Source: an optimization exercise on an open RTL-to-GDS flow (aim: small area). Production flows keep margins and buffers that such runs may drop.
RTL that was checked went through simulation tests only; none was proved equivalent to the original.
Some runs may be left out. An edit can pass the tests and still lose a function that they never use.
Function not checked in runs 4 to 8: the RTL went through the layout flow alone.

`flow/design.v`:
```
module processing_element(activation, weight, out, clk, rst);
parameter NON_ZERO_WEIGHTS = 108,
          SPECIAL_CASE = 0,
          FRACTIONAL_BITS = 8,
          BIT_SIZE = 16;
output reg signed [BIT_SIZE-1:0] out;
input [BIT_SIZE-1:0] activation, weight;
input clk, rst;
reg [23:0] s_n;        
reg [15:0] d1, d2, d3, d4;   
reg [6:0] cnt;       
reg valid;           
wire load = (cnt == 0);
wire [23:0] nxt;
wire pp1;
wire pp2;
wire pp3;
wire pp4;
wire pp5;
wire pp6;
wire pp7;
wire pp8;
wire pp9;
wire pp10;
wire pp11;
wire pp12;
wire pp13;
wire pp14;
wire pp15;
wire pp16;
wire pp17;
wire pp18;
wire pp19;
wire pp20;
wire pp21;
wire pp22;
wire pp23;
wire pp24;
wire pp25;
wire pp26;
wire pp27;
wire pp28;
wire pp29;
wire pp30;
wire pp31;
wire pp32;
wire pp33;
wire pp34;
wire pp35;
wire pp36;
wire pp37;
wire pp38;
wire pp39;
wire pp40;
wire pp41;
wire pp42;
wire pp43;
wire pp44;
wire pp45;
wire pp46;
wire pp47;
wire pp48;
wire pp49;
wire pp50;
wire pp51;
wire pp52;
wire pp53;
wire pp54;
wire pp55;
wire pp56;
wire pp57;
wire pp58;
wire pp59;
wire pp60;
wire pp61;
wire pp62;
wire pp63;
wire pp64;
wire pp65;
wire pp66;
wire pp67;
wire pp68;
wire pp69;
wire pp70;
wire pp71;
wire pp72;
wire pp73;
wire pp74;
wire pp75;
wire pp76;
wire pp77;
wire pp78;
wire pp79;
wire pp80;
wire pp81;
wire pp82;
wire pp83;
wire pp84;
wire pp85;
wire pp86;
wire pp87;
wire pp88;
wire pp89;
wire pp90;
wire pp91;
wire pp92;
wire pp93;
wire pp94;
wire pp95;
wire pp96;
wire pp97;
wire pp98;
wire pp99;
wire pp100;
wire pp101;
wire pp102;
wire pp103;
wire pp104;
wire pp105;
wire pp106;
wire pp107;
wire pp108;
wire pp109;
wire pp110;
wire pp111;
wire pp112;
wire pp113;
wire pp114;
wire pp115;
wire pp116;
wire pp117;
wire pp118;
wire pp119;
wire pp120;
wire pp121;
wire pp122;
wire pp123;
wire pp124;
wire pp125;
wire pp126;
wire pp127;
wire pp128;
wire pp129;
wire pp130;
wire pp131;
wire pp132;
wire pp133;
wire pp134;
wire pp135;
wire pp136;
wire pp137;
wire pp138;
wire pp139;
wire pp140;
wire pp141;
wire pp142;
wire pp143;
wire pp144;
wire pp145;
wire pp146;
wire pp147;
wire pp148;
wire pp149;
wire pp150;
wire pp151;
wire pp152;
wire pp153;
wire pp154;
wire pp155;
wire pp156;
wire pp157;
wire pp158;
wire pp159;
wire pp160;
wire pp161;
wire pp162;
wire pp163;
wire pp164;
wire pp165;
wire pp166;
wire pp167;
wire pp168;
wire pp169;
wire pp170;
wire pp171;
wire pp172;
wire pp173;
wire pp174;
wire pp175;
wire pp176;
wire pp177;
wire pp178;
wire pp179;
wire pp180;
wire pp181;
wire pp182;
wire pp183;
wire pp184;
wire pp185;
wire pp186;
wire pp187;
wire pp188;
wire pp189;
wire pp190;
wire pp191;
wire pp192;
wire pp193;
wire pp194;
wire pp195;
wire pp196;
wire pp197;
wire pp198;
wire pp199;
wire pp200;
wire pp201;
wire pp202;
wire pp203;
wire pp204;
wire pp205;
wire pp206;
wire pp207;
wire pp208;
wire pp209;
wire pp210;
wire pp211;
wire pp212;
wire pp213;
wire pp214;
wire pp215;
wire pp216;
wire pp217;
wire pp218;
wire pp219;
wire pp220;
wire pp221;
wire pp222;
wire pp223;
wire pp224;
wire pp225;
wire pp226;
wire pp227;
wire pp228;
wire ac229;
wire ac230;
wire ac231;
wire ac232;
wire ac233;
wire ac234;
wire ac235;
wire ac236;
wire ac237;
wire ac238;
wire ac239;
wire ac240;
wire ac241;
wire ac242;
wire ac243;
wire ac244;
wire ac245;
wire ac246;
wire ac247;
wire ac248;
wire ac249;
wire ac250;
wire ac251;
wire ac252;
wire hs253;
wire hc254;
wire fs255;
wire fc256;
wire hs257;
wire hc258;
wire fs259;
wire fc260;
wire fs261;
wire fc262;
wire hs263;
wire hc264;
wire fs265;
wire fc266;
wire fs267;
wire fc268;
wire fs269;
wire fc270;
wire hs271;
wire hc272;
wire fs273;
wire fc274;
wire fs275;
wire fc276;
wire fs277;
wire fc278;
wire fs279;
wire fc280;
wire fs281;
wire fc282;
wire fs283;
wire fc284;
wire fs285;
wire fc286;
wire fs287;
wire fc288;
wire fs289;
wire fc290;
wire fs291;
wire fc292;
wire hs293;
wire hc294;
wire fs295;
wire fc296;
wire hs297;
wire hc298;
wire fs299;
wire fc300;
wire fs301;
wire fc302;
wire hs303;
wire hc304;
wire fs305;
wire fc306;
wire fs307;
wire fc308;
wire fs309;
wire fc310;
wire hs311;
wire hc312;
wire fs313;
wire fc314;
wire fs315;
wire fc316;
wire fs317;
wire fc318;
wire fs319;
wire fc320;
wire fs321;
wire fc322;
wire fs323;
wire fc324;
wire fs325;
wire fc326;
wire fs327;
wire fc328;
wire fs329;
wire fc330;
wire fs331;
wire fc332;
wire fs333;
wire fc334;
wire fs335;
wire fc336;
wire fs337;
wire fc338;
wire fs339;
wire fc340;
wire fs341;
wire fc342;
wire fs343;
wire fc344;
wire fs345;
wire fc346;
wire fs347;
wire fc348;
wire fs349;
wire fc350;
wire fs351;
wire fc352;
wire fs353;
wire fc354;
wire fs355;
wire fc356;
wire fs357;
wire fc358;
wire fs359;
wire fc360;
wire fs361;
wire fc362;
wire fs363;
wire fc364;
wire fs365;
wire fc366;
wire fs367;
wire fc368;
wire fs369;
wire fc370;
wire fs371;
wire fc372;
wire fs373;
wire fc374;
wire fs375;
wire fc376;
wire fs377;
wire fc378;
wire fs379;
wire fc380;
wire fs381;
wire fc382;
wire fs383;
wire fc384;
wire fs385;
wire fc386;
wire fs387;
wire fc388;
wire fs389;
wire fc390;
wire fs391;
wire fc392;
wire fs393;
wire fc394;
wire fs395;
wire hs396;
wire hc397;
wire fs398;
wire fc399;
wire hs400;
wire hc401;
wire fs402;
wire fc403;
wire fs404;
wire fc405;
wire hs406;
wire hc407;
wire fs408;
wire fc409;
wire fs410;
wire fc411;
wire fs412;
wire fc413;
wire fs414;
wire fc415;
wire fs416;
wire fc417;
wire fs418;
wire fc419;
wire fs420;
wire fc421;
wire fs422;
wire fc423;
wire fs424;
wire fc425;
wire fs426;
wire fc427;
wire fs428;
wire fc429;
wire fs430;
wire fc431;
wire fs432;
wire fc433;
wire fs434;
wire fc435;
wire fs436;
wire fc437;
wire fs438;
wire fc439;
wire fs440;
wire fc441;
wire fs442;
wire fc443;
wire fs444;
wire fc445;
wire fs446;
wire fc447;
wire fs448;
wire fc449;
wire fs450;
wire fc451;
wire fs452;
wire fc453;
wire fs454;
wire fc455;
wire fs456;
wire fc457;
wire fs458;
wire fc459;
wire fs460;
wire fc461;
wire fs462;
wire fc463;
wire fs464;
wire fc465;
wire fs466;
wire fc467;
wire fs468;
wire fc469;
wire fs470;
wire fc471;
wire fs472;
wire fc473;
wire fs474;
wire fc475;
wire fs476;
wire fc477;
wire fs478;
wire fc479;
wire fs480;
wire fc481;
wire fs482;
wire fc483;
wire fs484;
wire fc485;
wire fs486;
wire fc487;
wire fs488;
wire fc489;
wire fs490;
wire fc491;
wire fs492;
wire fc493;
wire fs494;
wire fc495;
wire fs496;
wire fc497;
wire fs498;
wire fs499;
wire fs500;
wire hs501;
wire hc502;
wire fs503;
wire fc504;
wire hs505;
wire hc506;
wire fs507;
wire fc508;
wire fs509;
wire fc510;
wire fs511;
wire fc512;
wire fs513;
wire fc514;
wire fs515;
wire fc516;
wire fs517;
wire fc518;
wire fs519;
wire fc520;
wire fs521;
wire fc522;
wire fs523;
wire fc524;
wire fs525;
wire fc526;
wire fs527;
wire fc528;
wire fs529;
wire fc530;
wire fs531;
wire fc532;
wire fs533;
wire fc534;
wire fs535;
wire fc536;
wire fs537;
wire fc538;
wire fs539;
wire fc540;
wire fs541;
wire fc542;
wire fs543;
wire fc544;
wire fs545;
wire fc546;
wire fs547;
wire fc548;
wire fs549;
wire fc550;
wire fs551;
wire fc552;
wire fs553;
wire fc554;
wire fs555;
wire fc556;
wire fs557;
wire fc558;
wire fs559;
wire fc560;
wire fs561;
wire fc562;
wire fs563;
wire fc564;
wire fs565;
wire fc566;
wire fs567;
wire fc568;
wire fs569;
wire fc570;
wire fs571;
wire fc572;
wire fs573;
wire fc574;
wire fs575;
wire fc576;
wire fs577;
wire fc578;
wire fs579;
wire fs580;
wire hs581;
wire hc582;
wire fs583;
wire fc584;
wire fs585;
wire fc586;
wire fs587;
wire fc588;
wire fs589;
wire fc590;
wire fs591;
wire fc592;
wire fs593;
wire fc594;
wire fs595;
wire fc596;
wire fs597;
wire fc598;
wire fs599;
wire fc600;
wire fs601;
wire fc602;
wire fs603;
wire fc604;
wire fs605;
wire fc606;
wire fs607;
wire fc608;
wire fs609;
wire fc610;
wire fs611;
wire fc612;
wire fs613;
wire fc614;
wire fs615;
wire fc616;
wire fs617;
wire fc618;
wire fs619;
wire fc620;
wire fs621;
wire fc622;
wire fs623;
wire hs624;
wire hc625;
wire fs626;
wire fc627;
wire fs628;
wire fc629;
wire fs630;
wire fc631;
wire fs632;
wire fc633;
wire fs634;
wire fc635;
wire fs636;
wire fc637;
wire fs638;
wire fc639;
wire fs640;
wire fc641;
wire fs642;
wire fc643;
wire fs644;
wire fc645;
wire fs646;
wire fc647;
wire fs648;
wire fc649;
wire fs650;
wire fc651;
wire fs652;
wire fc653;
wire fs654;
wire fc655;
wire fs656;
wire fc657;
wire fs658;
wire fc659;
wire fs660;
wire fc661;
wire fs662;
wire fc663;
wire fs664;
wire fc665;
wire fs666;
wire fc667;
wire fs668;
assign pp1 = ~(activation[0] & weight[0]);
assign pp2 = ~(activation[0] & weight[1]);
assign pp3 = ~(activation[0] & weight[2]);
assign pp4 = ~(activation[0] & weight[3]);
assign pp5 = ~(activation[0] & weight[4]);
assign pp6 = ~(activation[0] & weight[5]);
assign pp7 = ~(activation[0] & weight[6]);
assign pp8 = ~(activation[0] & weight[7]);
assign pp9 = ~(activation[0] & weight[8]);
assign pp10 = ~(activation[0] & weight[9]);
assign pp11 = ~(activation[0] & weight[10]);
assign pp12 = ~(activation[0] & weight[11]);
assign pp13 = ~(activation[0] & weight[12]);
assign pp14 = ~(activation[0] & weight[13]);
assign pp15 = ~(activation[0] & weight[14]);
assign pp16 = ~(activation[1] & weight[0]);
assign pp17 = ~(activation[1] & weight[1]);
assign pp18 = ~(activation[1] & weight[2]);
assign pp19 = ~(activation[1] & weight[3]);
assign pp20 = ~(activation[1] & weight[4]);
assign pp21 = ~(activation[1] & weight[5]);
assign pp22 = ~(activation[1] & weight[6]);
assign pp23 = ~(activation[1] & weight[7]);
assign pp24 = ~(activation[1] & weight[8]);
assign pp25 = ~(activation[1] & weight[9]);
assign pp26 = ~(activation[1] & weight[10]);
assign pp27 = ~(activation[1] & weight[11]);
assign pp28 = ~(activation[1] & weight[12]);
assign pp29 = ~(activation[1] & weight[13]);
assign pp30 = ~(activation[1] & weight[14]);
assign pp31 = ~(activation[2] & weight[0]);
assign pp32 = ~(activation[2] & weight[1]);
assign pp33 = ~(activation[2] & weight[2]);
assign pp34 = ~(activation[2] & weight[3]);
assign pp35 = ~(activation[2] & weight[4]);
assign pp36 = ~(activation[2] & weight[5]);
assign pp37 = ~(activation[2] & weight[6]);
assign pp38 = ~(activation[2] & weight[7]);
assign pp39 = ~(activation[2] & weight[8]);
assign pp40 = ~(activation[2] & weight[9]);
assign pp41 = ~(activation[2] & weight[10]);
assign pp42 = ~(activation[2] & weight[11]);
assign pp43 = ~(activation[2] & weight[12]);
assign pp44 = ~(activation[2] & weight[13]);
assign pp45 = ~(activation[2] & weight[14]);
assign pp46 = ~(activation[3] & weight[0]);
assign pp47 = ~(activation[3] & weight[1]);
assign pp48 = ~(activation[3] & weight[2]);
assign pp49 = ~(activation[3] & weight[3]);
assign pp50 = ~(activation[3] & weight[4]);
assign pp51 = ~(activation[3] & weight[5]);
assign pp52 = ~(activation[3] & weight[6]);
assign pp53 = ~(activation[3] & weight[7]);
assign pp54 = ~(activation[3] & weight[8]);
assign pp55 = ~(activation[3] & weight[9]);
assign pp56 = ~(activation[3] & weight[10]);
assign pp57 = ~(activation[3] & weight[11]);
assign pp58 = ~(activation[3] & weight[12]);
assign pp59 = ~(activation[3] & weight[13]);
assign pp60 = ~(activation[3] & weight[14]);
assign pp61 = ~(activation[4] & weight[0]);
assign pp62 = ~(activation[4] & weight[1]);
assign pp63 = ~(activation[4] & weight[2]);
assign pp64 = ~(activation[4] & weight[3]);
assign pp65 = ~(activation[4] & weight[4]);
assign pp66 = ~(activation[4] & weight[5]);
assign pp67 = ~(activation[4] & weight[6]);
assign pp68 = ~(activation[4] & weight[7]);
assign pp69 = ~(activation[4] & weight[8]);
assign pp70 = ~(activation[4] & weight[9]);
assign pp71 = ~(activation[4] & weight[10]);
assign pp72 = ~(activation[4] & weight[11]);
assign pp73 = ~(activation[4] & weight[12]);
assign pp74 = ~(activation[4] & weight[13]);
assign pp75 = ~(activation[4] & weight[14]);
assign pp76 = ~(activation[5] & weight[0]);
assign pp77 = ~(activation[5] & weight[1]);
assign pp78 = ~(activation[5] & weight[2]);
assign pp79 = ~(activation[5] & weight[3]);
assign pp80 = ~(activation[5] & weight[4]);
assign pp81 = ~(activation[5] & weight[5]);
assign pp82 = ~(activation[5] & weight[6]);
assign pp83 = ~(activation[5] & weight[7]);
assign pp84 = ~(activation[5] & weight[8]);
assign pp85 = ~(activation[5] & weight[9]);
assign pp86 = ~(activation[5] & weight[10]);
assign pp87 = ~(activation[5] & weight[11]);
assign pp88 = ~(activation[5] & weight[12]);
assign pp89 = ~(activation[5] & weight[13]);
assign pp90 = ~(activation[5] & weight[14]);
assign pp91 = ~(activation[6] & weight[0]);
assign pp92 = ~(activation[6] & weight[1]);
assign pp93 = ~(activation[6] & weight[2]);
assign pp94 = ~(activation[6] & weight[3]);
assign pp95 = ~(activation[6] & weight[4]);
assign pp96 = ~(activation[6] & weight[5]);
assign pp97 = ~(activation[6] & weight[6]);
assign pp98 = ~(activation[6] & weight[7]);
assign pp99 = ~(activation[6] & weight[8]);
assign pp100 = ~(activation[6] & weight[9]);
assign pp101 = ~(activation[6] & weight[10]);
assign pp102 = ~(activation[6] & weight[11]);
assign pp103 = ~(activation[6] & weight[12]);
assign pp104 = ~(activation[6] & weight[13]);
assign pp105 = ~(activation[6] & weight[14]);
assign pp106 = ~(activation[7] & weight[0]);
assign pp107 = ~(activation[7] & weight[1]);
assign pp108 = ~(activation[7] & weight[2]);
assign pp109 = ~(activation[7] & weight[3]);
assign pp110 = ~(activation[7] & weight[4]);
assign pp111 = ~(activation[7] & weight[5]);
assign pp112 = ~(activation[7] & weight[6]);
assign pp113 = ~(activation[7] & weight[7]);
assign pp114 = ~(activation[7] & weight[8]);
assign pp115 = ~(activation[7] & weight[9]);
assign pp116 = ~(activation[7] & weight[10]);
assign pp117 = ~(activation[7] & weight[11]);
assign pp118 = ~(activation[7] & weight[12]);
assign pp119 = ~(activation[7] & weight[13]);
assign pp120 = ~(activation[7] & weight[14]);
assign pp121 = ~(activation[8] & weight[0]);
assign pp122 = ~(activation[8] & weight[1]);
assign pp123 = ~(activation[8] & weight[2]);
assign pp124 = ~(activation[8] & weight[3]);
assign pp125 = ~(activation[8] & weight[4]);
assign pp126 = ~(activation[8] & weight[5]);
assign pp127 = ~(activation[8] & weight[6]);
assign pp128 = ~(activation[8] & weight[7]);
assign pp129 = ~(activation[8] & weight[8]);
assign pp130 = ~(activation[8] & weight[9]);
assign pp131 = ~(activation[8] & weight[10]);
assign pp132 = ~(activation[8] & weight[11]);
assign pp133 = ~(activation[8] & weight[12]);
assign pp134 = ~(activation[8] & weight[13]);
assign pp135 = ~(activation[8] & weight[14]);
assign pp136 = ~(activation[9] & weight[0]);
assign pp137 = ~(activation[9] & weight[1]);
assign pp138 = ~(activation[9] & weight[2]);
assign pp139 = ~(activation[9] & weight[3]);
assign pp140 = ~(activation[9] & weight[4]);
assign pp141 = ~(activation[9] & weight[5]);
assign pp142 = ~(activation[9] & weight[6]);
assign pp143 = ~(activation[9] & weight[7]);
assign pp144 = ~(activation[9] & weight[8]);
assign pp145 = ~(activation[9] & weight[9]);
assign pp146 = ~(activation[9] & weight[10]);
assign pp147 = ~(activation[9] & weight[11]);
assign pp148 = ~(activation[9] & weight[12]);
assign pp149 = ~(activation[9] & weight[13]);
assign pp150 = ~(activation[9] & weight[14]);
assign pp151 = ~(activation[10] & weight[0]);
assign pp152 = ~(activation[10] & weight[1]);
assign pp153 = ~(activation[10] & weight[2]);
assign pp154 = ~(activation[10] & weight[3]);
assign pp155 = ~(activation[10] & weight[4]);
assign pp156 = ~(activation[10] & weight[5]);
assign pp157 = ~(activation[10] & weight[6]);
assign pp158 = ~(activation[10] & weight[7]);
assign pp159 = ~(activation[10] & weight[8]);
assign pp160 = ~(activation[10] & weight[9]);
assign pp161 = ~(activation[10] & weight[10]);
assign pp162 = ~(activation[10] & weight[11]);
assign pp163 = ~(activation[10] & weight[12]);
assign pp164 = ~(activation[10] & weight[13]);
assign pp165 = ~(activation[11] & weight[0]);
assign pp166 = ~(activation[11] & weight[1]);
assign pp167 = ~(activation[11] & weight[2]);
assign pp168 = ~(activation[11] & weight[3]);
assign pp169 = ~(activation[11] & weight[4]);
assign pp170 = ~(activation[11] & weight[5]);
assign pp171 = ~(activation[11] & weight[6]);
assign pp172 = ~(activation[11] & weight[7]);
assign pp173 = ~(activation[11] & weight[8]);
assign pp174 = ~(activation[11] & weight[9]);
assign pp175 = ~(activation[11] & weight[10]);
assign pp176 = ~(activation[11] & weight[11]);
assign pp177 = ~(activation[11] & weight[12]);
assign pp178 = ~(activation[12] & weight[0]);
assign pp179 = ~(activation[12] & weight[1]);
assign pp180 = ~(activation[12] & weight[2]);
assign pp181 = ~(activation[12] & weight[3]);
assign pp182 = ~(activation[12] & weight[4]);
assign pp183 = ~(activation[12] & weight[5]);
assign pp184 = ~(activation[12] & weight[6]);
assign pp185 = ~(activation[12] & weight[7]);
assign pp186 = ~(activation[12] & weight[8]);
assign pp187 = ~(activation[12] & weight[9]);
assign pp188 = ~(activation[12] & weight[10]);
assign pp189 = ~(activation[12] & weight[11]);
assign pp190 = ~(activation[13] & weight[0]);
assign pp191 = ~(activation[13] & weight[1]);
assign pp192 = ~(activation[13] & weight[2]);
assign pp193 = ~(activation[13] & weight[3]);
assign pp194 = ~(activation[13] & weight[4]);
assign pp195 = ~(activation[13] & weight[5]);
assign pp196 = ~(activation[13] & weight[6]);
assign pp197 = ~(activation[13] & weight[7]);
assign pp198 = ~(activation[13] & weight[8]);
assign pp199 = ~(activation[13] & weight[9]);
assign pp200 = ~(activation[13] & weight[10]);
assign pp201 = ~(activation[14] & weight[0]);
assign pp202 = ~(activation[14] & weight[1]);
assign pp203 = ~(activation[14] & weight[2]);
assign pp204 = ~(activation[14] & weight[3]);
assign pp205 = ~(activation[14] & weight[4]);
assign pp206 = ~(activation[14] & weight[5]);
assign pp207 = ~(activation[14] & weight[6]);
assign pp208 = ~(activation[14] & weight[7]);
assign pp209 = ~(activation[14] & weight[8]);
assign pp210 = ~(activation[14] & weight[9]);
assign pp211 = (activation[15] & weight[0]);
assign pp212 = (activation[0] & weight[15]);
assign pp213 = (activation[15] & weight[1]);
assign pp214 = (activation[1] & weight[15]);
assign pp215 = (activation[15] & weight[2]);
assign pp216 = (activation[2] & weight[15]);
assign pp217 = (activation[15] & weight[3]);
assign pp218 = (activation[3] & weight[15]);
assign pp219 = (activation[15] & weight[4]);
assign pp220 = (activation[4] & weight[15]);
assign pp221 = (activation[15] & weight[5]);
assign pp222 = (activation[5] & weight[15]);
assign pp223 = (activation[15] & weight[6]);
assign pp224 = (activation[6] & weight[15]);
assign pp225 = (activation[15] & weight[7]);
assign pp226 = (activation[7] & weight[15]);
assign pp227 = (activation[15] & weight[8]);
assign pp228 = (activation[8] & weight[15]);
assign ac229 = s_n[0] | load;
assign ac230 = s_n[1] | load;
assign ac231 = s_n[2] | load;
assign ac232 = s_n[3] | load;
assign ac233 = s_n[4] | load;
assign ac234 = s_n[5] | load;
assign ac235 = s_n[6] | load;
assign ac236 = s_n[7] | load;
assign ac237 = s_n[8] | load;
assign ac238 = s_n[9] | load;
assign ac239 = s_n[10] | load;
assign ac240 = s_n[11] | load;
assign ac241 = s_n[12] | load;
assign ac242 = s_n[13] | load;
assign ac243 = s_n[14] | load;
assign ac244 = s_n[15] | load;
assign ac245 = s_n[16] | load;
assign ac246 = s_n[17] | load;
assign ac247 = s_n[18] | load;
assign ac248 = s_n[19] | load;
assign ac249 = s_n[20] | load;
assign ac250 = s_n[21] | load;
assign ac251 = s_n[22] | load;
assign ac252 = s_n[23] | load;
pe_ha u_ha1 (.a(ac241), .b(pp13), .s(hs253), .co(hc254));
pe_fa u_fa2 (.a(ac242), .b(pp14), .c(pp28), .s(fs255), .co(fc256));
pe_ha u_ha3 (.a(pp42), .b(pp56), .s(hs257), .co(hc258));
pe_fa u_fa4 (.a(ac243), .b(pp15), .c(pp29), .s(fs259), .co(fc260));
pe_fa u_fa5 (.a(pp43), .b(pp57), .c(pp71), .s(fs261), .co(fc262));
pe_ha u_ha6 (.a(pp85), .b(pp99), .s(hs263), .co(hc264));
pe_fa u_fa7 (.a(ac244), .b(pp30), .c(pp44), .s(fs265), .co(fc266));
pe_fa u_fa8 (.a(pp58), .b(pp72), .c(pp86), .s(fs267), .co(fc268));
pe_fa u_fa9 (.a(pp100), .b(pp114), .c(pp128), .s(fs269), .co(fc270));
pe_ha u_ha10 (.a(pp142), .b(pp156), .s(hs271), .co(hc272));
pe_fa u_fa11 (.a(1'b0), .b(ac245), .c(pp45), .s(fs273), .co(fc274));
pe_fa u_fa12 (.a(pp59), .b(pp73), .c(pp87), .s(fs275), .co(fc276));
pe_fa u_fa13 (.a(pp101), .b(pp115), .c(pp129), .s(fs277), .co(fc278));
pe_fa u_fa14 (.a(pp143), .b(pp157), .c(pp170), .s(fs279), .co(fc280));
pe_fa u_fa15 (.a(ac246), .b(pp60), .c(pp74), .s(fs281), .co(fc282));
pe_fa u_fa16 (.a(pp88), .b(pp102), .c(pp116), .s(fs283), .co(fc284));
pe_fa u_fa17 (.a(pp130), .b(pp144), .c(pp158), .s(fs285), .co(fc286));
pe_fa u_fa18 (.a(ac247), .b(pp75), .c(pp89), .s(fs287), .co(fc288));
pe_fa u_fa19 (.a(pp103), .b(pp117), .c(pp131), .s(fs289), .co(fc290));
pe_fa u_fa20 (.a(ac248), .b(pp90), .c(pp104), .s(fs291), .co(fc292));
pe_ha u_ha21 (.a(ac237), .b(pp9), .s(hs293), .co(hc294));
pe_fa u_fa22 (.a(ac238), .b(pp10), .c(pp24), .s(fs295), .co(fc296));
pe_ha u_ha23 (.a(pp38), .b(pp52), .s(hs297), .co(hc298));
pe_fa u_fa24 (.a(ac239), .b(pp11), .c(pp25), .s(fs299), .co(fc300));
pe_fa u_fa25 (.a(pp39), .b(pp53), .c(pp67), .s(fs301), .co(fc302));
pe_ha u_ha26 (.a(pp81), .b(pp95), .s(hs303), .co(hc304));
pe_fa u_fa27 (.a(ac240), .b(pp12), .c(pp26), .s(fs305), .co(fc306));
pe_fa u_fa28 (.a(pp40), .b(pp54), .c(pp68), .s(fs307), .co(fc308));
pe_fa u_fa29 (.a(pp82), .b(pp96), .c(pp110), .s(fs309), .co(fc310));
pe_ha u_ha30 (.a(pp124), .b(pp138), .s(hs311), .co(hc312));
pe_fa u_fa31 (.a(pp27), .b(pp41), .c(pp55), .s(fs313), .co(fc314));
pe_fa u_fa32 (.a(pp69), .b(pp83), .c(pp97), .s(fs315), .co(fc316));
pe_fa u_fa33 (.a(pp111), .b(pp125), .c(pp139), .s(fs317), .co(fc318));
pe_fa u_fa34 (.a(pp153), .b(pp166), .c(pp178), .s(fs319), .co(fc320));
pe_fa u_fa35 (.a(pp70), .b(pp84), .c(pp98), .s(fs321), .co(fc322));
pe_fa u_fa36 (.a(pp112), .b(pp126), .c(pp140), .s(fs323), .co(fc324));
pe_fa u_fa37 (.a(pp154), .b(pp167), .c(pp179), .s(fs325), .co(fc326));
pe_fa u_fa38 (.a(pp190), .b(hc254), .c(hs257), .s(fs327), .co(fc328));
pe_fa u_fa39 (.a(pp113), .b(pp127), .c(pp141), .s(fs329), .co(fc330));
pe_fa u_fa40 (.a(pp155), .b(pp168), .c(pp180), .s(fs331), .co(fc332));
pe_fa u_fa41 (.a(pp191), .b(pp201), .c(hc258), .s(fs333), .co(fc334));
pe_fa u_fa42 (.a(hs263), .b(fc256), .c(fs259), .s(fs335), .co(fc336));
pe_fa u_fa43 (.a(pp169), .b(pp181), .c(pp192), .s(fs337), .co(fc338));
pe_fa u_fa44 (.a(pp202), .b(pp211), .c(pp212), .s(fs339), .co(fc340));
pe_fa u_fa45 (.a(hc264), .b(hs271), .c(fc260), .s(fs341), .co(fc342));
pe_fa u_fa46 (.a(fc262), .b(fs265), .c(fs267), .s(fs343), .co(fc344));
pe_fa u_fa47 (.a(pp182), .b(pp193), .c(pp203), .s(fs345), .co(fc346));
pe_fa u_fa48 (.a(pp213), .b(pp214), .c(hc272), .s(fs347), .co(fc348));
pe_fa u_fa49 (.a(fc266), .b(fc268), .c(fc270), .s(fs349), .co(fc350));
pe_fa u_fa50 (.a(fs273), .b(fs275), .c(fs277), .s(fs351), .co(fc352));
pe_fa u_fa51 (.a(pp171), .b(pp183), .c(pp194), .s(fs353), .co(fc354));
pe_fa u_fa52 (.a(pp204), .b(pp215), .c(pp216), .s(fs355), .co(fc356));
pe_fa u_fa53 (.a(fc274), .b(fc276), .c(fc278), .s(fs357), .co(fc358));
pe_fa u_fa54 (.a(fc280), .b(fs281), .c(fs283), .s(fs359), .co(fc360));
pe_fa u_fa55 (.a(pp145), .b(pp159), .c(pp172), .s(fs361), .co(fc362));
pe_fa u_fa56 (.a(pp184), .b(pp195), .c(pp205), .s(fs363), .co(fc364));
pe_fa u_fa57 (.a(pp217), .b(pp218), .c(fc282), .s(fs365), .co(fc366));
pe_fa u_fa58 (.a(fc284), .b(fc286), .c(fs287), .s(fs367), .co(fc368));
pe_fa u_fa59 (.a(pp118), .b(pp132), .c(pp146), .s(fs369), .co(fc370));
pe_fa u_fa60 (.a(pp160), .b(pp173), .c(pp185), .s(fs371), .co(fc372));
pe_fa u_fa61 (.a(pp196), .b(pp206), .c(pp219), .s(fs373), .co(fc374));
pe_fa u_fa62 (.a(pp220), .b(fc288), .c(fc290), .s(fs375), .co(fc376));
pe_fa u_fa63 (.a(ac249), .b(pp105), .c(pp119), .s(fs377), .co(fc378));
pe_fa u_fa64 (.a(pp133), .b(pp147), .c(pp161), .s(fs379), .co(fc380));
pe_fa u_fa65 (.a(pp174), .b(pp186), .c(pp197), .s(fs381), .co(fc382));
pe_fa u_fa66 (.a(pp207), .b(pp221), .c(pp222), .s(fs383), .co(fc384));
pe_fa u_fa67 (.a(ac250), .b(pp120), .c(pp134), .s(fs385), .co(fc386));
pe_fa u_fa68 (.a(pp148), .b(pp162), .c(pp175), .s(fs387), .co(fc388));
pe_fa u_fa69 (.a(pp187), .b(pp198), .c(pp208), .s(fs389), .co(fc390));
pe_fa u_fa70 (.a(ac251), .b(pp135), .c(pp149), .s(fs391), .co(fc392));
pe_fa u_fa71 (.a(pp163), .b(pp176), .c(pp188), .s(fs393), .co(fc394));
assign fs395 = ac252 ^ pp150 ^ pp164;
pe_ha u_ha72 (.a(ac234), .b(pp6), .s(hs396), .co(hc397));
pe_fa u_fa73 (.a(ac235), .b(pp7), .c(pp21), .s(fs398), .co(fc399));
pe_ha u_ha74 (.a(pp35), .b(pp49), .s(hs400), .co(hc401));
pe_fa u_fa75 (.a(ac236), .b(pp8), .c(pp22), .s(fs402), .co(fc403));
pe_fa u_fa76 (.a(pp36), .b(pp50), .c(pp64), .s(fs404), .co(fc405));
pe_ha u_ha77 (.a(pp78), .b(pp92), .s(hs406), .co(hc407));
pe_fa u_fa78 (.a(pp23), .b(pp37), .c(pp51), .s(fs408), .co(fc409));
pe_fa u_fa79 (.a(pp65), .b(pp79), .c(pp93), .s(fs410), .co(fc411));
pe_fa u_fa80 (.a(pp107), .b(pp121), .c(hs293), .s(fs412), .co(fc413));
pe_fa u_fa81 (.a(pp66), .b(pp80), .c(pp94), .s(fs414), .co(fc415));
pe_fa u_fa82 (.a(pp108), .b(pp122), .c(pp136), .s(fs416), .co(fc417));
pe_fa u_fa83 (.a(hc294), .b(hs297), .c(fs295), .s(fs418), .co(fc419));
pe_fa u_fa84 (.a(pp109), .b(pp123), .c(pp137), .s(fs420), .co(fc421));
pe_fa u_fa85 (.a(pp151), .b(hc298), .c(hs303), .s(fs422), .co(fc423));
pe_fa u_fa86 (.a(fc296), .b(fs299), .c(fs301), .s(fs424), .co(fc425));
pe_fa u_fa87 (.a(pp152), .b(pp165), .c(hc304), .s(fs426), .co(fc427));
pe_fa u_fa88 (.a(hs311), .b(fc300), .c(fc302), .s(fs428), .co(fc429));
pe_fa u_fa89 (.a(fs305), .b(fs307), .c(fs309), .s(fs430), .co(fc431));
pe_fa u_fa90 (.a(hc312), .b(hs253), .c(fc306), .s(fs432), .co(fc433));
pe_fa u_fa91 (.a(fc308), .b(fc310), .c(fs313), .s(fs434), .co(fc435));
pe_fa u_fa92 (.a(fs315), .b(fs317), .c(fs319), .s(fs436), .co(fc437));
pe_fa u_fa93 (.a(fc314), .b(fc316), .c(fc318), .s(fs438), .co(fc439));
pe_fa u_fa94 (.a(fc320), .b(fs321), .c(fs323), .s(fs440), .co(fc441));
pe_fa u_fa95 (.a(fs325), .b(fs255), .c(fs327), .s(fs442), .co(fc443));
pe_fa u_fa96 (.a(fc322), .b(fc324), .c(fc326), .s(fs444), .co(fc445));
pe_fa u_fa97 (.a(fs329), .b(fs331), .c(fs261), .s(fs446), .co(fc447));
pe_fa u_fa98 (.a(fc328), .b(fs333), .c(fs335), .s(fs448), .co(fc449));
pe_fa u_fa99 (.a(fc330), .b(fc332), .c(fs337), .s(fs450), .co(fc451));
pe_fa u_fa100 (.a(fs339), .b(fs269), .c(fc334), .s(fs452), .co(fc453));
pe_fa u_fa101 (.a(fc336), .b(fs341), .c(fs343), .s(fs454), .co(fc455));
pe_fa u_fa102 (.a(fc338), .b(fc340), .c(fs345), .s(fs456), .co(fc457));
pe_fa u_fa103 (.a(fs279), .b(fs347), .c(fc342), .s(fs458), .co(fc459));
pe_fa u_fa104 (.a(fc344), .b(fs349), .c(fs351), .s(fs460), .co(fc461));
pe_fa u_fa105 (.a(fc346), .b(fs353), .c(fs355), .s(fs462), .co(fc463));
pe_fa u_fa106 (.a(fs285), .b(fc348), .c(fc350), .s(fs464), .co(fc465));
pe_fa u_fa107 (.a(fc352), .b(fs357), .c(fs359), .s(fs466), .co(fc467));
pe_fa u_fa108 (.a(fc354), .b(fc356), .c(fs361), .s(fs468), .co(fc469));
pe_fa u_fa109 (.a(fs363), .b(fs289), .c(fc358), .s(fs470), .co(fc471));
pe_fa u_fa110 (.a(fc360), .b(fs365), .c(fs367), .s(fs472), .co(fc473));
pe_fa u_fa111 (.a(fc362), .b(fc364), .c(fs369), .s(fs474), .co(fc475));
pe_fa u_fa112 (.a(fs371), .b(fs373), .c(fs291), .s(fs476), .co(fc477));
pe_fa u_fa113 (.a(fc366), .b(fc368), .c(fs375), .s(fs478), .co(fc479));
pe_fa u_fa114 (.a(fc370), .b(fc372), .c(fc374), .s(fs480), .co(fc481));
pe_fa u_fa115 (.a(fc292), .b(fs377), .c(fs379), .s(fs482), .co(fc483));
pe_fa u_fa116 (.a(fs381), .b(fs383), .c(fc376), .s(fs484), .co(fc485));
pe_fa u_fa117 (.a(pp223), .b(pp224), .c(fc378), .s(fs486), .co(fc487));
pe_fa u_fa118 (.a(fc380), .b(fc382), .c(fc384), .s(fs488), .co(fc489));
pe_fa u_fa119 (.a(fs385), .b(fs387), .c(fs389), .s(fs490), .co(fc491));
pe_fa u_fa120 (.a(pp199), .b(pp209), .c(pp225), .s(fs492), .co(fc493));
pe_fa u_fa121 (.a(pp226), .b(fc386), .c(fc388), .s(fs494), .co(fc495));
pe_fa u_fa122 (.a(fc390), .b(fs391), .c(fs393), .s(fs496), .co(fc497));
assign fs498 = pp177 ^ pp189 ^ pp200;
assign fs499 = pp210 ^ pp227 ^ pp228;
assign fs500 = fc392 ^ fc394 ^ fs395;
pe_ha u_ha123 (.a(ac232), .b(pp4), .s(hs501), .co(hc502));
pe_fa u_fa124 (.a(ac233), .b(pp5), .c(pp19), .s(fs503), .co(fc504));
pe_ha u_ha125 (.a(pp33), .b(pp47), .s(hs505), .co(hc506));
pe_fa u_fa126 (.a(pp20), .b(pp34), .c(pp48), .s(fs507), .co(fc508));
pe_fa u_fa127 (.a(pp62), .b(pp76), .c(hs396), .s(fs509), .co(fc510));
pe_fa u_fa128 (.a(pp63), .b(pp77), .c(pp91), .s(fs511), .co(fc512));
pe_fa u_fa129 (.a(hc397), .b(hs400), .c(fs398), .s(fs513), .co(fc514));
pe_fa u_fa130 (.a(pp106), .b(hc401), .c(hs406), .s(fs515), .co(fc516));
pe_fa u_fa131 (.a(fc399), .b(fs402), .c(fs404), .s(fs517), .co(fc518));
pe_fa u_fa132 (.a(hc407), .b(fc403), .c(fc405), .s(fs519), .co(fc520));
pe_fa u_fa133 (.a(fs408), .b(fs410), .c(fs412), .s(fs521), .co(fc522));
pe_fa u_fa134 (.a(fc409), .b(fc411), .c(fs414), .s(fs523), .co(fc524));
pe_fa u_fa135 (.a(fs416), .b(fc413), .c(fs418), .s(fs525), .co(fc526));
pe_fa u_fa136 (.a(fc415), .b(fc417), .c(fs420), .s(fs527), .co(fc528));
pe_fa u_fa137 (.a(fs422), .b(fc419), .c(fs424), .s(fs529), .co(fc530));
pe_fa u_fa138 (.a(fc421), .b(fc423), .c(fs426), .s(fs531), .co(fc532));
pe_fa u_fa139 (.a(fc425), .b(fs428), .c(fs430), .s(fs533), .co(fc534));
pe_fa u_fa140 (.a(fc427), .b(fc429), .c(fc431), .s(fs535), .co(fc536));
pe_fa u_fa141 (.a(fs432), .b(fs434), .c(fs436), .s(fs537), .co(fc538));
pe_fa u_fa142 (.a(fc433), .b(fc435), .c(fc437), .s(fs539), .co(fc540));
pe_fa u_fa143 (.a(fs438), .b(fs440), .c(fs442), .s(fs541), .co(fc542));
pe_fa u_fa144 (.a(fc439), .b(fc441), .c(fs444), .s(fs543), .co(fc544));
pe_fa u_fa145 (.a(fs446), .b(fc443), .c(fs448), .s(fs545), .co(fc546));
pe_fa u_fa146 (.a(fc445), .b(fc447), .c(fs450), .s(fs547), .co(fc548));
pe_fa u_fa147 (.a(fs452), .b(fc449), .c(fs454), .s(fs549), .co(fc550));
pe_fa u_fa148 (.a(fc451), .b(fs456), .c(fc453), .s(fs551), .co(fc552));
pe_fa u_fa149 (.a(fs458), .b(fc455), .c(fs460), .s(fs553), .co(fc554));
pe_fa u_fa150 (.a(fc457), .b(fs462), .c(fc459), .s(fs555), .co(fc556));
pe_fa u_fa151 (.a(fs464), .b(fc461), .c(fs466), .s(fs557), .co(fc558));
pe_fa u_fa152 (.a(fc463), .b(fs468), .c(fc465), .s(fs559), .co(fc560));
pe_fa u_fa153 (.a(fs470), .b(fc467), .c(fs472), .s(fs561), .co(fc562));
pe_fa u_fa154 (.a(fc469), .b(fs474), .c(fs476), .s(fs563), .co(fc564));
pe_fa u_fa155 (.a(fc471), .b(fc473), .c(fs478), .s(fs565), .co(fc566));
pe_fa u_fa156 (.a(fc475), .b(fc477), .c(fs480), .s(fs567), .co(fc568));
pe_fa u_fa157 (.a(fs482), .b(fc479), .c(fs484), .s(fs569), .co(fc570));
pe_fa u_fa158 (.a(fc481), .b(fc483), .c(fs486), .s(fs571), .co(fc572));
pe_fa u_fa159 (.a(fs488), .b(fs490), .c(fc485), .s(fs573), .co(fc574));
pe_fa u_fa160 (.a(fs492), .b(fc487), .c(fc489), .s(fs575), .co(fc576));
pe_fa u_fa161 (.a(fc491), .b(fs494), .c(fs496), .s(fs577), .co(fc578));
assign fs579 = fc493 ^ fs498 ^ fs499;
assign fs580 = fc495 ^ fc497 ^ fs500;
pe_ha u_ha162 (.a(ac231), .b(pp3), .s(hs581), .co(hc582));
pe_fa u_fa163 (.a(pp18), .b(pp32), .c(pp46), .s(fs583), .co(fc584));
pe_fa u_fa164 (.a(pp61), .b(hc502), .c(hs505), .s(fs585), .co(fc586));
pe_fa u_fa165 (.a(hc506), .b(fc504), .c(fs507), .s(fs587), .co(fc588));
pe_fa u_fa166 (.a(fc508), .b(fs511), .c(fc510), .s(fs589), .co(fc590));
pe_fa u_fa167 (.a(fc512), .b(fs515), .c(fc514), .s(fs591), .co(fc592));
pe_fa u_fa168 (.a(fc516), .b(fc518), .c(fs519), .s(fs593), .co(fc594));
pe_fa u_fa169 (.a(fc520), .b(fs523), .c(fc522), .s(fs595), .co(fc596));
pe_fa u_fa170 (.a(fc524), .b(fs527), .c(fc526), .s(fs597), .co(fc598));
pe_fa u_fa171 (.a(fc528), .b(fs531), .c(fc530), .s(fs599), .co(fc600));
pe_fa u_fa172 (.a(fc532), .b(fc534), .c(fs535), .s(fs601), .co(fc602));
pe_fa u_fa173 (.a(fc536), .b(fc538), .c(fs539), .s(fs603), .co(fc604));
pe_fa u_fa174 (.a(fc540), .b(fs543), .c(fc542), .s(fs605), .co(fc606));
pe_fa u_fa175 (.a(fc544), .b(fs547), .c(fc546), .s(fs607), .co(fc608));
pe_fa u_fa176 (.a(fc548), .b(fs551), .c(fc550), .s(fs609), .co(fc610));
pe_fa u_fa177 (.a(fc552), .b(fs555), .c(fc554), .s(fs611), .co(fc612));
pe_fa u_fa178 (.a(fc556), .b(fs559), .c(fc558), .s(fs613), .co(fc614));
pe_fa u_fa179 (.a(fs563), .b(fc560), .c(fc562), .s(fs615), .co(fc616));
pe_fa u_fa180 (.a(fc564), .b(fs567), .c(fc566), .s(fs617), .co(fc618));
pe_fa u_fa181 (.a(fc568), .b(fs571), .c(fc570), .s(fs619), .co(fc620));
pe_fa u_fa182 (.a(fc572), .b(fs575), .c(fs577), .s(fs621), .co(fc622));
assign fs623 = fs579 ^ fc576 ^ fc578;
pe_ha u_ha183 (.a(ac230), .b(pp2), .s(hs624), .co(hc625));
pe_fa u_fa184 (.a(pp17), .b(pp31), .c(hs581), .s(fs626), .co(fc627));
pe_fa u_fa185 (.a(hc582), .b(hs501), .c(fs583), .s(fs628), .co(fc629));
pe_fa u_fa186 (.a(fc584), .b(fs503), .c(fs585), .s(fs630), .co(fc631));
pe_fa u_fa187 (.a(fc586), .b(fs509), .c(fs587), .s(fs632), .co(fc633));
pe_fa u_fa188 (.a(fc588), .b(fs513), .c(fs589), .s(fs634), .co(fc635));
pe_fa u_fa189 (.a(fs517), .b(fc590), .c(fs591), .s(fs636), .co(fc637));
pe_fa u_fa190 (.a(fc592), .b(fs521), .c(fs593), .s(fs638), .co(fc639));
pe_fa u_fa191 (.a(fc594), .b(fs525), .c(fs595), .s(fs640), .co(fc641));
pe_fa u_fa192 (.a(fs529), .b(fc596), .c(fs597), .s(fs642), .co(fc643));
pe_fa u_fa193 (.a(fs533), .b(fc598), .c(fs599), .s(fs644), .co(fc645));
pe_fa u_fa194 (.a(fs537), .b(fc600), .c(fs601), .s(fs646), .co(fc647));
pe_fa u_fa195 (.a(fc602), .b(fs541), .c(fs603), .s(fs648), .co(fc649));
pe_fa u_fa196 (.a(fc604), .b(fs545), .c(fs605), .s(fs650), .co(fc651));
pe_fa u_fa197 (.a(fs549), .b(fc606), .c(fs607), .s(fs652), .co(fc653));
pe_fa u_fa198 (.a(fs553), .b(fc608), .c(fs609), .s(fs654), .co(fc655));
pe_fa u_fa199 (.a(fs557), .b(fc610), .c(fs611), .s(fs656), .co(fc657));
pe_fa u_fa200 (.a(fs561), .b(fc612), .c(fs613), .s(fs658), .co(fc659));
pe_fa u_fa201 (.a(fs565), .b(fc614), .c(fs615), .s(fs660), .co(fc661));
pe_fa u_fa202 (.a(fs569), .b(fc616), .c(fs617), .s(fs662), .co(fc663));
pe_fa u_fa203 (.a(fs573), .b(fc618), .c(fs619), .s(fs664), .co(fc665));
pe_fa u_fa204 (.a(fc574), .b(fs621), .c(fc620), .s(fs666), .co(fc667));
assign fs668 = fs580 ^ fc622 ^ fs623;
assign nxt = {fc667, fc665, fc663, fc661, fc659, fc657, fc655, fc653, fc651, fc649, fc647, fc645, fc643, fc641, fc639, fc637, fc635, fc633, fc631, fc629, fc627, hc625, hs624, ac229} + {fs668, fs666, fs664, fs662, fs660, fs658, fs656, fs654, fs652, fs650, fs648, fs646, fs644, fs642, fs640, fs638, fs636, fs634, fs632, fs630, fs628, fs626, pp16, pp1} + 24'd1;
always @(posedge clk) begin
  s_n <= nxt;
  d1 <= s_n[FRACTIONAL_BITS+15:FRACTIONAL_BITS];
  d2 <= d1;
  d3 <= d2;
  d4 <= d3;
  if (!rst) begin
    cnt <= 0;
    valid <= 1'b0;
    out <= 0;
  end else begin
    cnt <= (cnt == NON_ZERO_WEIGHTS - 1) ? 7'd0 : cnt + 7'd1;
    valid <= valid | (cnt == 4);
    out <= valid ? ~d4 : 16'd0;
  end
end
endmodule
module pe_fa(a, b, c, s, co);
input a, b, c;
output s, co;
assign s = a ^ b ^ c;
assign co = (a & b) | (a & c) | (b & c);
endmodule
module pe_ha(a, b, s, co);
input a, b;
output s, co;
assign s = ~(a ^ b);
assign co = a | b;
endmodule
```
`flow/run.sh`:
```
#!/bin/bash
# synth_recipe.tcl (not shown) runs the flow's synth.tcl, then flattens the netlist and writes it again
# the make line also repeats each setting of config.mk as NAME=value (left out here)
make -C /OpenROAD-flow-scripts/flow DESIGN_CONFIG=/design/flow/config.mk WORK_HOME=/design/flow/orfs CLKGATE_MAP_FILE= SYNTH_SCRIPT=/design/flow/synth_recipe.tcl finish
```
`flow/config.mk`:
```
export PLATFORM = sky130hd
export DESIGN_NAME = processing_element
export DESIGN_NICKNAME = processing_element
export VERILOG_FILES = /design/flow/design.v
export SDC_FILE = /design/flow/constraint.sdc
export NUM_CORES = 4
export LEC_CHECK = 0
export CAP_MARGIN = 20
export CORE_MARGIN = 2
export CORE_UTILIZATION = 40
export SLEW_MARGIN = 20
export SYNTH_HIERARCHICAL = 1
```
`flow/constraint.sdc`:
```
create_clock -name core_clock -period 6.5 [get_ports {clk}]
set_input_delay 1.3000 -clock core_clock [delete_from_list [all_inputs] [get_ports {clk}]]
set_output_delay 1.3000 -clock core_clock [all_outputs]
set_load 0.01 [all_outputs]
```
Fig. 1: run 1, M1 wires
Cells faint in the background.
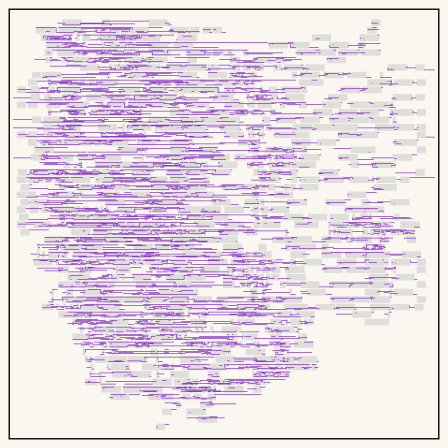
share of all routed wire	50%
wire length on this layer	10,100 um
main direction	horizontal
drt total wl: 20.3 mm
total number of vias: 6,116
GRT met1 Usage: 0.278

Fig. 2: run 1, metal 2
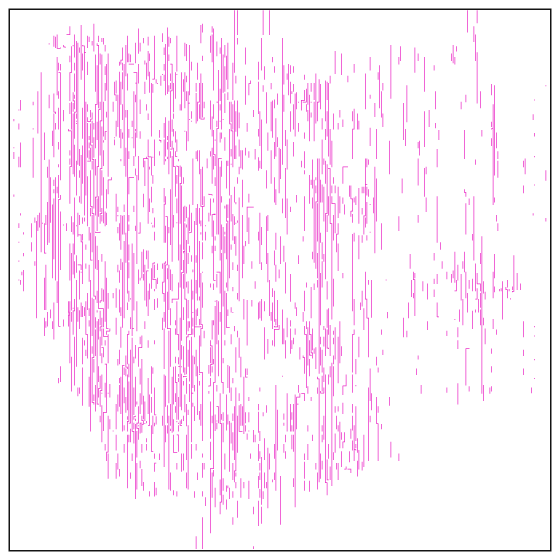
main direction	vertical
share of all routed wire	44%
met2 Use GR: 0.277

Fig. 3: run 1, M3 wires
Cells faint in the background.
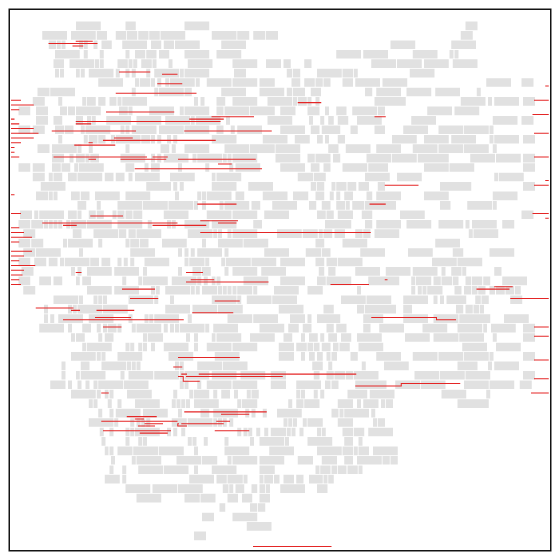
wire length on this layer	1,140 um
main direction	horizontal
nets with wire on the layer	100
GR met3 Demand/Resource: 0.0239

==> results.sh, run 1 <==
export IMPL_tapCellCount=285
export IMPL_worst_ep_arrival_time_ns=6.43
export IMPL_cpMostUsedCell="fa_1"
export IMPL_path_cells="clkdlybuf4s50_1, nand2_1, fa_1, fa_1, fa_1, fa_1, fa_1, fa_1, ha_1, a21o_1, a21o_1, a21oi_1, nor2b_1, a31oi_2, nor4b_1, a211o_1"
export IMPL_coreArea_sq_mm=0.0226
export IMPL_multi_input_cells=659
export IMPL_stdcell_count=1246
export IMPL_area_growth_pct=15.7
export IMPL_grt_start_max_net_pins=25
export IMPL_fin_worst_skew_ns=0.00991
export IMPL_n_all_buffers=106
export IMPL_num_nonclk_inverters=68
export IMPL_clk_pin_slew_ns=0.08
export IMPL_path_buf_inv=1
export IMPL_status="no timing/DRC/antenna violations"
export IMPL_cpPeakStageDelay_ns=0.62
export IMPL_antenna_cells=0
export IMPL_design_seq_count=112
export IMPL_cts_buffers=9
export IMPL_tns_ns=0
export IMPL_grt_overflow_total=0
export IMPL_async_flop_share=0
export IMPL_final_cell_mix="nand2_1 (227), fa_1 (190), dfxtp_1 (112)"
export IMPL_fin_area_sq_mm=0.0106
export IMPL_max_slew_margin=0.627
export IMPL_first_pass_iters=5
export IMPL_synth_cell_types=49
export IMPL_drv_slew=0
export IMPL_initial_core_util=0.407
export IMPL_globalplace_congestion=0.891
export IMPL_syn_area_sq_mm=0.00919
export IMPL_io_pins=50
export IMPL_drtIter0Drc=448
export IMPL_buf_share=0.0876
export IMPL_setup_violations=0
export IMPL_htree_num_levels=3
export IMPL_finalHoldViolations=0
export IMPL_cts_buffer_depth=2
export IMPL_numPortBuffers=49
export IMPL_worst_pin_slew_ns=0.554
export IMPL_multi_input_area_sq_mm=0.00652
export IMPL_n_fill_cell=2146
export IMPL_first_global_vias=6407
export IMPL_start_kind="primary input"
export IMPL_worst_slack_ns=0.360
export IMPL_grt_pass1_wl_mm=34.1
export IMPL_die_area_sq_mm=0.0242
export IMPL_clock_area_frac=0.0305
export IMPL_cts_resized=0
export IMPL_holdBufCountCts=0
export IMPL_synth_top_cell_by_area="fa_1"
export IMPL_antenna_found_initial=0
export IMPL_root_buffer="clkbuf_16"
export IMPL_clock_latency_ns=0.35
export IMPL_sh_seq_area=0.211
export IMPL_synth_edf_count=0
export IMPL_antenna_left=0
export IMPL_crit_required_ns=6.79
export IMPL_worstSetupEndpointType="flip-flop"
export IMPL_post_place_ws_ns=0.0408
export IMPL_cts_setup_buffers=0
export IMPL_multi_input_area_share=0.613
export IMPL_drive_gt1_frac=0.111
export IMPL_synth_flop_cell="dfxtp_1"
export IMPL_maxCapViolations=0
export IMPL_yosysWarnings=7
export IMPL_place_area_sq_mm=0.0103
==> run 1: modules after synthesis (local to each module, per instance) <==
module | copies in the design | flip-flops and latches | cell area [sq um]
processing_element | 1 | 112 | 4990
pe_ha | 15 | 0 | 27.5
pe_fa | 189 | 0 | 20.0
==> run 1: cell families after synthesis <==
kind of cell / after synthesis / synth area share
flops: 112 / 0.244
other cells: 1 / 0.000408
compound gates: 53 / 0.0432
simple gates: 333 / 0.157
fa+ha+maj: 230 / 0.469
mux: 1 / 0.00109
buf+inv: 108 / 0.0460
xor+xnor: 41 / 0.0391
==> run 1: sequential cells by signal, summed over array words and instances, names as in the netlist <==
register,cells
cnt,7
d1,16
d2,16
d3,16
d4,16
out,16
s_n,24
valid,1
==> run 1: per-stage QoR <==
stage	hold slack, ns	util
2_1_floorplan	0.310	-
3_3_place_gp	0.311	0.457
3_5_place_dp	0.312	0.457
4_1_cts	0.322	0.471
5_1_grt	0.326	0.471
6_report	0.322	0.471
==> run 1: worst paths after layout <==
check                                    from       to  slack, ns  cells past startpoint
worst min-delay path                    d1[9]    d2[9]       0.32                      0
worst min register to register          d1[9]    d2[9]       0.32                      0
worst max-delay path            activation[3]  s_n[21]       0.36                     16
worst max register to register         cnt[0]  s_n[21]       0.64                     21
==> run 1: synth_stat cells (2+ instances only) <==
library cell,count
a21oi_1,14
or2_2,22
nand3b_1,2
a21oi_2,4
xor2_1,13
inv_1,68
o21ai_0,6
clkbuf_1,33
nor2b_1,8
o21ai_2,2
dfxtp_1,112
xnor2_1,28
buf_2,5
a31oi_1,2
fa_1,190
nand3_1,5
nor3_1,2
nor2_1,32
and2_1,19
o21bai_1,2
and3_1,4
nand2b_1,4
ha_1,40
nand2_1,227
a21o_1,7
o21ai_1,2
o2111ai_1,3
o21a_1,2
==> run 1: metal layers <==
metal,vias up,track usage,wire length (um),share of wire
met5,-,0,0,0
met4,0,0.0319,141,0.0070
met3,8,0.0239,1140,0.056
li1,2841,-,-,-
met2,203,0.277,8910,0.44
met1,3064,0.278,10100,0.50
==> inputs of run 2 (changes only) <==
--- a/flow/config.mk
+++ b/flow/config.mk
@@ -10,2 +10,3 @@
 export CORE_UTILIZATION = 40
+export GPL_TIMING_DRIVEN = 0
 export SLEW_MARGIN = 20
Fig. 4: run 2, path with the least slack
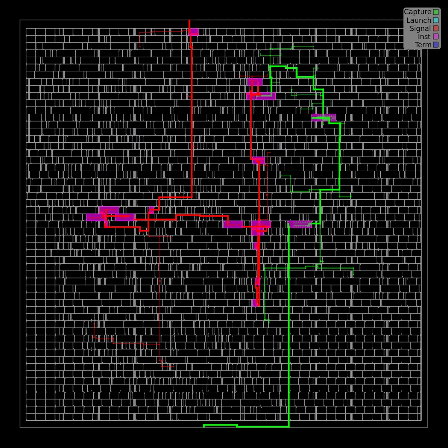
min Tclk post-route: 6.27 ns
Final Core Density: 0.458
final setup TNS: 0 ns
final worst setup slack: 0.234 ns

Fig. 5: run 2, metal 2
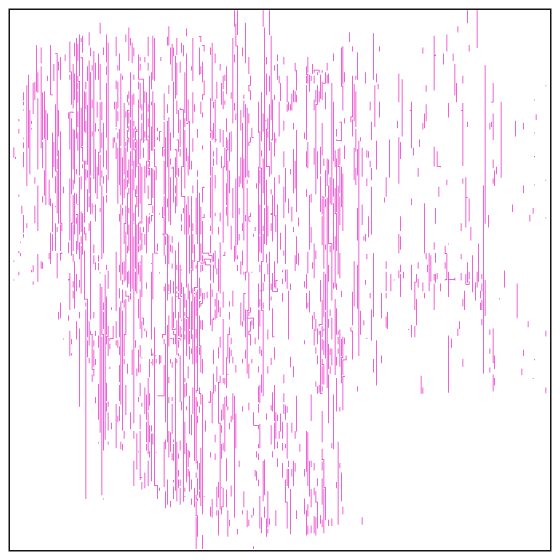
nets with wire on the layer	984
share of all routed wire	46%
main direction	vertical
longest straight run	61.9 um
drt total wl: 19.8 mm
total number of vias: 5,951
met2 Use GR: 0.283

==> run 2 against run 1 <==
Net effect: sequential share of layout area increased by 0.57 points; clock skew rose by 0.00084 ns; synthesized cell count stayed put; still clean; highest routed layer unchanged; via count shrank 2.7%; critical path depth down 1; maximum frequency is 2.0% lower; critical path type unchanged.
==> results.sh, run 2 <==
export IMPL_synth_top_cell_by_area="fa_1"
export IMPL_met2_length_mm=9.15
export IMPL_setup_violations=0
export IMPL_wl_met1_mm=9.50
export IMPL_syn_area_sq_mm=0.00919
export IMPL_synth_edf_count=0
export IMPL_cpPeakStageDelay_ns=0.66
export IMPL_async_flop_share=0
export IMPL_final_cell_mix="nand2_1 (227), fa_1 (190), dfxtp_1 (112)"
export IMPL_post_route_period_util=0.964
export IMPL_vias_per_cell=4.88
export IMPL_largest_register_ffs=24
export IMPL_cpLargestDelayFamily="adder cells"
export IMPL_finalHoldViolations=0
export IMPL_r2r_cells=21
export IMPL_grt_start_max_net_pins=23
export IMPL_die_h_um=156
export IMPL_status="no timing/DRC/antenna violations"
export IMPL_worst_setup_path_type="primary input to flip-flop"
export IMPL_rsz0062_at_grt="no"
export IMPL_grt_pass1_wl_mm=33.2
export IMPL_antenna_left=0
export IMPL_area_growth_pct=12.7
export IMPL_wl_met3_um=986
export IMPL_nets=1193
export IMPL_drtIter0Drc=300
export IMPL_grt_overflow_total=0
export IMPL_synth_cell_types=49
export IMPL_cts_buffers=9
export IMPL_synthMuxAreaShare=0.00109
export IMPL_path_cells="clkdlybuf4s50_1, buf_2, nand2_1, fa_1, fa_1, fa_1, fa_1, fa_1, ha_1, nand2_1, nor3_1, o21ai_1, a31oi_2, nor4b_2, a211o_1"
export IMPL_die_area_sq_mm=0.0242
export IMPL_numPortBuffers=45
export IMPL_route_detailed_drc=0
export IMPL_synthXorXnorAreaFrac=0.0391
export IMPL_post_place_ws_ns=-0.602
export IMPL_max_slew_margin=0.516
export IMPL_routedWlPerCell_um=16.3
export IMPL_cts_resized=14
export IMPL_clock_latency_ns=0.34
export IMPL_critical_path_max_fanout=10
export IMPL_antenna_found_initial=0
export IMPL_synth_most_common_cell="nand2_1"
export IMPL_synth_top_family_by_area="adder cells"
export IMPL_fin_worst_skew_ns=0.0107
export IMPL_layout_commonest_cell="nand2_1"
export IMPL_first_pass_iters=5
export IMPL_start_kind="primary input"
export IMPL_die_w_um=156
export IMPL_grt_usage=0.176
export IMPL_maxCapViolations=0
export IMPL_worstHoldPathCells=0
export IMPL_yosys_area_share_adder=0.469
export IMPL_crit_cells=15
export IMPL_cts_setup_buffers=0
export IMPL_yosys_area_share_simple=0.157
export IMPL_crit_required_ns=6.74
export IMPL_fmaxAchievable_ghz=0.160
export IMPL_root_buffer="clkbuf_16"
export IMPL_drive_gt1_frac=0.0824
export IMPL_cpMostUsedCell="fa_1"
export IMPL_n_fill_cell=2165
export IMPL_cts_tree="done"
export IMPL_htree_num_levels=3
export IMPL_path_buf_inv=2
export IMPL_routed_top_layer="met4"
export IMPL_globalplace_congestion=0.871
export IMPL_cts_buffer_depth=2
export IMPL_cts_sinks=112
export IMPL_synth_area_top_cells="fa_1 (41%), dfxtp_1 (24%), nand2_1 (9.3%)"
export IMPL_io_pins=50
export IMPL_yosysWarnings=7
export IMPL_initial_core_util=0.407
export IMPL_postSynthAreaPerCell_sq_um=10.4
export IMPL_ys_seq_area_frac=0.244
export IMPL_synth_ff_latch_count=112
export IMPL_coreArea_sq_mm=0.0226
export IMPL_worst_pin_slew_ns=0.726
export IMPL_worst_ep_arrival_time_ns=6.51
export IMPL_syn_inst=879
export IMPL_synth_top_area_share=0.414
export IMPL_largest_register="s_n"
export IMPL_slowest_stage="clkdlybuf4s50_1"
export IMPL_synth_flop_cell="dfxtp_1"
export IMPL_antenna_cells=0
export IMPL_place_detailed_hpwl_mm=16.2
export IMPL_synth_compound_area_frac=0.0432
export IMPL_rows=55
export IMPL_worstSetupEndpointType="flip-flop"
export IMPL_timing_hold_ws_ns=0.324
export IMPL_clk_pin_slew_ns=0.08
export IMPL_drv_slew=0
export IMPL_first_global_vias=6256
export IMPL_synth_common_cells="nand2_1 (227), fa_1 (190), dfxtp_1 (112)"
export IMPL_hold_path_class="flip-flop to flip-flop"
export IMPL_holdBufCountCts=0
Fig. 6: run 2, M1 wires
Cells faint in the background.
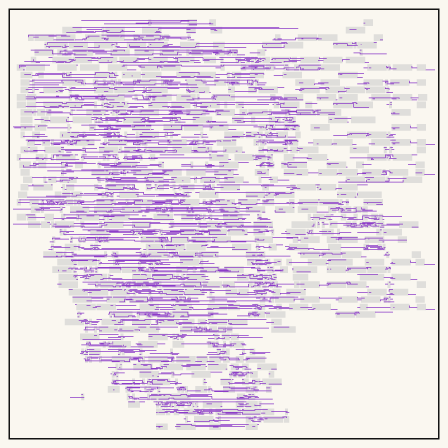
GRT met1 Usage: 0.258

[run 2: cell types whose count changed in the layout (fill, tap and decap cells not counted), sizes merged]
cell / previous run / this run
clkinv: 4 / 1
inv: 71 / 73
clkbuf: 9 / 31
clkdlybuf4s50: 49 / 34
clkinvlp: 0 / 1
buf: 57 / 12
dlygate4sd2: 0 / 2
dlymetal6s2s: 0 / 9
[run 2: logic make-up (layout without fill, tap and decap cells)]
| group | count (synthesis) | count (layout) |
|---|---|---|
| buffers and inverters | 108 | 163 |
| AOI/OAI and AO/OA | 53 | 53 |
| adders and majority gates | 230 | 230 |
| other | 1 | 1 |
| xor gates and xnor gates | 41 | 41 |
| DFF | 112 | 112 |
| and+or+nand+nor | 333 | 333 |
| muxes | 1 | 1 |
[run 2: layer usage]
layer  up-vias  GRT usage
met1      2991      0.258
met2       165      0.283
met3        14     0.0219
met4         0     0.0389
met5         -          0
li1       2781          -
[run 2: cell type report]
| cell class | count | area (sq um) | share of cell area |
|---|---|---|---|
| plain buffers | 34 | 188 | 0.0181 |
| inverters | 68 | 255 | 0.0247 |
| repair buffers | 45 | 470 | 0.0455 |
| flip-flops and latches | 112 | 2240 | 0.217 |
| multi-input cells | 659 | 6540 | 0.632 |
| clock buffers | 9 | 225 | 0.0218 |
| clock inverters | 7 | 75.1 | 0.00725 |
| well taps | 285 | 357 | 0.0345 |
[run 2: worst paths after layout]
| check | startpoint | end | slack (ns) |
|---|---|---|---|
| worst max-delay path | activation[4] | s_n[21] | 0.23 |
| worst min-delay path | d2[6] | d3[6] | 0.32 |
| worst max register to register | cnt[0] | s_n[18] | 0.57 |
| worst min register to register | d2[6] | d3[6] | 0.32 |
[run 2: metrics by stage]
stage	util	TNS, ns	area, sq um	cells
final	0.458	0	10300	1219
after global placement	0.443	-3.35	9990	1209
after floorplan	-	0	9190	879
after CTS	0.456	0	10300	1221
after global routing	0.458	0	10300	1219
after detailed placement	0.443	-3.50	9990	1209
==> inputs of run 3 (changes only) <==
--- a/flow/config.mk
+++ b/flow/config.mk
@@ -10,2 +10,3 @@
 export CORE_UTILIZATION = 40
+export CTS_BUF_LIST = sky130_fd_sc_hd__clkbuf_8
 export GPL_TIMING_DRIVEN = 0
Fig. 7: run 3, M1 wires
Cells faint in the background.
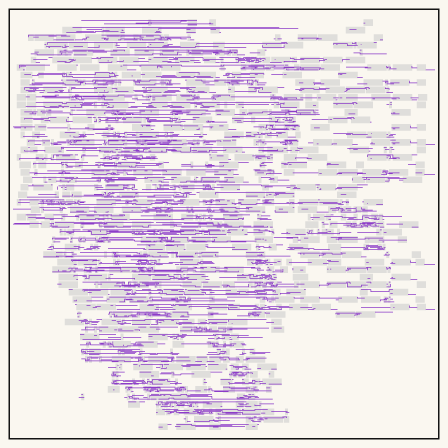
main direction	horizontal
nets with wire on the layer	1,054
GRT met1 Usage: 0.252
drt total wl: 19.8 mm
total number of vias: 5,938

Fig. 8: run 3, the routed nets
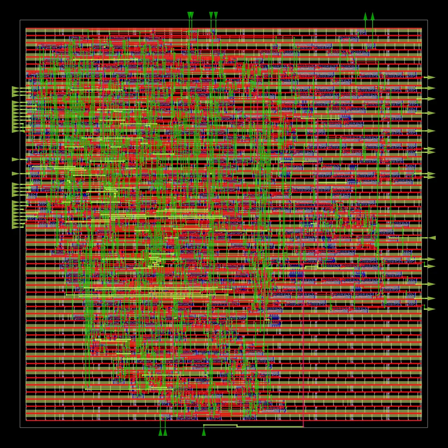
Metal-1 WL: 9.34 mm
drt wl/cell: 16.2 um
GRT Util Overall: 0.176
top sig layer: met4
metal2 WL: 9.09 mm

==> run 3 against run 2 <==
Net effect: area after synthesis is the same; via count fell by 0.22%; setup slack got worse by 0.036 ns; routed wire length shrank 0.30%; largest cell class unchanged; cell area decreased by 0.96%.
==> results.sh, run 3 <==
export IMPL_io_pins=50
export IMPL_grt_pass1_wl_mm=33.1
export IMPL_slowest_stage="clkdlybuf4s50_1"
export IMPL_nets=1195
export IMPL_finalHoldViolations=0
export IMPL_htree_num_levels=3
export IMPL_rsz0062_at_grt="no"
export IMPL_worst_pin_slew_ns=0.705
export IMPL_drive_gt1_frac=0.0823
export IMPL_largest_register_ffs=24
export IMPL_die_w_um=156
export IMPL_worstHoldStart="d1[8]"
export IMPL_cts_setup_buffers=0
export IMPL_fin_util=0.454
export IMPL_synth_flop_cell="dfxtp_1"
export IMPL_largest_register="s_n"
export IMPL_worstSetupEndpointType="flip-flop"
export IMPL_numPortBuffers=45
export IMPL_synth_common_cells="nand2_1 (227), fa_1 (190), dfxtp_1 (112)"
export IMPL_synth_cell_types=49
export IMPL_post_route_period_util=0.970
export IMPL_syn_area_sq_mm=0.00919
export IMPL_critPathLaunch="activation[1]"
export IMPL_antenna_left=0
export IMPL_drv_slew=0
export IMPL_route_detailed_drc=0
export IMPL_cts_tree="done"
export IMPL_layout_commonest_cell="nand2_1"
export IMPL_worst_setup_path_type="primary input to flip-flop"
export IMPL_rows=55
export IMPL_critical_path_max_fanout=7
export IMPL_clock_latency_ns=0.37
export IMPL_syn_inst=879
export IMPL_start_kind="primary input"
export IMPL_fin_worst_skew_ns=0.0166
export IMPL_synth_top_cell_by_area="fa_1"
export IMPL_cpPeakStageDelay_ns=0.73
export IMPL_fin_area_sq_mm=0.0102
export IMPL_first_pass_iters=5
export IMPL_holdBufCountCts=0
export IMPL_synth_edf_count=0
export IMPL_r2r_start="cnt[0]"
export IMPL_antenna_cells=0
export IMPL_crit_required_ns=6.76
export IMPL_status="no timing/DRC/antenna violations"
export IMPL_ys_seq_area_frac=0.244
export IMPL_grt_overflow_total=0
export IMPL_grt_start_max_net_pins=23
export IMPL_cpMostUsedCell="fa_1"
export IMPL_setup_violations=0
export IMPL_synth_ff_latch_count=112
export IMPL_place_area_sq_mm=0.00999
export IMPL_yosysWarnings=7
export IMPL_drtIter0Drc=251
export IMPL_busiest_layer="met2"
export IMPL_area_growth_pct=11.6
export IMPL_max_slew_margin=0.529
export IMPL_path_cells="clkdlybuf4s50_1, nand2_1, fa_1, fa_1, fa_1, fa_1, fa_1, fa_1, ha_1, a21o_1, a21o_1, a21oi_1, nor2b_1, a31oi_2, a31oi_1, xnor2_1"
export IMPL_hold_path_class="flip-flop to flip-flop"
export IMPL_synth_area_top_cells="fa_1 (41%), dfxtp_1 (24%), nand2_1 (9.3%)"
export IMPL_initial_core_util=0.407
export IMPL_maxCapViolations=0
export IMPL_n_fill_cell=2175
export IMPL_synth_top_area_share=0.414
export IMPL_synth_most_common_cell="nand2_1"
export IMPL_async_flop_share=0
export IMPL_cts_buffers=9
export IMPL_use_met3=0.0294
export IMPL_globalplace_congestion=0.871
export IMPL_cts_resized=10
export IMPL_die_h_um=156
export IMPL_first_global_vias=6297
export IMPL_fmaxAchievable_ghz=0.159
export IMPL_timing_hold_ws_ns=0.327
export IMPL_antenna_found_initial=0
export IMPL_cts_buffer_depth=2
export IMPL_fin_crit_ns=6.30
export IMPL_root_buffer="clkbuf_8"
export IMPL_postSynthAreaPerCell_sq_um=10.4
export IMPL_worst_ep_arrival_time_ns=6.56
export IMPL_clk_pin_slew_ns=0.12
export IMPL_grt_met2_usage=0.280
export IMPL_final_cell_mix="nand2_1 (227), fa_1 (190), dfxtp_1 (112)"
export IMPL_wl_met3_mm=1.09
export IMPL_coreArea_sq_mm=0.0226
export IMPL_vias_per_cell=4.86
export IMPL_place_detailed_hpwl_mm=16.2
export IMPL_cts_sinks=112
export IMPL_die_area_sq_mm=0.0242
Fig. 9: run 3, met4 routing
Bar = 50 um. Cells faint in the background.
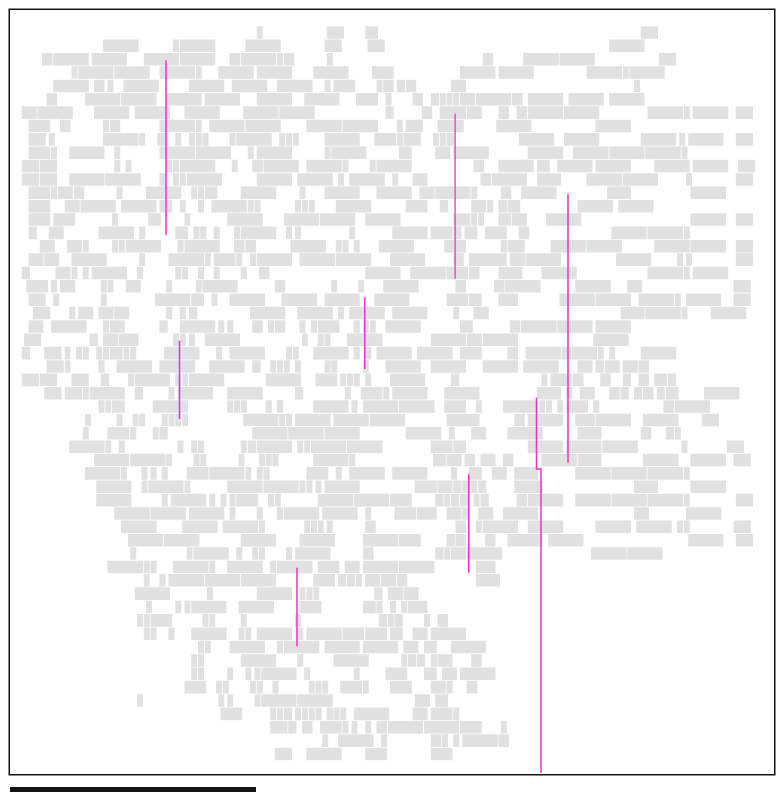
nets with wire on the layer	7
share of all routed wire	1.3%
main direction	vertical

==> run 3: changes by cell type in the layout (fill, tap and decap cells not counted), sizes merged <==
cell,delta
dlygate4sd2,-1
clkbuf,+3
dlymetal6s2s,-2
buf,-1
clkdlybuf4s50,+3
==> run 3: stage by stage <==
stage	setup TNS (ns)	setup WS, ns	instances
3_5_place_dp	-3.50	-0.602	1209
5_1_grt	0	0.00497	1221
3_3_place_gp	-3.35	-0.544	1209
4_1_cts	0	0.00507	1222
6_report	0	0.198	1221
2_1_floorplan	0	0.529	879
==> run 3: path summary, 6_finish.rpt <==
path | endpoint | slack [ns] | depth (start not counted)
setup reg to reg | s_n[18] | 0.58 | 21
hold / removal | d2[8] | 0.33 | 0
hold reg to reg | d2[8] | 0.33 | 0
setup / recovery | s_n[23] | 0.20 | 16
==> run 3: final cells by class <==
| class | instances | area, sq um | area share |
|---|---|---|---|
| clock buffers | 9 | 124 | 0.0121 |
| multi-input cells | 659 | 6530 | 0.637 |
| clock inverters | 7 | 75.1 | 0.00732 |
| inverters | 68 | 255 | 0.0249 |
| flip-flops and latches | 112 | 2240 | 0.219 |
| repair buffers | 45 | 467 | 0.0455 |
| well taps | 285 | 357 | 0.0348 |
| plain buffers | 36 | 196 | 0.0192 |
==> run 3: critical path, delay by kind of cell <==
| kind | cells | cell delay, ns |
|---|---|---|
| AO/OA/AOI/OAI | 5 | 0.93 |
| XOR/XNOR | 1 | 0.09 |
| buffers and inverters | 1 | 0.73 |
| adder cells (fa/ha/maj) | 7 | 3.15 |
| AND/OR/NAND/NOR | 2 | 0.34 |
==> run 3: logic make-up after synthesis <==
family	Yosys count	synth area share
AOI/OAI and AO/OA	53	0.0432
DFF	112	0.244
buffers and inverters	108	0.0460
muxes	1	0.00109
adders and majority gates	230	0.469
xor gates and xnor gates	41	0.0391
and+or+nand+nor	333	0.157
other	1	0.000408
--- run 4 (changed files replaced; the others as in run 3) ---
==> flow/design.v <==
module processing_element(activation, weight, out, clk, rst);
parameter NON_ZERO_WEIGHTS = 108,
          SPECIAL_CASE = 0,
          FRACTIONAL_BITS = 8,
          BIT_SIZE = 16;
output reg signed [BIT_SIZE-1:0] out;
input [BIT_SIZE-1:0] activation, weight;
input clk, rst;
reg [23:0] s;
reg [15:0] d1, d2, d3, d4;
reg [6:0] cnt;       
reg valid;           
wire [23:0] prod = $signed(activation) * $signed(weight);
wire load = (cnt == 0);
always @(posedge clk) begin
  s <= (load ? 24'd0 : s) + prod;
  d1 <= s[FRACTIONAL_BITS+15:FRACTIONAL_BITS];
  d2 <= d1;
  d3 <= d2;
  d4 <= d3;
  if (!rst) begin
    cnt <= 0;
    valid <= 1'b0;
    out <= 0;
  end else begin
    cnt <= (cnt == NON_ZERO_WEIGHTS - 1) ? 7'd0 : cnt + 7'd1;
    valid <= valid | (cnt == 4);
    out <= valid ? d4 : 16'd0;
  end
end
endmodule
==> flow/config.mk <==
export PLATFORM = sky130hd
export DESIGN_NAME = processing_element
export DESIGN_NICKNAME = processing_element
export VERILOG_FILES = /design/flow/design.v
export SDC_FILE = /design/flow/constraint.sdc
export NUM_CORES = 4
export LEC_CHECK = 0
export CAP_MARGIN = 20
export CORE_MARGIN = 2
export CORE_UTILIZATION = 40
export SLEW_MARGIN = 20
Fig. 10: run 4, M3 wires
Cells faint in the background.
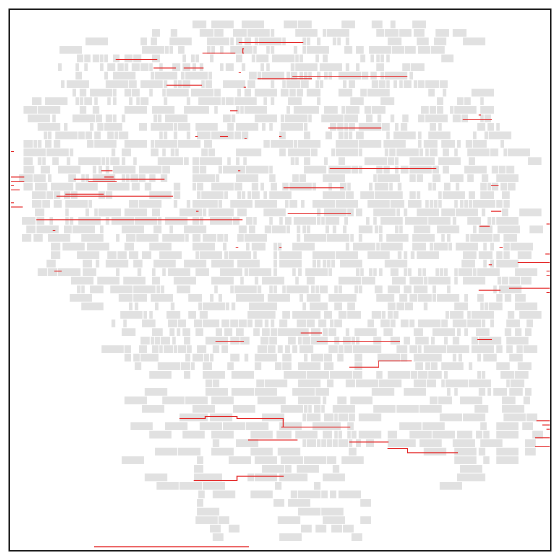
drt total wl: 23.5 mm
total number of vias: 7,634
GR met3 Demand/Resource: 0.0221

Fig. 11: run 4, M1 wires
Cells faint in the background.
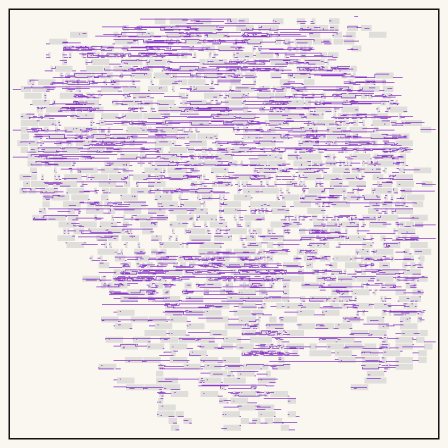
main direction	horizontal
nets with wire on the layer	1,517
GRT met1 Usage: 0.211

==> run 4 against run 3 <==
Net effect: die area increased by 22%; via count increased by 29%; synthesized cell count increased by 32%; area after synthesis increased by 23%; critical path depth increased by 3; global-route usage decreased by 1.0 points; setup slack got worse by 0.069 ns; first-iteration DRC count increased by 7.6%; critical path type unchanged; largest cell class unchanged.
==> results.sh, run 4 <==
export IMPL_cts_buffers=9
export IMPL_busiest_layer="met2"
export IMPL_synth_top_cell_by_area="fa_1"
export IMPL_layout_commonest_cell="inv_1"
export IMPL_fmaxAchievable_ghz=0.157
export IMPL_worstHoldStart="d3[4]"
export IMPL_clk_pin_slew_ns=0.07
export IMPL_path_cells="clkdlybuf4s50_1, buf_6, and2_1, fa_1, fa_1, inv_1, fa_1, inv_1, fa_1, fa_1, inv_1, fa_1, inv_2, ha_4, nand4_1, a2111oi_4, o2111ai_2, a21oi_2, xnor2_1"
export IMPL_fin_worst_skew_ns=0.00952
export IMPL_synth_edf_count=0
export IMPL_status="no timing/DRC/antenna violations"
export IMPL_io_pins=50
export IMPL_cts_sinks=112
export IMPL_fin_crit_ns=6.37
export IMPL_fin_area_sq_mm=0.0136
export IMPL_htree_num_levels=3
export IMPL_yosysWarnings=1
export IMPL_place_area_sq_mm=0.0130
export IMPL_globalplace_congestion=0.834
export IMPL_hold_path_class="flip-flop to flip-flop"
export IMPL_synth_most_common_cell="inv_1"
export IMPL_grt_start_max_net_pins=21
export IMPL_grt_usage=0.166
export IMPL_min_to="d4[4]"
export IMPL_fin_util=0.490
export IMPL_postSynthAreaPerCell_sq_um=9.70
export IMPL_dpl_cell_count=1663
export IMPL_ys_seq_area_frac=0.199
export IMPL_cpMostUsedCell="fa_1"
export IMPL_cts_tree="done"
export IMPL_vias_per_cell=4.53
export IMPL_worstHoldPathCells=0
export IMPL_worst_ep_arrival_time_ns=6.64
export IMPL_max_slew_margin=0.429
export IMPL_coreArea_sq_mm=0.0278
export IMPL_synth_cell_types=45
export IMPL_r2r_cells=20
export IMPL_setup_violations=0
export IMPL_drv_slew=0
export IMPL_async_flop_share=0
export IMPL_place_detailed_hpwl_mm=19.8
export IMPL_routedWlPerCell_um=13.9
export IMPL_syn_inst=1162
export IMPL_path_buf_inv=6
export IMPL_synth_flop_cell="dfxtp_1"
export IMPL_antenna_found_initial=0
export IMPL_die_h_um=172
export IMPL_worst_pin_slew_ns=0.845
export IMPL_die_area_sq_mm=0.0295
export IMPL_antenna_cells=0
export IMPL_drive_gt1_frac=0.131
export IMPL_reg2reg_to="s[23]"
export IMPL_synth_ff_latch_count=112
export IMPL_slowest_stage="fa_1"
export IMPL_initial_core_util=0.406
export IMPL_maxCapViolations=0
export IMPL_start_kind="primary input"
export IMPL_cts_buffer_depth=2
export IMPL_first_pass_iters=6
export IMPL_holdBufCountCts=0
export IMPL_drtIter0Drc=270
export IMPL_finalHoldViolations=0
export IMPL_synth_common_cells="inv_1 (308), fa_1 (209), and2_1 (162)"
export IMPL_cpPeakStageDelay_ns=0.52
export IMPL_clock_latency_ns=0.34
export IMPL_grt_pass1_wl_mm=38.3
export IMPL_post_route_period_util=0.980
export IMPL_antenna_left=0
export IMPL_stdcell_count=1686
export IMPL_worst_setup_path_type="primary input to flip-flop"
export IMPL_grt_met2_usage=0.301
export IMPL_syn_area_sq_mm=0.0113
export IMPL_timing_hold_ws_ns=0.325
export IMPL_area_growth_pct=20.9
export IMPL_worstSetupEndpointType="flip-flop"
export IMPL_final_cell_mix="inv_1 (306), fa_1 (202), and2_1 (161)"
export IMPL_grt_overflow_total=0
export IMPL_r2r_start="cnt[0]"
export IMPL_worst_slack_ns=0.129
export IMPL_die_w_um=172
export IMPL_tns_ns=0
export IMPL_nets=1630
export IMPL_numPortBuffers=49
export IMPL_synth_area_top_cells="fa_1 (37%), dfxtp_1 (20%), inv_1 (10%)"
export IMPL_critical_path_max_fanout=11
export IMPL_post_place_ws_ns=-0.585
export IMPL_first_global_vias=8003
export IMPL_regToRegSetupSlack_ns=0.87
export IMPL_largest_register="s"
export IMPL_synth_top_area_share=0.371
export IMPL_route_detailed_drc=0
export IMPL_crit_required_ns=6.77
export IMPL_rows=61
export IMPL_cpLargestDelayFamily="adder cells"
export IMPL_root_buffer="clkbuf_16"
export IMPL_largest_register_ffs=24
Fig. 12: run 4, met4 routing
Bar = 50 um. Cells faint in the background.
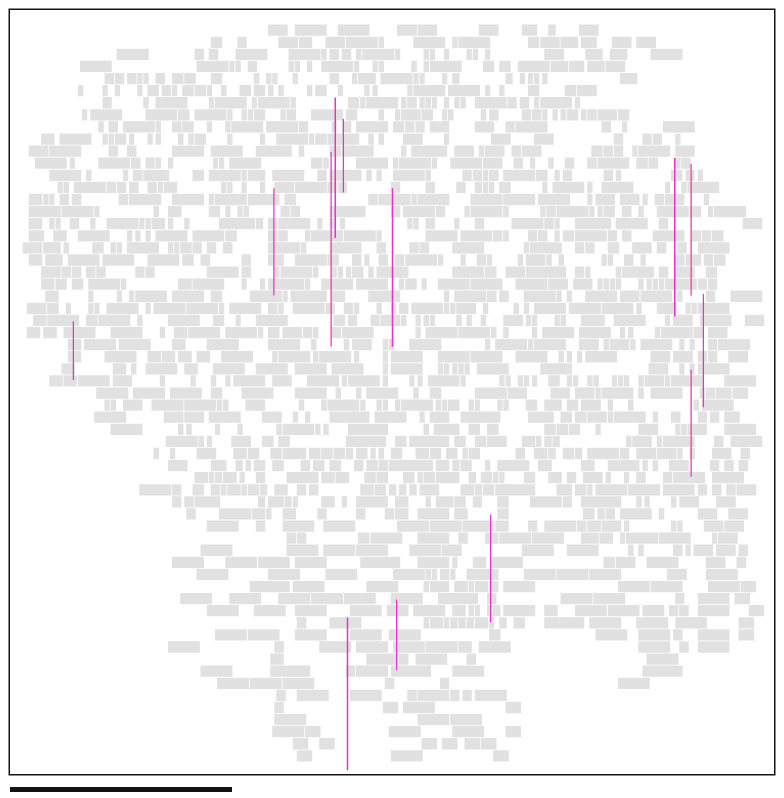
main direction	vertical
wire length on this layer	350 um
share of all routed wire	1.5%
nets with wire on the layer	11
longest straight run	43.5 um

## run 4: cell types whose count changed in the layout (fill, tap and decap cells not counted), moves of 13 or more
| cell | previous run | this run |
|---|---|---|
| inv_1 | 68 | 306 |
| nand2_1 | 227 | 85 |
| or2_2 | 22 | 0 |
| buf_4 | 2 | 94 |
| and2_1 | 19 | 161 |
| clkdlybuf4s50_1 | 37 | 24 |
| dlymetal6s2s_1 | 7 | 21 |
| and3_1 | 4 | 19 |
| ha_1 | 40 | 77 |
## run 4: worst register-to-register path, delay by kind of cell (launching register included)
kind | cells | cell delay, ns
AO/OA/AOI/OAI | 4 | 0.91
AND/OR/NAND/NOR | 3 | 1.17
buffers and inverters | 5 | 0.27
adder cells (fa/ha/maj) | 7 | 2.74
flip-flops | 1 | 0.33
XOR/XNOR | 1 | 0.14
## run 4: how the worst max path moves through the flow
stage	slack [ns]	depth (start not counted)	endpoint	start
2_1_floorplan	0.08	20	s[23]	weight[7]
3_3_place_gp	-0.49	20	s[23]	weight[4]
3_5_place_dp	-0.59	20	s[23]	weight[4]
4_1_cts	0.006	21	s[23]	activation[7]
5_1_grt	-0.02	21	s[23]	weight[6]
6_report	0.13	19	s[23]	activation[13]
## run 4: layout make-up
type	instances	area [sq um]
Fill cell	2669	14200
Multi-Input combinational cell	706	7880
Sequential cell	112	2240
Timing Repair Buffer	167	1580
Inverter	308	1160
Tap cell	378	473
Clock buffer	11	253
Clock inverter	4	37.5
## run 4: metal layers
layer  up-vias  wire length [um]  share of wire
met1      3859              9820           0.42
li1       3639                 -              -
met4         0               350          0.015
met2       107             12600           0.54
met5         -                 0              0
met3        29               715          0.030
## run 4: cells by family (layout without fill, tap and decap cells)
logic type      after synthesis  after routing  share of synthesized area
flops                       112            112                      0.199
xor+xnor                     47             47                     0.0372
mux                           1              1                   0.000889
buf+inv                     344            490                      0.115
simple gates                314            314                      0.151
compound gates               52             52                     0.0337
fa+ha+maj                   292            292                      0.464
## run 4: timing repair
action | 4_1_cts | 5_1_grt
pin swaps | 3 | 23
cloned | 0 | 5
setup buffers | 0 | 3
resized for setup | 12 | 57
setup endpoints to repair | 5 | 11
==> run 5: a larger rewrite; changed files in full <==
==> flow/design.v <==
module mux2to1(out, sel, in1 ,in2);
output out;
input sel,in1,in2;
wire a,b,c;
not(a,sel);
nand(b,in1,a);
nand(c,sel,in2);
nand(out,b,c);
endmodule
module carryLookAheadAdder4bit(sum, cout, a, b, c0);
output [3:0] sum;
output cout;
input [3:0] a,b;
input c0;
wire p0,p1,p2,p3,p0not,p1not,p2not,p3not;
wire g0,g1,g2,g3,g0not,g1not,g2not,g3not;
wire c1,c2,c3,c0not;
not(c0not,c0);
nand(g0not,a[0],b[0]);
not(g0,g0not);
xnor(p0not,a[0],b[0]);
not(p0,p0not);
nand(g1not,a[1],b[1]);
not(g1,g1not);
xnor(p1not,a[1],b[1]);
not(p1,p1not);
nand(g2not,a[2],b[2]);
not(g2,g2not);
xnor(p2not,a[2],b[2]);
not(p2,p2not);
nand(g3not,a[3],b[3]);
not(g3,g3not);
xnor(p3not,a[3],b[3]);
not(p3,p3not);
cy1 carry1(.c1(c1),.p0(p0),.c0(c0),.g0not(g0not));
cy2 carry2(.c2(c2),.p0(p0),.p1(p1),.c0not(c0not),.g0(g0),.g1not(g1not));
cy3 carry3(.c3(c3),.p1(p1),.p2(p2),.p0not(p0not),.c0(c0),.g0not(g0not),.g1(g1),.g2not(g2not));
cy4 carry4(.c4(cout),.p2(p2),.p3(p3),.p1(p1),.p0(p0),.c0not(c0not),.g0(g0),.g1(g1),.g2(g2),.g3(g3));
xor(sum[0],p0,c0);
xor(sum[1],p1,c1);
xor(sum[2],p2,c2);
xor(sum[3],p3,c3);
endmodule 
module cy1(c1,p0,c0,g0not);
output c1;
input p0,c0,g0not;
wire a;
nand(a,p0,c0);
nand(c1,a,g0not);
endmodule
module cy2(c2,p0,p1,c0not,g0,g1not);
output c2;
input p0,p1,c0not,g0,g1not;
wire a,b,c,d;
nand(a,p0,p1);
nor(c,a,c0not);
nand(b,p1,g0);
nand(d,b,g1not);
or(c2,c,d);
endmodule
module cy3(c3,p1,p2,p0not,c0,g0not,g1,g2not);
output c3;
input p1,p2,p0not,c0,g0not,g1,g2not;
wire a,b,c,e,f,g,h;
nand(a,p1,p2);
or(g,a,g0not);
nand(b,p2,g1);
nor(c,a,p0not);
nand(e,b,g2not);
nand(f,c,c0);
nand(h,f,g);
or(c3,h,e);
endmodule 
module cy4(c4,p2,p3,p1,p0,c0not,g0,g1,g2,g3);
output c4;
input p2,p3,p1,p0,c0not,g0,g1,g2,g3;
wire a,b,c,d,e,f,g,h,i,j,k,l,m;
and(a,p3,g2);
and(b,p3,p2);
nand(c,p3,p2);
nand(d,p1,g0);
nand(e,p3,p2);
nand(f,p1,p0);
nor(g,g3,a);
nand(h,b,g1);
or(i,c,d);
or(j,e,f);
and(k,h,i);
or(l,j,c0not);
and(m,k,l);
nand(c4,g,m);
endmodule 
module carrySlelectAdder4bit (sum, cout, a, b, cin);
output [3:0] sum;
output cout;
input [3:0] a,b;
input cin;
wire [3:0] sum_0, sum_1;
wire cout_0, cout_1;
carryLookAheadAdder4bit cla0(sum_0[3:0], cout_0, a, b, 1'b0);
carryLookAheadAdder4bit cla1(sum_1[3:0], cout_1, a, b, 1'b1);
mux2to1 m0(sum[0], cin, sum_0[0], sum_1[0]);
mux2to1 m1(sum[1], cin, sum_0[1], sum_1[1]);
mux2to1 m2(sum[2], cin, sum_0[2], sum_1[2]);
mux2to1 m3(sum[3], cin, sum_0[3], sum_1[3]);
mux2to1 m4(cout, cin, cout_0, cout_1);
endmodule
module carrySelectAdder32bit(sum, in1, in2);
output [31:0] sum;
input [31:0] in1, in2;
wire c0,c1,c2,c3,c4,c5,c6,cout;
carrySlelectAdder4bit cla0(sum[3:0], c0, in1[3:0], in2[3:0], 1'b0);
carrySlelectAdder4bit cla1(sum[7:4], c1, in1[7:4], in2[7:4], c0);
carrySlelectAdder4bit cla2(sum[11:8], c2, in1[11:8], in2[11:8], c1);
carrySlelectAdder4bit cla3(sum[15:12], c3, in1[15:12], in2[15:12], c2);
carrySlelectAdder4bit cla4(sum[19:16], c4, in1[19:16], in2[19:16], c3);
carrySlelectAdder4bit cla5(sum[23:20], c5, in1[23:20], in2[23:20], c4);
carrySlelectAdder4bit cla6(sum[27:24], c6, in1[27:24], in2[27:24], c5);
carrySlelectAdder4bit cla7(sum[31:28], cout, in1[31:28], in2[31:28], c6);
endmodule
module carrySelectAdder40bit(sum, in1, in2);
output [39:0] sum;
input [39:0] in1, in2;
wire c0,c1,c2,c3,c4,c5,c6,c7,c8,cout;
carrySlelectAdder4bit cla0(sum[3:0], c0, in1[3:0], in2[3:0], 1'b0);
carrySlelectAdder4bit cla1(sum[7:4], c1, in1[7:4], in2[7:4], c0);
carrySlelectAdder4bit cla2(sum[11:8], c2, in1[11:8], in2[11:8], c1);
carrySlelectAdder4bit cla3(sum[15:12], c3, in1[15:12], in2[15:12], c2);
carrySlelectAdder4bit cla4(sum[19:16], c4, in1[19:16], in2[19:16], c3);
carrySlelectAdder4bit cla5(sum[23:20], c5, in1[23:20], in2[23:20], c4);
carrySlelectAdder4bit cla6(sum[27:24], c6, in1[27:24], in2[27:24], c5);
carrySlelectAdder4bit cla7(sum[31:28], c7, in1[31:28], in2[31:28], c6);
carrySlelectAdder4bit cla8(sum[35:32], c8, in1[35:32], in2[35:32], c7);
carrySlelectAdder4bit cla9(sum[39:36], cout, in1[39:36], in2[39:36], c8);
endmodule
module fullAdder(sum,cout,a,b,cin);
output sum,cout;
input a,b,cin;
wire m,n,o;
xor(m,a,b);
and(n,a,b);
xor(sum,m,cin);
and(o,m,cin);
or(cout,o,n);
endmodule 
module carrySaveAdder32bit(sum,carry,in1,in2,in3);
output [31:0] sum, carry;
input [31:0] in1, in2, in3;
wire garbage;
assign carry[0] = 1'b0;
fullAdder f0(.sum(sum[0]),.cout(carry[1]),.a(in1[0]),.b(in2[0]),.cin(in3[0]));
fullAdder f1(.sum(sum[1]),.cout(carry[2]),.a(in1[1]),.b(in2[1]),.cin(in3[1]));
fullAdder f2(.sum(sum[2]),.cout(carry[3]),.a(in1[2]),.b(in2[2]),.cin(in3[2]));
fullAdder f3(.sum(sum[3]),.cout(carry[4]),.a(in1[3]),.b(in2[3]),.cin(in3[3]));
fullAdder f4(.sum(sum[4]),.cout(carry[5]),.a(in1[4]),.b(in2[4]),.cin(in3[4]));
fullAdder f5(.sum(sum[5]),.cout(carry[6]),.a(in1[5]),.b(in2[5]),.cin(in3[5]));
fullAdder f6(.sum(sum[6]),.cout(carry[7]),.a(in1[6]),.b(in2[6]),.cin(in3[6]));
fullAdder f7(.sum(sum[7]),.cout(carry[8]),.a(in1[7]),.b(in2[7]),.cin(in3[7]));
fullAdder f8(.sum(sum[8]),.cout(carry[9]),.a(in1[8]),.b(in2[8]),.cin(in3[8]));
fullAdder f9(.sum(sum[9]),.cout(carry[10]),.a(in1[9]),.b(in2[9]),.cin(in3[9]));
fullAdder f10(.sum(sum[10]),.cout(carry[11]),.a(in1[10]),.b(in2[10]),.cin(in3[10]));
fullAdder f11(.sum(sum[11]),.cout(carry[12]),.a(in1[11]),.b(in2[11]),.cin(in3[11]));
fullAdder f12(.sum(sum[12]),.cout(carry[13]),.a(in1[12]),.b(in2[12]),.cin(in3[12]));
fullAdder f13(.sum(sum[13]),.cout(carry[14]),.a(in1[13]),.b(in2[13]),.cin(in3[13]));
fullAdder f14(.sum(sum[14]),.cout(carry[15]),.a(in1[14]),.b(in2[14]),.cin(in3[14]));
fullAdder f15(.sum(sum[15]),.cout(carry[16]),.a(in1[15]),.b(in2[15]),.cin(in3[15]));
fullAdder f16(.sum(sum[16]),.cout(carry[17]),.a(in1[16]),.b(in2[16]),.cin(in3[16]));
fullAdder f17(.sum(sum[17]),.cout(carry[18]),.a(in1[17]),.b(in2[17]),.cin(in3[17]));
fullAdder f18(.sum(sum[18]),.cout(carry[19]),.a(in1[18]),.b(in2[18]),.cin(in3[18]));
fullAdder f19(.sum(sum[19]),.cout(carry[20]),.a(in1[19]),.b(in2[19]),.cin(in3[19]));
fullAdder f20(.sum(sum[20]),.cout(carry[21]),.a(in1[20]),.b(in2[20]),.cin(in3[20]));
fullAdder f21(.sum(sum[21]),.cout(carry[22]),.a(in1[21]),.b(in2[21]),.cin(in3[21]));
fullAdder f22(.sum(sum[22]),.cout(carry[23]),.a(in1[22]),.b(in2[22]),.cin(in3[22]));
fullAdder f23(.sum(sum[23]),.cout(carry[24]),.a(in1[23]),.b(in2[23]),.cin(in3[23]));
fullAdder f24(.sum(sum[24]),.cout(carry[25]),.a(in1[24]),.b(in2[24]),.cin(in3[24]));
fullAdder f25(.sum(sum[25]),.cout(carry[26]),.a(in1[25]),.b(in2[25]),.cin(in3[25]));
fullAdder f26(.sum(sum[26]),.cout(carry[27]),.a(in1[26]),.b(in2[26]),.cin(in3[26]));
fullAdder f27(.sum(sum[27]),.cout(carry[28]),.a(in1[27]),.b(in2[27]),.cin(in3[27]));
fullAdder f28(.sum(sum[28]),.cout(carry[29]),.a(in1[28]),.b(in2[28]),.cin(in3[28]));
fullAdder f29(.sum(sum[29]),.cout(carry[30]),.a(in1[29]),.b(in2[29]),.cin(in3[29]));
fullAdder f30(.sum(sum[30]),.cout(carry[31]),.a(in1[30]),.b(in2[30]),.cin(in3[30]));
fullAdder f31(.sum(sum[31]),.cout(garbage),.a(in1[31]),.b(in2[31]),.cin(in3[31]));
endmodule 
module boothEncoderDecoder(PPIJ, BIP1, BI, BIM1, AJ, AJM1);
output PPIJ;
input BIP1, BI, BIM1, AJ, AJM1;
wire a,b,c,d,e,f,g,h,i;
xor(a,BI,BIM1);
xor(b,BIP1,BI);
xor(c,BIP1,AJM1);
xor(d,BI,BIM1);
xor(e,BIP1,AJ);
nand(f,b,c);
nand(g,d,e);
nor(h,a,f);
not(i,h);
nand(PPIJ,i,g);
endmodule  
module partialProductGenerator(PP, neg, MD, MRIP1, MRI, MRIM1);
output [17:0] PP;
output neg;
input [15:0] MD;
input MRIP1, MRI, MRIM1;
boothEncoderDecoder PP0(PP[0], MRIP1, MRI, MRIM1, MD[0], 1'b0);
boothEncoderDecoder PP1(PP[1], MRIP1, MRI, MRIM1, MD[1], MD[0]);
boothEncoderDecoder PP2(PP[2], MRIP1, MRI, MRIM1, MD[2], MD[1]);
boothEncoderDecoder PP3(PP[3], MRIP1, MRI, MRIM1, MD[3], MD[2]);
boothEncoderDecoder PP4(PP[4], MRIP1, MRI, MRIM1, MD[4], MD[3]);
boothEncoderDecoder PP5(PP[5], MRIP1, MRI, MRIM1, MD[5], MD[4]);
boothEncoderDecoder PP6(PP[6], MRIP1, MRI, MRIM1, MD[6], MD[5]);
boothEncoderDecoder PP7(PP[7], MRIP1, MRI, MRIM1, MD[7], MD[6]);
boothEncoderDecoder PP8(PP[8], MRIP1, MRI, MRIM1, MD[8], MD[7]);
boothEncoderDecoder PP9(PP[9], MRIP1, MRI, MRIM1, MD[9], MD[8]);
boothEncoderDecoder PP10(PP[10], MRIP1, MRI, MRIM1, MD[10], MD[9]);
boothEncoderDecoder PP11(PP[11], MRIP1, MRI, MRIM1, MD[11], MD[10]);
boothEncoderDecoder PP12(PP[12], MRIP1, MRI, MRIM1, MD[12], MD[11]);
boothEncoderDecoder PP13(PP[13], MRIP1, MRI, MRIM1, MD[13], MD[12]);
boothEncoderDecoder PP14(PP[14], MRIP1, MRI, MRIM1, MD[14], MD[13]);
boothEncoderDecoder PP15(PP[15], MRIP1, MRI, MRIM1, MD[15], MD[14]);
boothEncoderDecoder PP16(PP[16], MRIP1, MRI, MRIM1, MD[15], MD[15]);
boothEncoderDecoder PP17(PP[17], MRIP1, MRI, MRIM1, MD[15], MD[15]);
getNegBit n0(neg,MD[15],PP[17],MRIP1, MRI, MRIM1);
endmodule
module getNegBit(neg,MD_MSB, PP_MSB,MRIP1, MRI, MRIM1);
output neg;
input MRIP1, MRI, MRIM1, MD_MSB, PP_MSB;
wire all_1, all_0, a,b,c,d,e,f;
nand(a,MRIP1,MRI);
not(b,MRIM1);
nor(all_1,a,b);
nor(c,MRIP1,MRI);
not(d,MRIM1);
and(all_0,c,d);
nor(e,all_0,all_1);
xor(f,PP_MSB,MD_MSB);
and(neg,e,f);
endmodule
module generatePartialProducts(PP0,PP1,PP2,PP3,PP4,PP5,PP6,PP7,PP8,neg,MD,MR);
output [17:0] PP0,PP1,PP2,PP3,PP4,PP5,PP6,PP7,PP8;
output [7:0] neg;
input [15:0] MD, MR;
wire not_used;
partialProductGenerator P0(PP0, neg[0], MD, MR[1], MR[0], 1'b0);
partialProductGenerator P1(PP1, neg[1], MD, MR[3], MR[2], MR[1]);
partialProductGenerator P2(PP2, neg[2], MD, MR[5], MR[4], MR[3]);
partialProductGenerator P3(PP3, neg[3], MD, MR[7], MR[6], MR[5]);
partialProductGenerator P4(PP4, neg[4], MD, MR[9], MR[8], MR[7]);
partialProductGenerator P5(PP5, neg[5], MD, MR[11], MR[10], MR[9]);
partialProductGenerator P6(PP6, neg[6], MD, MR[13], MR[12], MR[11]);
partialProductGenerator P7(PP7, neg[7], MD, MR[15], MR[14], MR[13]);
partialProductGenerator P8(PP8, not_used, MD, MR[15] ,MR[15], MR[15]);
endmodule
module mac_16bit(out_rounded,md,mr,clk,rst);
parameter NON_ZERO_WEIGHTS = 27,
					FRACTIONAL_BITS = 8;
output reg [26:0] out_rounded;
input [15:0] md,mr;               
input clk,rst;
reg [15:0] MD,MR;
reg [39:0] acc;
wire [39:0] mult_out;
wire [17:0] PP0,PP1,PP2,PP3,PP4,PP5,PP6,PP7,PP8;
reg [31:0] PP0_reg,PP1_reg,PP2_reg,PP3_reg,PP4_reg,PP5_reg,PP6_reg,PP7_reg,PP8_reg;
wire [31:0] PP0_FULL,PP1_FULL,PP2_FULL,PP3_FULL,PP4_FULL,PP5_FULL,PP6_FULL,PP7_FULL,PP8_FULL;
wire [7:0] neg;
wire [31:0] sum0,carry0,sum1,carry1,sum2,carry2,sum3,carry3,sum4,carry4,sum5,carry5,sum6,carry6;
wire [39:0] new_acc;
reg [2:0] setup_count;
reg setup_completed;
reg signed [$clog2(NON_ZERO_WEIGHTS)+1:0] count;
wire [26:0] out_rounded_wire;
generatePartialProducts PP(.PP0(PP0),.PP1(PP1),.PP2(PP2),.PP3(PP3),.PP4(PP4),.PP5(PP5),.PP6(PP6),.PP7(PP7),.PP8(PP8),.neg(neg),.MD(MD),.MR(MR));
genvar i;
assign PP0_FULL[16:0] = PP0;
for(i=31; i>16; i=i-1) begin
  assign PP0_FULL[i] = PP0_FULL[16];
end
assign PP1_FULL[18:2] = PP1;
for(i=31; i>18; i=i-1) begin
  assign PP1_FULL[i] = PP1_FULL[18];
end
assign PP1_FULL[1] = 1'b0;
assign PP1_FULL[0] = neg[0];
assign PP2_FULL[20:4] = PP2;
for(i=31; i>20; i=i-1) begin
  assign PP2_FULL[i] = PP2_FULL[20];
end
assign PP2_FULL[3] = 1'b0;
assign PP2_FULL[2] = neg[1];
for(i=0; i<2; i=i+1) begin
  assign PP2_FULL[i] = 1'b0;
end
assign PP3_FULL[22:6] = PP3;
for(i=31; i>22; i=i-1) begin
  assign PP3_FULL[i] = PP3_FULL[22];
end
assign PP3_FULL[5] = 1'b0;
assign PP3_FULL[4] = neg[2];
for(i=0; i<4; i=i+1) begin
  assign PP3_FULL[i] = 1'b0;
end
assign PP4_FULL[24:8] = PP4;
for(i=31; i>24; i=i-1) begin
  assign PP4_FULL[i] = PP4_FULL[24];
end
assign PP4_FULL[7] = 1'b0;
assign PP4_FULL[6] = neg[3];
for(i=0; i<6; i=i+1) begin
  assign PP4_FULL[i] = 1'b0;
end
assign PP5_FULL[26:10] = PP5;
for(i=31; i>26; i=i-1) begin
  assign PP5_FULL[i] = PP5_FULL[26];
end
assign PP5_FULL[9] = 1'b0;
assign PP5_FULL[8] = neg[4];
for(i=0; i<8; i=i+1) begin
  assign PP5_FULL[i] = 1'b0;
end
assign PP6_FULL[28:12] = PP6;
for(i=31; i>28; i=i-1) begin
  assign PP6_FULL[i] = PP6_FULL[28];
end
assign PP6_FULL[11] = 1'b0;
assign PP6_FULL[10] = neg[5];
for(i=0; i<10; i=i+1) begin
  assign PP6_FULL[i] = 1'b0;
end
assign PP7_FULL[30:14] = PP7;
assign PP7_FULL[31] = PP7_FULL[30];
assign PP7_FULL[13] = 1'b0;
assign PP7_FULL[12] = neg[6];
for(i=0; i<12; i=i+1) begin
  assign PP7_FULL[i] = 1'b0;
end
assign PP8_FULL[31:16] = PP8[15:0];
assign PP8_FULL[15] = 1'b0;
assign PP8_FULL[14] = neg[7];
for(i=0; i<14; i=i+1) begin
  assign PP8_FULL[i] = 1'b0;
end
carrySaveAdder32bit csa0(.sum(sum0),.carry(carry0),.in1(PP0_reg),.in2(PP1_reg),.in3(PP2_reg));
carrySaveAdder32bit csa1(.sum(sum1),.carry(carry1),.in1(PP3_reg),.in2(PP4_reg),.in3(PP5_reg));
carrySaveAdder32bit csa2(.sum(sum2),.carry(carry2),.in1(PP6_reg),.in2(PP7_reg),.in3(PP8_reg));
carrySaveAdder32bit csa3(.sum(sum3),.carry(carry3),.in1(sum0),.in2(carry0),.in3(sum1));
carrySaveAdder32bit csa4(.sum(sum4),.carry(carry4),.in1(carry1),.in2(sum2),.in3(carry2));
carrySaveAdder32bit csa5(.sum(sum5),.carry(carry5),.in1(sum3),.in2(carry3),.in3(sum4));
carrySaveAdder32bit csa6(.sum(sum6),.carry(carry6),.in1(sum5),.in2(carry5),.in3(carry4));
carrySelectAdder32bit cla0(.sum(mult_out[31:0]), .in1(sum6), .in2(carry6));
for(i=32; i<40; i=i+1) begin
  assign mult_out[i] = mult_out[31];
end
carrySelectAdder40bit cla1(.sum(new_acc), .in1(mult_out), .in2(acc));
assign out_rounded_wire = acc[FRACTIONAL_BITS + 26 : FRACTIONAL_BITS];
always @ (posedge clk) begin
		if(setup_count == 3 && !setup_completed && rst) begin
				setup_completed <= 1;
				MD <= md;
				MR <= mr;
				PP0_reg <= PP0_FULL;
				PP1_reg <= PP1_FULL;
				PP2_reg <= PP2_FULL;
				PP3_reg <= PP3_FULL;
				PP4_reg <= PP4_FULL;
				PP5_reg <= PP5_FULL;
				PP6_reg <= PP6_FULL;
				PP7_reg <= PP7_FULL;
				PP8_reg <= PP8_FULL;
				acc <= new_acc;
				out_rounded <= out_rounded_wire;
				count <= 1;
		end
		else if(!setup_completed && rst) begin
				MD <= md;
				MR <= mr;
				PP0_reg <= PP0_FULL;
				PP1_reg <= PP1_FULL;
				PP2_reg <= PP2_FULL;
				PP3_reg <= PP3_FULL;
				PP4_reg <= PP4_FULL;
				PP5_reg <= PP5_FULL;
				PP6_reg <= PP6_FULL;
				PP7_reg <= PP7_FULL;
				PP8_reg <= PP8_FULL;
				acc <= new_acc;
				out_rounded <= out_rounded_wire;
				setup_count <= setup_count + 1;
		end
		if(count >0 && rst) begin
				MD <= md;
				MR <= mr;
				PP0_reg <= PP0_FULL;
				PP1_reg <= PP1_FULL;
				PP2_reg <= PP2_FULL;
				PP3_reg <= PP3_FULL;
				PP4_reg <= PP4_FULL;
				PP5_reg <= PP5_FULL;
				PP6_reg <= PP6_FULL;
				PP7_reg <= PP7_FULL;
				PP8_reg <= PP8_FULL;
				if (count == NON_ZERO_WEIGHTS) begin
						acc <= mult_out;
						count <= 1;
				end
				else begin
						acc <= new_acc;
						count <= count + 1;
				end
				out_rounded <= out_rounded_wire;
		end
		if(!rst) begin
				acc <= 0;
				MD <= 0;
				MR <= 0;
				out_rounded <= 0;
				setup_count <= 0;
				setup_completed <= 0;
				count <= 0;
				PP0_reg <= 0;
				PP1_reg <= 0;
				PP2_reg <= 0;
				PP3_reg <= 0;
				PP4_reg <= 0;
				PP5_reg <= 0;
				PP6_reg <= 0;
				PP7_reg <= 0;
				PP8_reg <= 0;
		end
		if(count == 256) begin
				acc <= 0;
				out_rounded <= 0;
				setup_count <= 1;
				setup_completed <= 0;
				count <= 0;
				PP0_reg <= 0;
				PP1_reg <= 0;
				PP2_reg <= 0;
				PP3_reg <= 0;
				PP4_reg <= 0;
				PP5_reg <= 0;
				PP6_reg <= 0;
				PP7_reg <= 0;
				PP8_reg <= 0;
		end
end
endmodule
module processing_element(activation, weight, out, clk, rst);
parameter NON_ZERO_WEIGHTS = 108,
					SPECIAL_CASE = 0,
					FRACTIONAL_BITS = 8,
					BIT_SIZE = 16;
output reg signed [BIT_SIZE-1:0] out;
input [BIT_SIZE-1:0] activation, weight;
input clk, rst;
wire signed [26:0] out_27bit;
reg signed [26:0] shifted_out;
reg [BIT_SIZE-1:0] activation_reg, weight_reg;
mac_16bit #(.NON_ZERO_WEIGHTS(NON_ZERO_WEIGHTS), .FRACTIONAL_BITS(FRACTIONAL_BITS)) mac0 (out_27bit,activation_reg,weight_reg,clk,rst);
always @ (posedge clk) begin
		if(!rst) begin
				activation_reg <= 0;
				weight_reg <= 0;
				out <= 0;
				shifted_out <= 0;
		end
		else begin
		activation_reg <= activation;
		weight_reg <= weight;
		out <= out_27bit[BIT_SIZE-1:0];
		end
end
endmodule
Fig. 13: run 5, met4 routing
Bar = 50 um. Cells faint in the background.
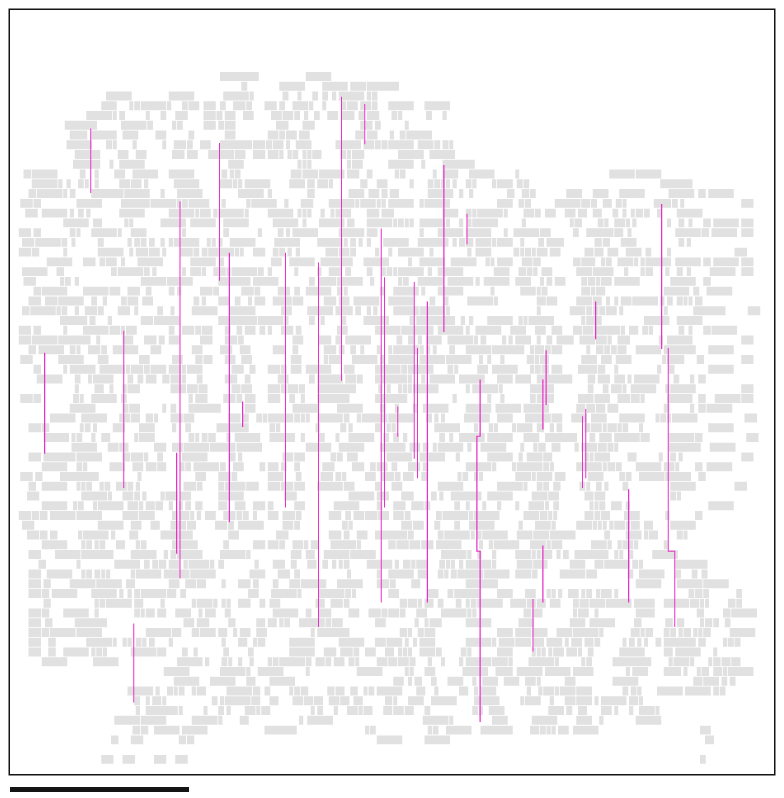
nets with wire on the layer	22
wire length on this layer	1,380 um
share of all routed wire	3.1%
total number of vias: 14,500
drt total wl: 44.5 mm

Fig. 14: run 5, M3 wires
Cells faint in the background.
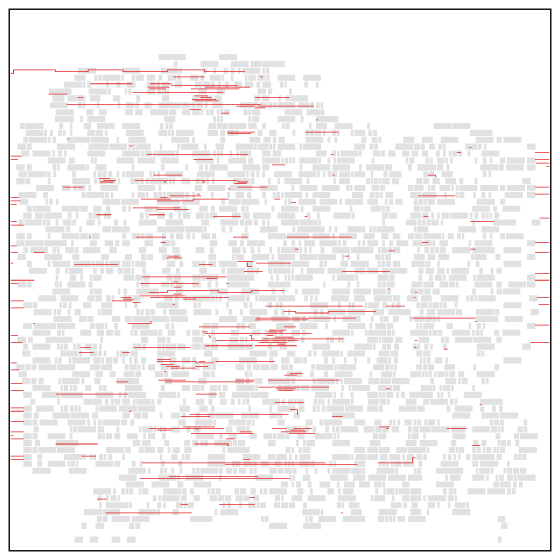
main direction	horizontal
nets with wire on the layer	149
GR met3 Demand/Resource: 0.0285

==> run 5 against run 4 <==
Net effect: still clean; clock skew is 0.020 ns higher; sequential share of layout area rose by 10 points; cell area is 43% higher; non-clock buffer count decreased by 80; count of clock-buffer cells in the layout rose by 28; maximum frequency grew 2.5%; first-iteration DRC count rose to 4.7 times the previous value; utilization fell by 3.9 points.
==> results.sh, run 5 <==
export IMPL_drv_slew=0
export IMPL_synth_most_common_cell="nand2_1"
export IMPL_cts_buffers=31
export IMPL_synth_flop_cell="dfxtp_1"
export IMPL_r2r_cells=21
export IMPL_syn_area_sq_mm=0.0175
export IMPL_cpPeakStageDelay_ns=0.59
export IMPL_route_detailed_drc=0
export IMPL_start_kind="flip-flop"
export IMPL_root_buffer="clkbuf_16"
export IMPL_antenna_left=0
export IMPL_clk_pin_slew_ns=0.06
export IMPL_status="no timing/DRC/antenna violations"
export IMPL_worst_slack_ns=0.282
export IMPL_crit_cells=21
export IMPL_worstHoldPathCells=2
export IMPL_hold_path_class="flip-flop to flip-flop"
export IMPL_rows=76
export IMPL_fin_crit_ns=6.22
export IMPL_clock_latency_ns=0.60
export IMPL_coreArea_sq_mm=0.0431
export IMPL_io_pins=50
export IMPL_cts_sinks=261
export IMPL_cts_tree="done"
export IMPL_path_cells="fa_1, inv_1, fa_1, fa_1, inv_1, fa_1, ha_2, ha_1, o21a_1, o21ai_0, and2_1, and2_4, mux2i_2, ha_1, ha_1, or4_1, nor3_4, o31ai_4, or2_1, a211oi_2, o31a_1"
export IMPL_routedWlPerCell_um=17.0
export IMPL_nets=2264
export IMPL_postSynthAreaPerCell_sq_um=8.38
export IMPL_final_cell_mix="nand2_1 (265), dfxtp_1 (258), a21oi_1 (215)"
export IMPL_fin_worst_skew_ns=0.0297
export IMPL_die_w_um=213
export IMPL_synth_edf_count=1
export IMPL_setup_violations=0
export IMPL_first_global_vias=13700
export IMPL_slowest_stage="fa_1"
export IMPL_initial_core_util=0.406
export IMPL_crit_required_ns=7.02
export IMPL_cpLargestDelayFamily="adder cells"
export IMPL_globalplace_congestion=0.844
export IMPL_worst_setup_path_type="flip-flop to flip-flop"
export IMPL_worst_ep_arrival_time_ns=6.74
export IMPL_antenna_cells=0
export IMPL_worstSetupEndpointType="flip-flop"
export IMPL_largest_register_ffs=24
export IMPL_numPortBuffers=49
export IMPL_layout_commonest_cell="nand2_1"
export IMPL_synth_top_cell_by_area="dfxtp_1"
export IMPL_syn_inst=2085
export IMPL_die_h_um=213
export IMPL_area_growth_pct=11.2
export IMPL_synth_area_top_cells="dfxtp_1 (30%), fa_1 (11%), ha_1 (8.4%)"
export IMPL_first_pass_iters=5
export IMPL_rsz0062_at_grt="no"
export IMPL_drtIter0Drc=1263
export IMPL_grt_pass1_wl_mm=72.6
export IMPL_post_route_period_util=0.957
export IMPL_yosysWarnings=2
export IMPL_fmaxAchievable_ghz=0.161
export IMPL_ys_seq_area_frac=0.300
export IMPL_die_area_sq_mm=0.0454
export IMPL_tns_ns=0
export IMPL_synth_top_area_share=0.298
export IMPL_place_detailed_hpwl_mm=29.8
export IMPL_drive_gt1_frac=0.0574
export IMPL_vias_per_cell=5.54
export IMPL_critical_path_max_fanout=6
export IMPL_largest_register="mac0.acc"
export IMPL_antenna_found_initial=0
export IMPL_cpMostUsedCell="fa_1"
export IMPL_worst_pin_slew_ns=1.15
export IMPL_synth_ff_latch_count=261
export IMPL_cts_buffer_depth=3
export IMPL_synth_common_cells="nand2_1 (265), dfxtp_1 (260), a21oi_1 (216)"
export IMPL_grt_overflow_total=0
export IMPL_async_flop_share=0
export IMPL_grt_start_max_net_pins=168
export IMPL_path_buf_inv=2
export IMPL_htree_num_levels=1
export IMPL_maxCapViolations=0
export IMPL_holdBufCountCts=0
export IMPL_max_slew_margin=0.231
export IMPL_grt_usage=0.199
export IMPL_post_place_ws_ns=0.187
export IMPL_synth_cell_types=63
export IMPL_finalHoldViolations=0
Fig. 15: run 5, metal 2
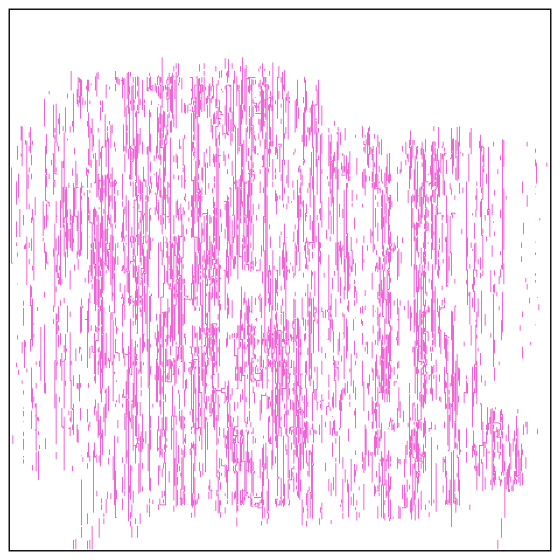
main direction	vertical
longest straight run	55.8 um
wire length on this layer	20,000 um
share of all routed wire	45%
nets with wire on the layer	1,697
met2 Use GR: 0.318

## run 5: cell count changes after synthesis, sizes merged, moves of 92 or more
cell	before	now
nand3	5	103
and2	162	64
a21oi	14	219
inv	308	196
a221o	0	92
fa	209	96
clkbuf	35	174
nand2	89	265
dfxtp	112	260
## run 5: final timing paths
path	start	end	slack [ns]
min reg2reg	weight_reg[12]	mac0.MR[12]	0.43
min	weight_reg[12]	mac0.MR[12]	0.43
max	mac0.PP1_reg[13]	mac0.acc[23]	0.28
max reg2reg	mac0.PP1_reg[13]	mac0.acc[23]	0.28
## run 5: logic make-up (layout without fill, tap and decap cells)
| logic type | after synthesis | after routing | synth area share |
|---|---|---|---|
| muxes | 14 | 14 | 0.00802 |
| adders and majority gates | 214 | 214 | 0.194 |
| DFF | 261 | 261 | 0.300 |
| buffers and inverters | 386 | 339 | 0.0833 |
| AOI/OAI and AO/OA | 547 | 547 | 0.223 |
| and+or+nand+nor | 585 | 585 | 0.152 |
| xor gates and xnor gates | 78 | 78 | 0.0399 |
## run 5: repair_timing
item,in CTS,in global routing
endpoints found under the setup margin,0,3
buffers inserted,0,3
resized for setup,0,5
## run 5: per-layer routing
metal / routed length, um / track usage / share of wire / up-vias
met1: 20800 / 0.276 / 0.47 / 6963
met3: 2440 / 0.0285 / 0.055 / 75
met5: 0 / 0 / 0 / -
met2: 20000 / 0.318 / 0.45 / 397
met4: 1380 / 0.0627 / 0.031 / 0
li1: - / - / - / 7089
## run 5: metrics by stage
| step | area (sq um) | hold WS (ns) | util | std cells |
|---|---|---|---|---|
| 6_report | 19400 | 0.429 | 0.451 | 2623 |
| 5_1_grt | 19400 | 0.449 | 0.451 | 2623 |
| 4_1_cts | 19400 | 0.433 | 0.450 | 2620 |
| 3_5_place_dp | 18300 | 0.429 | 0.425 | 2565 |
| 3_3_place_gp | 18300 | 0.426 | 0.424 | 2565 |
| 2_1_floorplan | 17500 | 0.422 | - | 2085 |
## run 5: area by class of cell
class	count	area (sq um)
Fill cell	4295	23600
Multi-Input combinational cell	1438	10800
Sequential cell	261	5240
Clock buffer	39	866
Timing Repair Buffer	87	783
Inverter	197	744
Tap cell	585	732
Clock inverter	16	233
==> run 6: a larger rewrite; changed files in full <==
==> flow/design.v <==
module processing_element(activation, weight, out, clk, rst);
parameter NON_ZERO_WEIGHTS = 108,
          SPECIAL_CASE = 0,
          FRACTIONAL_BITS = 8,
          BIT_SIZE = 16;
output reg signed [BIT_SIZE-1:0] out;
input [BIT_SIZE-1:0] activation, weight;
input clk, rst;
reg [23:0] s_n;        
reg [15:0] d1, d2, d3, d4;   
reg [6:0] cnt;       
reg valid;           
wire load = (cnt == 0);
wire [23:0] nxt;
wire pp1;
wire pp2;
wire pp3;
wire pp4;
wire pp5;
wire pp6;
wire pp7;
wire pp8;
wire pp9;
wire pp10;
wire pp11;
wire pp12;
wire pp13;
wire pp14;
wire pp15;
wire pp16;
wire pp17;
wire pp18;
wire pp19;
wire pp20;
wire pp21;
wire pp22;
wire pp23;
wire pp24;
wire pp25;
wire pp26;
wire pp27;
wire pp28;
wire pp29;
wire pp30;
wire pp31;
wire pp32;
wire pp33;
wire pp34;
wire pp35;
wire pp36;
wire pp37;
wire pp38;
wire pp39;
wire pp40;
wire pp41;
wire pp42;
wire pp43;
wire pp44;
wire pp45;
wire pp46;
wire pp47;
wire pp48;
wire pp49;
wire pp50;
wire pp51;
wire pp52;
wire pp53;
wire pp54;
wire pp55;
wire pp56;
wire pp57;
wire pp58;
wire pp59;
wire pp60;
wire pp61;
wire pp62;
wire pp63;
wire pp64;
wire pp65;
wire pp66;
wire pp67;
wire pp68;
wire pp69;
wire pp70;
wire pp71;
wire pp72;
wire pp73;
wire pp74;
wire pp75;
wire pp76;
wire pp77;
wire pp78;
wire pp79;
wire pp80;
wire pp81;
wire pp82;
wire pp83;
wire pp84;
wire pp85;
wire pp86;
wire pp87;
wire pp88;
wire pp89;
wire pp90;
wire pp91;
wire pp92;
wire pp93;
wire pp94;
wire pp95;
wire pp96;
wire pp97;
wire pp98;
wire pp99;
wire pp100;
wire pp101;
wire pp102;
wire pp103;
wire pp104;
wire pp105;
wire pp106;
wire pp107;
wire pp108;
wire pp109;
wire pp110;
wire pp111;
wire pp112;
wire pp113;
wire pp114;
wire pp115;
wire pp116;
wire pp117;
wire pp118;
wire pp119;
wire pp120;
wire pp121;
wire pp122;
wire pp123;
wire pp124;
wire pp125;
wire pp126;
wire pp127;
wire pp128;
wire pp129;
wire pp130;
wire pp131;
wire pp132;
wire pp133;
wire pp134;
wire pp135;
wire pp136;
wire pp137;
wire pp138;
wire pp139;
wire pp140;
wire pp141;
wire pp142;
wire pp143;
wire pp144;
wire pp145;
wire pp146;
wire pp147;
wire pp148;
wire pp149;
wire pp150;
wire pp151;
wire pp152;
wire pp153;
wire pp154;
wire pp155;
wire pp156;
wire pp157;
wire pp158;
wire pp159;
wire pp160;
wire pp161;
wire pp162;
wire pp163;
wire pp164;
wire pp165;
wire pp166;
wire pp167;
wire pp168;
wire pp169;
wire pp170;
wire pp171;
wire pp172;
wire pp173;
wire pp174;
wire pp175;
wire pp176;
wire pp177;
wire pp178;
wire pp179;
wire pp180;
wire pp181;
wire pp182;
wire pp183;
wire pp184;
wire pp185;
wire pp186;
wire pp187;
wire pp188;
wire pp189;
wire pp190;
wire pp191;
wire pp192;
wire pp193;
wire pp194;
wire pp195;
wire pp196;
wire pp197;
wire pp198;
wire pp199;
wire pp200;
wire pp201;
wire pp202;
wire pp203;
wire pp204;
wire pp205;
wire pp206;
wire pp207;
wire pp208;
wire pp209;
wire pp210;
wire pp211;
wire pp212;
wire pp213;
wire pp214;
wire pp215;
wire pp216;
wire pp217;
wire pp218;
wire pp219;
wire pp220;
wire pp221;
wire pp222;
wire pp223;
wire pp224;
wire pp225;
wire pp226;
wire pp227;
wire pp228;
wire ac229;
wire ac230;
wire ac231;
wire ac232;
wire ac233;
wire ac234;
wire ac235;
wire ac236;
wire ac237;
wire ac238;
wire ac239;
wire ac240;
wire ac241;
wire ac242;
wire ac243;
wire ac244;
wire ac245;
wire ac246;
wire ac247;
wire ac248;
wire ac249;
wire ac250;
wire ac251;
wire ac252;
wire fs253;
wire fc254;
wire fs255;
wire fc256;
wire fs257;
wire fc258;
wire fs259;
wire fc260;
wire fs261;
wire fc262;
wire fs263;
wire fc264;
wire fs265;
wire fc266;
wire fs267;
wire fc268;
wire fs269;
wire fc270;
wire fs271;
wire fc272;
wire fs273;
wire fc274;
wire fs275;
wire fc276;
wire fs277;
wire fc278;
wire fs279;
wire fc280;
wire fs281;
wire fc282;
wire fs283;
wire fc284;
wire fs285;
wire fc286;
wire fs287;
wire fc288;
wire fs289;
wire fc290;
wire fs291;
wire fc292;
wire fs293;
wire fc294;
wire fs295;
wire fc296;
wire fs297;
wire fc298;
wire fs299;
wire fc300;
wire fs301;
wire fc302;
wire fs303;
wire fc304;
wire fs305;
wire fc306;
wire fs307;
wire fc308;
wire fs309;
wire fc310;
wire fs311;
wire fc312;
wire fs313;
wire fc314;
wire fs315;
wire fc316;
wire fs317;
wire fc318;
wire fs319;
wire fc320;
wire fs321;
wire fc322;
wire fs323;
wire fc324;
wire fs325;
wire fc326;
wire fs327;
wire fc328;
wire fs329;
wire fc330;
wire fs331;
wire fc332;
wire fs333;
wire fc334;
wire fs335;
wire fc336;
wire fs337;
wire fc338;
wire fs339;
wire fc340;
wire fs341;
wire fc342;
wire fs343;
wire fc344;
wire fs345;
wire fc346;
wire fs347;
wire fc348;
wire fs349;
wire fc350;
wire fs351;
wire fc352;
wire fs353;
wire fc354;
wire fs355;
wire fc356;
wire fs357;
wire fc358;
wire fs359;
wire fc360;
wire fs361;
wire fc362;
wire fs363;
wire fc364;
wire fs365;
wire fc366;
wire fs367;
wire fc368;
wire fs369;
wire fc370;
wire fs371;
wire fc372;
wire fs373;
wire fc374;
wire fs375;
wire fc376;
wire fs377;
wire fc378;
wire fs379;
wire fc380;
wire fs381;
wire fc382;
wire fs383;
wire fc384;
wire fs385;
wire fc386;
wire fs387;
wire fc388;
wire fs389;
wire fc390;
wire fs391;
wire fc392;
wire fs393;
wire fc394;
wire fs395;
wire fc396;
wire fs397;
wire fc398;
wire fs399;
wire fc400;
wire fs401;
wire fc402;
wire fs403;
wire fc404;
wire fs405;
wire fc406;
wire fs407;
wire fc408;
wire fs409;
wire fc410;
wire fs411;
wire fc412;
wire fs413;
wire fc414;
wire fs415;
wire fc416;
wire fs417;
wire fc418;
wire fs419;
wire fc420;
wire fs421;
wire fc422;
wire fs423;
wire fc424;
wire fs425;
wire fc426;
wire fs427;
wire fc428;
wire fs429;
wire fc430;
wire fs431;
wire fc432;
wire fs433;
wire fc434;
wire fs435;
wire fc436;
wire fs437;
wire fc438;
wire fs439;
wire fc440;
wire fs441;
wire fc442;
wire fs443;
wire fc444;
wire fs445;
wire fc446;
wire fs447;
wire fc448;
wire fs449;
wire fc450;
wire fs451;
wire fc452;
wire fs453;
wire fc454;
wire fs455;
wire fc456;
wire fs457;
wire fc458;
wire fs459;
wire fc460;
wire fs461;
wire fc462;
wire fs463;
wire fc464;
wire fs465;
wire fc466;
wire fs467;
wire fc468;
wire fs469;
wire fc470;
wire fs471;
wire fc472;
wire fs473;
wire fc474;
wire fs475;
wire fc476;
wire fs477;
wire fc478;
wire fs479;
wire fc480;
wire fs481;
wire fc482;
wire fs483;
wire fc484;
wire fs485;
wire fc486;
wire fs487;
wire fc488;
wire fs489;
wire fc490;
wire fs491;
wire fc492;
wire fs493;
wire fc494;
wire fs495;
wire fc496;
wire fs497;
wire fc498;
wire fs499;
wire fc500;
wire fs501;
wire fc502;
wire fs503;
wire fc504;
wire fs505;
wire fc506;
wire fs507;
wire fc508;
wire fs509;
wire fc510;
wire fs511;
wire fc512;
wire fs513;
wire fc514;
wire fs515;
wire fc516;
wire fs517;
wire fc518;
wire fs519;
wire fc520;
wire fs521;
wire fc522;
wire fs523;
wire fc524;
wire fs525;
wire fc526;
wire fs527;
wire fc528;
wire fs529;
wire fc530;
wire fs531;
wire fc532;
wire fs533;
wire fc534;
wire fs535;
wire fc536;
wire fs537;
wire fc538;
wire fs539;
wire fc540;
wire fs541;
wire fc542;
wire fs543;
wire fc544;
wire fs545;
wire fc546;
wire fs547;
wire fc548;
wire fs549;
wire fc550;
wire fs551;
wire fc552;
wire fs553;
wire fc554;
wire fs555;
wire fc556;
wire fs557;
wire fc558;
wire fs559;
wire fc560;
wire fs561;
wire fc562;
wire fs563;
wire fc564;
wire fs565;
wire fc566;
wire fs567;
wire fc568;
wire fs569;
wire fc570;
wire fs571;
wire fc572;
wire fs573;
wire fc574;
wire fs575;
wire fc576;
wire fs577;
wire fc578;
wire fs579;
wire fc580;
wire fs581;
wire fc582;
wire fs583;
wire fc584;
wire fs585;
wire fc586;
wire fs587;
wire fc588;
wire fs589;
wire fc590;
wire fs591;
wire fc592;
wire fs593;
wire fc594;
wire fs595;
wire fc596;
wire fs597;
wire fc598;
wire fs599;
wire fc600;
wire fs601;
wire fc602;
wire fs603;
wire fc604;
wire fs605;
wire fc606;
wire fs607;
wire fc608;
wire fs609;
wire fc610;
wire fs611;
wire fc612;
wire fs613;
wire fc614;
wire fs615;
wire fc616;
wire fs617;
wire fc618;
wire fs619;
wire fc620;
wire fs621;
wire fc622;
wire fs623;
wire fc624;
wire fs625;
wire fc626;
wire fs627;
wire fc628;
wire fs629;
wire fc630;
wire fs631;
wire fc632;
wire fs633;
wire fc634;
wire fs635;
wire fc636;
wire fs637;
wire fc638;
wire fs639;
wire fc640;
wire fs641;
wire fc642;
wire fs643;
wire fc644;
wire fs645;
wire fc646;
wire fs647;
wire fc648;
wire fs649;
wire fc650;
wire fs651;
wire fc652;
wire fs653;
wire fc654;
wire fs655;
wire fc656;
wire fs657;
wire fc658;
wire fs659;
wire fc660;
wire fs661;
wire fs662;
wire fs663;
wire fs664;
wire fs665;
wire fs666;
wire fs667;
wire fs668;
wire rc669;
wire rc670;
wire rc671;
wire rc672;
wire rc673;
wire rc674;
wire rc675;
wire rc676;
wire rc677;
wire rc678;
wire rc679;
wire rc680;
wire rc681;
wire rc682;
wire rc683;
wire rc684;
wire rc685;
wire rc686;
wire rc687;
wire rc688;
wire rc689;
wire rc690;
wire rc691;
assign pp1 = ~(activation[0] & weight[0]);
assign pp2 = ~(activation[0] & weight[1]);
assign pp3 = ~(activation[0] & weight[2]);
assign pp4 = ~(activation[0] & weight[3]);
assign pp5 = ~(activation[0] & weight[4]);
assign pp6 = ~(activation[0] & weight[5]);
assign pp7 = ~(activation[0] & weight[6]);
assign pp8 = ~(activation[0] & weight[7]);
assign pp9 = ~(activation[0] & weight[8]);
assign pp10 = ~(activation[0] & weight[9]);
assign pp11 = ~(activation[0] & weight[10]);
assign pp12 = ~(activation[0] & weight[11]);
assign pp13 = ~(activation[0] & weight[12]);
assign pp14 = ~(activation[0] & weight[13]);
assign pp15 = ~(activation[0] & weight[14]);
assign pp16 = ~(activation[1] & weight[0]);
assign pp17 = ~(activation[1] & weight[1]);
assign pp18 = ~(activation[1] & weight[2]);
assign pp19 = ~(activation[1] & weight[3]);
assign pp20 = ~(activation[1] & weight[4]);
assign pp21 = ~(activation[1] & weight[5]);
assign pp22 = ~(activation[1] & weight[6]);
assign pp23 = ~(activation[1] & weight[7]);
assign pp24 = ~(activation[1] & weight[8]);
assign pp25 = ~(activation[1] & weight[9]);
assign pp26 = ~(activation[1] & weight[10]);
assign pp27 = ~(activation[1] & weight[11]);
assign pp28 = ~(activation[1] & weight[12]);
assign pp29 = ~(activation[1] & weight[13]);
assign pp30 = ~(activation[1] & weight[14]);
assign pp31 = ~(activation[2] & weight[0]);
assign pp32 = ~(activation[2] & weight[1]);
assign pp33 = ~(activation[2] & weight[2]);
assign pp34 = ~(activation[2] & weight[3]);
assign pp35 = ~(activation[2] & weight[4]);
assign pp36 = ~(activation[2] & weight[5]);
assign pp37 = ~(activation[2] & weight[6]);
assign pp38 = ~(activation[2] & weight[7]);
assign pp39 = ~(activation[2] & weight[8]);
assign pp40 = ~(activation[2] & weight[9]);
assign pp41 = ~(activation[2] & weight[10]);
assign pp42 = ~(activation[2] & weight[11]);
assign pp43 = ~(activation[2] & weight[12]);
assign pp44 = ~(activation[2] & weight[13]);
assign pp45 = ~(activation[2] & weight[14]);
assign pp46 = ~(activation[3] & weight[0]);
assign pp47 = ~(activation[3] & weight[1]);
assign pp48 = ~(activation[3] & weight[2]);
assign pp49 = ~(activation[3] & weight[3]);
assign pp50 = ~(activation[3] & weight[4]);
assign pp51 = ~(activation[3] & weight[5]);
assign pp52 = ~(activation[3] & weight[6]);
assign pp53 = ~(activation[3] & weight[7]);
assign pp54 = ~(activation[3] & weight[8]);
assign pp55 = ~(activation[3] & weight[9]);
assign pp56 = ~(activation[3] & weight[10]);
assign pp57 = ~(activation[3] & weight[11]);
assign pp58 = ~(activation[3] & weight[12]);
assign pp59 = ~(activation[3] & weight[13]);
assign pp60 = ~(activation[3] & weight[14]);
assign pp61 = ~(activation[4] & weight[0]);
assign pp62 = ~(activation[4] & weight[1]);
assign pp63 = ~(activation[4] & weight[2]);
assign pp64 = ~(activation[4] & weight[3]);
assign pp65 = ~(activation[4] & weight[4]);
assign pp66 = ~(activation[4] & weight[5]);
assign pp67 = ~(activation[4] & weight[6]);
assign pp68 = ~(activation[4] & weight[7]);
assign pp69 = ~(activation[4] & weight[8]);
assign pp70 = ~(activation[4] & weight[9]);
assign pp71 = ~(activation[4] & weight[10]);
assign pp72 = ~(activation[4] & weight[11]);
assign pp73 = ~(activation[4] & weight[12]);
assign pp74 = ~(activation[4] & weight[13]);
assign pp75 = ~(activation[4] & weight[14]);
assign pp76 = ~(activation[5] & weight[0]);
assign pp77 = ~(activation[5] & weight[1]);
assign pp78 = ~(activation[5] & weight[2]);
assign pp79 = ~(activation[5] & weight[3]);
assign pp80 = ~(activation[5] & weight[4]);
assign pp81 = ~(activation[5] & weight[5]);
assign pp82 = ~(activation[5] & weight[6]);
assign pp83 = ~(activation[5] & weight[7]);
assign pp84 = ~(activation[5] & weight[8]);
assign pp85 = ~(activation[5] & weight[9]);
assign pp86 = ~(activation[5] & weight[10]);
assign pp87 = ~(activation[5] & weight[11]);
assign pp88 = ~(activation[5] & weight[12]);
assign pp89 = ~(activation[5] & weight[13]);
assign pp90 = ~(activation[5] & weight[14]);
assign pp91 = ~(activation[6] & weight[0]);
assign pp92 = ~(activation[6] & weight[1]);
assign pp93 = ~(activation[6] & weight[2]);
assign pp94 = ~(activation[6] & weight[3]);
assign pp95 = ~(activation[6] & weight[4]);
assign pp96 = ~(activation[6] & weight[5]);
assign pp97 = ~(activation[6] & weight[6]);
assign pp98 = ~(activation[6] & weight[7]);
assign pp99 = ~(activation[6] & weight[8]);
assign pp100 = ~(activation[6] & weight[9]);
assign pp101 = ~(activation[6] & weight[10]);
assign pp102 = ~(activation[6] & weight[11]);
assign pp103 = ~(activation[6] & weight[12]);
assign pp104 = ~(activation[6] & weight[13]);
assign pp105 = ~(activation[6] & weight[14]);
assign pp106 = ~(activation[7] & weight[0]);
assign pp107 = ~(activation[7] & weight[1]);
assign pp108 = ~(activation[7] & weight[2]);
assign pp109 = ~(activation[7] & weight[3]);
assign pp110 = ~(activation[7] & weight[4]);
assign pp111 = ~(activation[7] & weight[5]);
assign pp112 = ~(activation[7] & weight[6]);
assign pp113 = ~(activation[7] & weight[7]);
assign pp114 = ~(activation[7] & weight[8]);
assign pp115 = ~(activation[7] & weight[9]);
assign pp116 = ~(activation[7] & weight[10]);
assign pp117 = ~(activation[7] & weight[11]);
assign pp118 = ~(activation[7] & weight[12]);
assign pp119 = ~(activation[7] & weight[13]);
assign pp120 = ~(activation[7] & weight[14]);
assign pp121 = ~(activation[8] & weight[0]);
assign pp122 = ~(activation[8] & weight[1]);
assign pp123 = ~(activation[8] & weight[2]);
assign pp124 = ~(activation[8] & weight[3]);
assign pp125 = ~(activation[8] & weight[4]);
assign pp126 = ~(activation[8] & weight[5]);
assign pp127 = ~(activation[8] & weight[6]);
assign pp128 = ~(activation[8] & weight[7]);
assign pp129 = ~(activation[8] & weight[8]);
assign pp130 = ~(activation[8] & weight[9]);
assign pp131 = ~(activation[8] & weight[10]);
assign pp132 = ~(activation[8] & weight[11]);
assign pp133 = ~(activation[8] & weight[12]);
assign pp134 = ~(activation[8] & weight[13]);
assign pp135 = ~(activation[8] & weight[14]);
assign pp136 = ~(activation[9] & weight[0]);
assign pp137 = ~(activation[9] & weight[1]);
assign pp138 = ~(activation[9] & weight[2]);
assign pp139 = ~(activation[9] & weight[3]);
assign pp140 = ~(activation[9] & weight[4]);
assign pp141 = ~(activation[9] & weight[5]);
assign pp142 = ~(activation[9] & weight[6]);
assign pp143 = ~(activation[9] & weight[7]);
assign pp144 = ~(activation[9] & weight[8]);
assign pp145 = ~(activation[9] & weight[9]);
assign pp146 = ~(activation[9] & weight[10]);
assign pp147 = ~(activation[9] & weight[11]);
assign pp148 = ~(activation[9] & weight[12]);
assign pp149 = ~(activation[9] & weight[13]);
assign pp150 = ~(activation[9] & weight[14]);
assign pp151 = ~(activation[10] & weight[0]);
assign pp152 = ~(activation[10] & weight[1]);
assign pp153 = ~(activation[10] & weight[2]);
assign pp154 = ~(activation[10] & weight[3]);
assign pp155 = ~(activation[10] & weight[4]);
assign pp156 = ~(activation[10] & weight[5]);
assign pp157 = ~(activation[10] & weight[6]);
assign pp158 = ~(activation[10] & weight[7]);
assign pp159 = ~(activation[10] & weight[8]);
assign pp160 = ~(activation[10] & weight[9]);
assign pp161 = ~(activation[10] & weight[10]);
assign pp162 = ~(activation[10] & weight[11]);
assign pp163 = ~(activation[10] & weight[12]);
assign pp164 = ~(activation[10] & weight[13]);
assign pp165 = ~(activation[11] & weight[0]);
assign pp166 = ~(activation[11] & weight[1]);
assign pp167 = ~(activation[11] & weight[2]);
assign pp168 = ~(activation[11] & weight[3]);
assign pp169 = ~(activation[11] & weight[4]);
assign pp170 = ~(activation[11] & weight[5]);
assign pp171 = ~(activation[11] & weight[6]);
assign pp172 = ~(activation[11] & weight[7]);
assign pp173 = ~(activation[11] & weight[8]);
assign pp174 = ~(activation[11] & weight[9]);
assign pp175 = ~(activation[11] & weight[10]);
assign pp176 = ~(activation[11] & weight[11]);
assign pp177 = ~(activation[11] & weight[12]);
assign pp178 = ~(activation[12] & weight[0]);
assign pp179 = ~(activation[12] & weight[1]);
assign pp180 = ~(activation[12] & weight[2]);
assign pp181 = ~(activation[12] & weight[3]);
assign pp182 = ~(activation[12] & weight[4]);
assign pp183 = ~(activation[12] & weight[5]);
assign pp184 = ~(activation[12] & weight[6]);
assign pp185 = ~(activation[12] & weight[7]);
assign pp186 = ~(activation[12] & weight[8]);
assign pp187 = ~(activation[12] & weight[9]);
assign pp188 = ~(activation[12] & weight[10]);
assign pp189 = ~(activation[12] & weight[11]);
assign pp190 = ~(activation[13] & weight[0]);
assign pp191 = ~(activation[13] & weight[1]);
assign pp192 = ~(activation[13] & weight[2]);
assign pp193 = ~(activation[13] & weight[3]);
assign pp194 = ~(activation[13] & weight[4]);
assign pp195 = ~(activation[13] & weight[5]);
assign pp196 = ~(activation[13] & weight[6]);
assign pp197 = ~(activation[13] & weight[7]);
assign pp198 = ~(activation[13] & weight[8]);
assign pp199 = ~(activation[13] & weight[9]);
assign pp200 = ~(activation[13] & weight[10]);
assign pp201 = ~(activation[14] & weight[0]);
assign pp202 = ~(activation[14] & weight[1]);
assign pp203 = ~(activation[14] & weight[2]);
assign pp204 = ~(activation[14] & weight[3]);
assign pp205 = ~(activation[14] & weight[4]);
assign pp206 = ~(activation[14] & weight[5]);
assign pp207 = ~(activation[14] & weight[6]);
assign pp208 = ~(activation[14] & weight[7]);
assign pp209 = ~(activation[14] & weight[8]);
assign pp210 = ~(activation[14] & weight[9]);
assign pp211 = (activation[15] & weight[0]);
assign pp212 = (activation[0] & weight[15]);
assign pp213 = (activation[15] & weight[1]);
assign pp214 = (activation[1] & weight[15]);
assign pp215 = (activation[15] & weight[2]);
assign pp216 = (activation[2] & weight[15]);
assign pp217 = (activation[15] & weight[3]);
assign pp218 = (activation[3] & weight[15]);
assign pp219 = (activation[15] & weight[4]);
assign pp220 = (activation[4] & weight[15]);
assign pp221 = (activation[15] & weight[5]);
assign pp222 = (activation[5] & weight[15]);
assign pp223 = (activation[15] & weight[6]);
assign pp224 = (activation[6] & weight[15]);
assign pp225 = (activation[15] & weight[7]);
assign pp226 = (activation[7] & weight[15]);
assign pp227 = (activation[15] & weight[8]);
assign pp228 = (activation[8] & weight[15]);
assign ac229 = s_n[0] | load;
assign ac230 = s_n[1] | load;
assign ac231 = s_n[2] | load;
assign ac232 = s_n[3] | load;
assign ac233 = s_n[4] | load;
assign ac234 = s_n[5] | load;
assign ac235 = s_n[6] | load;
assign ac236 = s_n[7] | load;
assign ac237 = s_n[8] | load;
assign ac238 = s_n[9] | load;
assign ac239 = s_n[10] | load;
assign ac240 = s_n[11] | load;
assign ac241 = s_n[12] | load;
assign ac242 = s_n[13] | load;
assign ac243 = s_n[14] | load;
assign ac244 = s_n[15] | load;
assign ac245 = s_n[16] | load;
assign ac246 = s_n[17] | load;
assign ac247 = s_n[18] | load;
assign ac248 = s_n[19] | load;
assign ac249 = s_n[20] | load;
assign ac250 = s_n[21] | load;
assign ac251 = s_n[22] | load;
assign ac252 = s_n[23] | load;
pe_fa u_fa1 (.a(ac230), .b(pp2), .c(pp16), .s(fs253), .co(fc254));
pe_fa u_fa2 (.a(ac231), .b(pp3), .c(pp17), .s(fs255), .co(fc256));
pe_fa u_fa3 (.a(pp31), .b(fc254), .c(fs255), .s(fs257), .co(fc258));
pe_fa u_fa4 (.a(ac232), .b(pp4), .c(pp18), .s(fs259), .co(fc260));
pe_fa u_fa5 (.a(pp32), .b(pp46), .c(fc256), .s(fs261), .co(fc262));
pe_fa u_fa6 (.a(fs259), .b(fc258), .c(fs261), .s(fs263), .co(fc264));
pe_fa u_fa7 (.a(ac233), .b(pp5), .c(pp19), .s(fs265), .co(fc266));
pe_fa u_fa8 (.a(pp33), .b(pp47), .c(pp61), .s(fs267), .co(fc268));
pe_fa u_fa9 (.a(fc260), .b(fs265), .c(fs267), .s(fs269), .co(fc270));
pe_fa u_fa10 (.a(fc262), .b(fs269), .c(fc264), .s(fs271), .co(fc272));
pe_fa u_fa11 (.a(ac234), .b(pp6), .c(pp20), .s(fs273), .co(fc274));
pe_fa u_fa12 (.a(pp34), .b(pp48), .c(pp62), .s(fs275), .co(fc276));
pe_fa u_fa13 (.a(pp76), .b(fc266), .c(fc268), .s(fs277), .co(fc278));
pe_fa u_fa14 (.a(fs273), .b(fs275), .c(fc270), .s(fs279), .co(fc280));
pe_fa u_fa15 (.a(fs277), .b(fs279), .c(fc272), .s(fs281), .co(fc282));
pe_fa u_fa16 (.a(ac235), .b(pp7), .c(pp21), .s(fs283), .co(fc284));
pe_fa u_fa17 (.a(pp35), .b(pp49), .c(pp63), .s(fs285), .co(fc286));
pe_fa u_fa18 (.a(pp77), .b(pp91), .c(fc274), .s(fs287), .co(fc288));
pe_fa u_fa19 (.a(fc276), .b(fs283), .c(fs285), .s(fs289), .co(fc290));
pe_fa u_fa20 (.a(fc278), .b(fs287), .c(fs289), .s(fs291), .co(fc292));
pe_fa u_fa21 (.a(fc280), .b(fs291), .c(fc282), .s(fs293), .co(fc294));
pe_fa u_fa22 (.a(ac236), .b(pp8), .c(pp22), .s(fs295), .co(fc296));
pe_fa u_fa23 (.a(pp36), .b(pp50), .c(pp64), .s(fs297), .co(fc298));
pe_fa u_fa24 (.a(pp78), .b(pp92), .c(pp106), .s(fs299), .co(fc300));
pe_fa u_fa25 (.a(fc284), .b(fc286), .c(fs295), .s(fs301), .co(fc302));
pe_fa u_fa26 (.a(fs297), .b(fs299), .c(fc288), .s(fs303), .co(fc304));
pe_fa u_fa27 (.a(fc290), .b(fs301), .c(fs303), .s(fs305), .co(fc306));
pe_fa u_fa28 (.a(fc292), .b(fs305), .c(fc294), .s(fs307), .co(fc308));
pe_fa u_fa29 (.a(ac237), .b(pp9), .c(pp23), .s(fs309), .co(fc310));
pe_fa u_fa30 (.a(pp37), .b(pp51), .c(pp65), .s(fs311), .co(fc312));
pe_fa u_fa31 (.a(pp79), .b(pp93), .c(pp107), .s(fs313), .co(fc314));
pe_fa u_fa32 (.a(pp121), .b(fc296), .c(fc298), .s(fs315), .co(fc316));
pe_fa u_fa33 (.a(fc300), .b(fs309), .c(fs311), .s(fs317), .co(fc318));
pe_fa u_fa34 (.a(fs313), .b(fc302), .c(fs315), .s(fs319), .co(fc320));
pe_fa u_fa35 (.a(fs317), .b(fc304), .c(fs319), .s(fs321), .co(fc322));
pe_fa u_fa36 (.a(fc306), .b(fs321), .c(fc308), .s(fs323), .co(fc324));
pe_fa u_fa37 (.a(ac238), .b(pp10), .c(pp24), .s(fs325), .co(fc326));
pe_fa u_fa38 (.a(pp38), .b(pp52), .c(pp66), .s(fs327), .co(fc328));
pe_fa u_fa39 (.a(pp80), .b(pp94), .c(pp108), .s(fs329), .co(fc330));
pe_fa u_fa40 (.a(pp122), .b(pp136), .c(fc310), .s(fs331), .co(fc332));
pe_fa u_fa41 (.a(fc312), .b(fc314), .c(fs325), .s(fs333), .co(fc334));
pe_fa u_fa42 (.a(fs327), .b(fs329), .c(fc316), .s(fs335), .co(fc336));
pe_fa u_fa43 (.a(fc318), .b(fs331), .c(fs333), .s(fs337), .co(fc338));
pe_fa u_fa44 (.a(fc320), .b(fs335), .c(fs337), .s(fs339), .co(fc340));
pe_fa u_fa45 (.a(fc322), .b(fs339), .c(fc324), .s(fs341), .co(fc342));
pe_fa u_fa46 (.a(ac239), .b(pp11), .c(pp25), .s(fs343), .co(fc344));
pe_fa u_fa47 (.a(pp39), .b(pp53), .c(pp67), .s(fs345), .co(fc346));
pe_fa u_fa48 (.a(pp81), .b(pp95), .c(pp109), .s(fs347), .co(fc348));
pe_fa u_fa49 (.a(pp123), .b(pp137), .c(pp151), .s(fs349), .co(fc350));
pe_fa u_fa50 (.a(fc326), .b(fc328), .c(fc330), .s(fs351), .co(fc352));
pe_fa u_fa51 (.a(fs343), .b(fs345), .c(fs347), .s(fs353), .co(fc354));
pe_fa u_fa52 (.a(fs349), .b(fc332), .c(fc334), .s(fs355), .co(fc356));
pe_fa u_fa53 (.a(fs351), .b(fs353), .c(fc336), .s(fs357), .co(fc358));
pe_fa u_fa54 (.a(fc338), .b(fs355), .c(fs357), .s(fs359), .co(fc360));
pe_fa u_fa55 (.a(fc340), .b(fs359), .c(fc342), .s(fs361), .co(fc362));
pe_fa u_fa56 (.a(ac240), .b(pp12), .c(pp26), .s(fs363), .co(fc364));
pe_fa u_fa57 (.a(pp40), .b(pp54), .c(pp68), .s(fs365), .co(fc366));
pe_fa u_fa58 (.a(pp82), .b(pp96), .c(pp110), .s(fs367), .co(fc368));
pe_fa u_fa59 (.a(pp124), .b(pp138), .c(pp152), .s(fs369), .co(fc370));
pe_fa u_fa60 (.a(pp165), .b(fc344), .c(fc346), .s(fs371), .co(fc372));
pe_fa u_fa61 (.a(fc348), .b(fc350), .c(fs363), .s(fs373), .co(fc374));
pe_fa u_fa62 (.a(fs365), .b(fs367), .c(fs369), .s(fs375), .co(fc376));
pe_fa u_fa63 (.a(fc352), .b(fc354), .c(fs371), .s(fs377), .co(fc378));
pe_fa u_fa64 (.a(fs373), .b(fs375), .c(fc356), .s(fs379), .co(fc380));
pe_fa u_fa65 (.a(fs377), .b(fc358), .c(fs379), .s(fs381), .co(fc382));
pe_fa u_fa66 (.a(fc360), .b(fs381), .c(fc362), .s(fs383), .co(fc384));
pe_fa u_fa67 (.a(ac241), .b(pp13), .c(pp27), .s(fs385), .co(fc386));
pe_fa u_fa68 (.a(pp41), .b(pp55), .c(pp69), .s(fs387), .co(fc388));
pe_fa u_fa69 (.a(pp83), .b(pp97), .c(pp111), .s(fs389), .co(fc390));
pe_fa u_fa70 (.a(pp125), .b(pp139), .c(pp153), .s(fs391), .co(fc392));
pe_fa u_fa71 (.a(pp166), .b(pp178), .c(fc364), .s(fs393), .co(fc394));
pe_fa u_fa72 (.a(fc366), .b(fc368), .c(fc370), .s(fs395), .co(fc396));
pe_fa u_fa73 (.a(fs385), .b(fs387), .c(fs389), .s(fs397), .co(fc398));
pe_fa u_fa74 (.a(fs391), .b(fc372), .c(fc374), .s(fs399), .co(fc400));
pe_fa u_fa75 (.a(fc376), .b(fs393), .c(fs395), .s(fs401), .co(fc402));
pe_fa u_fa76 (.a(fs397), .b(fc378), .c(fs399), .s(fs403), .co(fc404));
pe_fa u_fa77 (.a(fs401), .b(fc380), .c(fs403), .s(fs405), .co(fc406));
pe_fa u_fa78 (.a(fc382), .b(fs405), .c(fc384), .s(fs407), .co(fc408));
pe_fa u_fa79 (.a(ac242), .b(pp14), .c(pp28), .s(fs409), .co(fc410));
pe_fa u_fa80 (.a(pp42), .b(pp56), .c(pp70), .s(fs411), .co(fc412));
pe_fa u_fa81 (.a(pp84), .b(pp98), .c(pp112), .s(fs413), .co(fc414));
pe_fa u_fa82 (.a(pp126), .b(pp140), .c(pp154), .s(fs415), .co(fc416));
pe_fa u_fa83 (.a(pp167), .b(pp179), .c(pp190), .s(fs417), .co(fc418));
pe_fa u_fa84 (.a(fc386), .b(fc388), .c(fc390), .s(fs419), .co(fc420));
pe_fa u_fa85 (.a(fc392), .b(fs409), .c(fs411), .s(fs421), .co(fc422));
pe_fa u_fa86 (.a(fs413), .b(fs415), .c(fs417), .s(fs423), .co(fc424));
pe_fa u_fa87 (.a(fc394), .b(fc396), .c(fc398), .s(fs425), .co(fc426));
pe_fa u_fa88 (.a(fs419), .b(fs421), .c(fs423), .s(fs427), .co(fc428));
pe_fa u_fa89 (.a(fc400), .b(fc402), .c(fs425), .s(fs429), .co(fc430));
pe_fa u_fa90 (.a(fs427), .b(fc404), .c(fs429), .s(fs431), .co(fc432));
pe_fa u_fa91 (.a(fc406), .b(fs431), .c(fc408), .s(fs433), .co(fc434));
pe_fa u_fa92 (.a(ac243), .b(pp15), .c(pp29), .s(fs435), .co(fc436));
pe_fa u_fa93 (.a(pp43), .b(pp57), .c(pp71), .s(fs437), .co(fc438));
pe_fa u_fa94 (.a(pp85), .b(pp99), .c(pp113), .s(fs439), .co(fc440));
pe_fa u_fa95 (.a(pp127), .b(pp141), .c(pp155), .s(fs441), .co(fc442));
pe_fa u_fa96 (.a(pp168), .b(pp180), .c(pp191), .s(fs443), .co(fc444));
pe_fa u_fa97 (.a(pp201), .b(fc410), .c(fc412), .s(fs445), .co(fc446));
pe_fa u_fa98 (.a(fc414), .b(fc416), .c(fc418), .s(fs447), .co(fc448));
pe_fa u_fa99 (.a(fs435), .b(fs437), .c(fs439), .s(fs449), .co(fc450));
pe_fa u_fa100 (.a(fs441), .b(fs443), .c(fc420), .s(fs451), .co(fc452));
pe_fa u_fa101 (.a(fc422), .b(fc424), .c(fs445), .s(fs453), .co(fc454));
pe_fa u_fa102 (.a(fs447), .b(fs449), .c(fc426), .s(fs455), .co(fc456));
pe_fa u_fa103 (.a(fs451), .b(fc428), .c(fs453), .s(fs457), .co(fc458));
pe_fa u_fa104 (.a(fc430), .b(fs455), .c(fs457), .s(fs459), .co(fc460));
pe_fa u_fa105 (.a(fc432), .b(fs459), .c(fc434), .s(fs461), .co(fc462));
pe_fa u_fa106 (.a(ac244), .b(pp30), .c(pp44), .s(fs463), .co(fc464));
pe_fa u_fa107 (.a(pp58), .b(pp72), .c(pp86), .s(fs465), .co(fc466));
pe_fa u_fa108 (.a(pp100), .b(pp114), .c(pp128), .s(fs467), .co(fc468));
pe_fa u_fa109 (.a(pp142), .b(pp156), .c(pp169), .s(fs469), .co(fc470));
pe_fa u_fa110 (.a(pp181), .b(pp192), .c(pp202), .s(fs471), .co(fc472));
pe_fa u_fa111 (.a(pp211), .b(pp212), .c(fc436), .s(fs473), .co(fc474));
pe_fa u_fa112 (.a(fc438), .b(fc440), .c(fc442), .s(fs475), .co(fc476));
pe_fa u_fa113 (.a(fc444), .b(fs463), .c(fs465), .s(fs477), .co(fc478));
pe_fa u_fa114 (.a(fs467), .b(fs469), .c(fs471), .s(fs479), .co(fc480));
pe_fa u_fa115 (.a(fc446), .b(fc448), .c(fc450), .s(fs481), .co(fc482));
pe_fa u_fa116 (.a(fs473), .b(fs475), .c(fs477), .s(fs483), .co(fc484));
pe_fa u_fa117 (.a(fs479), .b(fc452), .c(fc454), .s(fs485), .co(fc486));
pe_fa u_fa118 (.a(fs481), .b(fs483), .c(fc456), .s(fs487), .co(fc488));
pe_fa u_fa119 (.a(fc458), .b(fs485), .c(fs487), .s(fs489), .co(fc490));
pe_fa u_fa120 (.a(fc460), .b(fs489), .c(fc462), .s(fs491), .co(fc492));
pe_fa u_fa121 (.a(1'b0), .b(ac245), .c(pp45), .s(fs493), .co(fc494));
pe_fa u_fa122 (.a(pp59), .b(pp73), .c(pp87), .s(fs495), .co(fc496));
pe_fa u_fa123 (.a(pp101), .b(pp115), .c(pp129), .s(fs497), .co(fc498));
pe_fa u_fa124 (.a(pp143), .b(pp157), .c(pp170), .s(fs499), .co(fc500));
pe_fa u_fa125 (.a(pp182), .b(pp193), .c(pp203), .s(fs501), .co(fc502));
pe_fa u_fa126 (.a(pp213), .b(pp214), .c(fc464), .s(fs503), .co(fc504));
pe_fa u_fa127 (.a(fc466), .b(fc468), .c(fc470), .s(fs505), .co(fc506));
pe_fa u_fa128 (.a(fc472), .b(fs493), .c(fs495), .s(fs507), .co(fc508));
pe_fa u_fa129 (.a(fs497), .b(fs499), .c(fs501), .s(fs509), .co(fc510));
pe_fa u_fa130 (.a(fc474), .b(fc476), .c(fc478), .s(fs511), .co(fc512));
pe_fa u_fa131 (.a(fc480), .b(fs503), .c(fs505), .s(fs513), .co(fc514));
pe_fa u_fa132 (.a(fs507), .b(fs509), .c(fc482), .s(fs515), .co(fc516));
pe_fa u_fa133 (.a(fc484), .b(fs511), .c(fs513), .s(fs517), .co(fc518));
pe_fa u_fa134 (.a(fc486), .b(fs515), .c(fs517), .s(fs519), .co(fc520));
pe_fa u_fa135 (.a(fc488), .b(fs519), .c(fc490), .s(fs521), .co(fc522));
pe_fa u_fa136 (.a(ac246), .b(pp60), .c(pp74), .s(fs523), .co(fc524));
pe_fa u_fa137 (.a(pp88), .b(pp102), .c(pp116), .s(fs525), .co(fc526));
pe_fa u_fa138 (.a(pp130), .b(pp144), .c(pp158), .s(fs527), .co(fc528));
pe_fa u_fa139 (.a(pp171), .b(pp183), .c(pp194), .s(fs529), .co(fc530));
pe_fa u_fa140 (.a(pp204), .b(pp215), .c(pp216), .s(fs531), .co(fc532));
pe_fa u_fa141 (.a(fc494), .b(fc496), .c(fc498), .s(fs533), .co(fc534));
pe_fa u_fa142 (.a(fc500), .b(fc502), .c(fs523), .s(fs535), .co(fc536));
pe_fa u_fa143 (.a(fs525), .b(fs527), .c(fs529), .s(fs537), .co(fc538));
pe_fa u_fa144 (.a(fs531), .b(fc504), .c(fc506), .s(fs539), .co(fc540));
pe_fa u_fa145 (.a(fc508), .b(fc510), .c(fs533), .s(fs541), .co(fc542));
pe_fa u_fa146 (.a(fs535), .b(fs537), .c(fc512), .s(fs543), .co(fc544));
pe_fa u_fa147 (.a(fc514), .b(fs539), .c(fs541), .s(fs545), .co(fc546));
pe_fa u_fa148 (.a(fc516), .b(fc518), .c(fs543), .s(fs547), .co(fc548));
pe_fa u_fa149 (.a(fs545), .b(fc520), .c(fs547), .s(fs549), .co(fc550));
pe_fa u_fa150 (.a(ac247), .b(pp75), .c(pp89), .s(fs551), .co(fc552));
pe_fa u_fa151 (.a(pp103), .b(pp117), .c(pp131), .s(fs553), .co(fc554));
pe_fa u_fa152 (.a(pp145), .b(pp159), .c(pp172), .s(fs555), .co(fc556));
pe_fa u_fa153 (.a(pp184), .b(pp195), .c(pp205), .s(fs557), .co(fc558));
pe_fa u_fa154 (.a(pp217), .b(pp218), .c(fc524), .s(fs559), .co(fc560));
pe_fa u_fa155 (.a(fc526), .b(fc528), .c(fc530), .s(fs561), .co(fc562));
pe_fa u_fa156 (.a(fc532), .b(fs551), .c(fs553), .s(fs563), .co(fc564));
pe_fa u_fa157 (.a(fs555), .b(fs557), .c(fc534), .s(fs565), .co(fc566));
pe_fa u_fa158 (.a(fc536), .b(fc538), .c(fs559), .s(fs567), .co(fc568));
pe_fa u_fa159 (.a(fs561), .b(fs563), .c(fc540), .s(fs569), .co(fc570));
pe_fa u_fa160 (.a(fc542), .b(fs565), .c(fs567), .s(fs571), .co(fc572));
pe_fa u_fa161 (.a(fc544), .b(fs569), .c(fc546), .s(fs573), .co(fc574));
pe_fa u_fa162 (.a(fs571), .b(fc548), .c(fs573), .s(fs575), .co(fc576));
pe_fa u_fa163 (.a(ac248), .b(pp90), .c(pp104), .s(fs577), .co(fc578));
pe_fa u_fa164 (.a(pp118), .b(pp132), .c(pp146), .s(fs579), .co(fc580));
pe_fa u_fa165 (.a(pp160), .b(pp173), .c(pp185), .s(fs581), .co(fc582));
pe_fa u_fa166 (.a(pp196), .b(pp206), .c(pp219), .s(fs583), .co(fc584));
pe_fa u_fa167 (.a(pp220), .b(fc552), .c(fc554), .s(fs585), .co(fc586));
pe_fa u_fa168 (.a(fc556), .b(fc558), .c(fs577), .s(fs587), .co(fc588));
pe_fa u_fa169 (.a(fs579), .b(fs581), .c(fs583), .s(fs589), .co(fc590));
pe_fa u_fa170 (.a(fc560), .b(fc562), .c(fc564), .s(fs591), .co(fc592));
pe_fa u_fa171 (.a(fs585), .b(fs587), .c(fs589), .s(fs593), .co(fc594));
pe_fa u_fa172 (.a(fc566), .b(fc568), .c(fs591), .s(fs595), .co(fc596));
pe_fa u_fa173 (.a(fs593), .b(fc570), .c(fc572), .s(fs597), .co(fc598));
pe_fa u_fa174 (.a(fs595), .b(fc574), .c(fs597), .s(fs599), .co(fc600));
pe_fa u_fa175 (.a(ac249), .b(pp105), .c(pp119), .s(fs601), .co(fc602));
pe_fa u_fa176 (.a(pp133), .b(pp147), .c(pp161), .s(fs603), .co(fc604));
pe_fa u_fa177 (.a(pp174), .b(pp186), .c(pp197), .s(fs605), .co(fc606));
pe_fa u_fa178 (.a(pp207), .b(pp221), .c(pp222), .s(fs607), .co(fc608));
pe_fa u_fa179 (.a(fc578), .b(fc580), .c(fc582), .s(fs609), .co(fc610));
pe_fa u_fa180 (.a(fc584), .b(fs601), .c(fs603), .s(fs611), .co(fc612));
pe_fa u_fa181 (.a(fs605), .b(fs607), .c(fc586), .s(fs613), .co(fc614));
pe_fa u_fa182 (.a(fc588), .b(fc590), .c(fs609), .s(fs615), .co(fc616));
pe_fa u_fa183 (.a(fs611), .b(fc592), .c(fs613), .s(fs617), .co(fc618));
pe_fa u_fa184 (.a(fc594), .b(fs615), .c(fc596), .s(fs619), .co(fc620));
pe_fa u_fa185 (.a(fs617), .b(fc598), .c(fs619), .s(fs621), .co(fc622));
pe_fa u_fa186 (.a(ac250), .b(pp120), .c(pp134), .s(fs623), .co(fc624));
pe_fa u_fa187 (.a(pp148), .b(pp162), .c(pp175), .s(fs625), .co(fc626));
pe_fa u_fa188 (.a(pp187), .b(pp198), .c(pp208), .s(fs627), .co(fc628));
pe_fa u_fa189 (.a(pp223), .b(pp224), .c(fc602), .s(fs629), .co(fc630));
pe_fa u_fa190 (.a(fc604), .b(fc606), .c(fc608), .s(fs631), .co(fc632));
pe_fa u_fa191 (.a(fs623), .b(fs625), .c(fs627), .s(fs633), .co(fc634));
pe_fa u_fa192 (.a(fc610), .b(fc612), .c(fs629), .s(fs635), .co(fc636));
pe_fa u_fa193 (.a(fs631), .b(fs633), .c(fc614), .s(fs637), .co(fc638));
pe_fa u_fa194 (.a(fc616), .b(fs635), .c(fc618), .s(fs639), .co(fc640));
pe_fa u_fa195 (.a(fs637), .b(fc620), .c(fs639), .s(fs641), .co(fc642));
pe_fa u_fa196 (.a(ac251), .b(pp135), .c(pp149), .s(fs643), .co(fc644));
pe_fa u_fa197 (.a(pp163), .b(pp176), .c(pp188), .s(fs645), .co(fc646));
pe_fa u_fa198 (.a(pp199), .b(pp209), .c(pp225), .s(fs647), .co(fc648));
pe_fa u_fa199 (.a(pp226), .b(fc624), .c(fc626), .s(fs649), .co(fc650));
pe_fa u_fa200 (.a(fc628), .b(fs643), .c(fs645), .s(fs651), .co(fc652));
pe_fa u_fa201 (.a(fs647), .b(fc630), .c(fc632), .s(fs653), .co(fc654));
pe_fa u_fa202 (.a(fc634), .b(fs649), .c(fs651), .s(fs655), .co(fc656));
pe_fa u_fa203 (.a(fc636), .b(fs653), .c(fs655), .s(fs657), .co(fc658));
pe_fa u_fa204 (.a(fc638), .b(fs657), .c(fc640), .s(fs659), .co(fc660));
assign fs661 = ac252 ^ pp150 ^ pp164;
assign fs662 = pp177 ^ pp189 ^ pp200;
assign fs663 = pp210 ^ pp227 ^ pp228;
assign fs664 = fc644 ^ fc646 ^ fc648;
assign fs665 = fs661 ^ fs662 ^ fs663;
assign fs666 = fc650 ^ fc652 ^ fs664;
assign fs667 = fs665 ^ fc654 ^ fc656;
assign fs668 = fs666 ^ fc658 ^ fs667;
pe_fa u_fa205 (.a(pp1), .b(ac229), .c(1'b1), .s(nxt[0]), .co(rc669));
pe_fa u_fa206 (.a(fs253), .b(1'b1), .c(rc669), .s(nxt[1]), .co(rc670));
pe_fa u_fa207 (.a(fs257), .b(1'b1), .c(rc670), .s(nxt[2]), .co(rc671));
pe_fa u_fa208 (.a(fs263), .b(1'b1), .c(rc671), .s(nxt[3]), .co(rc672));
pe_fa u_fa209 (.a(fs271), .b(1'b1), .c(rc672), .s(nxt[4]), .co(rc673));
pe_fa u_fa210 (.a(fs281), .b(1'b1), .c(rc673), .s(nxt[5]), .co(rc674));
pe_fa u_fa211 (.a(fs293), .b(1'b1), .c(rc674), .s(nxt[6]), .co(rc675));
pe_fa u_fa212 (.a(fs307), .b(1'b1), .c(rc675), .s(nxt[7]), .co(rc676));
pe_fa u_fa213 (.a(fs323), .b(1'b1), .c(rc676), .s(nxt[8]), .co(rc677));
pe_fa u_fa214 (.a(fs341), .b(1'b1), .c(rc677), .s(nxt[9]), .co(rc678));
pe_fa u_fa215 (.a(fs361), .b(1'b1), .c(rc678), .s(nxt[10]), .co(rc679));
pe_fa u_fa216 (.a(fs383), .b(1'b1), .c(rc679), .s(nxt[11]), .co(rc680));
pe_fa u_fa217 (.a(fs407), .b(1'b1), .c(rc680), .s(nxt[12]), .co(rc681));
pe_fa u_fa218 (.a(fs433), .b(1'b1), .c(rc681), .s(nxt[13]), .co(rc682));
pe_fa u_fa219 (.a(fs461), .b(1'b1), .c(rc682), .s(nxt[14]), .co(rc683));
pe_fa u_fa220 (.a(fs491), .b(1'b1), .c(rc683), .s(nxt[15]), .co(rc684));
pe_fa u_fa221 (.a(fc492), .b(fs521), .c(rc684), .s(nxt[16]), .co(rc685));
pe_fa u_fa222 (.a(fc522), .b(fs549), .c(rc685), .s(nxt[17]), .co(rc686));
pe_fa u_fa223 (.a(fc550), .b(fs575), .c(rc686), .s(nxt[18]), .co(rc687));
pe_fa u_fa224 (.a(fc576), .b(fs599), .c(rc687), .s(nxt[19]), .co(rc688));
pe_fa u_fa225 (.a(fc600), .b(fs621), .c(rc688), .s(nxt[20]), .co(rc689));
pe_fa u_fa226 (.a(fc622), .b(fs641), .c(rc689), .s(nxt[21]), .co(rc690));
pe_fa u_fa227 (.a(fc642), .b(fs659), .c(rc690), .s(nxt[22]), .co(rc691));
assign nxt[23] = fc660 ^ fs668 ^ rc691;
always @(posedge clk) begin
  s_n <= nxt;
  d1 <= s_n[FRACTIONAL_BITS+15:FRACTIONAL_BITS];
  d2 <= d1;
  d3 <= d2;
  d4 <= d3;
  if (!rst) begin
    cnt <= 0;
    valid <= 1'b0;
    out <= 0;
  end else begin
    cnt <= (cnt == NON_ZERO_WEIGHTS - 1) ? 7'd0 : cnt + 7'd1;
    valid <= valid | (cnt == 4);
    out <= valid ? ~d4 : 16'd0;
  end
end
endmodule
module pe_fa(a, b, c, s, co);
input a, b, c;
output s, co;
assign s = a ^ b ^ c;
assign co = (a & b) | (a & c) | (b & c);
endmodule
==> flow/config.mk <==
export PLATFORM = sky130hd
export DESIGN_NAME = processing_element
export DESIGN_NICKNAME = processing_element
export VERILOG_FILES = /design/flow/design.v
export SDC_FILE = /design/flow/constraint.sdc
export NUM_CORES = 4
export LEC_CHECK = 0
export CAP_MARGIN = 20
export CORE_MARGIN = 2
export CORE_UTILIZATION = 40
export SLEW_MARGIN = 20
export SYNTH_HIERARCHICAL = 1
Fig. 16: run 6, M3 wires
Cells faint in the background.
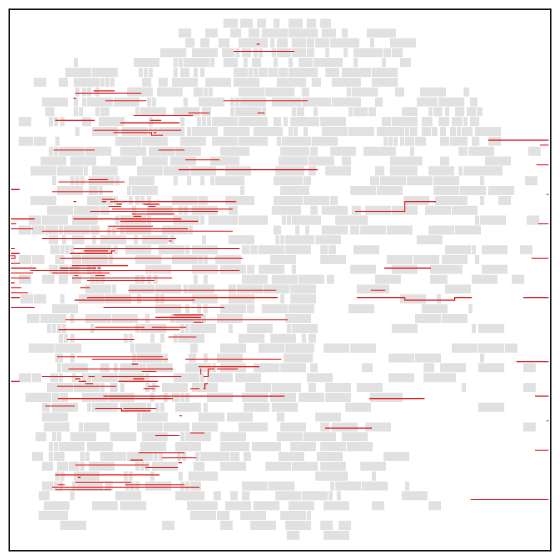
total number of vias: 5,321
drt total wl: 20.6 mm
GR met3 Demand/Resource: 0.0508

Fig. 17: run 6, the routed nets
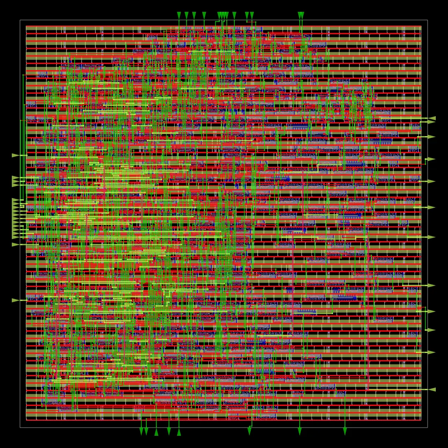
drt wl/cell: 19.3 um
WL met3: 1.90 mm
Metal-1 WL: 8.49 mm
metal2 WL: 9.85 mm
GRT Util Overall: 0.197

==> run 6 against run 5 <==
Net effect: the layout now fails its checks (setup timing); register-to-register slack worse by 4.4 ns; area after synthesis down 52%; worst hold slack got worse by 0.10 ns; via count is 63% lower; largest cell class unchanged; global-route usage decreased by 0.22 points; maximum frequency shrank 41%; final cell count decreased by 59%.
==> results.sh, run 6 <==
export IMPL_status="finished with violations"
export IMPL_so_faults="setup timing"
export IMPL_postSynthAreaPerCell_sq_um=12.2
export IMPL_post_route_period_util=1.63
export IMPL_globalplace_congestion=0.917
export IMPL_syn_inst=691
export IMPL_cts_buffers=9
export IMPL_first_global_vias=5964
export IMPL_worst_slack_ns=-4.10
export IMPL_fmaxAchievable_ghz=0.0944
export IMPL_async_flop_share=0
export IMPL_grt_overflow_total=0
export IMPL_fin_util=0.483
export IMPL_cts_tree="done"
export IMPL_endpoint="s_n[23]"
export IMPL_setup_violations=11
export IMPL_cts_sinks=112
export IMPL_vias_per_cell=5.00
export IMPL_regToRegSetupSlack_ns=-4.07
export IMPL_rsz0062_at_grt="yes"
export IMPL_synth_top_family_by_area="adder cells"
export IMPL_stdcell_count=1065
export IMPL_area_growth_pct=19.4
export IMPL_ys_seq_area_frac=0.266
export IMPL_yosys_area_share_adder=0.542
export IMPL_place_area_sq_mm=0.00966
export IMPL_holdBufCountCts=0
export IMPL_reg2reg_to="s_n[23]"
export IMPL_synth_top_cell_by_area="fa_1"
export IMPL_max_slew_margin=0.466
export IMPL_synth_common_cells="fa_1 (227), nand2_1 (213), dfxtp_1 (112)"
export IMPL_fin_area_sq_mm=0.0101
export IMPL_clk_pin_slew_ns=0.07
export IMPL_fin_worst_skew_ns=0.00670
export IMPL_maxCapViolations=0
export IMPL_yosysWarnings=7
export IMPL_crit_cells=29
export IMPL_r2r_start="cnt[1]"
export IMPL_synth_ff_latch_count=112
export IMPL_timing_hold_ws_ns=0.325
export IMPL_synth_cell_types=25
export IMPL_worst_pin_slew_ns=0.790
export IMPL_place_detailed_hpwl_mm=16.3
export IMPL_worst_setup_path_type="primary input to flip-flop"
export IMPL_synth_compound_area_frac=0.00401
export IMPL_die_w_um=149
export IMPL_drtIter0Drc=408
export IMPL_synth_most_common_cell="fa_1"
export IMPL_slowest_stage="fa_1"
export IMPL_synth_area_top_cells="fa_1 (54%), dfxtp_1 (27%), nand2_1 (9.5%)"
export IMPL_nets=1049
export IMPL_syn_area_sq_mm=0.00843
export IMPL_yosys_area_share_simple=0.144
export IMPL_synthMuxAreaShare=0
export IMPL_critical_path_max_fanout=3
export IMPL_coreArea_sq_mm=0.0208
export IMPL_critPathLaunch="weight[1]"
export IMPL_layout_commonest_cell="nand2_1"
export IMPL_rows=53
export IMPL_drv_slew=0
export IMPL_finalHoldViolations=0
export IMPL_cts_resized=35
export IMPL_grt_pass1_wl_mm=32.8
export IMPL_synth_top_area_share=0.539
export IMPL_dpl_cell_count=1042
export IMPL_largest_register_ffs=24
export IMPL_antenna_left=0
export IMPL_worstHoldStart="d2[2]"
export IMPL_route_detailed_drc=0
export IMPL_final_cell_mix="nand2_1 (210), fa_1 (186), dfxtp_1 (110)"
Fig. 18: run 6, metal 2
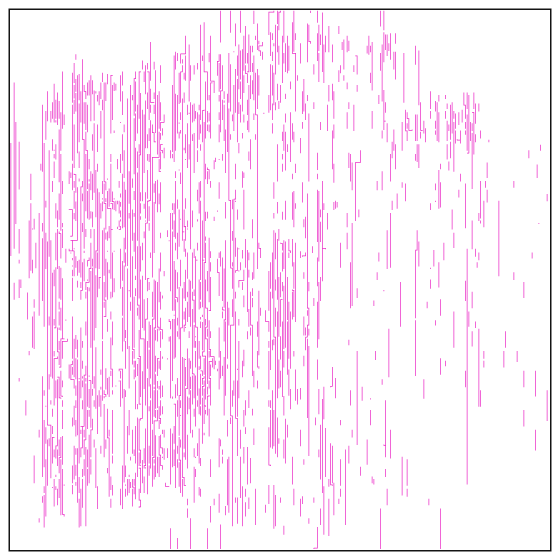
met2 Use GR: 0.313

## run 6: cell types whose count changed in the layout (fill, tap and decap cells not counted), moves of 92 or more
cell / before / now
a221o_1: 92 / 0
ha_1: 117 / 1
a21oi_1: 215 / 0
dfxtp_1: 258 / 110
inv_1: 196 / 2
o221ai_1: 92 / 0
nand3_1: 103 / 3
## run 6: how the worst min path moves through the flow
stage / to / depth (start not counted)
floorplan: d2[0] / 0
global placement: d4[1] / 0
detailed placement: d4[0] / 0
CTS: d2[4] / 0
global route: d3[2] / 0
finish: d3[2] / 0
## run 6: worst register-to-register path: cells and delay by family, from the launching register on
kind                     cells  cell delay (ns)
adder cells (fa/ha/maj)     24             8.46
XOR/XNOR                     4             0.84
AND/OR/NAND/NOR              3             0.79
flip-flops                   1             0.33
buffers and inverters        1             0.06
## run 6: cell families after synthesis
kind of cell    after synthesis
other cells                   2
fa+ha+maj                   229
xor+xnor                     18
flops                       112
compound gates                5
buf+inv                      40
simple gates                285
## run 6: stage by stage
| step | worst slack [ns] |
|---|---|
| 4_1_cts | -4.12 |
| 3_5_place_dp | -5.19 |
| 3_3_place_gp | -5.08 |
| 6_report | -4.10 |
| 2_1_floorplan | -3.89 |
| 5_1_grt | -4.35 |
## run 6: layout make-up
class / instances / area, sq um
Clock buffer: 10 / 239
Clock inverter: 5 / 62.6
Fill cell: 1878 / 10800
Inverter: 4 / 15.0
Multi-Input combinational cell: 554 / 6220
Sequential cell: 112 / 2240
Tap cell: 275 / 344
Timing Repair Buffer: 105 / 932
## run 6: Yosys stat by module, one instance, submodules excluded
module | cell area [sq um] | cells inside | flops+latches
pe_fa | 20.0 | 1 | 0
processing_element | 3880 | 464 | 112
## run 6: per-layer routing
| layer | part of all wire | vias to the layer above | global-route usage |
|---|---|---|---|
| li1 | - | 2234 | - |
| met4 | 0.017 | 0 | 0.0514 |
| met5 | 0 | - | 0 |
| met3 | 0.092 | 33 | 0.0508 |
| met2 | 0.48 | 259 | 0.313 |
| met1 | 0.41 | 2795 | 0.271 |
==> inputs of run 7 (changes only) <==
--- a/flow/design.v
+++ b/flow/design.v
@@ -682,25 +682,2 @@
 wire fs668;
-wire rc669;
-wire rc670;
-wire rc671;
-wire rc672;
-wire rc673;
-wire rc674;
-wire rc675;
-wire rc676;
-wire rc677;
-wire rc678;
-wire rc679;
-wire rc680;
-wire rc681;
-wire rc682;
-wire rc683;
-wire rc684;
-wire rc685;
-wire rc686;
-wire rc687;
-wire rc688;
-wire rc689;
-wire rc690;
-wire rc691;
 assign pp1 = ~(activation[0] & weight[0]);
@@ -1169,26 +1146,3 @@
 assign fs668 = fs666 ^ fc658 ^ fs667;
-pe_fa u_fa205 (.a(pp1), .b(ac229), .c(1'b1), .s(nxt[0]), .co(rc669));
-pe_fa u_fa206 (.a(fs253), .b(1'b1), .c(rc669), .s(nxt[1]), .co(rc670));
-pe_fa u_fa207 (.a(fs257), .b(1'b1), .c(rc670), .s(nxt[2]), .co(rc671));
-pe_fa u_fa208 (.a(fs263), .b(1'b1), .c(rc671), .s(nxt[3]), .co(rc672));
-pe_fa u_fa209 (.a(fs271), .b(1'b1), .c(rc672), .s(nxt[4]), .co(rc673));
-pe_fa u_fa210 (.a(fs281), .b(1'b1), .c(rc673), .s(nxt[5]), .co(rc674));
-pe_fa u_fa211 (.a(fs293), .b(1'b1), .c(rc674), .s(nxt[6]), .co(rc675));
-pe_fa u_fa212 (.a(fs307), .b(1'b1), .c(rc675), .s(nxt[7]), .co(rc676));
-pe_fa u_fa213 (.a(fs323), .b(1'b1), .c(rc676), .s(nxt[8]), .co(rc677));
-pe_fa u_fa214 (.a(fs341), .b(1'b1), .c(rc677), .s(nxt[9]), .co(rc678));
-pe_fa u_fa215 (.a(fs361), .b(1'b1), .c(rc678), .s(nxt[10]), .co(rc679));
-pe_fa u_fa216 (.a(fs383), .b(1'b1), .c(rc679), .s(nxt[11]), .co(rc680));
-pe_fa u_fa217 (.a(fs407), .b(1'b1), .c(rc680), .s(nxt[12]), .co(rc681));
-pe_fa u_fa218 (.a(fs433), .b(1'b1), .c(rc681), .s(nxt[13]), .co(rc682));
-pe_fa u_fa219 (.a(fs461), .b(1'b1), .c(rc682), .s(nxt[14]), .co(rc683));
-pe_fa u_fa220 (.a(fs491), .b(1'b1), .c(rc683), .s(nxt[15]), .co(rc684));
-pe_fa u_fa221 (.a(fc492), .b(fs521), .c(rc684), .s(nxt[16]), .co(rc685));
-pe_fa u_fa222 (.a(fc522), .b(fs549), .c(rc685), .s(nxt[17]), .co(rc686));
-pe_fa u_fa223 (.a(fc550), .b(fs575), .c(rc686), .s(nxt[18]), .co(rc687));
-pe_fa u_fa224 (.a(fc576), .b(fs599), .c(rc687), .s(nxt[19]), .co(rc688));
-pe_fa u_fa225 (.a(fc600), .b(fs621), .c(rc688), .s(nxt[20]), .co(rc689));
-pe_fa u_fa226 (.a(fc622), .b(fs641), .c(rc689), .s(nxt[21]), .co(rc690));
-pe_fa u_fa227 (.a(fc642), .b(fs659), .c(rc690), .s(nxt[22]), .co(rc691));
-assign nxt[23] = fc660 ^ fs668 ^ rc691;
+assign nxt = {fc660, fc642, fc622, fc600, fc576, fc550, fc522, fc492, fs491, fs461, fs433, fs407, fs383, fs361, fs341, fs323, fs307, fs293, fs281, fs271, fs263, fs257, fs253, pp1} + {fs668, fs659, fs641, fs621, fs599, fs575, fs549, fs521, 1'b1, 1'b1, 1'b1, 1'b1, 1'b1, 1'b1, 1'b1, 1'b1, 1'b1, 1'b1, 1'b1, 1'b1, 1'b1, 1'b1, 1'b1, ac229} + 24'd1;
 always @(posedge clk) begin
Fig. 19: run 7, M3 wires
Cells faint in the background.
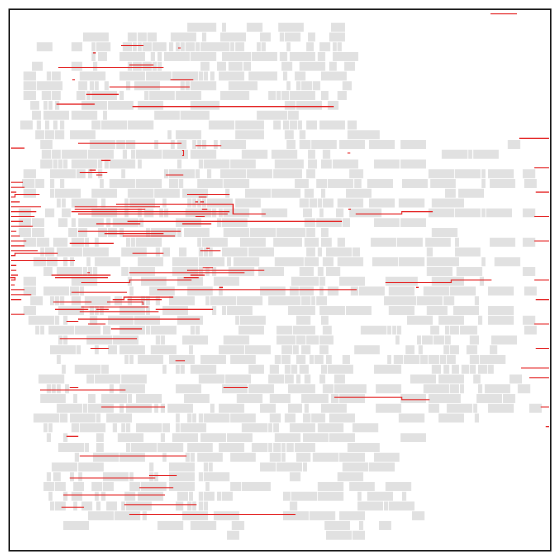
main direction	horizontal
nets with wire on the layer	97
wire length on this layer	1,420 um
longest straight run	59.3 um
drt total wl: 20.9 mm
GR met3 Demand/Resource: 0.0400
total number of vias: 5,619

Fig. 20: run 7, M1 wires
Cells faint in the background.
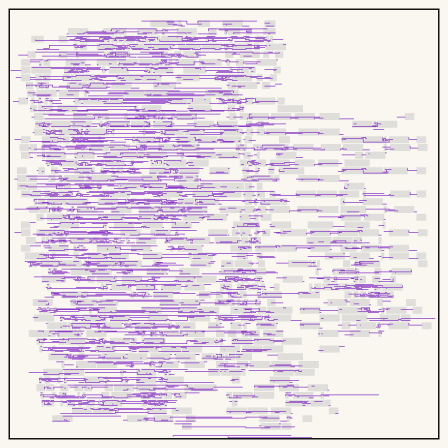
GRT met1 Usage: 0.286

==> run 7 against run 6 <==
Net effect: the layout still fails its checks (setup timing); critical path depth down 6; count of clock-buffer cells in the layout down 1; critical path type unchanged.
==> results.sh, run 7 <==
export IMPL_maxCapViolations=0
export IMPL_synth_area_top_cells="fa_1 (48%), dfxtp_1 (26%), nand2_1 (9.6%)"
export IMPL_n_fill_cell=1903
export IMPL_cts_tree="done"
export IMPL_initial_core_util=0.407
export IMPL_min_to="d2[7]"
export IMPL_fin_area_sq_mm=0.0104
export IMPL_layout_commonest_cell="nand2_1"
export IMPL_worst_slack_ns=-1.67
export IMPL_die_h_um=150
export IMPL_place_area_sq_mm=0.00994
export IMPL_worstHoldPathCells=0
export IMPL_clk_pin_slew_ns=0.07
export IMPL_worst_ep_arrival_time_ns=8.44
export IMPL_so_faults="setup timing"
export IMPL_regToRegSetupSlack_ns=-1.64
export IMPL_status="finished with violations"
export IMPL_route_detailed_drc=0
export IMPL_ys_seq_area_frac=0.262
export IMPL_grt_pass1_wl_mm=33.7
export IMPL_worst_setup_path_type="primary input to flip-flop"
export IMPL_drive_gt1_frac=0.188
export IMPL_root_buffer="clkbuf_16"
export IMPL_coreArea_sq_mm=0.0210
export IMPL_fin_crit_ns=8.17
export IMPL_antenna_left=0
export IMPL_postSynthAreaPerCell_sq_um=11.3
export IMPL_drtIter0Drc=358
export IMPL_first_pass_iters=5
export IMPL_syn_inst=758
export IMPL_syn_area_sq_mm=0.00856
export IMPL_synth_flop_cell="dfxtp_1"
export IMPL_fmaxAchievable_ghz=0.122
export IMPL_final_cell_mix="nand2_1 (215), fa_1 (188), dfxtp_1 (111)"
export IMPL_synth_cell_types=36
export IMPL_worstHoldStart="d1[7]"
export IMPL_dpl_cell_count=1124
export IMPL_cts_sinks=112
export IMPL_area_growth_pct=21.6
export IMPL_holdBufCountCts=0
export IMPL_reg2reg_to="s_n[22]"
export IMPL_synth_most_common_cell="nand2_1"
export IMPL_post_route_period_util=1.26
export IMPL_setup_violations=11
export IMPL_max_slew_margin=0.627
export IMPL_drv_slew=0
export IMPL_hold_path_class="flip-flop to flip-flop"
export IMPL_die_w_um=150
export IMPL_fin_util=0.495
export IMPL_worstSetupEndpointType="flip-flop"
export IMPL_grt_usage=0.200
export IMPL_first_global_vias=6048
export IMPL_timing_hold_ws_ns=0.328
export IMPL_rows=53
export IMPL_antenna_found_initial=2
export IMPL_stdcell_count=1146
export IMPL_die_area_sq_mm=0.0226
export IMPL_grt_start_max_net_pins=21
export IMPL_cts_buffer_depth=2
export IMPL_htree_num_levels=3
export IMPL_finalHoldViolations=0
export IMPL_critical_path_max_fanout=4
export IMPL_worst_pin_slew_ns=0.554
export IMPL_vias_per_cell=4.90
export IMPL_cts_buffers=9
export IMPL_rsz0062_at_grt="yes"
export IMPL_place_detailed_hpwl_mm=16.7
export IMPL_critPathLaunch="weight[2]"
export IMPL_synth_top_cell_by_area="fa_1"
export IMPL_largest_register_ffs=24
export IMPL_synth_common_cells="nand2_1 (218), fa_1 (204), dfxtp_1 (112)"
export IMPL_numPortBuffers=49
export IMPL_io_pins=50
export IMPL_post_place_ws_ns=-2.41
export IMPL_r2r_start="cnt[0]"
export IMPL_start_kind="primary input"
export IMPL_routedWlPerCell_um=18.3
export IMPL_yosysWarnings=7
export IMPL_async_flop_share=0
export IMPL_largest_register="s_n"
export IMPL_fin_worst_skew_ns=0.0101
export IMPL_grt_overflow_total=0
export IMPL_tns_ns=-13.37
export IMPL_crit_required_ns=6.77
export IMPL_nets=1113
export IMPL_synth_top_area_share=0.477
export IMPL_r2r_cells=25
export IMPL_globalplace_congestion=0.920
export IMPL_synth_edf_count=0
export IMPL_synth_ff_latch_count=112
export IMPL_clock_latency_ns=0.34
Fig. 21: run 7, met4 routing
Bar = 50 um. Cells faint in the background.
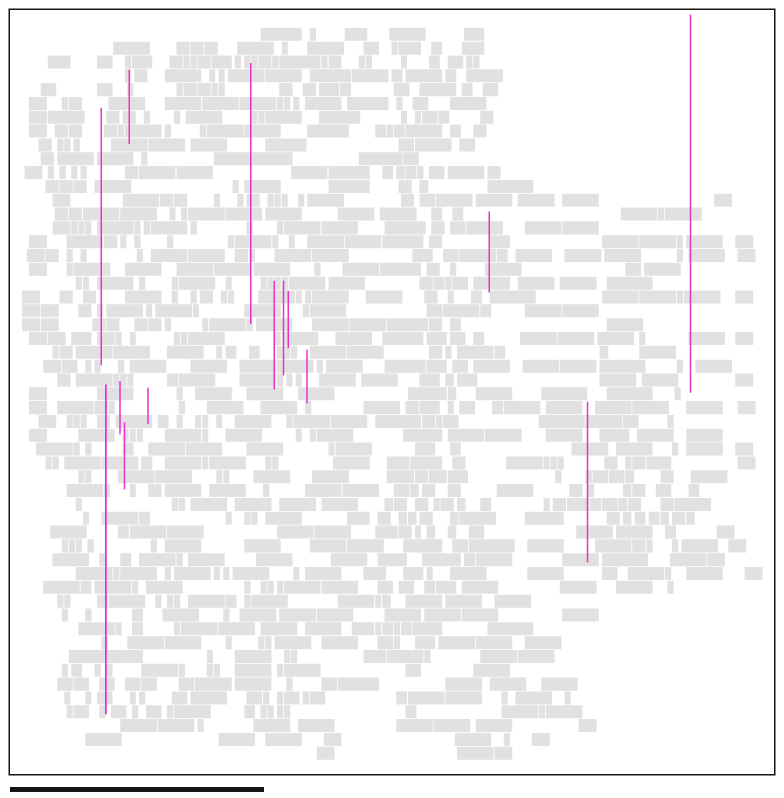

-- run 7: critical path, stage by stage --
cell	delay, ns
dlygate4sd2_1	0.24
buf_6	0.14
nand2_4	0.05
fa_2	0.45
fa_2	0.37
fa_2	0.36
fa_2	0.35
fa_2	0.35
fa_2	0.35
fa_2	0.36
fa_2	0.35
fa_2	0.36
fa_2	0.35
fa_2	0.35
fa_2	0.35
fa_2	0.35
fa_2	0.35
fa_2	0.46
or4_4	0.45
o211ai_4	0.21
a31oi_4	0.13
o41ai_2	0.24
xnor2_1	0.15
-- run 7: Yosys stat by module, one instance, submodules excluded --
module	times used	cell area, sq um
processing_element	1	4480
pe_fa	204	20.0
-- run 7: repair_timing --
action,4_1_cts,5_1_grt
pin swaps,12,5
resized for setup,40,9
buffers inserted,3,3
gates cloned,0,0
setup endpoints to repair,12,11
-- run 7: cell families after synthesis --
family | count (synthesis) | synth area share
xor+xnor | 40 | 0.0425
flops | 112 | 0.262
other cells | 1 | 0.000438
compound gates | 18 | 0.0149
buf+inv | 44 | 0.0193
fa+ha+maj | 215 | 0.493
simple gates | 328 | 0.168
-- run 7: routing by layer --
metal	GRT usage	vias to the layer above	wire length (um)
met3	0.0400	31	1420
met1	0.286	2850	9610
met2	0.309	201	9520
met4	0.0594	0	391
met5	0	-	0
li1	-	2537	-
-- run 7: cell type report --
class                   instances  area (sq um)  area share
diodes                          2          5.00    0.000481
clock inverters                 7          58.8     0.00565
clock buffers                   9           225      0.0216
multi-input cells             602          6360       0.611
inverters                       9          33.8     0.00324
well taps                     275           344      0.0330
repair buffers                130          1140       0.110
flip-flops and latches        112          2240       0.215
-- run 7: how the worst max path moves through the flow --
stage          endpoint  slack, ns  depth (start not counted)
2_1_floorplan   s_n[22]      -1.65                         22
6_report        s_n[22]      -1.67                         23
5_1_grt         s_n[22]      -1.85                         25
3_3_place_gp    s_n[22]      -2.35                         22
4_1_cts         s_n[19]      -1.67                         26
3_5_place_dp    s_n[22]      -2.41                         22
--- run 8: outline of the changes from run 7 ---
flow/design.v: 1170 -> 1316 lines; modules unchanged: 1
  processing_element: edited, 1164 -> 1294 lines
  pe_a22o: new, 5 lines
  pe_a22oi: new, 5 lines
  pe_ha: new, 6 lines
==> module pe_a22oi as of run 8 <==
module pe_a22oi(a, b, c, d, y);
input a, b, c, d;
output y;
assign y = ~((a & b) | (c & d));
endmodule
==> module pe_a22o as of run 8 <==
module pe_a22o(a, b, c, d, y);
input a, b, c, d;
output y;
assign y = (a & b) | (c & d);
endmodule
==> module pe_ha as of run 8 <==
module pe_ha(a, b, s, co);
input a, b;
output s, co;
assign s = a ^ b;
assign co = a & b;
endmodule
--- a/flow/config.mk
+++ b/flow/config.mk
@@ -9,4 +9,6 @@
 export CORE_MARGIN = 2
 export CORE_UTILIZATION = 40
+export CTS_BUF_LIST = sky130_fd_sc_hd__clkbuf_8
+export GPL_TIMING_DRIVEN = 0
 export SLEW_MARGIN = 20
 export SYNTH_HIERARCHICAL = 1
Fig. 22: run 8, metal 2
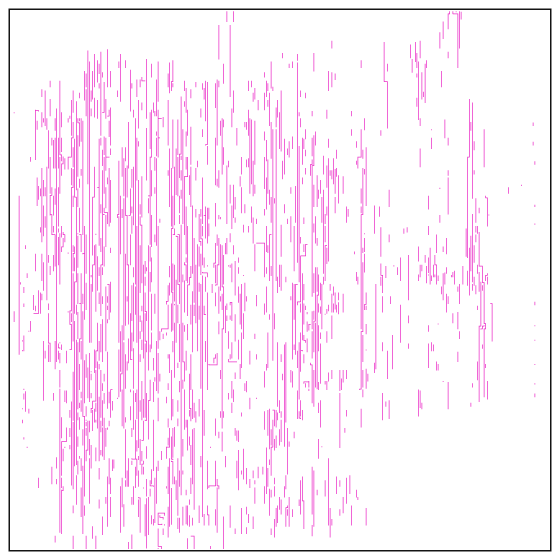
total number of vias: 5,628
met2 Use GR: 0.276

Fig. 23: run 8, M1 wires
Cells faint in the background.
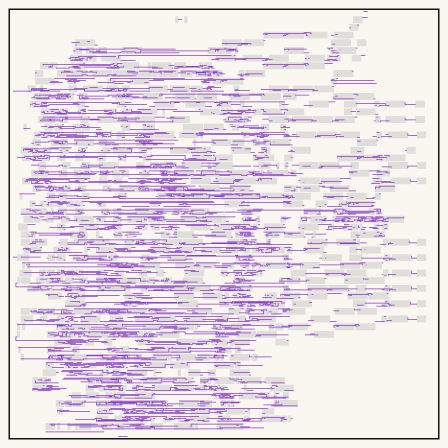
nets with wire on the layer	926
main direction	horizontal
wire length on this layer	9,370 um
drt total wl: 18.5 mm
GRT met1 Usage: 0.250

==> run 8 against run 7 <==
Net effect: the run now finishes clean; global-route usage shrank 2.8 points; first-iteration DRC count shrank 44%; largest cell class unchanged; non-clock buffer count shrank 66; via count grew 0.16%.
==> results.sh, run 8 <==
export IMPL_status="no timing/DRC/antenna violations"
export IMPL_synth_common_cells="fa_1 (124), xnor2_1 (122), a22o_1 (115)"
export IMPL_rsz0062_at_grt="no"
export IMPL_drive_gt1_frac=0.0614
export IMPL_route_detailed_drc=0
export IMPL_antenna_cells=0
export IMPL_cpMostUsedCell="fa_1"
export IMPL_fin_area_sq_mm=0.00978
export IMPL_routedWlPerCell_um=16.7
export IMPL_cts_buffer_depth=2
export IMPL_maxCapViolations=0
export IMPL_r2r_cells=18
export IMPL_start_kind="primary input"
export IMPL_synth_top_cell_by_area="fa_1"
export IMPL_io_pins=50
export IMPL_worstHoldStart="d1[11]"
export IMPL_ys_seq_area_frac=0.257
export IMPL_worst_pin_slew_ns=0.988
export IMPL_rows=54
export IMPL_globalplace_congestion=0.847
export IMPL_yosysWarnings=7
export IMPL_reg2reg_to="s[22]"
export IMPL_die_area_sq_mm=0.0230
export IMPL_grt_overflow_total=0
export IMPL_multi_input_area_sq_mm=0.00639
export IMPL_synth_flop_cell="dfxtp_1"
export IMPL_path_cells="clkdlybuf4s50_1, ha_1, nand2b_2, buf_4, xnor2_1, a22o_1, fa_1, fa_1, fa_1, fa_1, ha_1, a21o_1, a21oi_2, nand3_1, a221o_1, inv_1, fa_1, inv_1"
export IMPL_cts_buffers=9
export IMPL_syn_inst=766
export IMPL_first_global_vias=5564
export IMPL_critical_path_max_fanout=10
export IMPL_grt_usage=0.171
export IMPL_worstHoldPathCells=0
export IMPL_root_buffer="clkbuf_8"
export IMPL_clk_pin_slew_ns=0.11
export IMPL_seq_area_sq_mm=0.00224
export IMPL_cpPeakStageDelay_ns=0.59
export IMPL_die_h_um=152
export IMPL_fmaxAchievable_ghz=0.158
export IMPL_clock_latency_ns=0.37
export IMPL_cts_sinks=112
export IMPL_drtIter0Drc=199
export IMPL_synth_edf_count=0
export IMPL_area_growth_pct=12.1
export IMPL_synth_most_common_cell="fa_1"
export IMPL_htree_num_levels=3
export IMPL_largest_register_ffs=24
export IMPL_min_to="d2[11]"
export IMPL_hold_path_class="flip-flop to flip-flop"
export IMPL_regToRegSetupSlack_ns=0.60
export IMPL_slowest_stage="fa_1"
export IMPL_synth_area_top_cells="fa_1 (28%), dfxtp_1 (26%), xnor2_1 (12%)"
export IMPL_worstSetupEndpointType="flip-flop"
export IMPL_worst_setup_path_type="primary input to flip-flop"
export IMPL_grt_start_max_net_pins=22
export IMPL_crit_required_ns=6.82
export IMPL_post_place_ws_ns=-1.32
export IMPL_antenna_found_initial=0
export IMPL_fin_worst_skew_ns=0.0149
export IMPL_vias_per_cell=5.07
export IMPL_largest_register="s"
export IMPL_die_w_um=152
export IMPL_holdBufCountCts=0
export IMPL_coreArea_sq_mm=0.0216
export IMPL_syn_area_sq_mm=0.00873
export IMPL_grt_pass1_wl_mm=30.3
export IMPL_worst_ep_arrival_time_ns=6.65
export IMPL_synth_top_area_share=0.284
export IMPL_place_area_sq_mm=0.00950
export IMPL_final_cell_mix="fa_1 (124), xnor2_1 (122), a22o_1 (115)"
export IMPL_postSynthAreaPerCell_sq_um=11.4
export IMPL_r2r_start="cnt[0]"
export IMPL_setup_violations=0
export IMPL_drv_slew=0
export IMPL_synth_cell_types=47
export IMPL_initial_core_util=0.404
export IMPL_finalHoldViolations=0
export IMPL_cpLargestDelayFamily="adder cells"
export IMPL_synth_ff_latch_count=112
export IMPL_place_detailed_hpwl_mm=15.8
export IMPL_layout_commonest_cell="fa_1"
export IMPL_path_buf_inv=4
export IMPL_tns_ns=0
export IMPL_nets=1015
export IMPL_async_flop_share=0
export IMPL_antenna_left=0
export IMPL_numPortBuffers=32
export IMPL_post_route_period_util=0.974
export IMPL_cts_tree="done"
export IMPL_n_fill_cell=2123
export IMPL_first_pass_iters=4
export IMPL_max_slew_margin=0.334
Fig. 24: run 8, path with the least slack
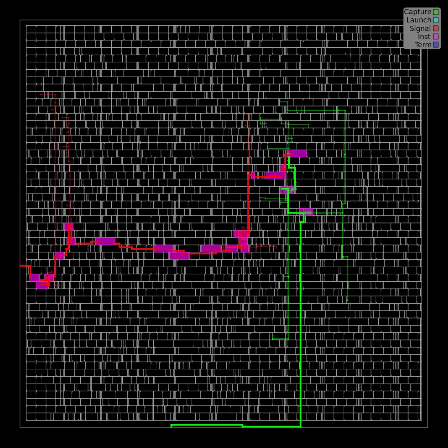
min Tclk post-route: 6.33 ns
Finished Layout Cells: 1,111
Final Core Density: 0.453
final worst setup slack: 0.167 ns

-- run 8: cell types whose count changed in the layout (fill, tap and decap cells not counted), moves of 21 or more --
| cell | delta |
|---|---|
| nand2_1 | -208 |
| a22o_1 | +115 |
| xnor2_1 | +96 |
| fa_1 | -64 |
| buf_4 | -62 |
| conb_1 | +22 |
| ha_1 | +22 |
| inv_1 | +22 |
| clkbuf_1 | +21 |
-- run 8: Yosys stat by module, one instance, submodules excluded --
module	cell area [sq um]	cells inside	times used	flip-flops and latches
pe_a22o	8.76	1	108	0
pe_a22oi	12.5	1	4	0
pe_fa	20.0	1	119	0
processing_element	5350	535	1	112
-- run 8: area by class of cell --
class | instances | share of cell area
inverter | 29 | 0.0111
sequential | 112 | 0.229
clock inverter | 7 | 0.00729
clock buffer | 9 | 0.0127
multi-input combinational | 610 | 0.653
timing repair buffer | 35 | 0.0366
buffer | 29 | 0.0142
tap | 280 | 0.0358
-- run 8: per-layer routing --
layer  up-vias  track usage  routed length (um)  share of wire
li1       2746            -                   -              -
met1      2751        0.250                9370           0.51
met2       109        0.276                8380           0.45
met3        22       0.0132                 505          0.027
met4         0       0.0454                 262          0.014
met5         -            0                   0              0
-- run 8: stage by stage --
step / hold slack (ns) / instances
6_report: 0.328 / 1111
5_1_grt: 0.333 / 1111
4_1_cts: 0.330 / 1112
3_5_place_dp: 0.312 / 1100
3_3_place_gp: 0.311 / 1099
2_1_floorplan: 0.310 / 787
-- run 8: worst max-delay path by stage --
stage            end  startpoint  slack, ns  cells after the start
6_report       s[16]  weight[10]       0.17                     18
5_1_grt        s[16]  weight[10]      0.002                     18
4_1_cts        s[16]   weight[1]       0.01                     18
3_5_place_dp   s[22]   weight[1]      -1.32                     17
3_3_place_gp   s[22]   weight[1]      -1.26                     17
2_1_floorplan  s[22]   weight[1]       0.03                     16
-- run 8: repair_timing --
action,4_1_cts,5_1_grt
cloned,0,0
buffers inserted,2,0
pin swaps,0,0
gates resized for setup,22,11
endpoints found under the setup margin,12,6
-- run 8: kinds of logic after synthesis --
family,share of synthesized area
other cells,0.000861
flops,0.257
compound gates,0.158
fa+ha+maj,0.329
mux,0.00229
buf+inv,0.0288
simple gates,0.0804
xor+xnor,0.144
==> inputs of run 9 (changes only) <==
--- a/flow/design.v
+++ b/flow/design.v
@@ -977,18 +977,18 @@
 assign ac284 = s[23] & ~load;
-pe_fa u_fa113 (.a(ac275), .b(neg240), .c(1'b0), .s(hs285), .co(hc286));
-pe_fa u_fa114 (.a(ac276), .b(pp35), .c(1'b0), .s(hs287), .co(hc288));
+pe_ha u_ha113 (.a(ac275), .b(neg240), .s(hs285), .co(hc286));
+pe_ha u_ha114 (.a(ac276), .b(pp35), .s(hs287), .co(hc288));
 pe_fa u_fa115 (.a(1'b1), .b(ac277), .c(pp36), .s(fs289), .co(fc290));
-pe_fa u_fa116 (.a(1'b1), .b(ac278), .c(1'b0), .s(hs291), .co(hc292));
-pe_fa u_fa117 (.a(ac269), .b(neg147), .c(1'b0), .s(hs293), .co(hc294));
-pe_fa u_fa118 (.a(ac270), .b(pp29), .c(1'b0), .s(hs295), .co(hc296));
+pe_ha u_ha116 (.a(1'b1), .b(ac278), .s(hs291), .co(hc292));
+pe_ha u_ha117 (.a(ac269), .b(neg147), .s(hs293), .co(hc294));
+pe_ha u_ha118 (.a(ac270), .b(pp29), .s(hs295), .co(hc296));
 pe_fa u_fa119 (.a(ac271), .b(neg182), .c(pp30), .s(fs297), .co(fc298));
-pe_fa u_fa120 (.a(pp64), .b(pp98), .c(1'b0), .s(hs299), .co(hc300));
+pe_ha u_ha120 (.a(pp64), .b(pp98), .s(hs299), .co(hc300));
 pe_fa u_fa121 (.a(ac272), .b(pp31), .c(pp65), .s(fs301), .co(fc302));
-pe_fa u_fa122 (.a(pp99), .b(pp133), .c(1'b0), .s(hs303), .co(hc304));
+pe_ha u_ha122 (.a(pp99), .b(pp133), .s(hs303), .co(hc304));
 pe_fa u_fa123 (.a(ac273), .b(neg213), .c(pp32), .s(fs305), .co(fc306));
 pe_fa u_fa124 (.a(pp66), .b(pp100), .c(pp134), .s(fs307), .co(fc308));
-pe_fa u_fa125 (.a(pp168), .b(pp199), .c(1'b0), .s(hs309), .co(hc310));
+pe_ha u_ha125 (.a(pp168), .b(pp199), .s(hs309), .co(hc310));
 pe_fa u_fa126 (.a(ac274), .b(pp33), .c(pp67), .s(fs311), .co(fc312));
 pe_fa u_fa127 (.a(pp101), .b(pp135), .c(pp169), .s(fs313), .co(fc314));
-pe_fa u_fa128 (.a(pp200), .b(pp227), .c(1'b0), .s(hs315), .co(hc316));
+pe_ha u_ha128 (.a(pp200), .b(pp227), .s(hs315), .co(hc316));
 pe_fa u_fa129 (.a(hs285), .b(pp34), .c(pp68), .s(fs317), .co(fc318));
@@ -1010,3 +1010,3 @@
 pe_fa u_fa145 (.a(pp141), .b(pp175), .c(pp206), .s(fs349), .co(fc350));
-pe_fa u_fa146 (.a(pp233), .b(pp256), .c(1'b0), .s(hs351), .co(hc352));
+pe_ha u_ha146 (.a(pp233), .b(pp256), .s(hs351), .co(hc352));
 pe_fa u_fa147 (.a(ac281), .b(pp108), .c(pp142), .s(fs353), .co(fc354));
@@ -1014,11 +1014,11 @@
 pe_fa u_fa149 (.a(1'b1), .b(ac282), .c(pp143), .s(fs357), .co(fc358));
-pe_fa u_fa150 (.a(pp177), .b(pp208), .c(1'b0), .s(hs359), .co(hc360));
+pe_ha u_ha150 (.a(pp177), .b(pp208), .s(hs359), .co(hc360));
 pe_fa u_fa151 (.a(ac283), .b(pp144), .c(pp178), .s(fs361), .co(fc362));
 assign hs363 = 1'b1 ^ ac284;
-pe_fa u_fa152 (.a(ac265), .b(neg75), .c(1'b0), .s(hs364), .co(hc365));
-pe_fa u_fa153 (.a(ac266), .b(pp25), .c(1'b0), .s(hs366), .co(hc367));
+pe_ha u_ha152 (.a(ac265), .b(neg75), .s(hs364), .co(hc365));
+pe_ha u_ha153 (.a(ac266), .b(pp25), .s(hs366), .co(hc367));
 pe_fa u_fa154 (.a(ac267), .b(neg111), .c(pp26), .s(fs368), .co(fc369));
-pe_fa u_fa155 (.a(pp60), .b(pp94), .c(1'b0), .s(hs370), .co(hc371));
+pe_ha u_ha155 (.a(pp60), .b(pp94), .s(hs370), .co(hc371));
 pe_fa u_fa156 (.a(ac268), .b(pp27), .c(pp61), .s(fs372), .co(fc373));
-pe_fa u_fa157 (.a(pp95), .b(pp129), .c(1'b0), .s(hs374), .co(hc375));
+pe_ha u_ha157 (.a(pp95), .b(pp129), .s(hs374), .co(hc375));
 pe_fa u_fa158 (.a(hs293), .b(pp28), .c(pp62), .s(fs376), .co(fc377));
@@ -1055,4 +1055,4 @@
 assign fs437 = pp237 ^ pp260 ^ fc362;
-pe_fa u_fa188 (.a(ac263), .b(neg39), .c(1'b0), .s(hs438), .co(hc439));
-pe_fa u_fa189 (.a(ac264), .b(pp23), .c(1'b0), .s(hs440), .co(hc441));
+pe_ha u_ha188 (.a(ac263), .b(neg39), .s(hs438), .co(hc439));
+pe_ha u_ha189 (.a(ac264), .b(pp23), .s(hs440), .co(hc441));
 pe_fa u_fa190 (.a(hs364), .b(pp24), .c(pp58), .s(fs442), .co(fc443));
@@ -1077,4 +1077,4 @@
 assign fs480 = fc433 ^ fs436 ^ fc435;
-pe_fa u_fa209 (.a(ac261), .b(neg3), .c(1'b0), .s(hs481), .co(hc482));
-pe_fa u_fa210 (.a(ac262), .b(pp21), .c(1'b0), .s(hs483), .co(hc484));
+pe_ha u_ha209 (.a(ac261), .b(neg3), .s(hs481), .co(hc482));
+pe_ha u_ha210 (.a(ac262), .b(pp21), .s(hs483), .co(hc484));
 pe_fa u_fa211 (.a(hs438), .b(pp22), .c(pp56), .s(fs485), .co(fc486));
==> flow/flow/run.sh (new file) <==
#!/bin/bash
# Standard layout, with ports buffered by a small buffer instead of ORFS's default choice.
set -euo pipefail
export BUFFER_PORTS_ARGS="-buffer_cell sky130_fd_sc_hd__buf_2"
bash standard.sh > standard_flow.log 2>&1
==> flow/standard.sh (new file) <==
#!/bin/bash
# synth_recipe.tcl (not shown) runs the flow's synth.tcl, then flattens the netlist and writes it again
# the make line also repeats each setting of config.mk as NAME=value (left out here)
make -C /OpenROAD-flow-scripts/flow DESIGN_CONFIG=/design/flow/config.mk WORK_HOME=/design/flow/orfs CLKGATE_MAP_FILE= SYNTH_SCRIPT=/design/flow/synth_recipe.tcl "${@:-finish}"
removed: flow/run.sh
Fig. 25: run 9, M3 wires
Cells faint in the background.
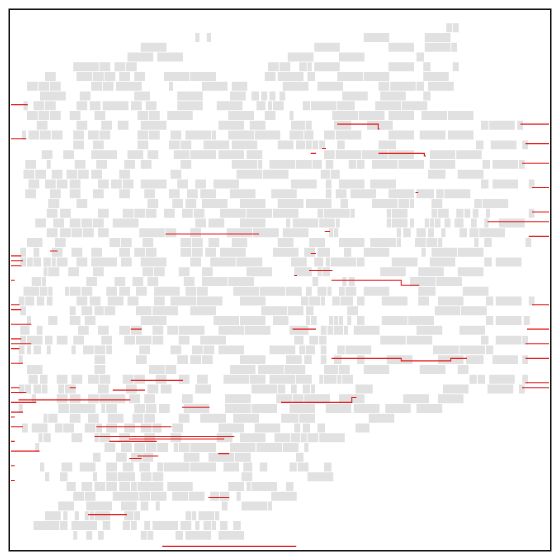
drt total wl: 17.9 mm
GR met3 Demand/Resource: 0.0194
total number of vias: 5,578

Fig. 26: run 9, the routed nets
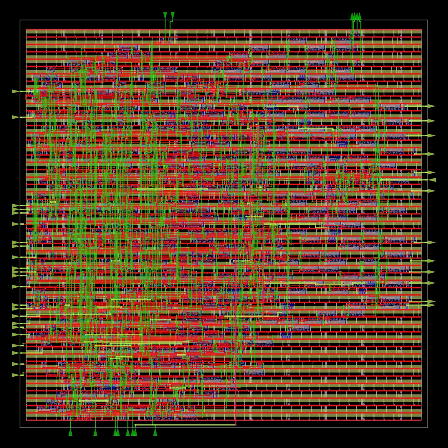
Metal-1 WL: 9.10 mm
GRT Util Overall: 0.170

==> run 9 against run 8 <==
Net effect: non-clock buffer count increased by 4; clock skew down 0.0035 ns; synthesized cell count is 0.13% lower; maximum frequency is 1.2% higher; utilization shrank 0.83 points; largest cell class unchanged.
==> results.sh, run 9 <==
export IMPL_status="no timing/DRC/antenna violations"
export IMPL_largest_register_ffs=24
export IMPL_synth_area_top_cells="dfxtp_1 (26%), fa_1 (25%), xnor2_1 (12%)"
export IMPL_route_detailed_drc=0
export IMPL_regToRegSetupSlack_ns=0.71
export IMPL_post_route_period_util=0.963
export IMPL_worst_pin_slew_ns=0.964
export IMPL_synth_top_area_share=0.261
export IMPL_worst_setup_path_type="primary input to flip-flop"
export IMPL_initial_core_util=0.408
export IMPL_vias_per_cell=5.11
export IMPL_syn_area_sq_mm=0.00858
export IMPL_cts_buffer_depth=2
export IMPL_largest_register="s"
export IMPL_post_place_ws_ns=-0.689
export IMPL_max_slew_margin=0.351
export IMPL_slowest_stage="fa_1"
export IMPL_synth_flop_cell="dfxtp_1"
export IMPL_synth_top_cell_by_area="dfxtp_1"
export IMPL_nets=1000
export IMPL_root_buffer="clkbuf_8"
export IMPL_grt_pass1_wl_mm=29.8
export IMPL_synth_most_common_cell="xnor2_1"
export IMPL_critical_path_max_fanout=10
export IMPL_first_pass_iters=4
export IMPL_numPortBuffers=32
export IMPL_synth_ff_latch_count=112
export IMPL_min_to="d4[6]"
export IMPL_maxCapViolations=0
export IMPL_syn_inst=765
export IMPL_hold_path_class="flip-flop to flip-flop"
export IMPL_yosysWarnings=7
export IMPL_stdcell_count=1091
export IMPL_reg2reg_to="s[22]"
export IMPL_cpPeakStageDelay_ns=0.56
export IMPL_r2r_cells=18
export IMPL_holdBufCountCts=0
export IMPL_drtIter0Drc=242
export IMPL_clock_latency_ns=0.38
export IMPL_worstHoldPathCells=0
export IMPL_routedWlPerCell_um=16.4
export IMPL_antenna_cells=0
export IMPL_synth_cell_types=47
export IMPL_fmaxAchievable_ghz=0.160
export IMPL_ys_seq_area_frac=0.261
export IMPL_synth_edf_count=0
export IMPL_die_h_um=150
export IMPL_grt_overflow_total=0
export IMPL_globalplace_congestion=0.854
export IMPL_cpMostUsedCell="fa_1"
export IMPL_cts_sinks=112
export IMPL_path_buf_inv=4
export IMPL_async_flop_share=0
export IMPL_tns_ns=0
export IMPL_rows=53
export IMPL_synth_common_cells="xnor2_1 (122), a22o_1 (115), dfxtp_1 (112)"
export IMPL_cts_tree="done"
export IMPL_layout_commonest_cell="xnor2_1"
export IMPL_fin_worst_skew_ns=0.0114
export IMPL_drive_gt1_frac=0.0882
export IMPL_postSynthAreaPerCell_sq_um=11.2
export IMPL_start_kind="primary input"
export IMPL_worstHoldStart="d3[6]"
export IMPL_final_cell_mix="xnor2_1 (122), a22o_1 (115), dfxtp_1 (112)"
export IMPL_coreArea_sq_mm=0.0210
export IMPL_rsz0062_at_grt="no"
export IMPL_first_global_vias=5526
export IMPL_grt_start_max_net_pins=21
export IMPL_crit_required_ns=6.82
export IMPL_worstSetupEndpointType="flip-flop"
export IMPL_worst_slack_ns=0.241
export IMPL_fin_util=0.444
export IMPL_worst_ep_arrival_time_ns=6.58
export IMPL_dpl_cell_count=1078
export IMPL_drv_slew=0
export IMPL_r2r_start="cnt[0]"
export IMPL_io_pins=50
export IMPL_clk_pin_slew_ns=0.11
export IMPL_die_w_um=150
export IMPL_path_cells="buf_2, ha_1, nand2b_1, buf_2, xnor2_1, a22o_1, fa_1, fa_1, fa_1, fa_1, ha_1, a21o_1, a21oi_1, nand3_1, a221o_1, inv_1, fa_1, inv_1"
export IMPL_finalHoldViolations=0
export IMPL_antenna_found_initial=0
export IMPL_fin_crit_ns=6.26
export IMPL_htree_num_levels=3
export IMPL_antenna_left=0
export IMPL_place_detailed_hpwl_mm=15.4
export IMPL_cts_buffers=9
export IMPL_die_area_sq_mm=0.0226
export IMPL_setup_violations=0
export IMPL_cpLargestDelayFamily="adder cells"
export IMPL_area_growth_pct=8.84
Fig. 27: run 9, metal 2
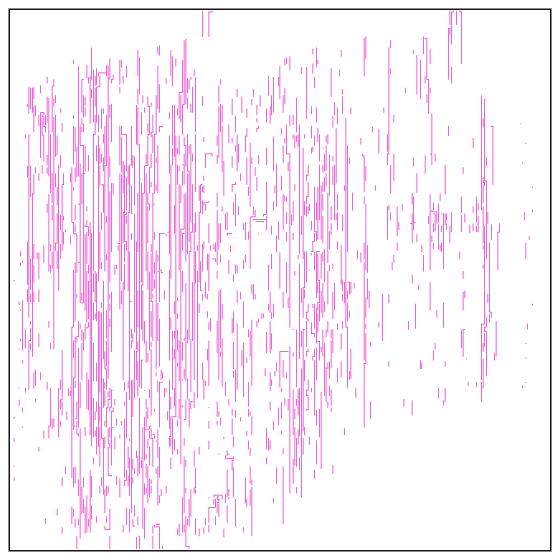
share of all routed wire	45%
main direction	vertical
met2 Use GR: 0.271

[run 9: Yosys stat by module (local to each module, per instance)]
module              cells inside  area, sq um
processing_element           534         5340
pe_fa                          1         20.0
pe_a22oi                       1         12.5
pe_ha                          1         12.5
pe_a22o                        1         8.76
[run 9: routing by layer]
layer	vias to the layer above	track usage	wire (um)
li1	2750	-	-
met1	2728	0.247	9100
met2	87	0.271	8020
met3	13	0.0194	543
met4	0	0.0401	210
met5	-	0	0
[run 9: area by class of cell]
class                      count  area (sq um)
timing repair buffer          36           203
inverter                      29           109
clock inverter                 6          61.3
multi-input combinational    591          6110
sequential                   112          2240
tap                          275           344
fill                        2004         11700
clock buffer                  10           138
buffer                        32           129
[run 9: kinds of logic (layout without fill, tap and decap cells)]
logic type                 count (synthesis)  count (layout)  share of synthesized area
other                                      1               4                   0.000437
muxes                                      2               2                    0.00233
and+or+nand+nor                          119             119                     0.0818
adders and majority gates                155             155                      0.318
AOI/OAI and AO/OA                        168             168                      0.161
DFF                                      112             112                      0.261
xor gates and xnor gates                 143             143                      0.146
buffers and inverters                     65             113                     0.0293
[run 9: worst max-delay path by stage]
| stage | from | endpoint | cells past startpoint |
|---|---|---|---|
| final | weight[3] | s[16] | 18 |
| after CTS | weight[3] | s[16] | 19 |
| after detailed placement | weight[1] | s[22] | 17 |
| after global placement | weight[1] | s[22] | 17 |
| after floorplan | weight[1] | s[22] | 16 |
| after global routing | weight[5] | s[16] | 18 |
[run 9: worst register-to-register path, stage by stage (launching register included)]
cell,delay (ns)
dfxtp_1,0.35
inv_1,0.06
ha_1,0.14
nor4b_1,0.37
nand2_1,0.31
clkbuf_1,0.27
and2_1,0.23
fa_1,0.52
fa_1,0.42
fa_1,0.39
fa_1,0.51
fa_1,0.42
ha_1,0.37
and3_2,0.24
nand3_1,0.20
a311oi_1,0.48
or3_4,0.23
a21oi_2,0.06
xnor2_1,0.12
[run 9: metrics by stage]
step | cell area [sq um] | hold WS, ns
2_1_floorplan | 8590 | 0.310
3_3_place_gp | 9100 | 0.310
3_5_place_dp | 9130 | 0.312
4_1_cts | 9330 | 0.323
5_1_grt | 9340 | 0.328
6_report | 9340 | 0.324
[run 9: what timing repair did]
item                                   in CTS  in global routing
resized for setup                           2                  0
setup buffers                               0                  1
endpoints found under the hold margin       0                  0
setup endpoints to repair                   5                  3
==> inputs of run 10 (changes only) <==
==> flow/flow/run.sh (replaced) <==
#!/bin/bash
# Standard layout, with ports buffered by a small buffer instead of ORFS's default choice.
set -euo pipefail
export BUFFER_PORTS_ARGS="-buffer_cell sky130_fd_sc_hd__buf_1"
bash standard.sh > standard_flow.log 2>&1
Fig. 28: run 10, metal 2
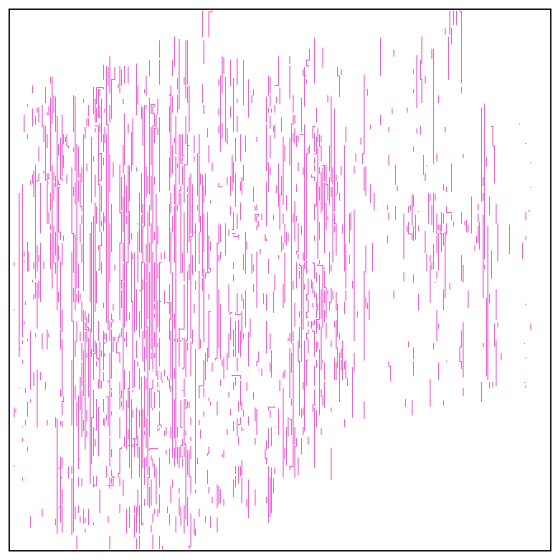
drt total wl: 18.0 mm
met2 Use GR: 0.272

Fig. 29: run 10, path with the least slack
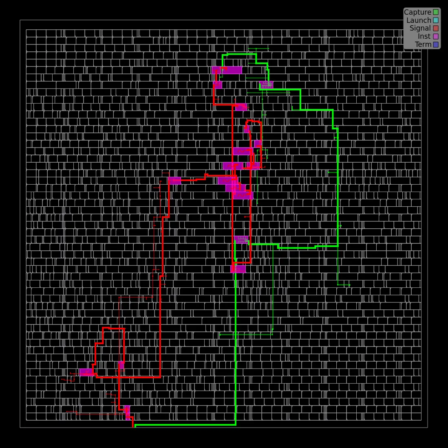
Final Core Density: 0.444
Finished Layout Cells: 1,094

==> run 10 against run 9 <==
Net effect: register-to-register slack gained 0.05 ns; routed wire length increased by 0.55%; non-clock buffer count grew 2; die area stayed put; largest cell class unchanged; area after synthesis stayed put.
==> results.sh, run 10 <==
export IMPL_status="no timing/DRC/antenna violations"
export IMPL_worst_pin_slew_ns=0.960
export IMPL_largest_register="s"
export IMPL_grt_usage=0.170
export IMPL_use_met3=0.0206
export IMPL_grt_start_max_net_pins=23
export IMPL_antenna_found_initial=0
export IMPL_synth_edf_count=0
export IMPL_antenna_cells=0
export IMPL_regToRegSetupSlack_ns=0.76
export IMPL_holdBufCountCts=0
export IMPL_r2r_cells=18
export IMPL_nets=1003
export IMPL_syn_area_sq_mm=0.00858
export IMPL_busiest_layer="met2"
export IMPL_rows=53
export IMPL_worstSetupEndpointType="flip-flop"
export IMPL_globalplace_congestion=0.853
export IMPL_cts_tree="done"
export IMPL_rsz0062_at_grt="no"
export IMPL_layout_commonest_cell="xnor2_1"
export IMPL_coreArea_sq_mm=0.0210
export IMPL_gr_usage_met1=0.247
export IMPL_worstHoldPathCells=0
export IMPL_reg2reg_to="s[22]"
export IMPL_met2_length_mm=8.05
export IMPL_area_growth_pct=8.74
export IMPL_start_kind="primary input"
export IMPL_n_fill_cell=2042
export IMPL_synth_top_area_share=0.261
export IMPL_largest_register_ffs=24
export IMPL_critical_path_max_fanout=11
export IMPL_ys_seq_area_frac=0.261
export IMPL_clock_latency_ns=0.38
export IMPL_max_slew_margin=0.354
export IMPL_cts_sinks=112
export IMPL_synth_area_top_cells="dfxtp_1 (26%), fa_1 (25%), xnor2_1 (12%)"
export IMPL_place_detailed_hpwl_mm=15.3
export IMPL_final_cell_mix="xnor2_1 (122), a22o_1 (115), dfxtp_1 (112)"
export IMPL_async_flop_share=0
export IMPL_htree_num_levels=3
export IMPL_cts_buffers=9
export IMPL_synth_common_cells="xnor2_1 (122), a22o_1 (115), dfxtp_1 (112)"
export IMPL_die_w_um=150
export IMPL_synth_cell_types=47
export IMPL_postSynthAreaPerCell_sq_um=11.2
export IMPL_worst_ep_arrival_time_ns=6.58
export IMPL_fin_worst_skew_ns=0.0152
export IMPL_hold_path_class="flip-flop to flip-flop"
export IMPL_initial_core_util=0.408
export IMPL_worst_setup_path_type="primary input to flip-flop"
export IMPL_maxCapViolations=0
export IMPL_tns_ns=0
export IMPL_die_h_um=150
export IMPL_synth_flop_cell="dfxtp_1"
export IMPL_first_pass_iters=4
export IMPL_cts_buffer_depth=2
export IMPL_r2r_start="cnt[0]"
export IMPL_worstHoldStart="d1[10]"
export IMPL_antenna_left=0
export IMPL_numPortBuffers=32
export IMPL_grt_pass1_wl_mm=29.7
export IMPL_multi_input_area_sq_mm=0.00614
export IMPL_seq_area_sq_mm=0.00224
export IMPL_root_buffer="clkbuf_8"
export IMPL_wl_met1_mm=9.14
export IMPL_drive_gt1_frac=0.0586
export IMPL_synth_most_common_cell="xnor2_1"
export IMPL_routedWlPerCell_um=16.4
export IMPL_fin_crit_ns=6.30
export IMPL_die_area_sq_mm=0.0226
export IMPL_synth_top_cell_by_area="dfxtp_1"
export IMPL_routed_top_layer="met4"
export IMPL_first_global_vias=5519
export IMPL_setup_violations=0
export IMPL_syn_inst=765
export IMPL_io_pins=50
export IMPL_route_detailed_drc=0
export IMPL_timing_hold_ws_ns=0.323
export IMPL_drtIter0Drc=211
export IMPL_grt_overflow_total=0
export IMPL_fmaxAchievable_ghz=0.159
export IMPL_vias_per_cell=5.11
export IMPL_drv_slew=0
export IMPL_crit_required_ns=6.78
export IMPL_synth_ff_latch_count=112
export IMPL_post_route_period_util=0.969
export IMPL_min_to="d2[10]"
export IMPL_wl_met3_um=564
Fig. 30: run 10, met4 routing
Bar = 50 um. Cells faint in the background.
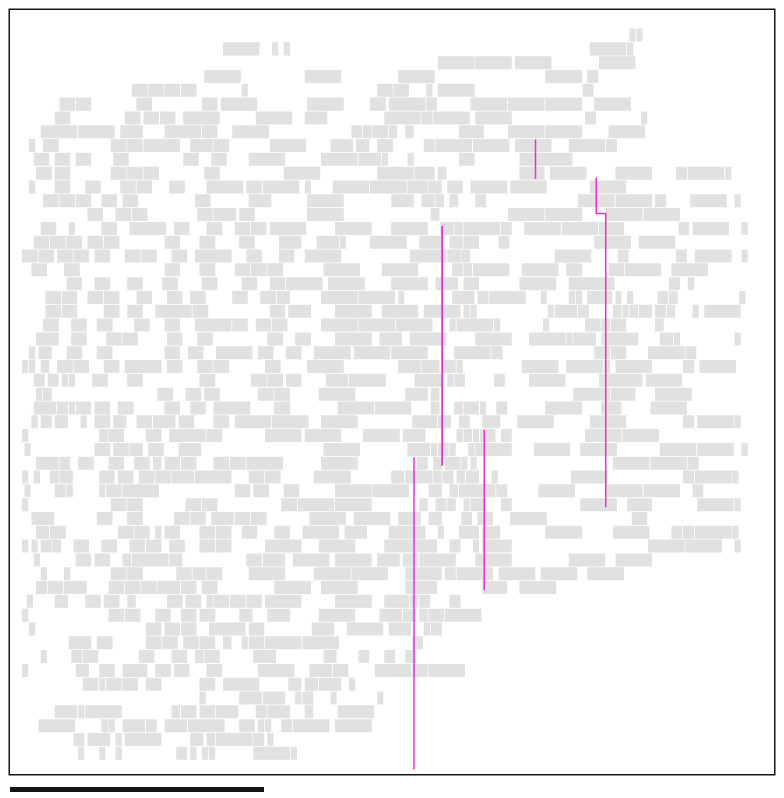
longest straight run	61.2 um
nets with wire on the layer	3
wire length on this layer	213 um
share of all routed wire	1.2%
total number of vias: 5,593

[run 10: changes by cell type in the layout (fill, tap and decap cells not counted), sizes merged]
cell,delta
clkinvlp,-1
inv,+1
nor2b,+1
clkbuf,-1
clkinv,+1
buf,+2
[run 10: worst max-delay path by stage]
stage | startpoint | end | slack (ns) | depth (start not counted)
2_1_floorplan | weight[1] | s[22] | 0.07 | 16
3_3_place_gp | weight[1] | s[22] | -0.75 | 17
3_5_place_dp | weight[1] | s[22] | -0.75 | 17
4_1_cts | weight[5] | s[16] | 0.04 | 19
5_1_grt | weight[1] | s[22] | 0.03 | 17
6_report | weight[1] | s[22] | 0.20 | 17
[run 10: layout make-up]
cell class	instances	area share
clock buffers	9	0.0133
plain buffers	32	0.0138
well taps	275	0.0369
flip-flops and latches	112	0.240
multi-input cells	592	0.658
repair buffers	38	0.0177
inverters	29	0.0117
clock inverters	7	0.00845
[run 10: kinds of logic after synthesis]
group                      after synthesis  synth area share
AOI/OAI and AO/OA                      168             0.161
xor gates and xnor gates               143             0.146
adders and majority gates              155             0.318
buffers and inverters                   65            0.0293
DFF                                    112             0.261
muxes                                    2           0.00233
other                                    1          0.000437
and+or+nand+nor                        119            0.0818
[run 10: repair_timing]
| item | CTS | global route |
|---|---|---|
| resized for setup | 2 | 5 |
| endpoints found under the setup margin | 6 | 6 |
| buffers inserted | 0 | 3 |
| gates cloned | 0 | 1 |
[run 10: modules after synthesis (local to each module, per instance)]
module              cells  flops+latches  area (sq um)
processing_element    534            112          5340
pe_fa                   1              0          20.0
pe_a22oi                1              0          12.5
pe_ha                   1              0          12.5
pe_a22o                 1              0          8.76
[run 10: worst max-delay path, stage by stage]
cell and delay [ns]:
buf_1 0.19, clkbuf_2 0.34, buf_2 0.34, nor2b_4 0.33, a22oi_2 0.12, fa_1 0.54
fa_1 0.42, fa_1 0.40, fa_1 0.52, fa_1 0.42, ha_1 0.35, and3_2 0.23
nand3_1 0.22, a2111oi_2 0.44, or3_4 0.24, a21oi_2 0.06, xnor2_1 0.12
[run 10: per-stage QoR]
stage | setup slack, ns | cells | area [sq um]
detailed placement | -0.746 | 1078 | 9090
global placement | -0.754 | 1075 | 9060
floorplan | 0.0729 | 768 | 8590
global route | 0.0298 | 1094 | 9330
CTS | 0.0412 | 1094 | 9300
finish | 0.200 | 1094 | 9330
==> inputs of run 11 (changes only) <==
--- a/flow/design.v
+++ b/flow/design.v
@@ -8,4 +8,4 @@
 input clk, rst;
-reg [23:0] s;
-reg [15:0] d1, d2, d3, d4;
+reg [23:0] s_n;        
+reg [15:0] d1, d2, d3, d4;   
 reg [6:0] cnt;       
@@ -953,26 +953,26 @@
 pe_a22o u_sel112 (.a(one238), .b(x250), .c(two239), .d(x249), .y(pp260));
-assign ac261 = s[0] & ~load;
-assign ac262 = s[1] & ~load;
-assign ac263 = s[2] & ~load;
-assign ac264 = s[3] & ~load;
-assign ac265 = s[4] & ~load;
-assign ac266 = s[5] & ~load;
-assign ac267 = s[6] & ~load;
-assign ac268 = s[7] & ~load;
-assign ac269 = s[8] & ~load;
-assign ac270 = s[9] & ~load;
-assign ac271 = s[10] & ~load;
-assign ac272 = s[11] & ~load;
-assign ac273 = s[12] & ~load;
-assign ac274 = s[13] & ~load;
-assign ac275 = s[14] & ~load;
-assign ac276 = s[15] & ~load;
-assign ac277 = s[16] & ~load;
-assign ac278 = s[17] & ~load;
-assign ac279 = s[18] & ~load;
-assign ac280 = s[19] & ~load;
-assign ac281 = s[20] & ~load;
-assign ac282 = s[21] & ~load;
-assign ac283 = s[22] & ~load;
-assign ac284 = s[23] & ~load;
+assign ac261 = ~(s_n[0] | load);
+assign ac262 = ~(s_n[1] | load);
+assign ac263 = ~(s_n[2] | load);
+assign ac264 = ~(s_n[3] | load);
+assign ac265 = ~(s_n[4] | load);
+assign ac266 = ~(s_n[5] | load);
+assign ac267 = ~(s_n[6] | load);
+assign ac268 = ~(s_n[7] | load);
+assign ac269 = ~(s_n[8] | load);
+assign ac270 = ~(s_n[9] | load);
+assign ac271 = ~(s_n[10] | load);
+assign ac272 = ~(s_n[11] | load);
+assign ac273 = ~(s_n[12] | load);
+assign ac274 = ~(s_n[13] | load);
+assign ac275 = ~(s_n[14] | load);
+assign ac276 = ~(s_n[15] | load);
+assign ac277 = ~(s_n[16] | load);
+assign ac278 = ~(s_n[17] | load);
+assign ac279 = ~(s_n[18] | load);
+assign ac280 = ~(s_n[19] | load);
+assign ac281 = ~(s_n[20] | load);
+assign ac282 = ~(s_n[21] | load);
+assign ac283 = ~(s_n[22] | load);
+assign ac284 = ~(s_n[23] | load);
 pe_ha u_ha113 (.a(ac275), .b(neg240), .s(hs285), .co(hc286));
@@ -1278,4 +1278,4 @@
 always @(posedge clk) begin
-  s <= nxt;
-  d1 <= s[FRACTIONAL_BITS+15:FRACTIONAL_BITS];
+  s_n <= ~nxt;
+  d1 <= s_n[FRACTIONAL_BITS+15:FRACTIONAL_BITS];
   d2 <= d1;
@@ -1290,3 +1290,3 @@
     valid <= valid | (cnt == 4);
-    out <= valid ? d4 : 16'd0;
+    out <= valid ? ~d4 : 16'd0;
   end
Fig. 31: run 11, path with the least slack
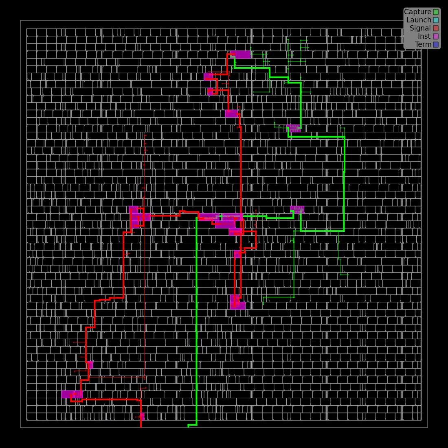
final worst setup slack: 0.274 ns
Final Core Density: 0.443
Finished Layout Cells: 1,084
min Tclk post-route: 6.23 ns

Fig. 32: run 11, clock network drawn from the DEF
Bar = 50 um.
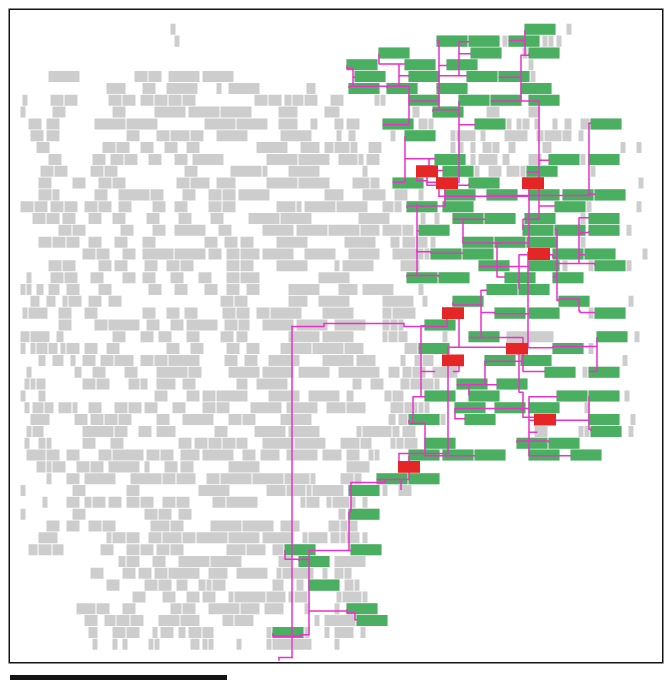
[clock drivers] red | count: 9
[flip-flops] green | count: 112
[clock wires] magenta | length: 1,090 um
routed clock nets	10
worst-skew pair later-pin latency: 0.35 ns

==> run 11 against run 10 <==
Net effect: cell area is 0.60% lower; maximum frequency is 1.2% higher; largest cell class unchanged; first-iteration DRC count decreased by 2.4%.
==> results.sh, run 11 <==
export IMPL_vias_per_cell=5.08
export IMPL_initial_core_util=0.407
export IMPL_numPortBuffers=33
export IMPL_cts_tree="done"
export IMPL_routedWlPerCell_um=16.3
export IMPL_htree_num_levels=3
export IMPL_layout_commonest_cell="a22o_1"
export IMPL_critical_path_max_fanout=10
export IMPL_synth_flop_cell="dfxtp_1"
export IMPL_syn_area_sq_mm=0.00852
export IMPL_multi_input_area_sq_mm=0.00609
export IMPL_worst_setup_path_type="primary input to flip-flop"
export IMPL_path_buf_inv=2
export IMPL_cpMostUsedCell="fa_1"
export IMPL_start_kind="primary input"
export IMPL_drive_gt1_frac=0.0766
export IMPL_synth_common_cells="a22o_1 (115), xnor2_1 (114), dfxtp_1 (112)"
export IMPL_setup_violations=0
export IMPL_globalplace_congestion=0.871
export IMPL_grt_usage=0.165
export IMPL_nets=995
export IMPL_finalHoldViolations=0
export IMPL_antenna_cells=0
export IMPL_ys_seq_area_frac=0.263
export IMPL_die_h_um=150
export IMPL_synth_edf_count=0
export IMPL_worst_pin_slew_ns=0.934
export IMPL_clk_pin_slew_ns=0.10
export IMPL_max_slew_margin=0.371
export IMPL_cts_sinks=112
export IMPL_synth_ff_latch_count=112
export IMPL_grt_start_max_net_pins=19
export IMPL_holdBufCountCts=0
export IMPL_cpPeakStageDelay_ns=0.53
export IMPL_cts_buffers=9
export IMPL_largest_register_ffs=24
export IMPL_synth_cell_types=53
export IMPL_fin_worst_skew_ns=0.00974
export IMPL_seq_area_sq_mm=0.00224
export IMPL_root_buffer="clkbuf_8"
export IMPL_synth_top_area_share=0.263
export IMPL_crit_required_ns=6.75
export IMPL_n_fill_cell=2052
export IMPL_async_flop_share=0
export IMPL_io_pins=50
export IMPL_place_detailed_hpwl_mm=15.2
export IMPL_regToRegSetupSlack_ns=0.58
export IMPL_worstHoldStart="d2[6]"
export IMPL_r2r_start="cnt[0]"
export IMPL_postSynthAreaPerCell_sq_um=11.3
export IMPL_maxCapViolations=0
export IMPL_crit_cells=17
export IMPL_cpLargestDelayFamily="adder cells"
export IMPL_reg2reg_to="s_n[23]"
export IMPL_largest_register="s_n"
export IMPL_final_cell_mix="a22o_1 (115), xnor2_1 (114), dfxtp_1 (112)"
export IMPL_worstHoldPathCells=0
export IMPL_antenna_found_initial=0
export IMPL_yosysWarnings=7
export IMPL_slowest_stage="fa_1"
export IMPL_die_w_um=150
export IMPL_syn_inst=756
export IMPL_grt_overflow_total=0
export IMPL_area_growth_pct=8.81
export IMPL_status="no timing/DRC/antenna violations"
export IMPL_grt_pass1_wl_mm=29.0
export IMPL_place_area_sq_mm=0.00903
export IMPL_fmaxAchievable_ghz=0.161
export IMPL_tns_ns=0
export IMPL_critPathLaunch="weight[3]"
export IMPL_rows=53
export IMPL_first_global_vias=5430
export IMPL_synth_area_top_cells="dfxtp_1 (26%), fa_1 (25%), a22o_1 (12%)"
export IMPL_post_route_period_util=0.958
export IMPL_first_pass_iters=4
export IMPL_path_cells="buf_1, ha_1, nand2b_2, buf_2, xnor2_1, a22o_1, fa_1, fa_1, fa_1, fa_1, ha_1, nand4_1, a2111oi_2, o21ai_2, a211oi_2, o21ai_1, o2bb2ai_1"
export IMPL_synth_most_common_cell="a22o_1"
export IMPL_route_detailed_drc=0
export IMPL_drtIter0Drc=206
export IMPL_antenna_left=0
export IMPL_coreArea_sq_mm=0.0210
export IMPL_synth_top_cell_by_area="dfxtp_1"
export IMPL_fin_area_sq_mm=0.00927
export IMPL_cts_buffer_depth=2
export IMPL_drv_slew=0
export IMPL_die_area_sq_mm=0.0225
export IMPL_worstSetupEndpointType="flip-flop"
export IMPL_rsz0062_at_grt="no"
export IMPL_post_place_ws_ns=-0.673
export IMPL_endpoint="s_n[23]"
export IMPL_r2r_cells=19
export IMPL_hold_path_class="flip-flop to flip-flop"
export IMPL_worst_ep_arrival_time_ns=6.47
Fig. 33: run 11, M1 wires
Cells faint in the background.
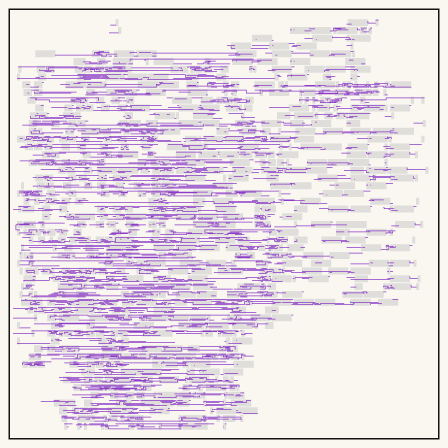
wire length on this layer	9,100 um
main direction	horizontal
longest straight run	53.1 um
nets with wire on the layer	903
share of all routed wire	52%
drt total wl: 17.6 mm
GRT met1 Usage: 0.246
total number of vias: 5,506

==> run 11: changes by cell type in the layout (fill, tap and decap cells not counted), moves of 4 or more <==
cell     previous run  this run
nor2_1             14        50
and2_1             25         5
and3_1             18         2
xor2_1             21        30
xnor2_1           122       114
a21o_1             10         5
inv_1              29        24
nor4_1              0         4
==> run 11: per-module statistics from Yosys (local to each module, per instance) <==
module / cell area [sq um] / copies in the design / flip-flops and latches
pe_fa: 20.0 / 100 / 0
processing_element: 5290 / 1 / 112
pe_a22oi: 12.5 / 4 / 0
pe_ha: 12.5 / 19 / 0
pe_a22o: 8.76 / 108 / 0
==> run 11: cells by family (layout without fill, tap and decap cells) <==
family / count (synthesis) / in the layout / synth area share
compound gates: 168 / 168 / 0.169
fa+ha+maj: 155 / 155 / 0.320
xor+xnor: 144 / 144 / 0.148
simple gates: 115 / 115 / 0.0702
flops: 112 / 112 / 0.263
buf+inv: 60 / 110 / 0.0275
other cells: 1 / 4 / 0.000440
mux: 1 / 1 / 0.00132
==> run 11: repair_timing <==
action,4_1_cts,5_1_grt
resized for setup,2,8
endpoints found under the setup margin,7,4
setup buffers,0,6
==> run 11: area by class of cell <==
type,count,area share
multi-input combinational,587,0.656
sequential,112,0.242
tap,275,0.0371
timing repair buffer,41,0.0198
buffer,31,0.0142
clock buffer,9,0.0134
inverter,24,0.00972
clock inverter,5,0.00769
==> run 11: metrics by stage <==
stage / instances / hold slack, ns
final: 1084 / 0.330
after detailed placement: 1069 / 0.312
after CTS: 1081 / 0.329
after global routing: 1084 / 0.333
after floorplan: 759 / 0.310
after global placement: 1067 / 0.312
==> run 11: per-layer routing <==
layer,global-route usage,part of all wire,vias up,wire length (um)
met5,0,0,-,0
met4,0.0377,0.010,0,176
met3,0.0140,0.031,9,546
met2,0.261,0.44,91,7820
met1,0.246,0.52,2684,9100
li1,-,-,2722,-
==> run 11: worst min path at each step <==
stage               endpoint  slack (ns)
CTS                   d2[11]        0.33
global route           d2[3]        0.33
detailed placement     d4[0]        0.31
finish                 d3[6]        0.33
floorplan              d2[0]        0.31
global placement       d4[8]        0.31
==> inputs of run 12 (changes only) <==
--- a/flow/config.mk
+++ b/flow/config.mk
@@ -9,3 +9,3 @@
 export CORE_MARGIN = 2
-export CORE_UTILIZATION = 40
+export CORE_UTILIZATION = 60
 export CTS_BUF_LIST = sky130_fd_sc_hd__clkbuf_8
Fig. 34: run 12, M3 wires
Cells faint in the background.
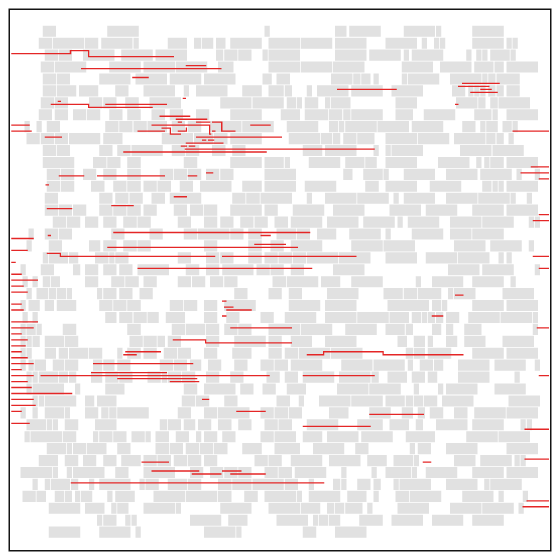
nets with wire on the layer	95
longest straight run	57.5 um
wire length on this layer	1,090 um
GR met3 Demand/Resource: 0.0503
drt total wl: 18.1 mm
total number of vias: 5,666

Fig. 35: run 12, met4 routing
Bar = 20 um. Cells faint in the background.
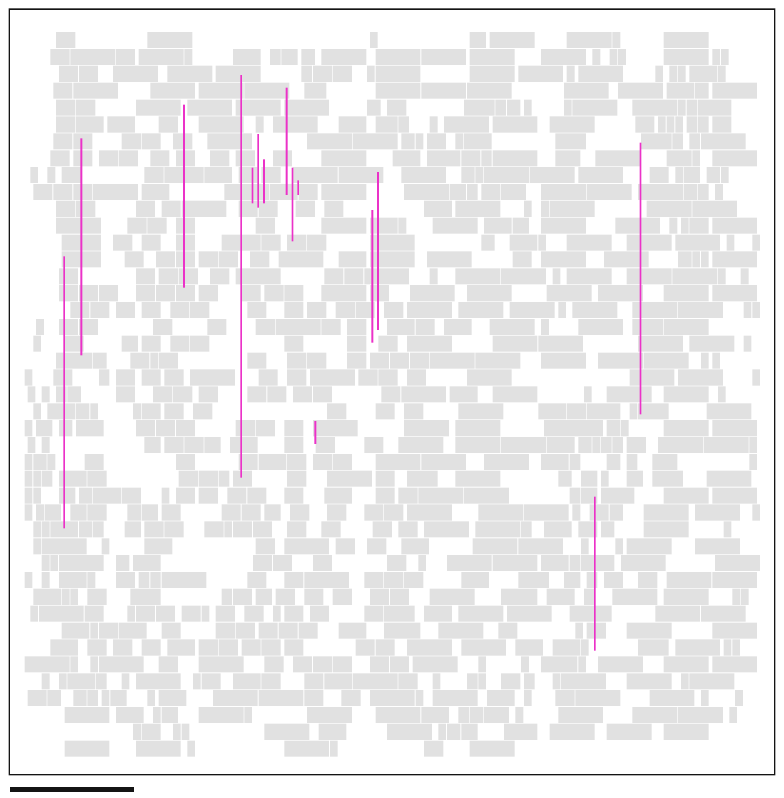
wire length on this layer	344 um
longest straight run	64.6 um
main direction	vertical
nets with wire on the layer	14
share of all routed wire	1.9%

==> run 12 against run 11 <==
Net effect: sequential share of layout area rose by 0.33 points; synthesized cell count unchanged; flip-flop and latch count is the same; via count is 2.9% higher; first-iteration DRC count grew 72%; die area is 33% lower; setup slack worse by 0.020 ns; global-route usage grew 9.4 points.
==> results.sh, run 12 <==
export IMPL_busiest_layer="met2"
export IMPL_post_place_ws_ns=-0.698
export IMPL_r2r_cells=19
export IMPL_die_area_sq_mm=0.0152
export IMPL_critical_path_max_fanout=16
export IMPL_post_route_period_util=0.961
export IMPL_antenna_left=0
export IMPL_place_detailed_hpwl_mm=15.0
export IMPL_n_fill_cell=1142
export IMPL_worst_ep_arrival_time_ns=6.52
export IMPL_hold_path_class="flip-flop to flip-flop"
export IMPL_nets=989
export IMPL_tns_ns=0
export IMPL_clock_latency_ns=0.38
export IMPL_first_global_vias=5853
export IMPL_worstHoldStart="d1[10]"
export IMPL_crit_required_ns=6.77
export IMPL_regToRegSetupSlack_ns=0.49
export IMPL_die_w_um=123
export IMPL_numPortBuffers=33
export IMPL_largest_register="s_n"
export IMPL_setup_violations=0
export IMPL_ys_seq_area_frac=0.263
export IMPL_grt_usage=0.259
export IMPL_synth_area_top_cells="dfxtp_1 (26%), fa_1 (25%), a22o_1 (12%)"
export IMPL_syn_area_sq_mm=0.00852
export IMPL_largest_register_ffs=24
export IMPL_drive_gt1_frac=0.0745
export IMPL_initial_core_util=0.614
export IMPL_postSynthAreaPerCell_sq_um=11.3
export IMPL_synth_flop_cell="dfxtp_1"
export IMPL_status="no timing/DRC/antenna violations"
export IMPL_cts_sinks=112
export IMPL_globalplace_congestion=0.908
export IMPL_yosysWarnings=7
export IMPL_route_detailed_drc=0
export IMPL_final_cell_mix="a22o_1 (115), xnor2_1 (114), dfxtp_1 (112)"
export IMPL_worstHoldPathCells=0
export IMPL_finalHoldViolations=0
export IMPL_cts_buffer_depth=2
export IMPL_fin_crit_ns=6.25
export IMPL_r2r_start="cnt[0]"
export IMPL_fin_worst_skew_ns=0.0155
export IMPL_synth_top_cell_by_area="dfxtp_1"
export IMPL_area_growth_pct=7.33
export IMPL_fin_util=0.659
export IMPL_root_buffer="clkbuf_8"
export IMPL_synth_edf_count=0
export IMPL_synth_ff_latch_count=112
export IMPL_vias_per_cell=5.75
export IMPL_synth_top_area_share=0.263
export IMPL_synth_most_common_cell="a22o_1"
export IMPL_first_pass_iters=5
export IMPL_syn_inst=756
export IMPL_grt_pass1_wl_mm=29.7
export IMPL_cts_tree="done"
export IMPL_drtIter0Drc=355
export IMPL_layout_commonest_cell="a22o_1"
export IMPL_coreArea_sq_mm=0.0139
export IMPL_worst_pin_slew_ns=1.06
export IMPL_antenna_cells=0
export IMPL_cts_buffers=9
export IMPL_worst_setup_path_type="primary input to flip-flop"
export IMPL_grt_met2_usage=0.414
export IMPL_die_h_um=123
export IMPL_clk_pin_slew_ns=0.12
export IMPL_htree_num_levels=3
export IMPL_maxCapViolations=0
export IMPL_worst_slack_ns=0.255
export IMPL_synth_common_cells="a22o_1 (115), xnor2_1 (114), dfxtp_1 (112)"
export IMPL_synth_cell_types=53
export IMPL_grt_start_max_net_pins=22
export IMPL_io_pins=50
export IMPL_rows=43
export IMPL_async_flop_share=0
export IMPL_min_to="d2[10]"
export IMPL_max_slew_margin=0.291
export IMPL_routedWlPerCell_um=18.4
export IMPL_reg2reg_to="s_n[23]"
export IMPL_critPathLaunch="weight[1]"
export IMPL_drv_slew=0
export IMPL_worstSetupEndpointType="flip-flop"
export IMPL_start_kind="primary input"
export IMPL_fmaxAchievable_ghz=0.160
export IMPL_antenna_found_initial=0
export IMPL_timing_hold_ws_ns=0.319
export IMPL_grt_overflow_total=0
Fig. 36: run 12, M1 wires
Cells faint in the background.
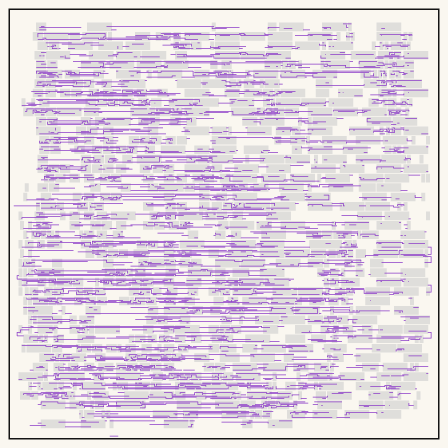
share of all routed wire	47%
longest straight run	44.2 um
main direction	horizontal
GRT met1 Usage: 0.360

-- run 12: worst max path at each step --
stage / depth (start not counted) / end / slack (ns)
4_1_cts: 18 / s_n[23] / 0.04
3_3_place_gp: 15 / s_n[23] / -0.62
3_5_place_dp: 17 / s_n[23] / -0.70
6_report: 18 / s_n[23] / 0.25
2_1_floorplan: 16 / s_n[23] / 0.19
5_1_grt: 18 / s_n[23] / -0.001
-- run 12: layer usage --
metal  up-vias  share of wire
li1       2707              -
met1      2751           0.47
met2       176           0.45
met3        32          0.060
met4         0          0.019
met5         -              0
-- run 12: cells by family after synthesis --
family                     count (synthesis)  share of synthesized area
AOI/OAI and AO/OA                        168                      0.169
adders and majority gates                155                      0.320
muxes                                      1                    0.00132
and+or+nand+nor                          115                     0.0702
buffers and inverters                     60                     0.0275
other                                      1                   0.000440
xor gates and xnor gates                 144                      0.148
DFF                                      112                      0.263
-- run 12: cell type report --
cell class	count	area [sq um]	area share
clock buffer	10	138	0.0150
timing repair buffer	35	151	0.0166
multi-input combinational	587	6090	0.666
tap	180	225	0.0246
sequential	112	2240	0.245
buffer	31	140	0.0153
clock inverter	6	71.3	0.00780
inverter	24	90.1	0.00985
-- run 12: through the flow --
step	instance area [sq um]	instances
6_report	9150	985
5_1_grt	9150	985
4_1_cts	9110	987
3_5_place_dp	8900	973
3_3_place_gp	8880	972
2_1_floorplan	8540	759
-- run 12: timing repair --
item	4_1_cts	5_1_grt
hold buffers	0	0
resized for setup	2	14
setup endpoints to repair	6	6
buffers inserted	0	1
-- run 12: Yosys stat by module, one instance, submodules excluded --
module,area [sq um],cells inside
pe_fa,20.0,1
pe_ha,12.5,1
pe_a22o,8.76,1
pe_a22oi,12.5,1
processing_element,5290,525
-- run 12: worst max-delay path, cell delays in order --
cell and delay [ns]:
buf_1 0.17, clkbuf_2 0.35, buf_2 0.36, nor2b_4 0.22, buf_12 0.16, a22oi_2 0.07, fa_1 0.54, fa_1 0.43
fa_1 0.40, fa_1 0.52, fa_1 0.41, ha_1 0.33, a21o_1 0.19, a21o_1 0.22, a221o_1 0.34, and2_1 0.20
nor4_1 0.21, o2bb2ai_1 0.09
==> inputs of run 13 (changes only) <==
--- a/flow/config.mk
+++ b/flow/config.mk
@@ -9,4 +9,5 @@
 export CORE_MARGIN = 2
-export CORE_UTILIZATION = 60
-export CTS_BUF_LIST = sky130_fd_sc_hd__clkbuf_8
+export CORE_UTILIZATION = 40
+export CTS_BUF_LIST = sky130_fd_sc_hd__clkbuf_16
+export CTS_CLUSTER_SIZE = 30
 export GPL_TIMING_DRIVEN = 0
Fig. 37: run 13, metal 2
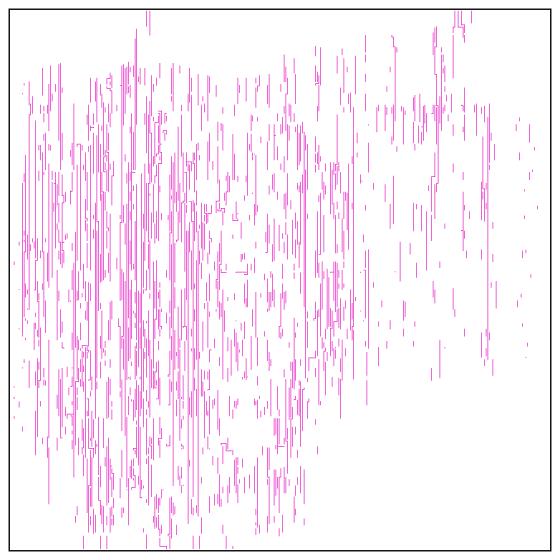
drt total wl: 17.7 mm
total number of vias: 5,520
met2 Use GR: 0.260

Fig. 38: run 13, the routed nets
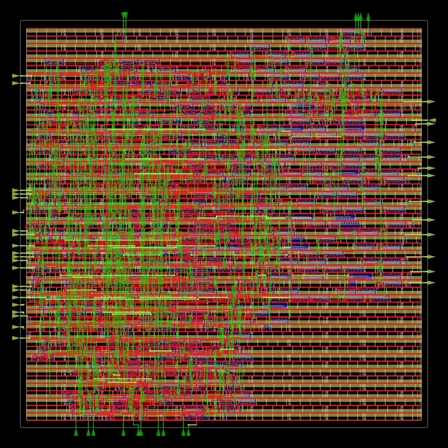
metal2 WL: 7.85 mm
WL met3: 743 um
drt wl/cell: 16.3 um
GRT Util Overall: 0.165
Metal-1 WL: 8.93 mm

==> run 13 against run 12 <==
Net effect: still clean; area after synthesis unchanged; synthesized cell count unchanged; maximum frequency up 0.35%; setup slack better by 0.022 ns; non-clock buffer count up 6; cell area up 2.6%; utilization down 21 points; worst hold slack better by 0.0051 ns; critical path type unchanged.
==> results.sh, run 13 <==
export IMPL_synth_ff_latch_count=112
export IMPL_grt_overflow_total=0
export IMPL_synth_common_cells="a22o_1 (115), xnor2_1 (114), dfxtp_1 (112)"
export IMPL_clock_latency_ns=0.33
export IMPL_synth_top_area_share=0.263
export IMPL_worst_ep_arrival_time_ns=6.44
export IMPL_antenna_cells=0
export IMPL_worstHoldPathCells=0
export IMPL_maxCapViolations=0
export IMPL_fmaxAchievable_ghz=0.161
export IMPL_start_kind="primary input"
export IMPL_syn_area_sq_mm=0.00852
export IMPL_cts_setup_buffers=0
export IMPL_cts_buffers=9
export IMPL_rsz0062_at_grt="no"
export IMPL_die_w_um=150
export IMPL_antenna_left=0
export IMPL_cts_sinks=112
export IMPL_vias_per_cell=5.09
export IMPL_nets=996
export IMPL_synth_area_top_cells="dfxtp_1 (26%), fa_1 (25%), a22o_1 (12%)"
export IMPL_setup_violations=0
export IMPL_fin_crit_ns=6.22
export IMPL_seq_area_sq_mm=0.00224
export IMPL_yosysWarnings=7
export IMPL_syn_inst=756
export IMPL_worstSetupEndpointType="flip-flop"
export IMPL_cts_resized=2
export IMPL_route_detailed_drc=0
export IMPL_worst_setup_path_type="primary input to flip-flop"
export IMPL_place_detailed_hpwl_mm=15.2
export IMPL_cts_tree="done"
export IMPL_clk_pin_slew_ns=0.07
export IMPL_worst_pin_slew_ns=0.995
export IMPL_globalplace_congestion=0.871
export IMPL_synth_edf_count=0
export IMPL_holdBufCountCts=0
export IMPL_largest_register_ffs=24
export IMPL_first_global_vias=5411
export IMPL_r2r_cells=19
export IMPL_htree_num_levels=3
export IMPL_n_fill_cell=2041
export IMPL_worstHoldStart="d1[3]"
export IMPL_root_buffer="clkbuf_16"
export IMPL_die_h_um=150
export IMPL_async_flop_share=0
export IMPL_synth_top_cell_by_area="dfxtp_1"
export IMPL_die_area_sq_mm=0.0225
export IMPL_fin_area_sq_mm=0.00938
export IMPL_hold_path_class="flip-flop to flip-flop"
export IMPL_post_place_ws_ns=-0.673
export IMPL_io_pins=50
export IMPL_place_area_sq_mm=0.00903
export IMPL_fin_util=0.448
export IMPL_max_slew_margin=0.336
export IMPL_synth_most_common_cell="a22o_1"
export IMPL_synth_flop_cell="dfxtp_1"
export IMPL_coreArea_sq_mm=0.0210
export IMPL_multi_input_area_sq_mm=0.00609
export IMPL_worst_slack_ns=0.277
export IMPL_status="no timing/DRC/antenna violations"
export IMPL_drive_gt1_frac=0.0778
export IMPL_grt_pass1_wl_mm=29.1
export IMPL_antenna_found_initial=0
export IMPL_numPortBuffers=33
export IMPL_largest_register="s_n"
export IMPL_critPathLaunch="weight[3]"
export IMPL_area_growth_pct=10.1
export IMPL_synth_cell_types=53
export IMPL_first_pass_iters=4
export IMPL_post_route_period_util=0.957
export IMPL_final_cell_mix="a22o_1 (115), xnor2_1 (114), dfxtp_1 (112)"
export IMPL_layout_commonest_cell="a22o_1"
export IMPL_drtIter0Drc=217
export IMPL_initial_core_util=0.407
export IMPL_crit_required_ns=6.72
export IMPL_cts_buffer_depth=2
export IMPL_postSynthAreaPerCell_sq_um=11.3
export IMPL_finalHoldViolations=0
export IMPL_grt_start_max_net_pins=19
export IMPL_fin_worst_skew_ns=0.00780
export IMPL_rows=53
export IMPL_ys_seq_area_frac=0.263
export IMPL_critical_path_max_fanout=10
export IMPL_r2r_start="cnt[0]"
export IMPL_drv_slew=0
Fig. 39: run 13, M1 wires
Cells faint in the background.
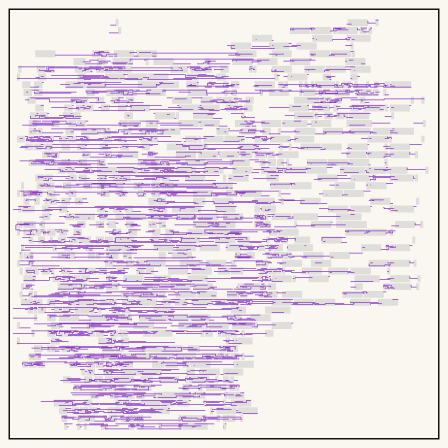
longest straight run	56.6 um
main direction	horizontal
GRT met1 Usage: 0.246

[run 13: final timing paths]
path                                 to  slack (ns)
worst min register to register    d2[3]        0.32
worst max-delay path            s_n[23]        0.28
worst max register to register  s_n[23]        0.59
worst min-delay path              d2[3]        0.32
[run 13: cell type report]
type                       instances  area share
clock buffer                       9      0.0240
clock inverter                     5     0.00760
buffer                            31      0.0140
tap                              275      0.0367
multi-input combinational        588       0.650
inverter                          24     0.00960
sequential                       112       0.239
timing repair buffer              41      0.0196
[run 13: kinds of logic (layout without fill, tap and decap cells)]
group / after synthesis / count (layout) / synth area share
compound gates: 168 / 168 / 0.169
mux: 1 / 1 / 0.00132
fa+ha+maj: 155 / 155 / 0.320
other cells: 1 / 4 / 0.000440
xor+xnor: 144 / 144 / 0.148
simple gates: 115 / 116 / 0.0702
flops: 112 / 112 / 0.263
buf+inv: 60 / 110 / 0.0275
[run 13: through the flow]
step                      cells  hold WS [ns]  TNS, ns
after floorplan             759         0.310        0
after global placement     1067         0.312    -4.11
after detailed placement   1069         0.312    -3.83
after CTS                  1081         0.326        0
after global routing       1085         0.330        0
final                      1085         0.324        0
[run 13: worst max-delay path: stages]
cell and delay (ns):
buf_1 0.25, ha_1 0.19, nand2b_2 0.28, buf_2 0.36
xnor2_1 0.14, a22o_1 0.26, fa_1 0.52, fa_1 0.44
fa_1 0.53, fa_1 0.42, ha_1 0.42, nand4_1 0.16
a2111oi_2 0.33, o21ai_2 0.18, a211oi_2 0.37, o21ai_1 0.12
o2bb2ai_1 0.14
[run 13: per-layer routing]
layer | routed length, um | vias up | GRT usage
met1 | 8930 | 2679 | 0.246
li1 | - | 2730 | -
met4 | 170 | 0 | 0.0349
met5 | 0 | - | 0
met3 | 743 | 11 | 0.0159
met2 | 7850 | 100 | 0.260
[run 13: Yosys stat by module, one instance, submodules excluded]
module / flip-flops and latches / cell area (sq um) / times used / cells
processing_element: 112 / 5290 / 1 / 525
pe_fa: 0 / 20.0 / 100 / 1
pe_a22oi: 0 / 12.5 / 4 / 1
pe_ha: 0 / 12.5 / 19 / 1
pe_a22o: 0 / 8.76 / 108 / 1

## Gallery

Metal 2.
image #1
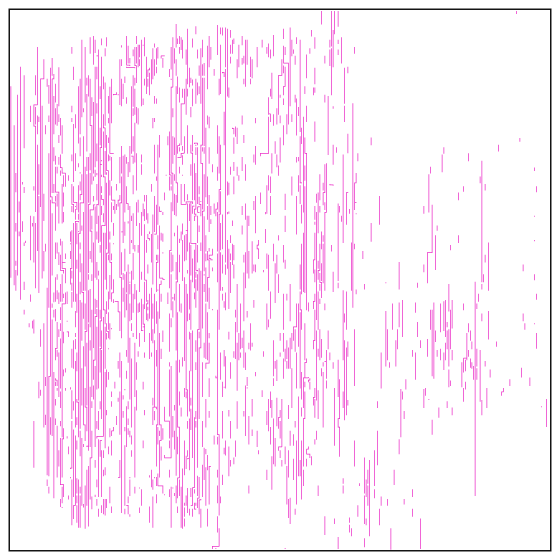
image #2
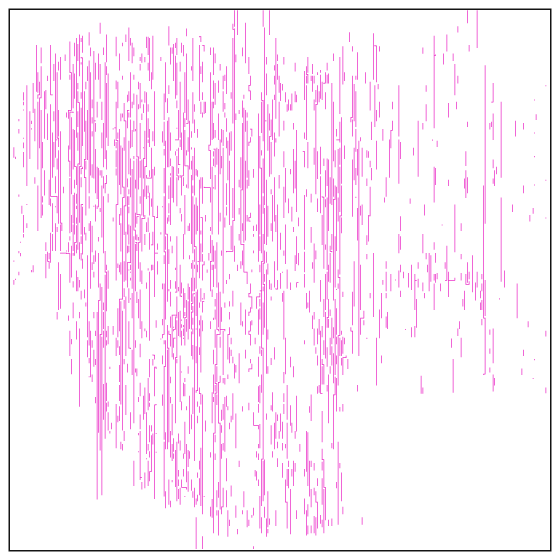
image #3
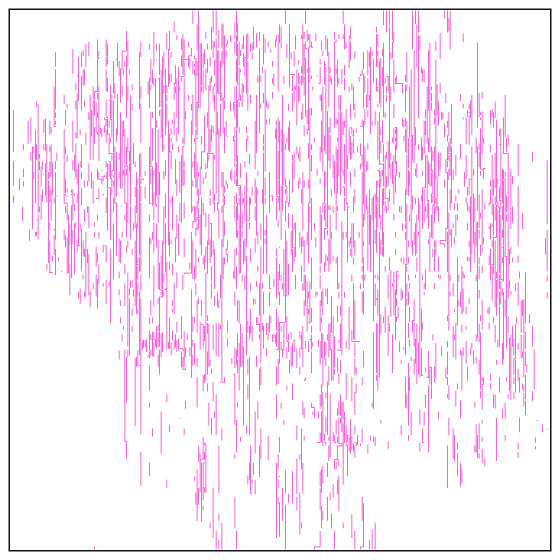
image #4
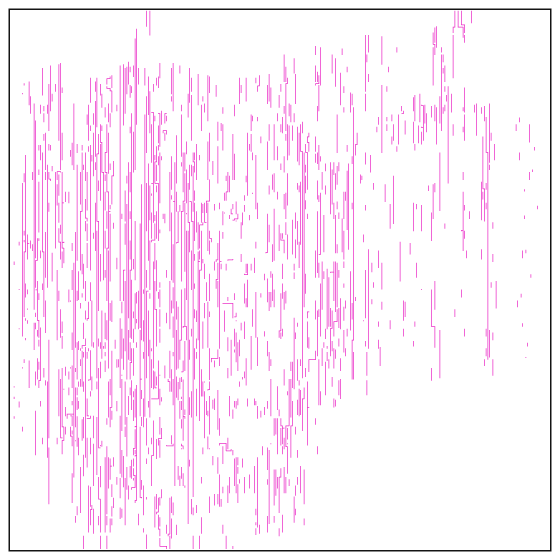
image #5
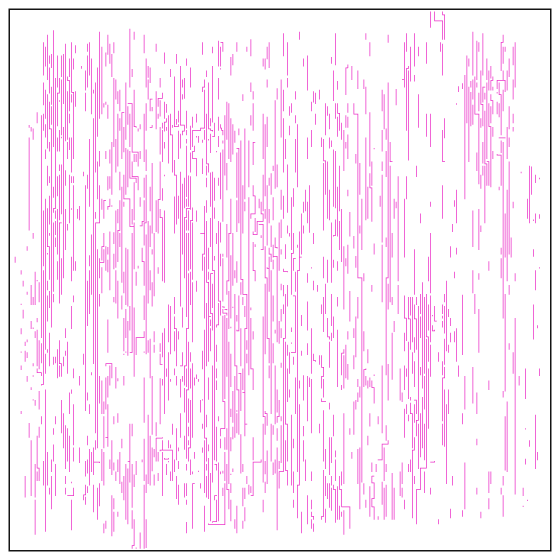
image #3 -> run 4
image #5 -> run 12
image #4 -> run 11
image #1 -> run 7
image #2 -> run 3


==> gallery <==
Path with the least slack.
panel A
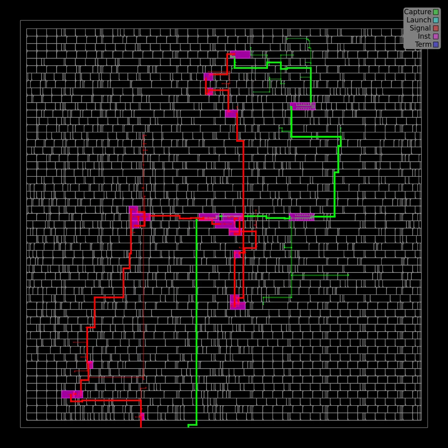
panel B
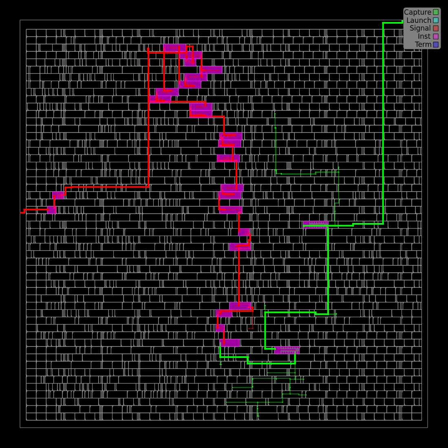
panel C
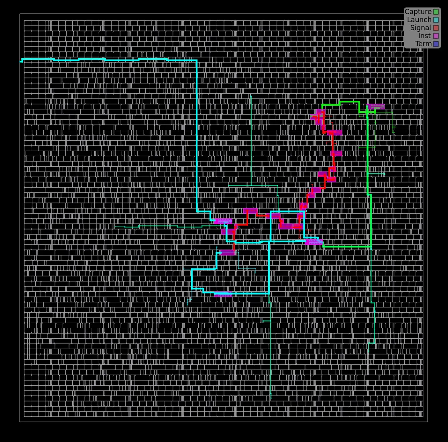
| from | picture |
|---|---|
| run 13 | panel A |
| run 5 | panel C |
| run 7 | panel B |

[what the ideal ports hide]
In the flow no input, the clock included, has a driving cell. The finished layouts below were timed again as built, in two steps. Step 1, drivers: a clkbuf_16 drives clk and a buf_2 each remaining input, both assumed. Step 2 also shifts input and output timing later by t, the mid clock arrival at the registers, as if the neighbouring blocks saw the same clock. Slacks: ideal / step 1 / step 2; pairs: ideal / step 1.
run	t, ns	setup slack, ns	clock arrival spread, ns
run 1	0.380	0.360 / 0.376 / -0.004	0.011 / 0.010
run 2	0.376	0.234 / 0.248 / -0.127	0.011 / 0.011
run 3	0.394	0.198 / 0.209 / -0.185	0.018 / 0.018
run 4	0.376	0.129 / 0.141 / -0.234	0.010 / 0.009
run 5	0.643	0.282 / 0.282 / 0.282	0.033 / 0.034
run 6	0.373	-4.096 / -4.093 / -4.466	0.010 / 0.010
run 7	0.369	-1.669 / -1.653 / -2.022	0.012 / 0.012
run 8	0.401	0.167 / 0.179 / -0.223	0.015 / 0.015
run 9	0.407	0.241 / 0.256 / -0.151	0.012 / 0.012
run 10	0.406	0.200 / 0.210 / -0.196	0.016 / 0.016
run 11	0.383	0.274 / 0.290 / -0.093	0.010 / 0.010
run 12	0.417	0.255 / 0.276 / -0.141	0.016 / 0.016
run 13	0.370	0.277 / 0.295 / -0.075	0.009 / 0.008
Met with ideal ports but missed after step 2: setup timing in 10 of these runs.
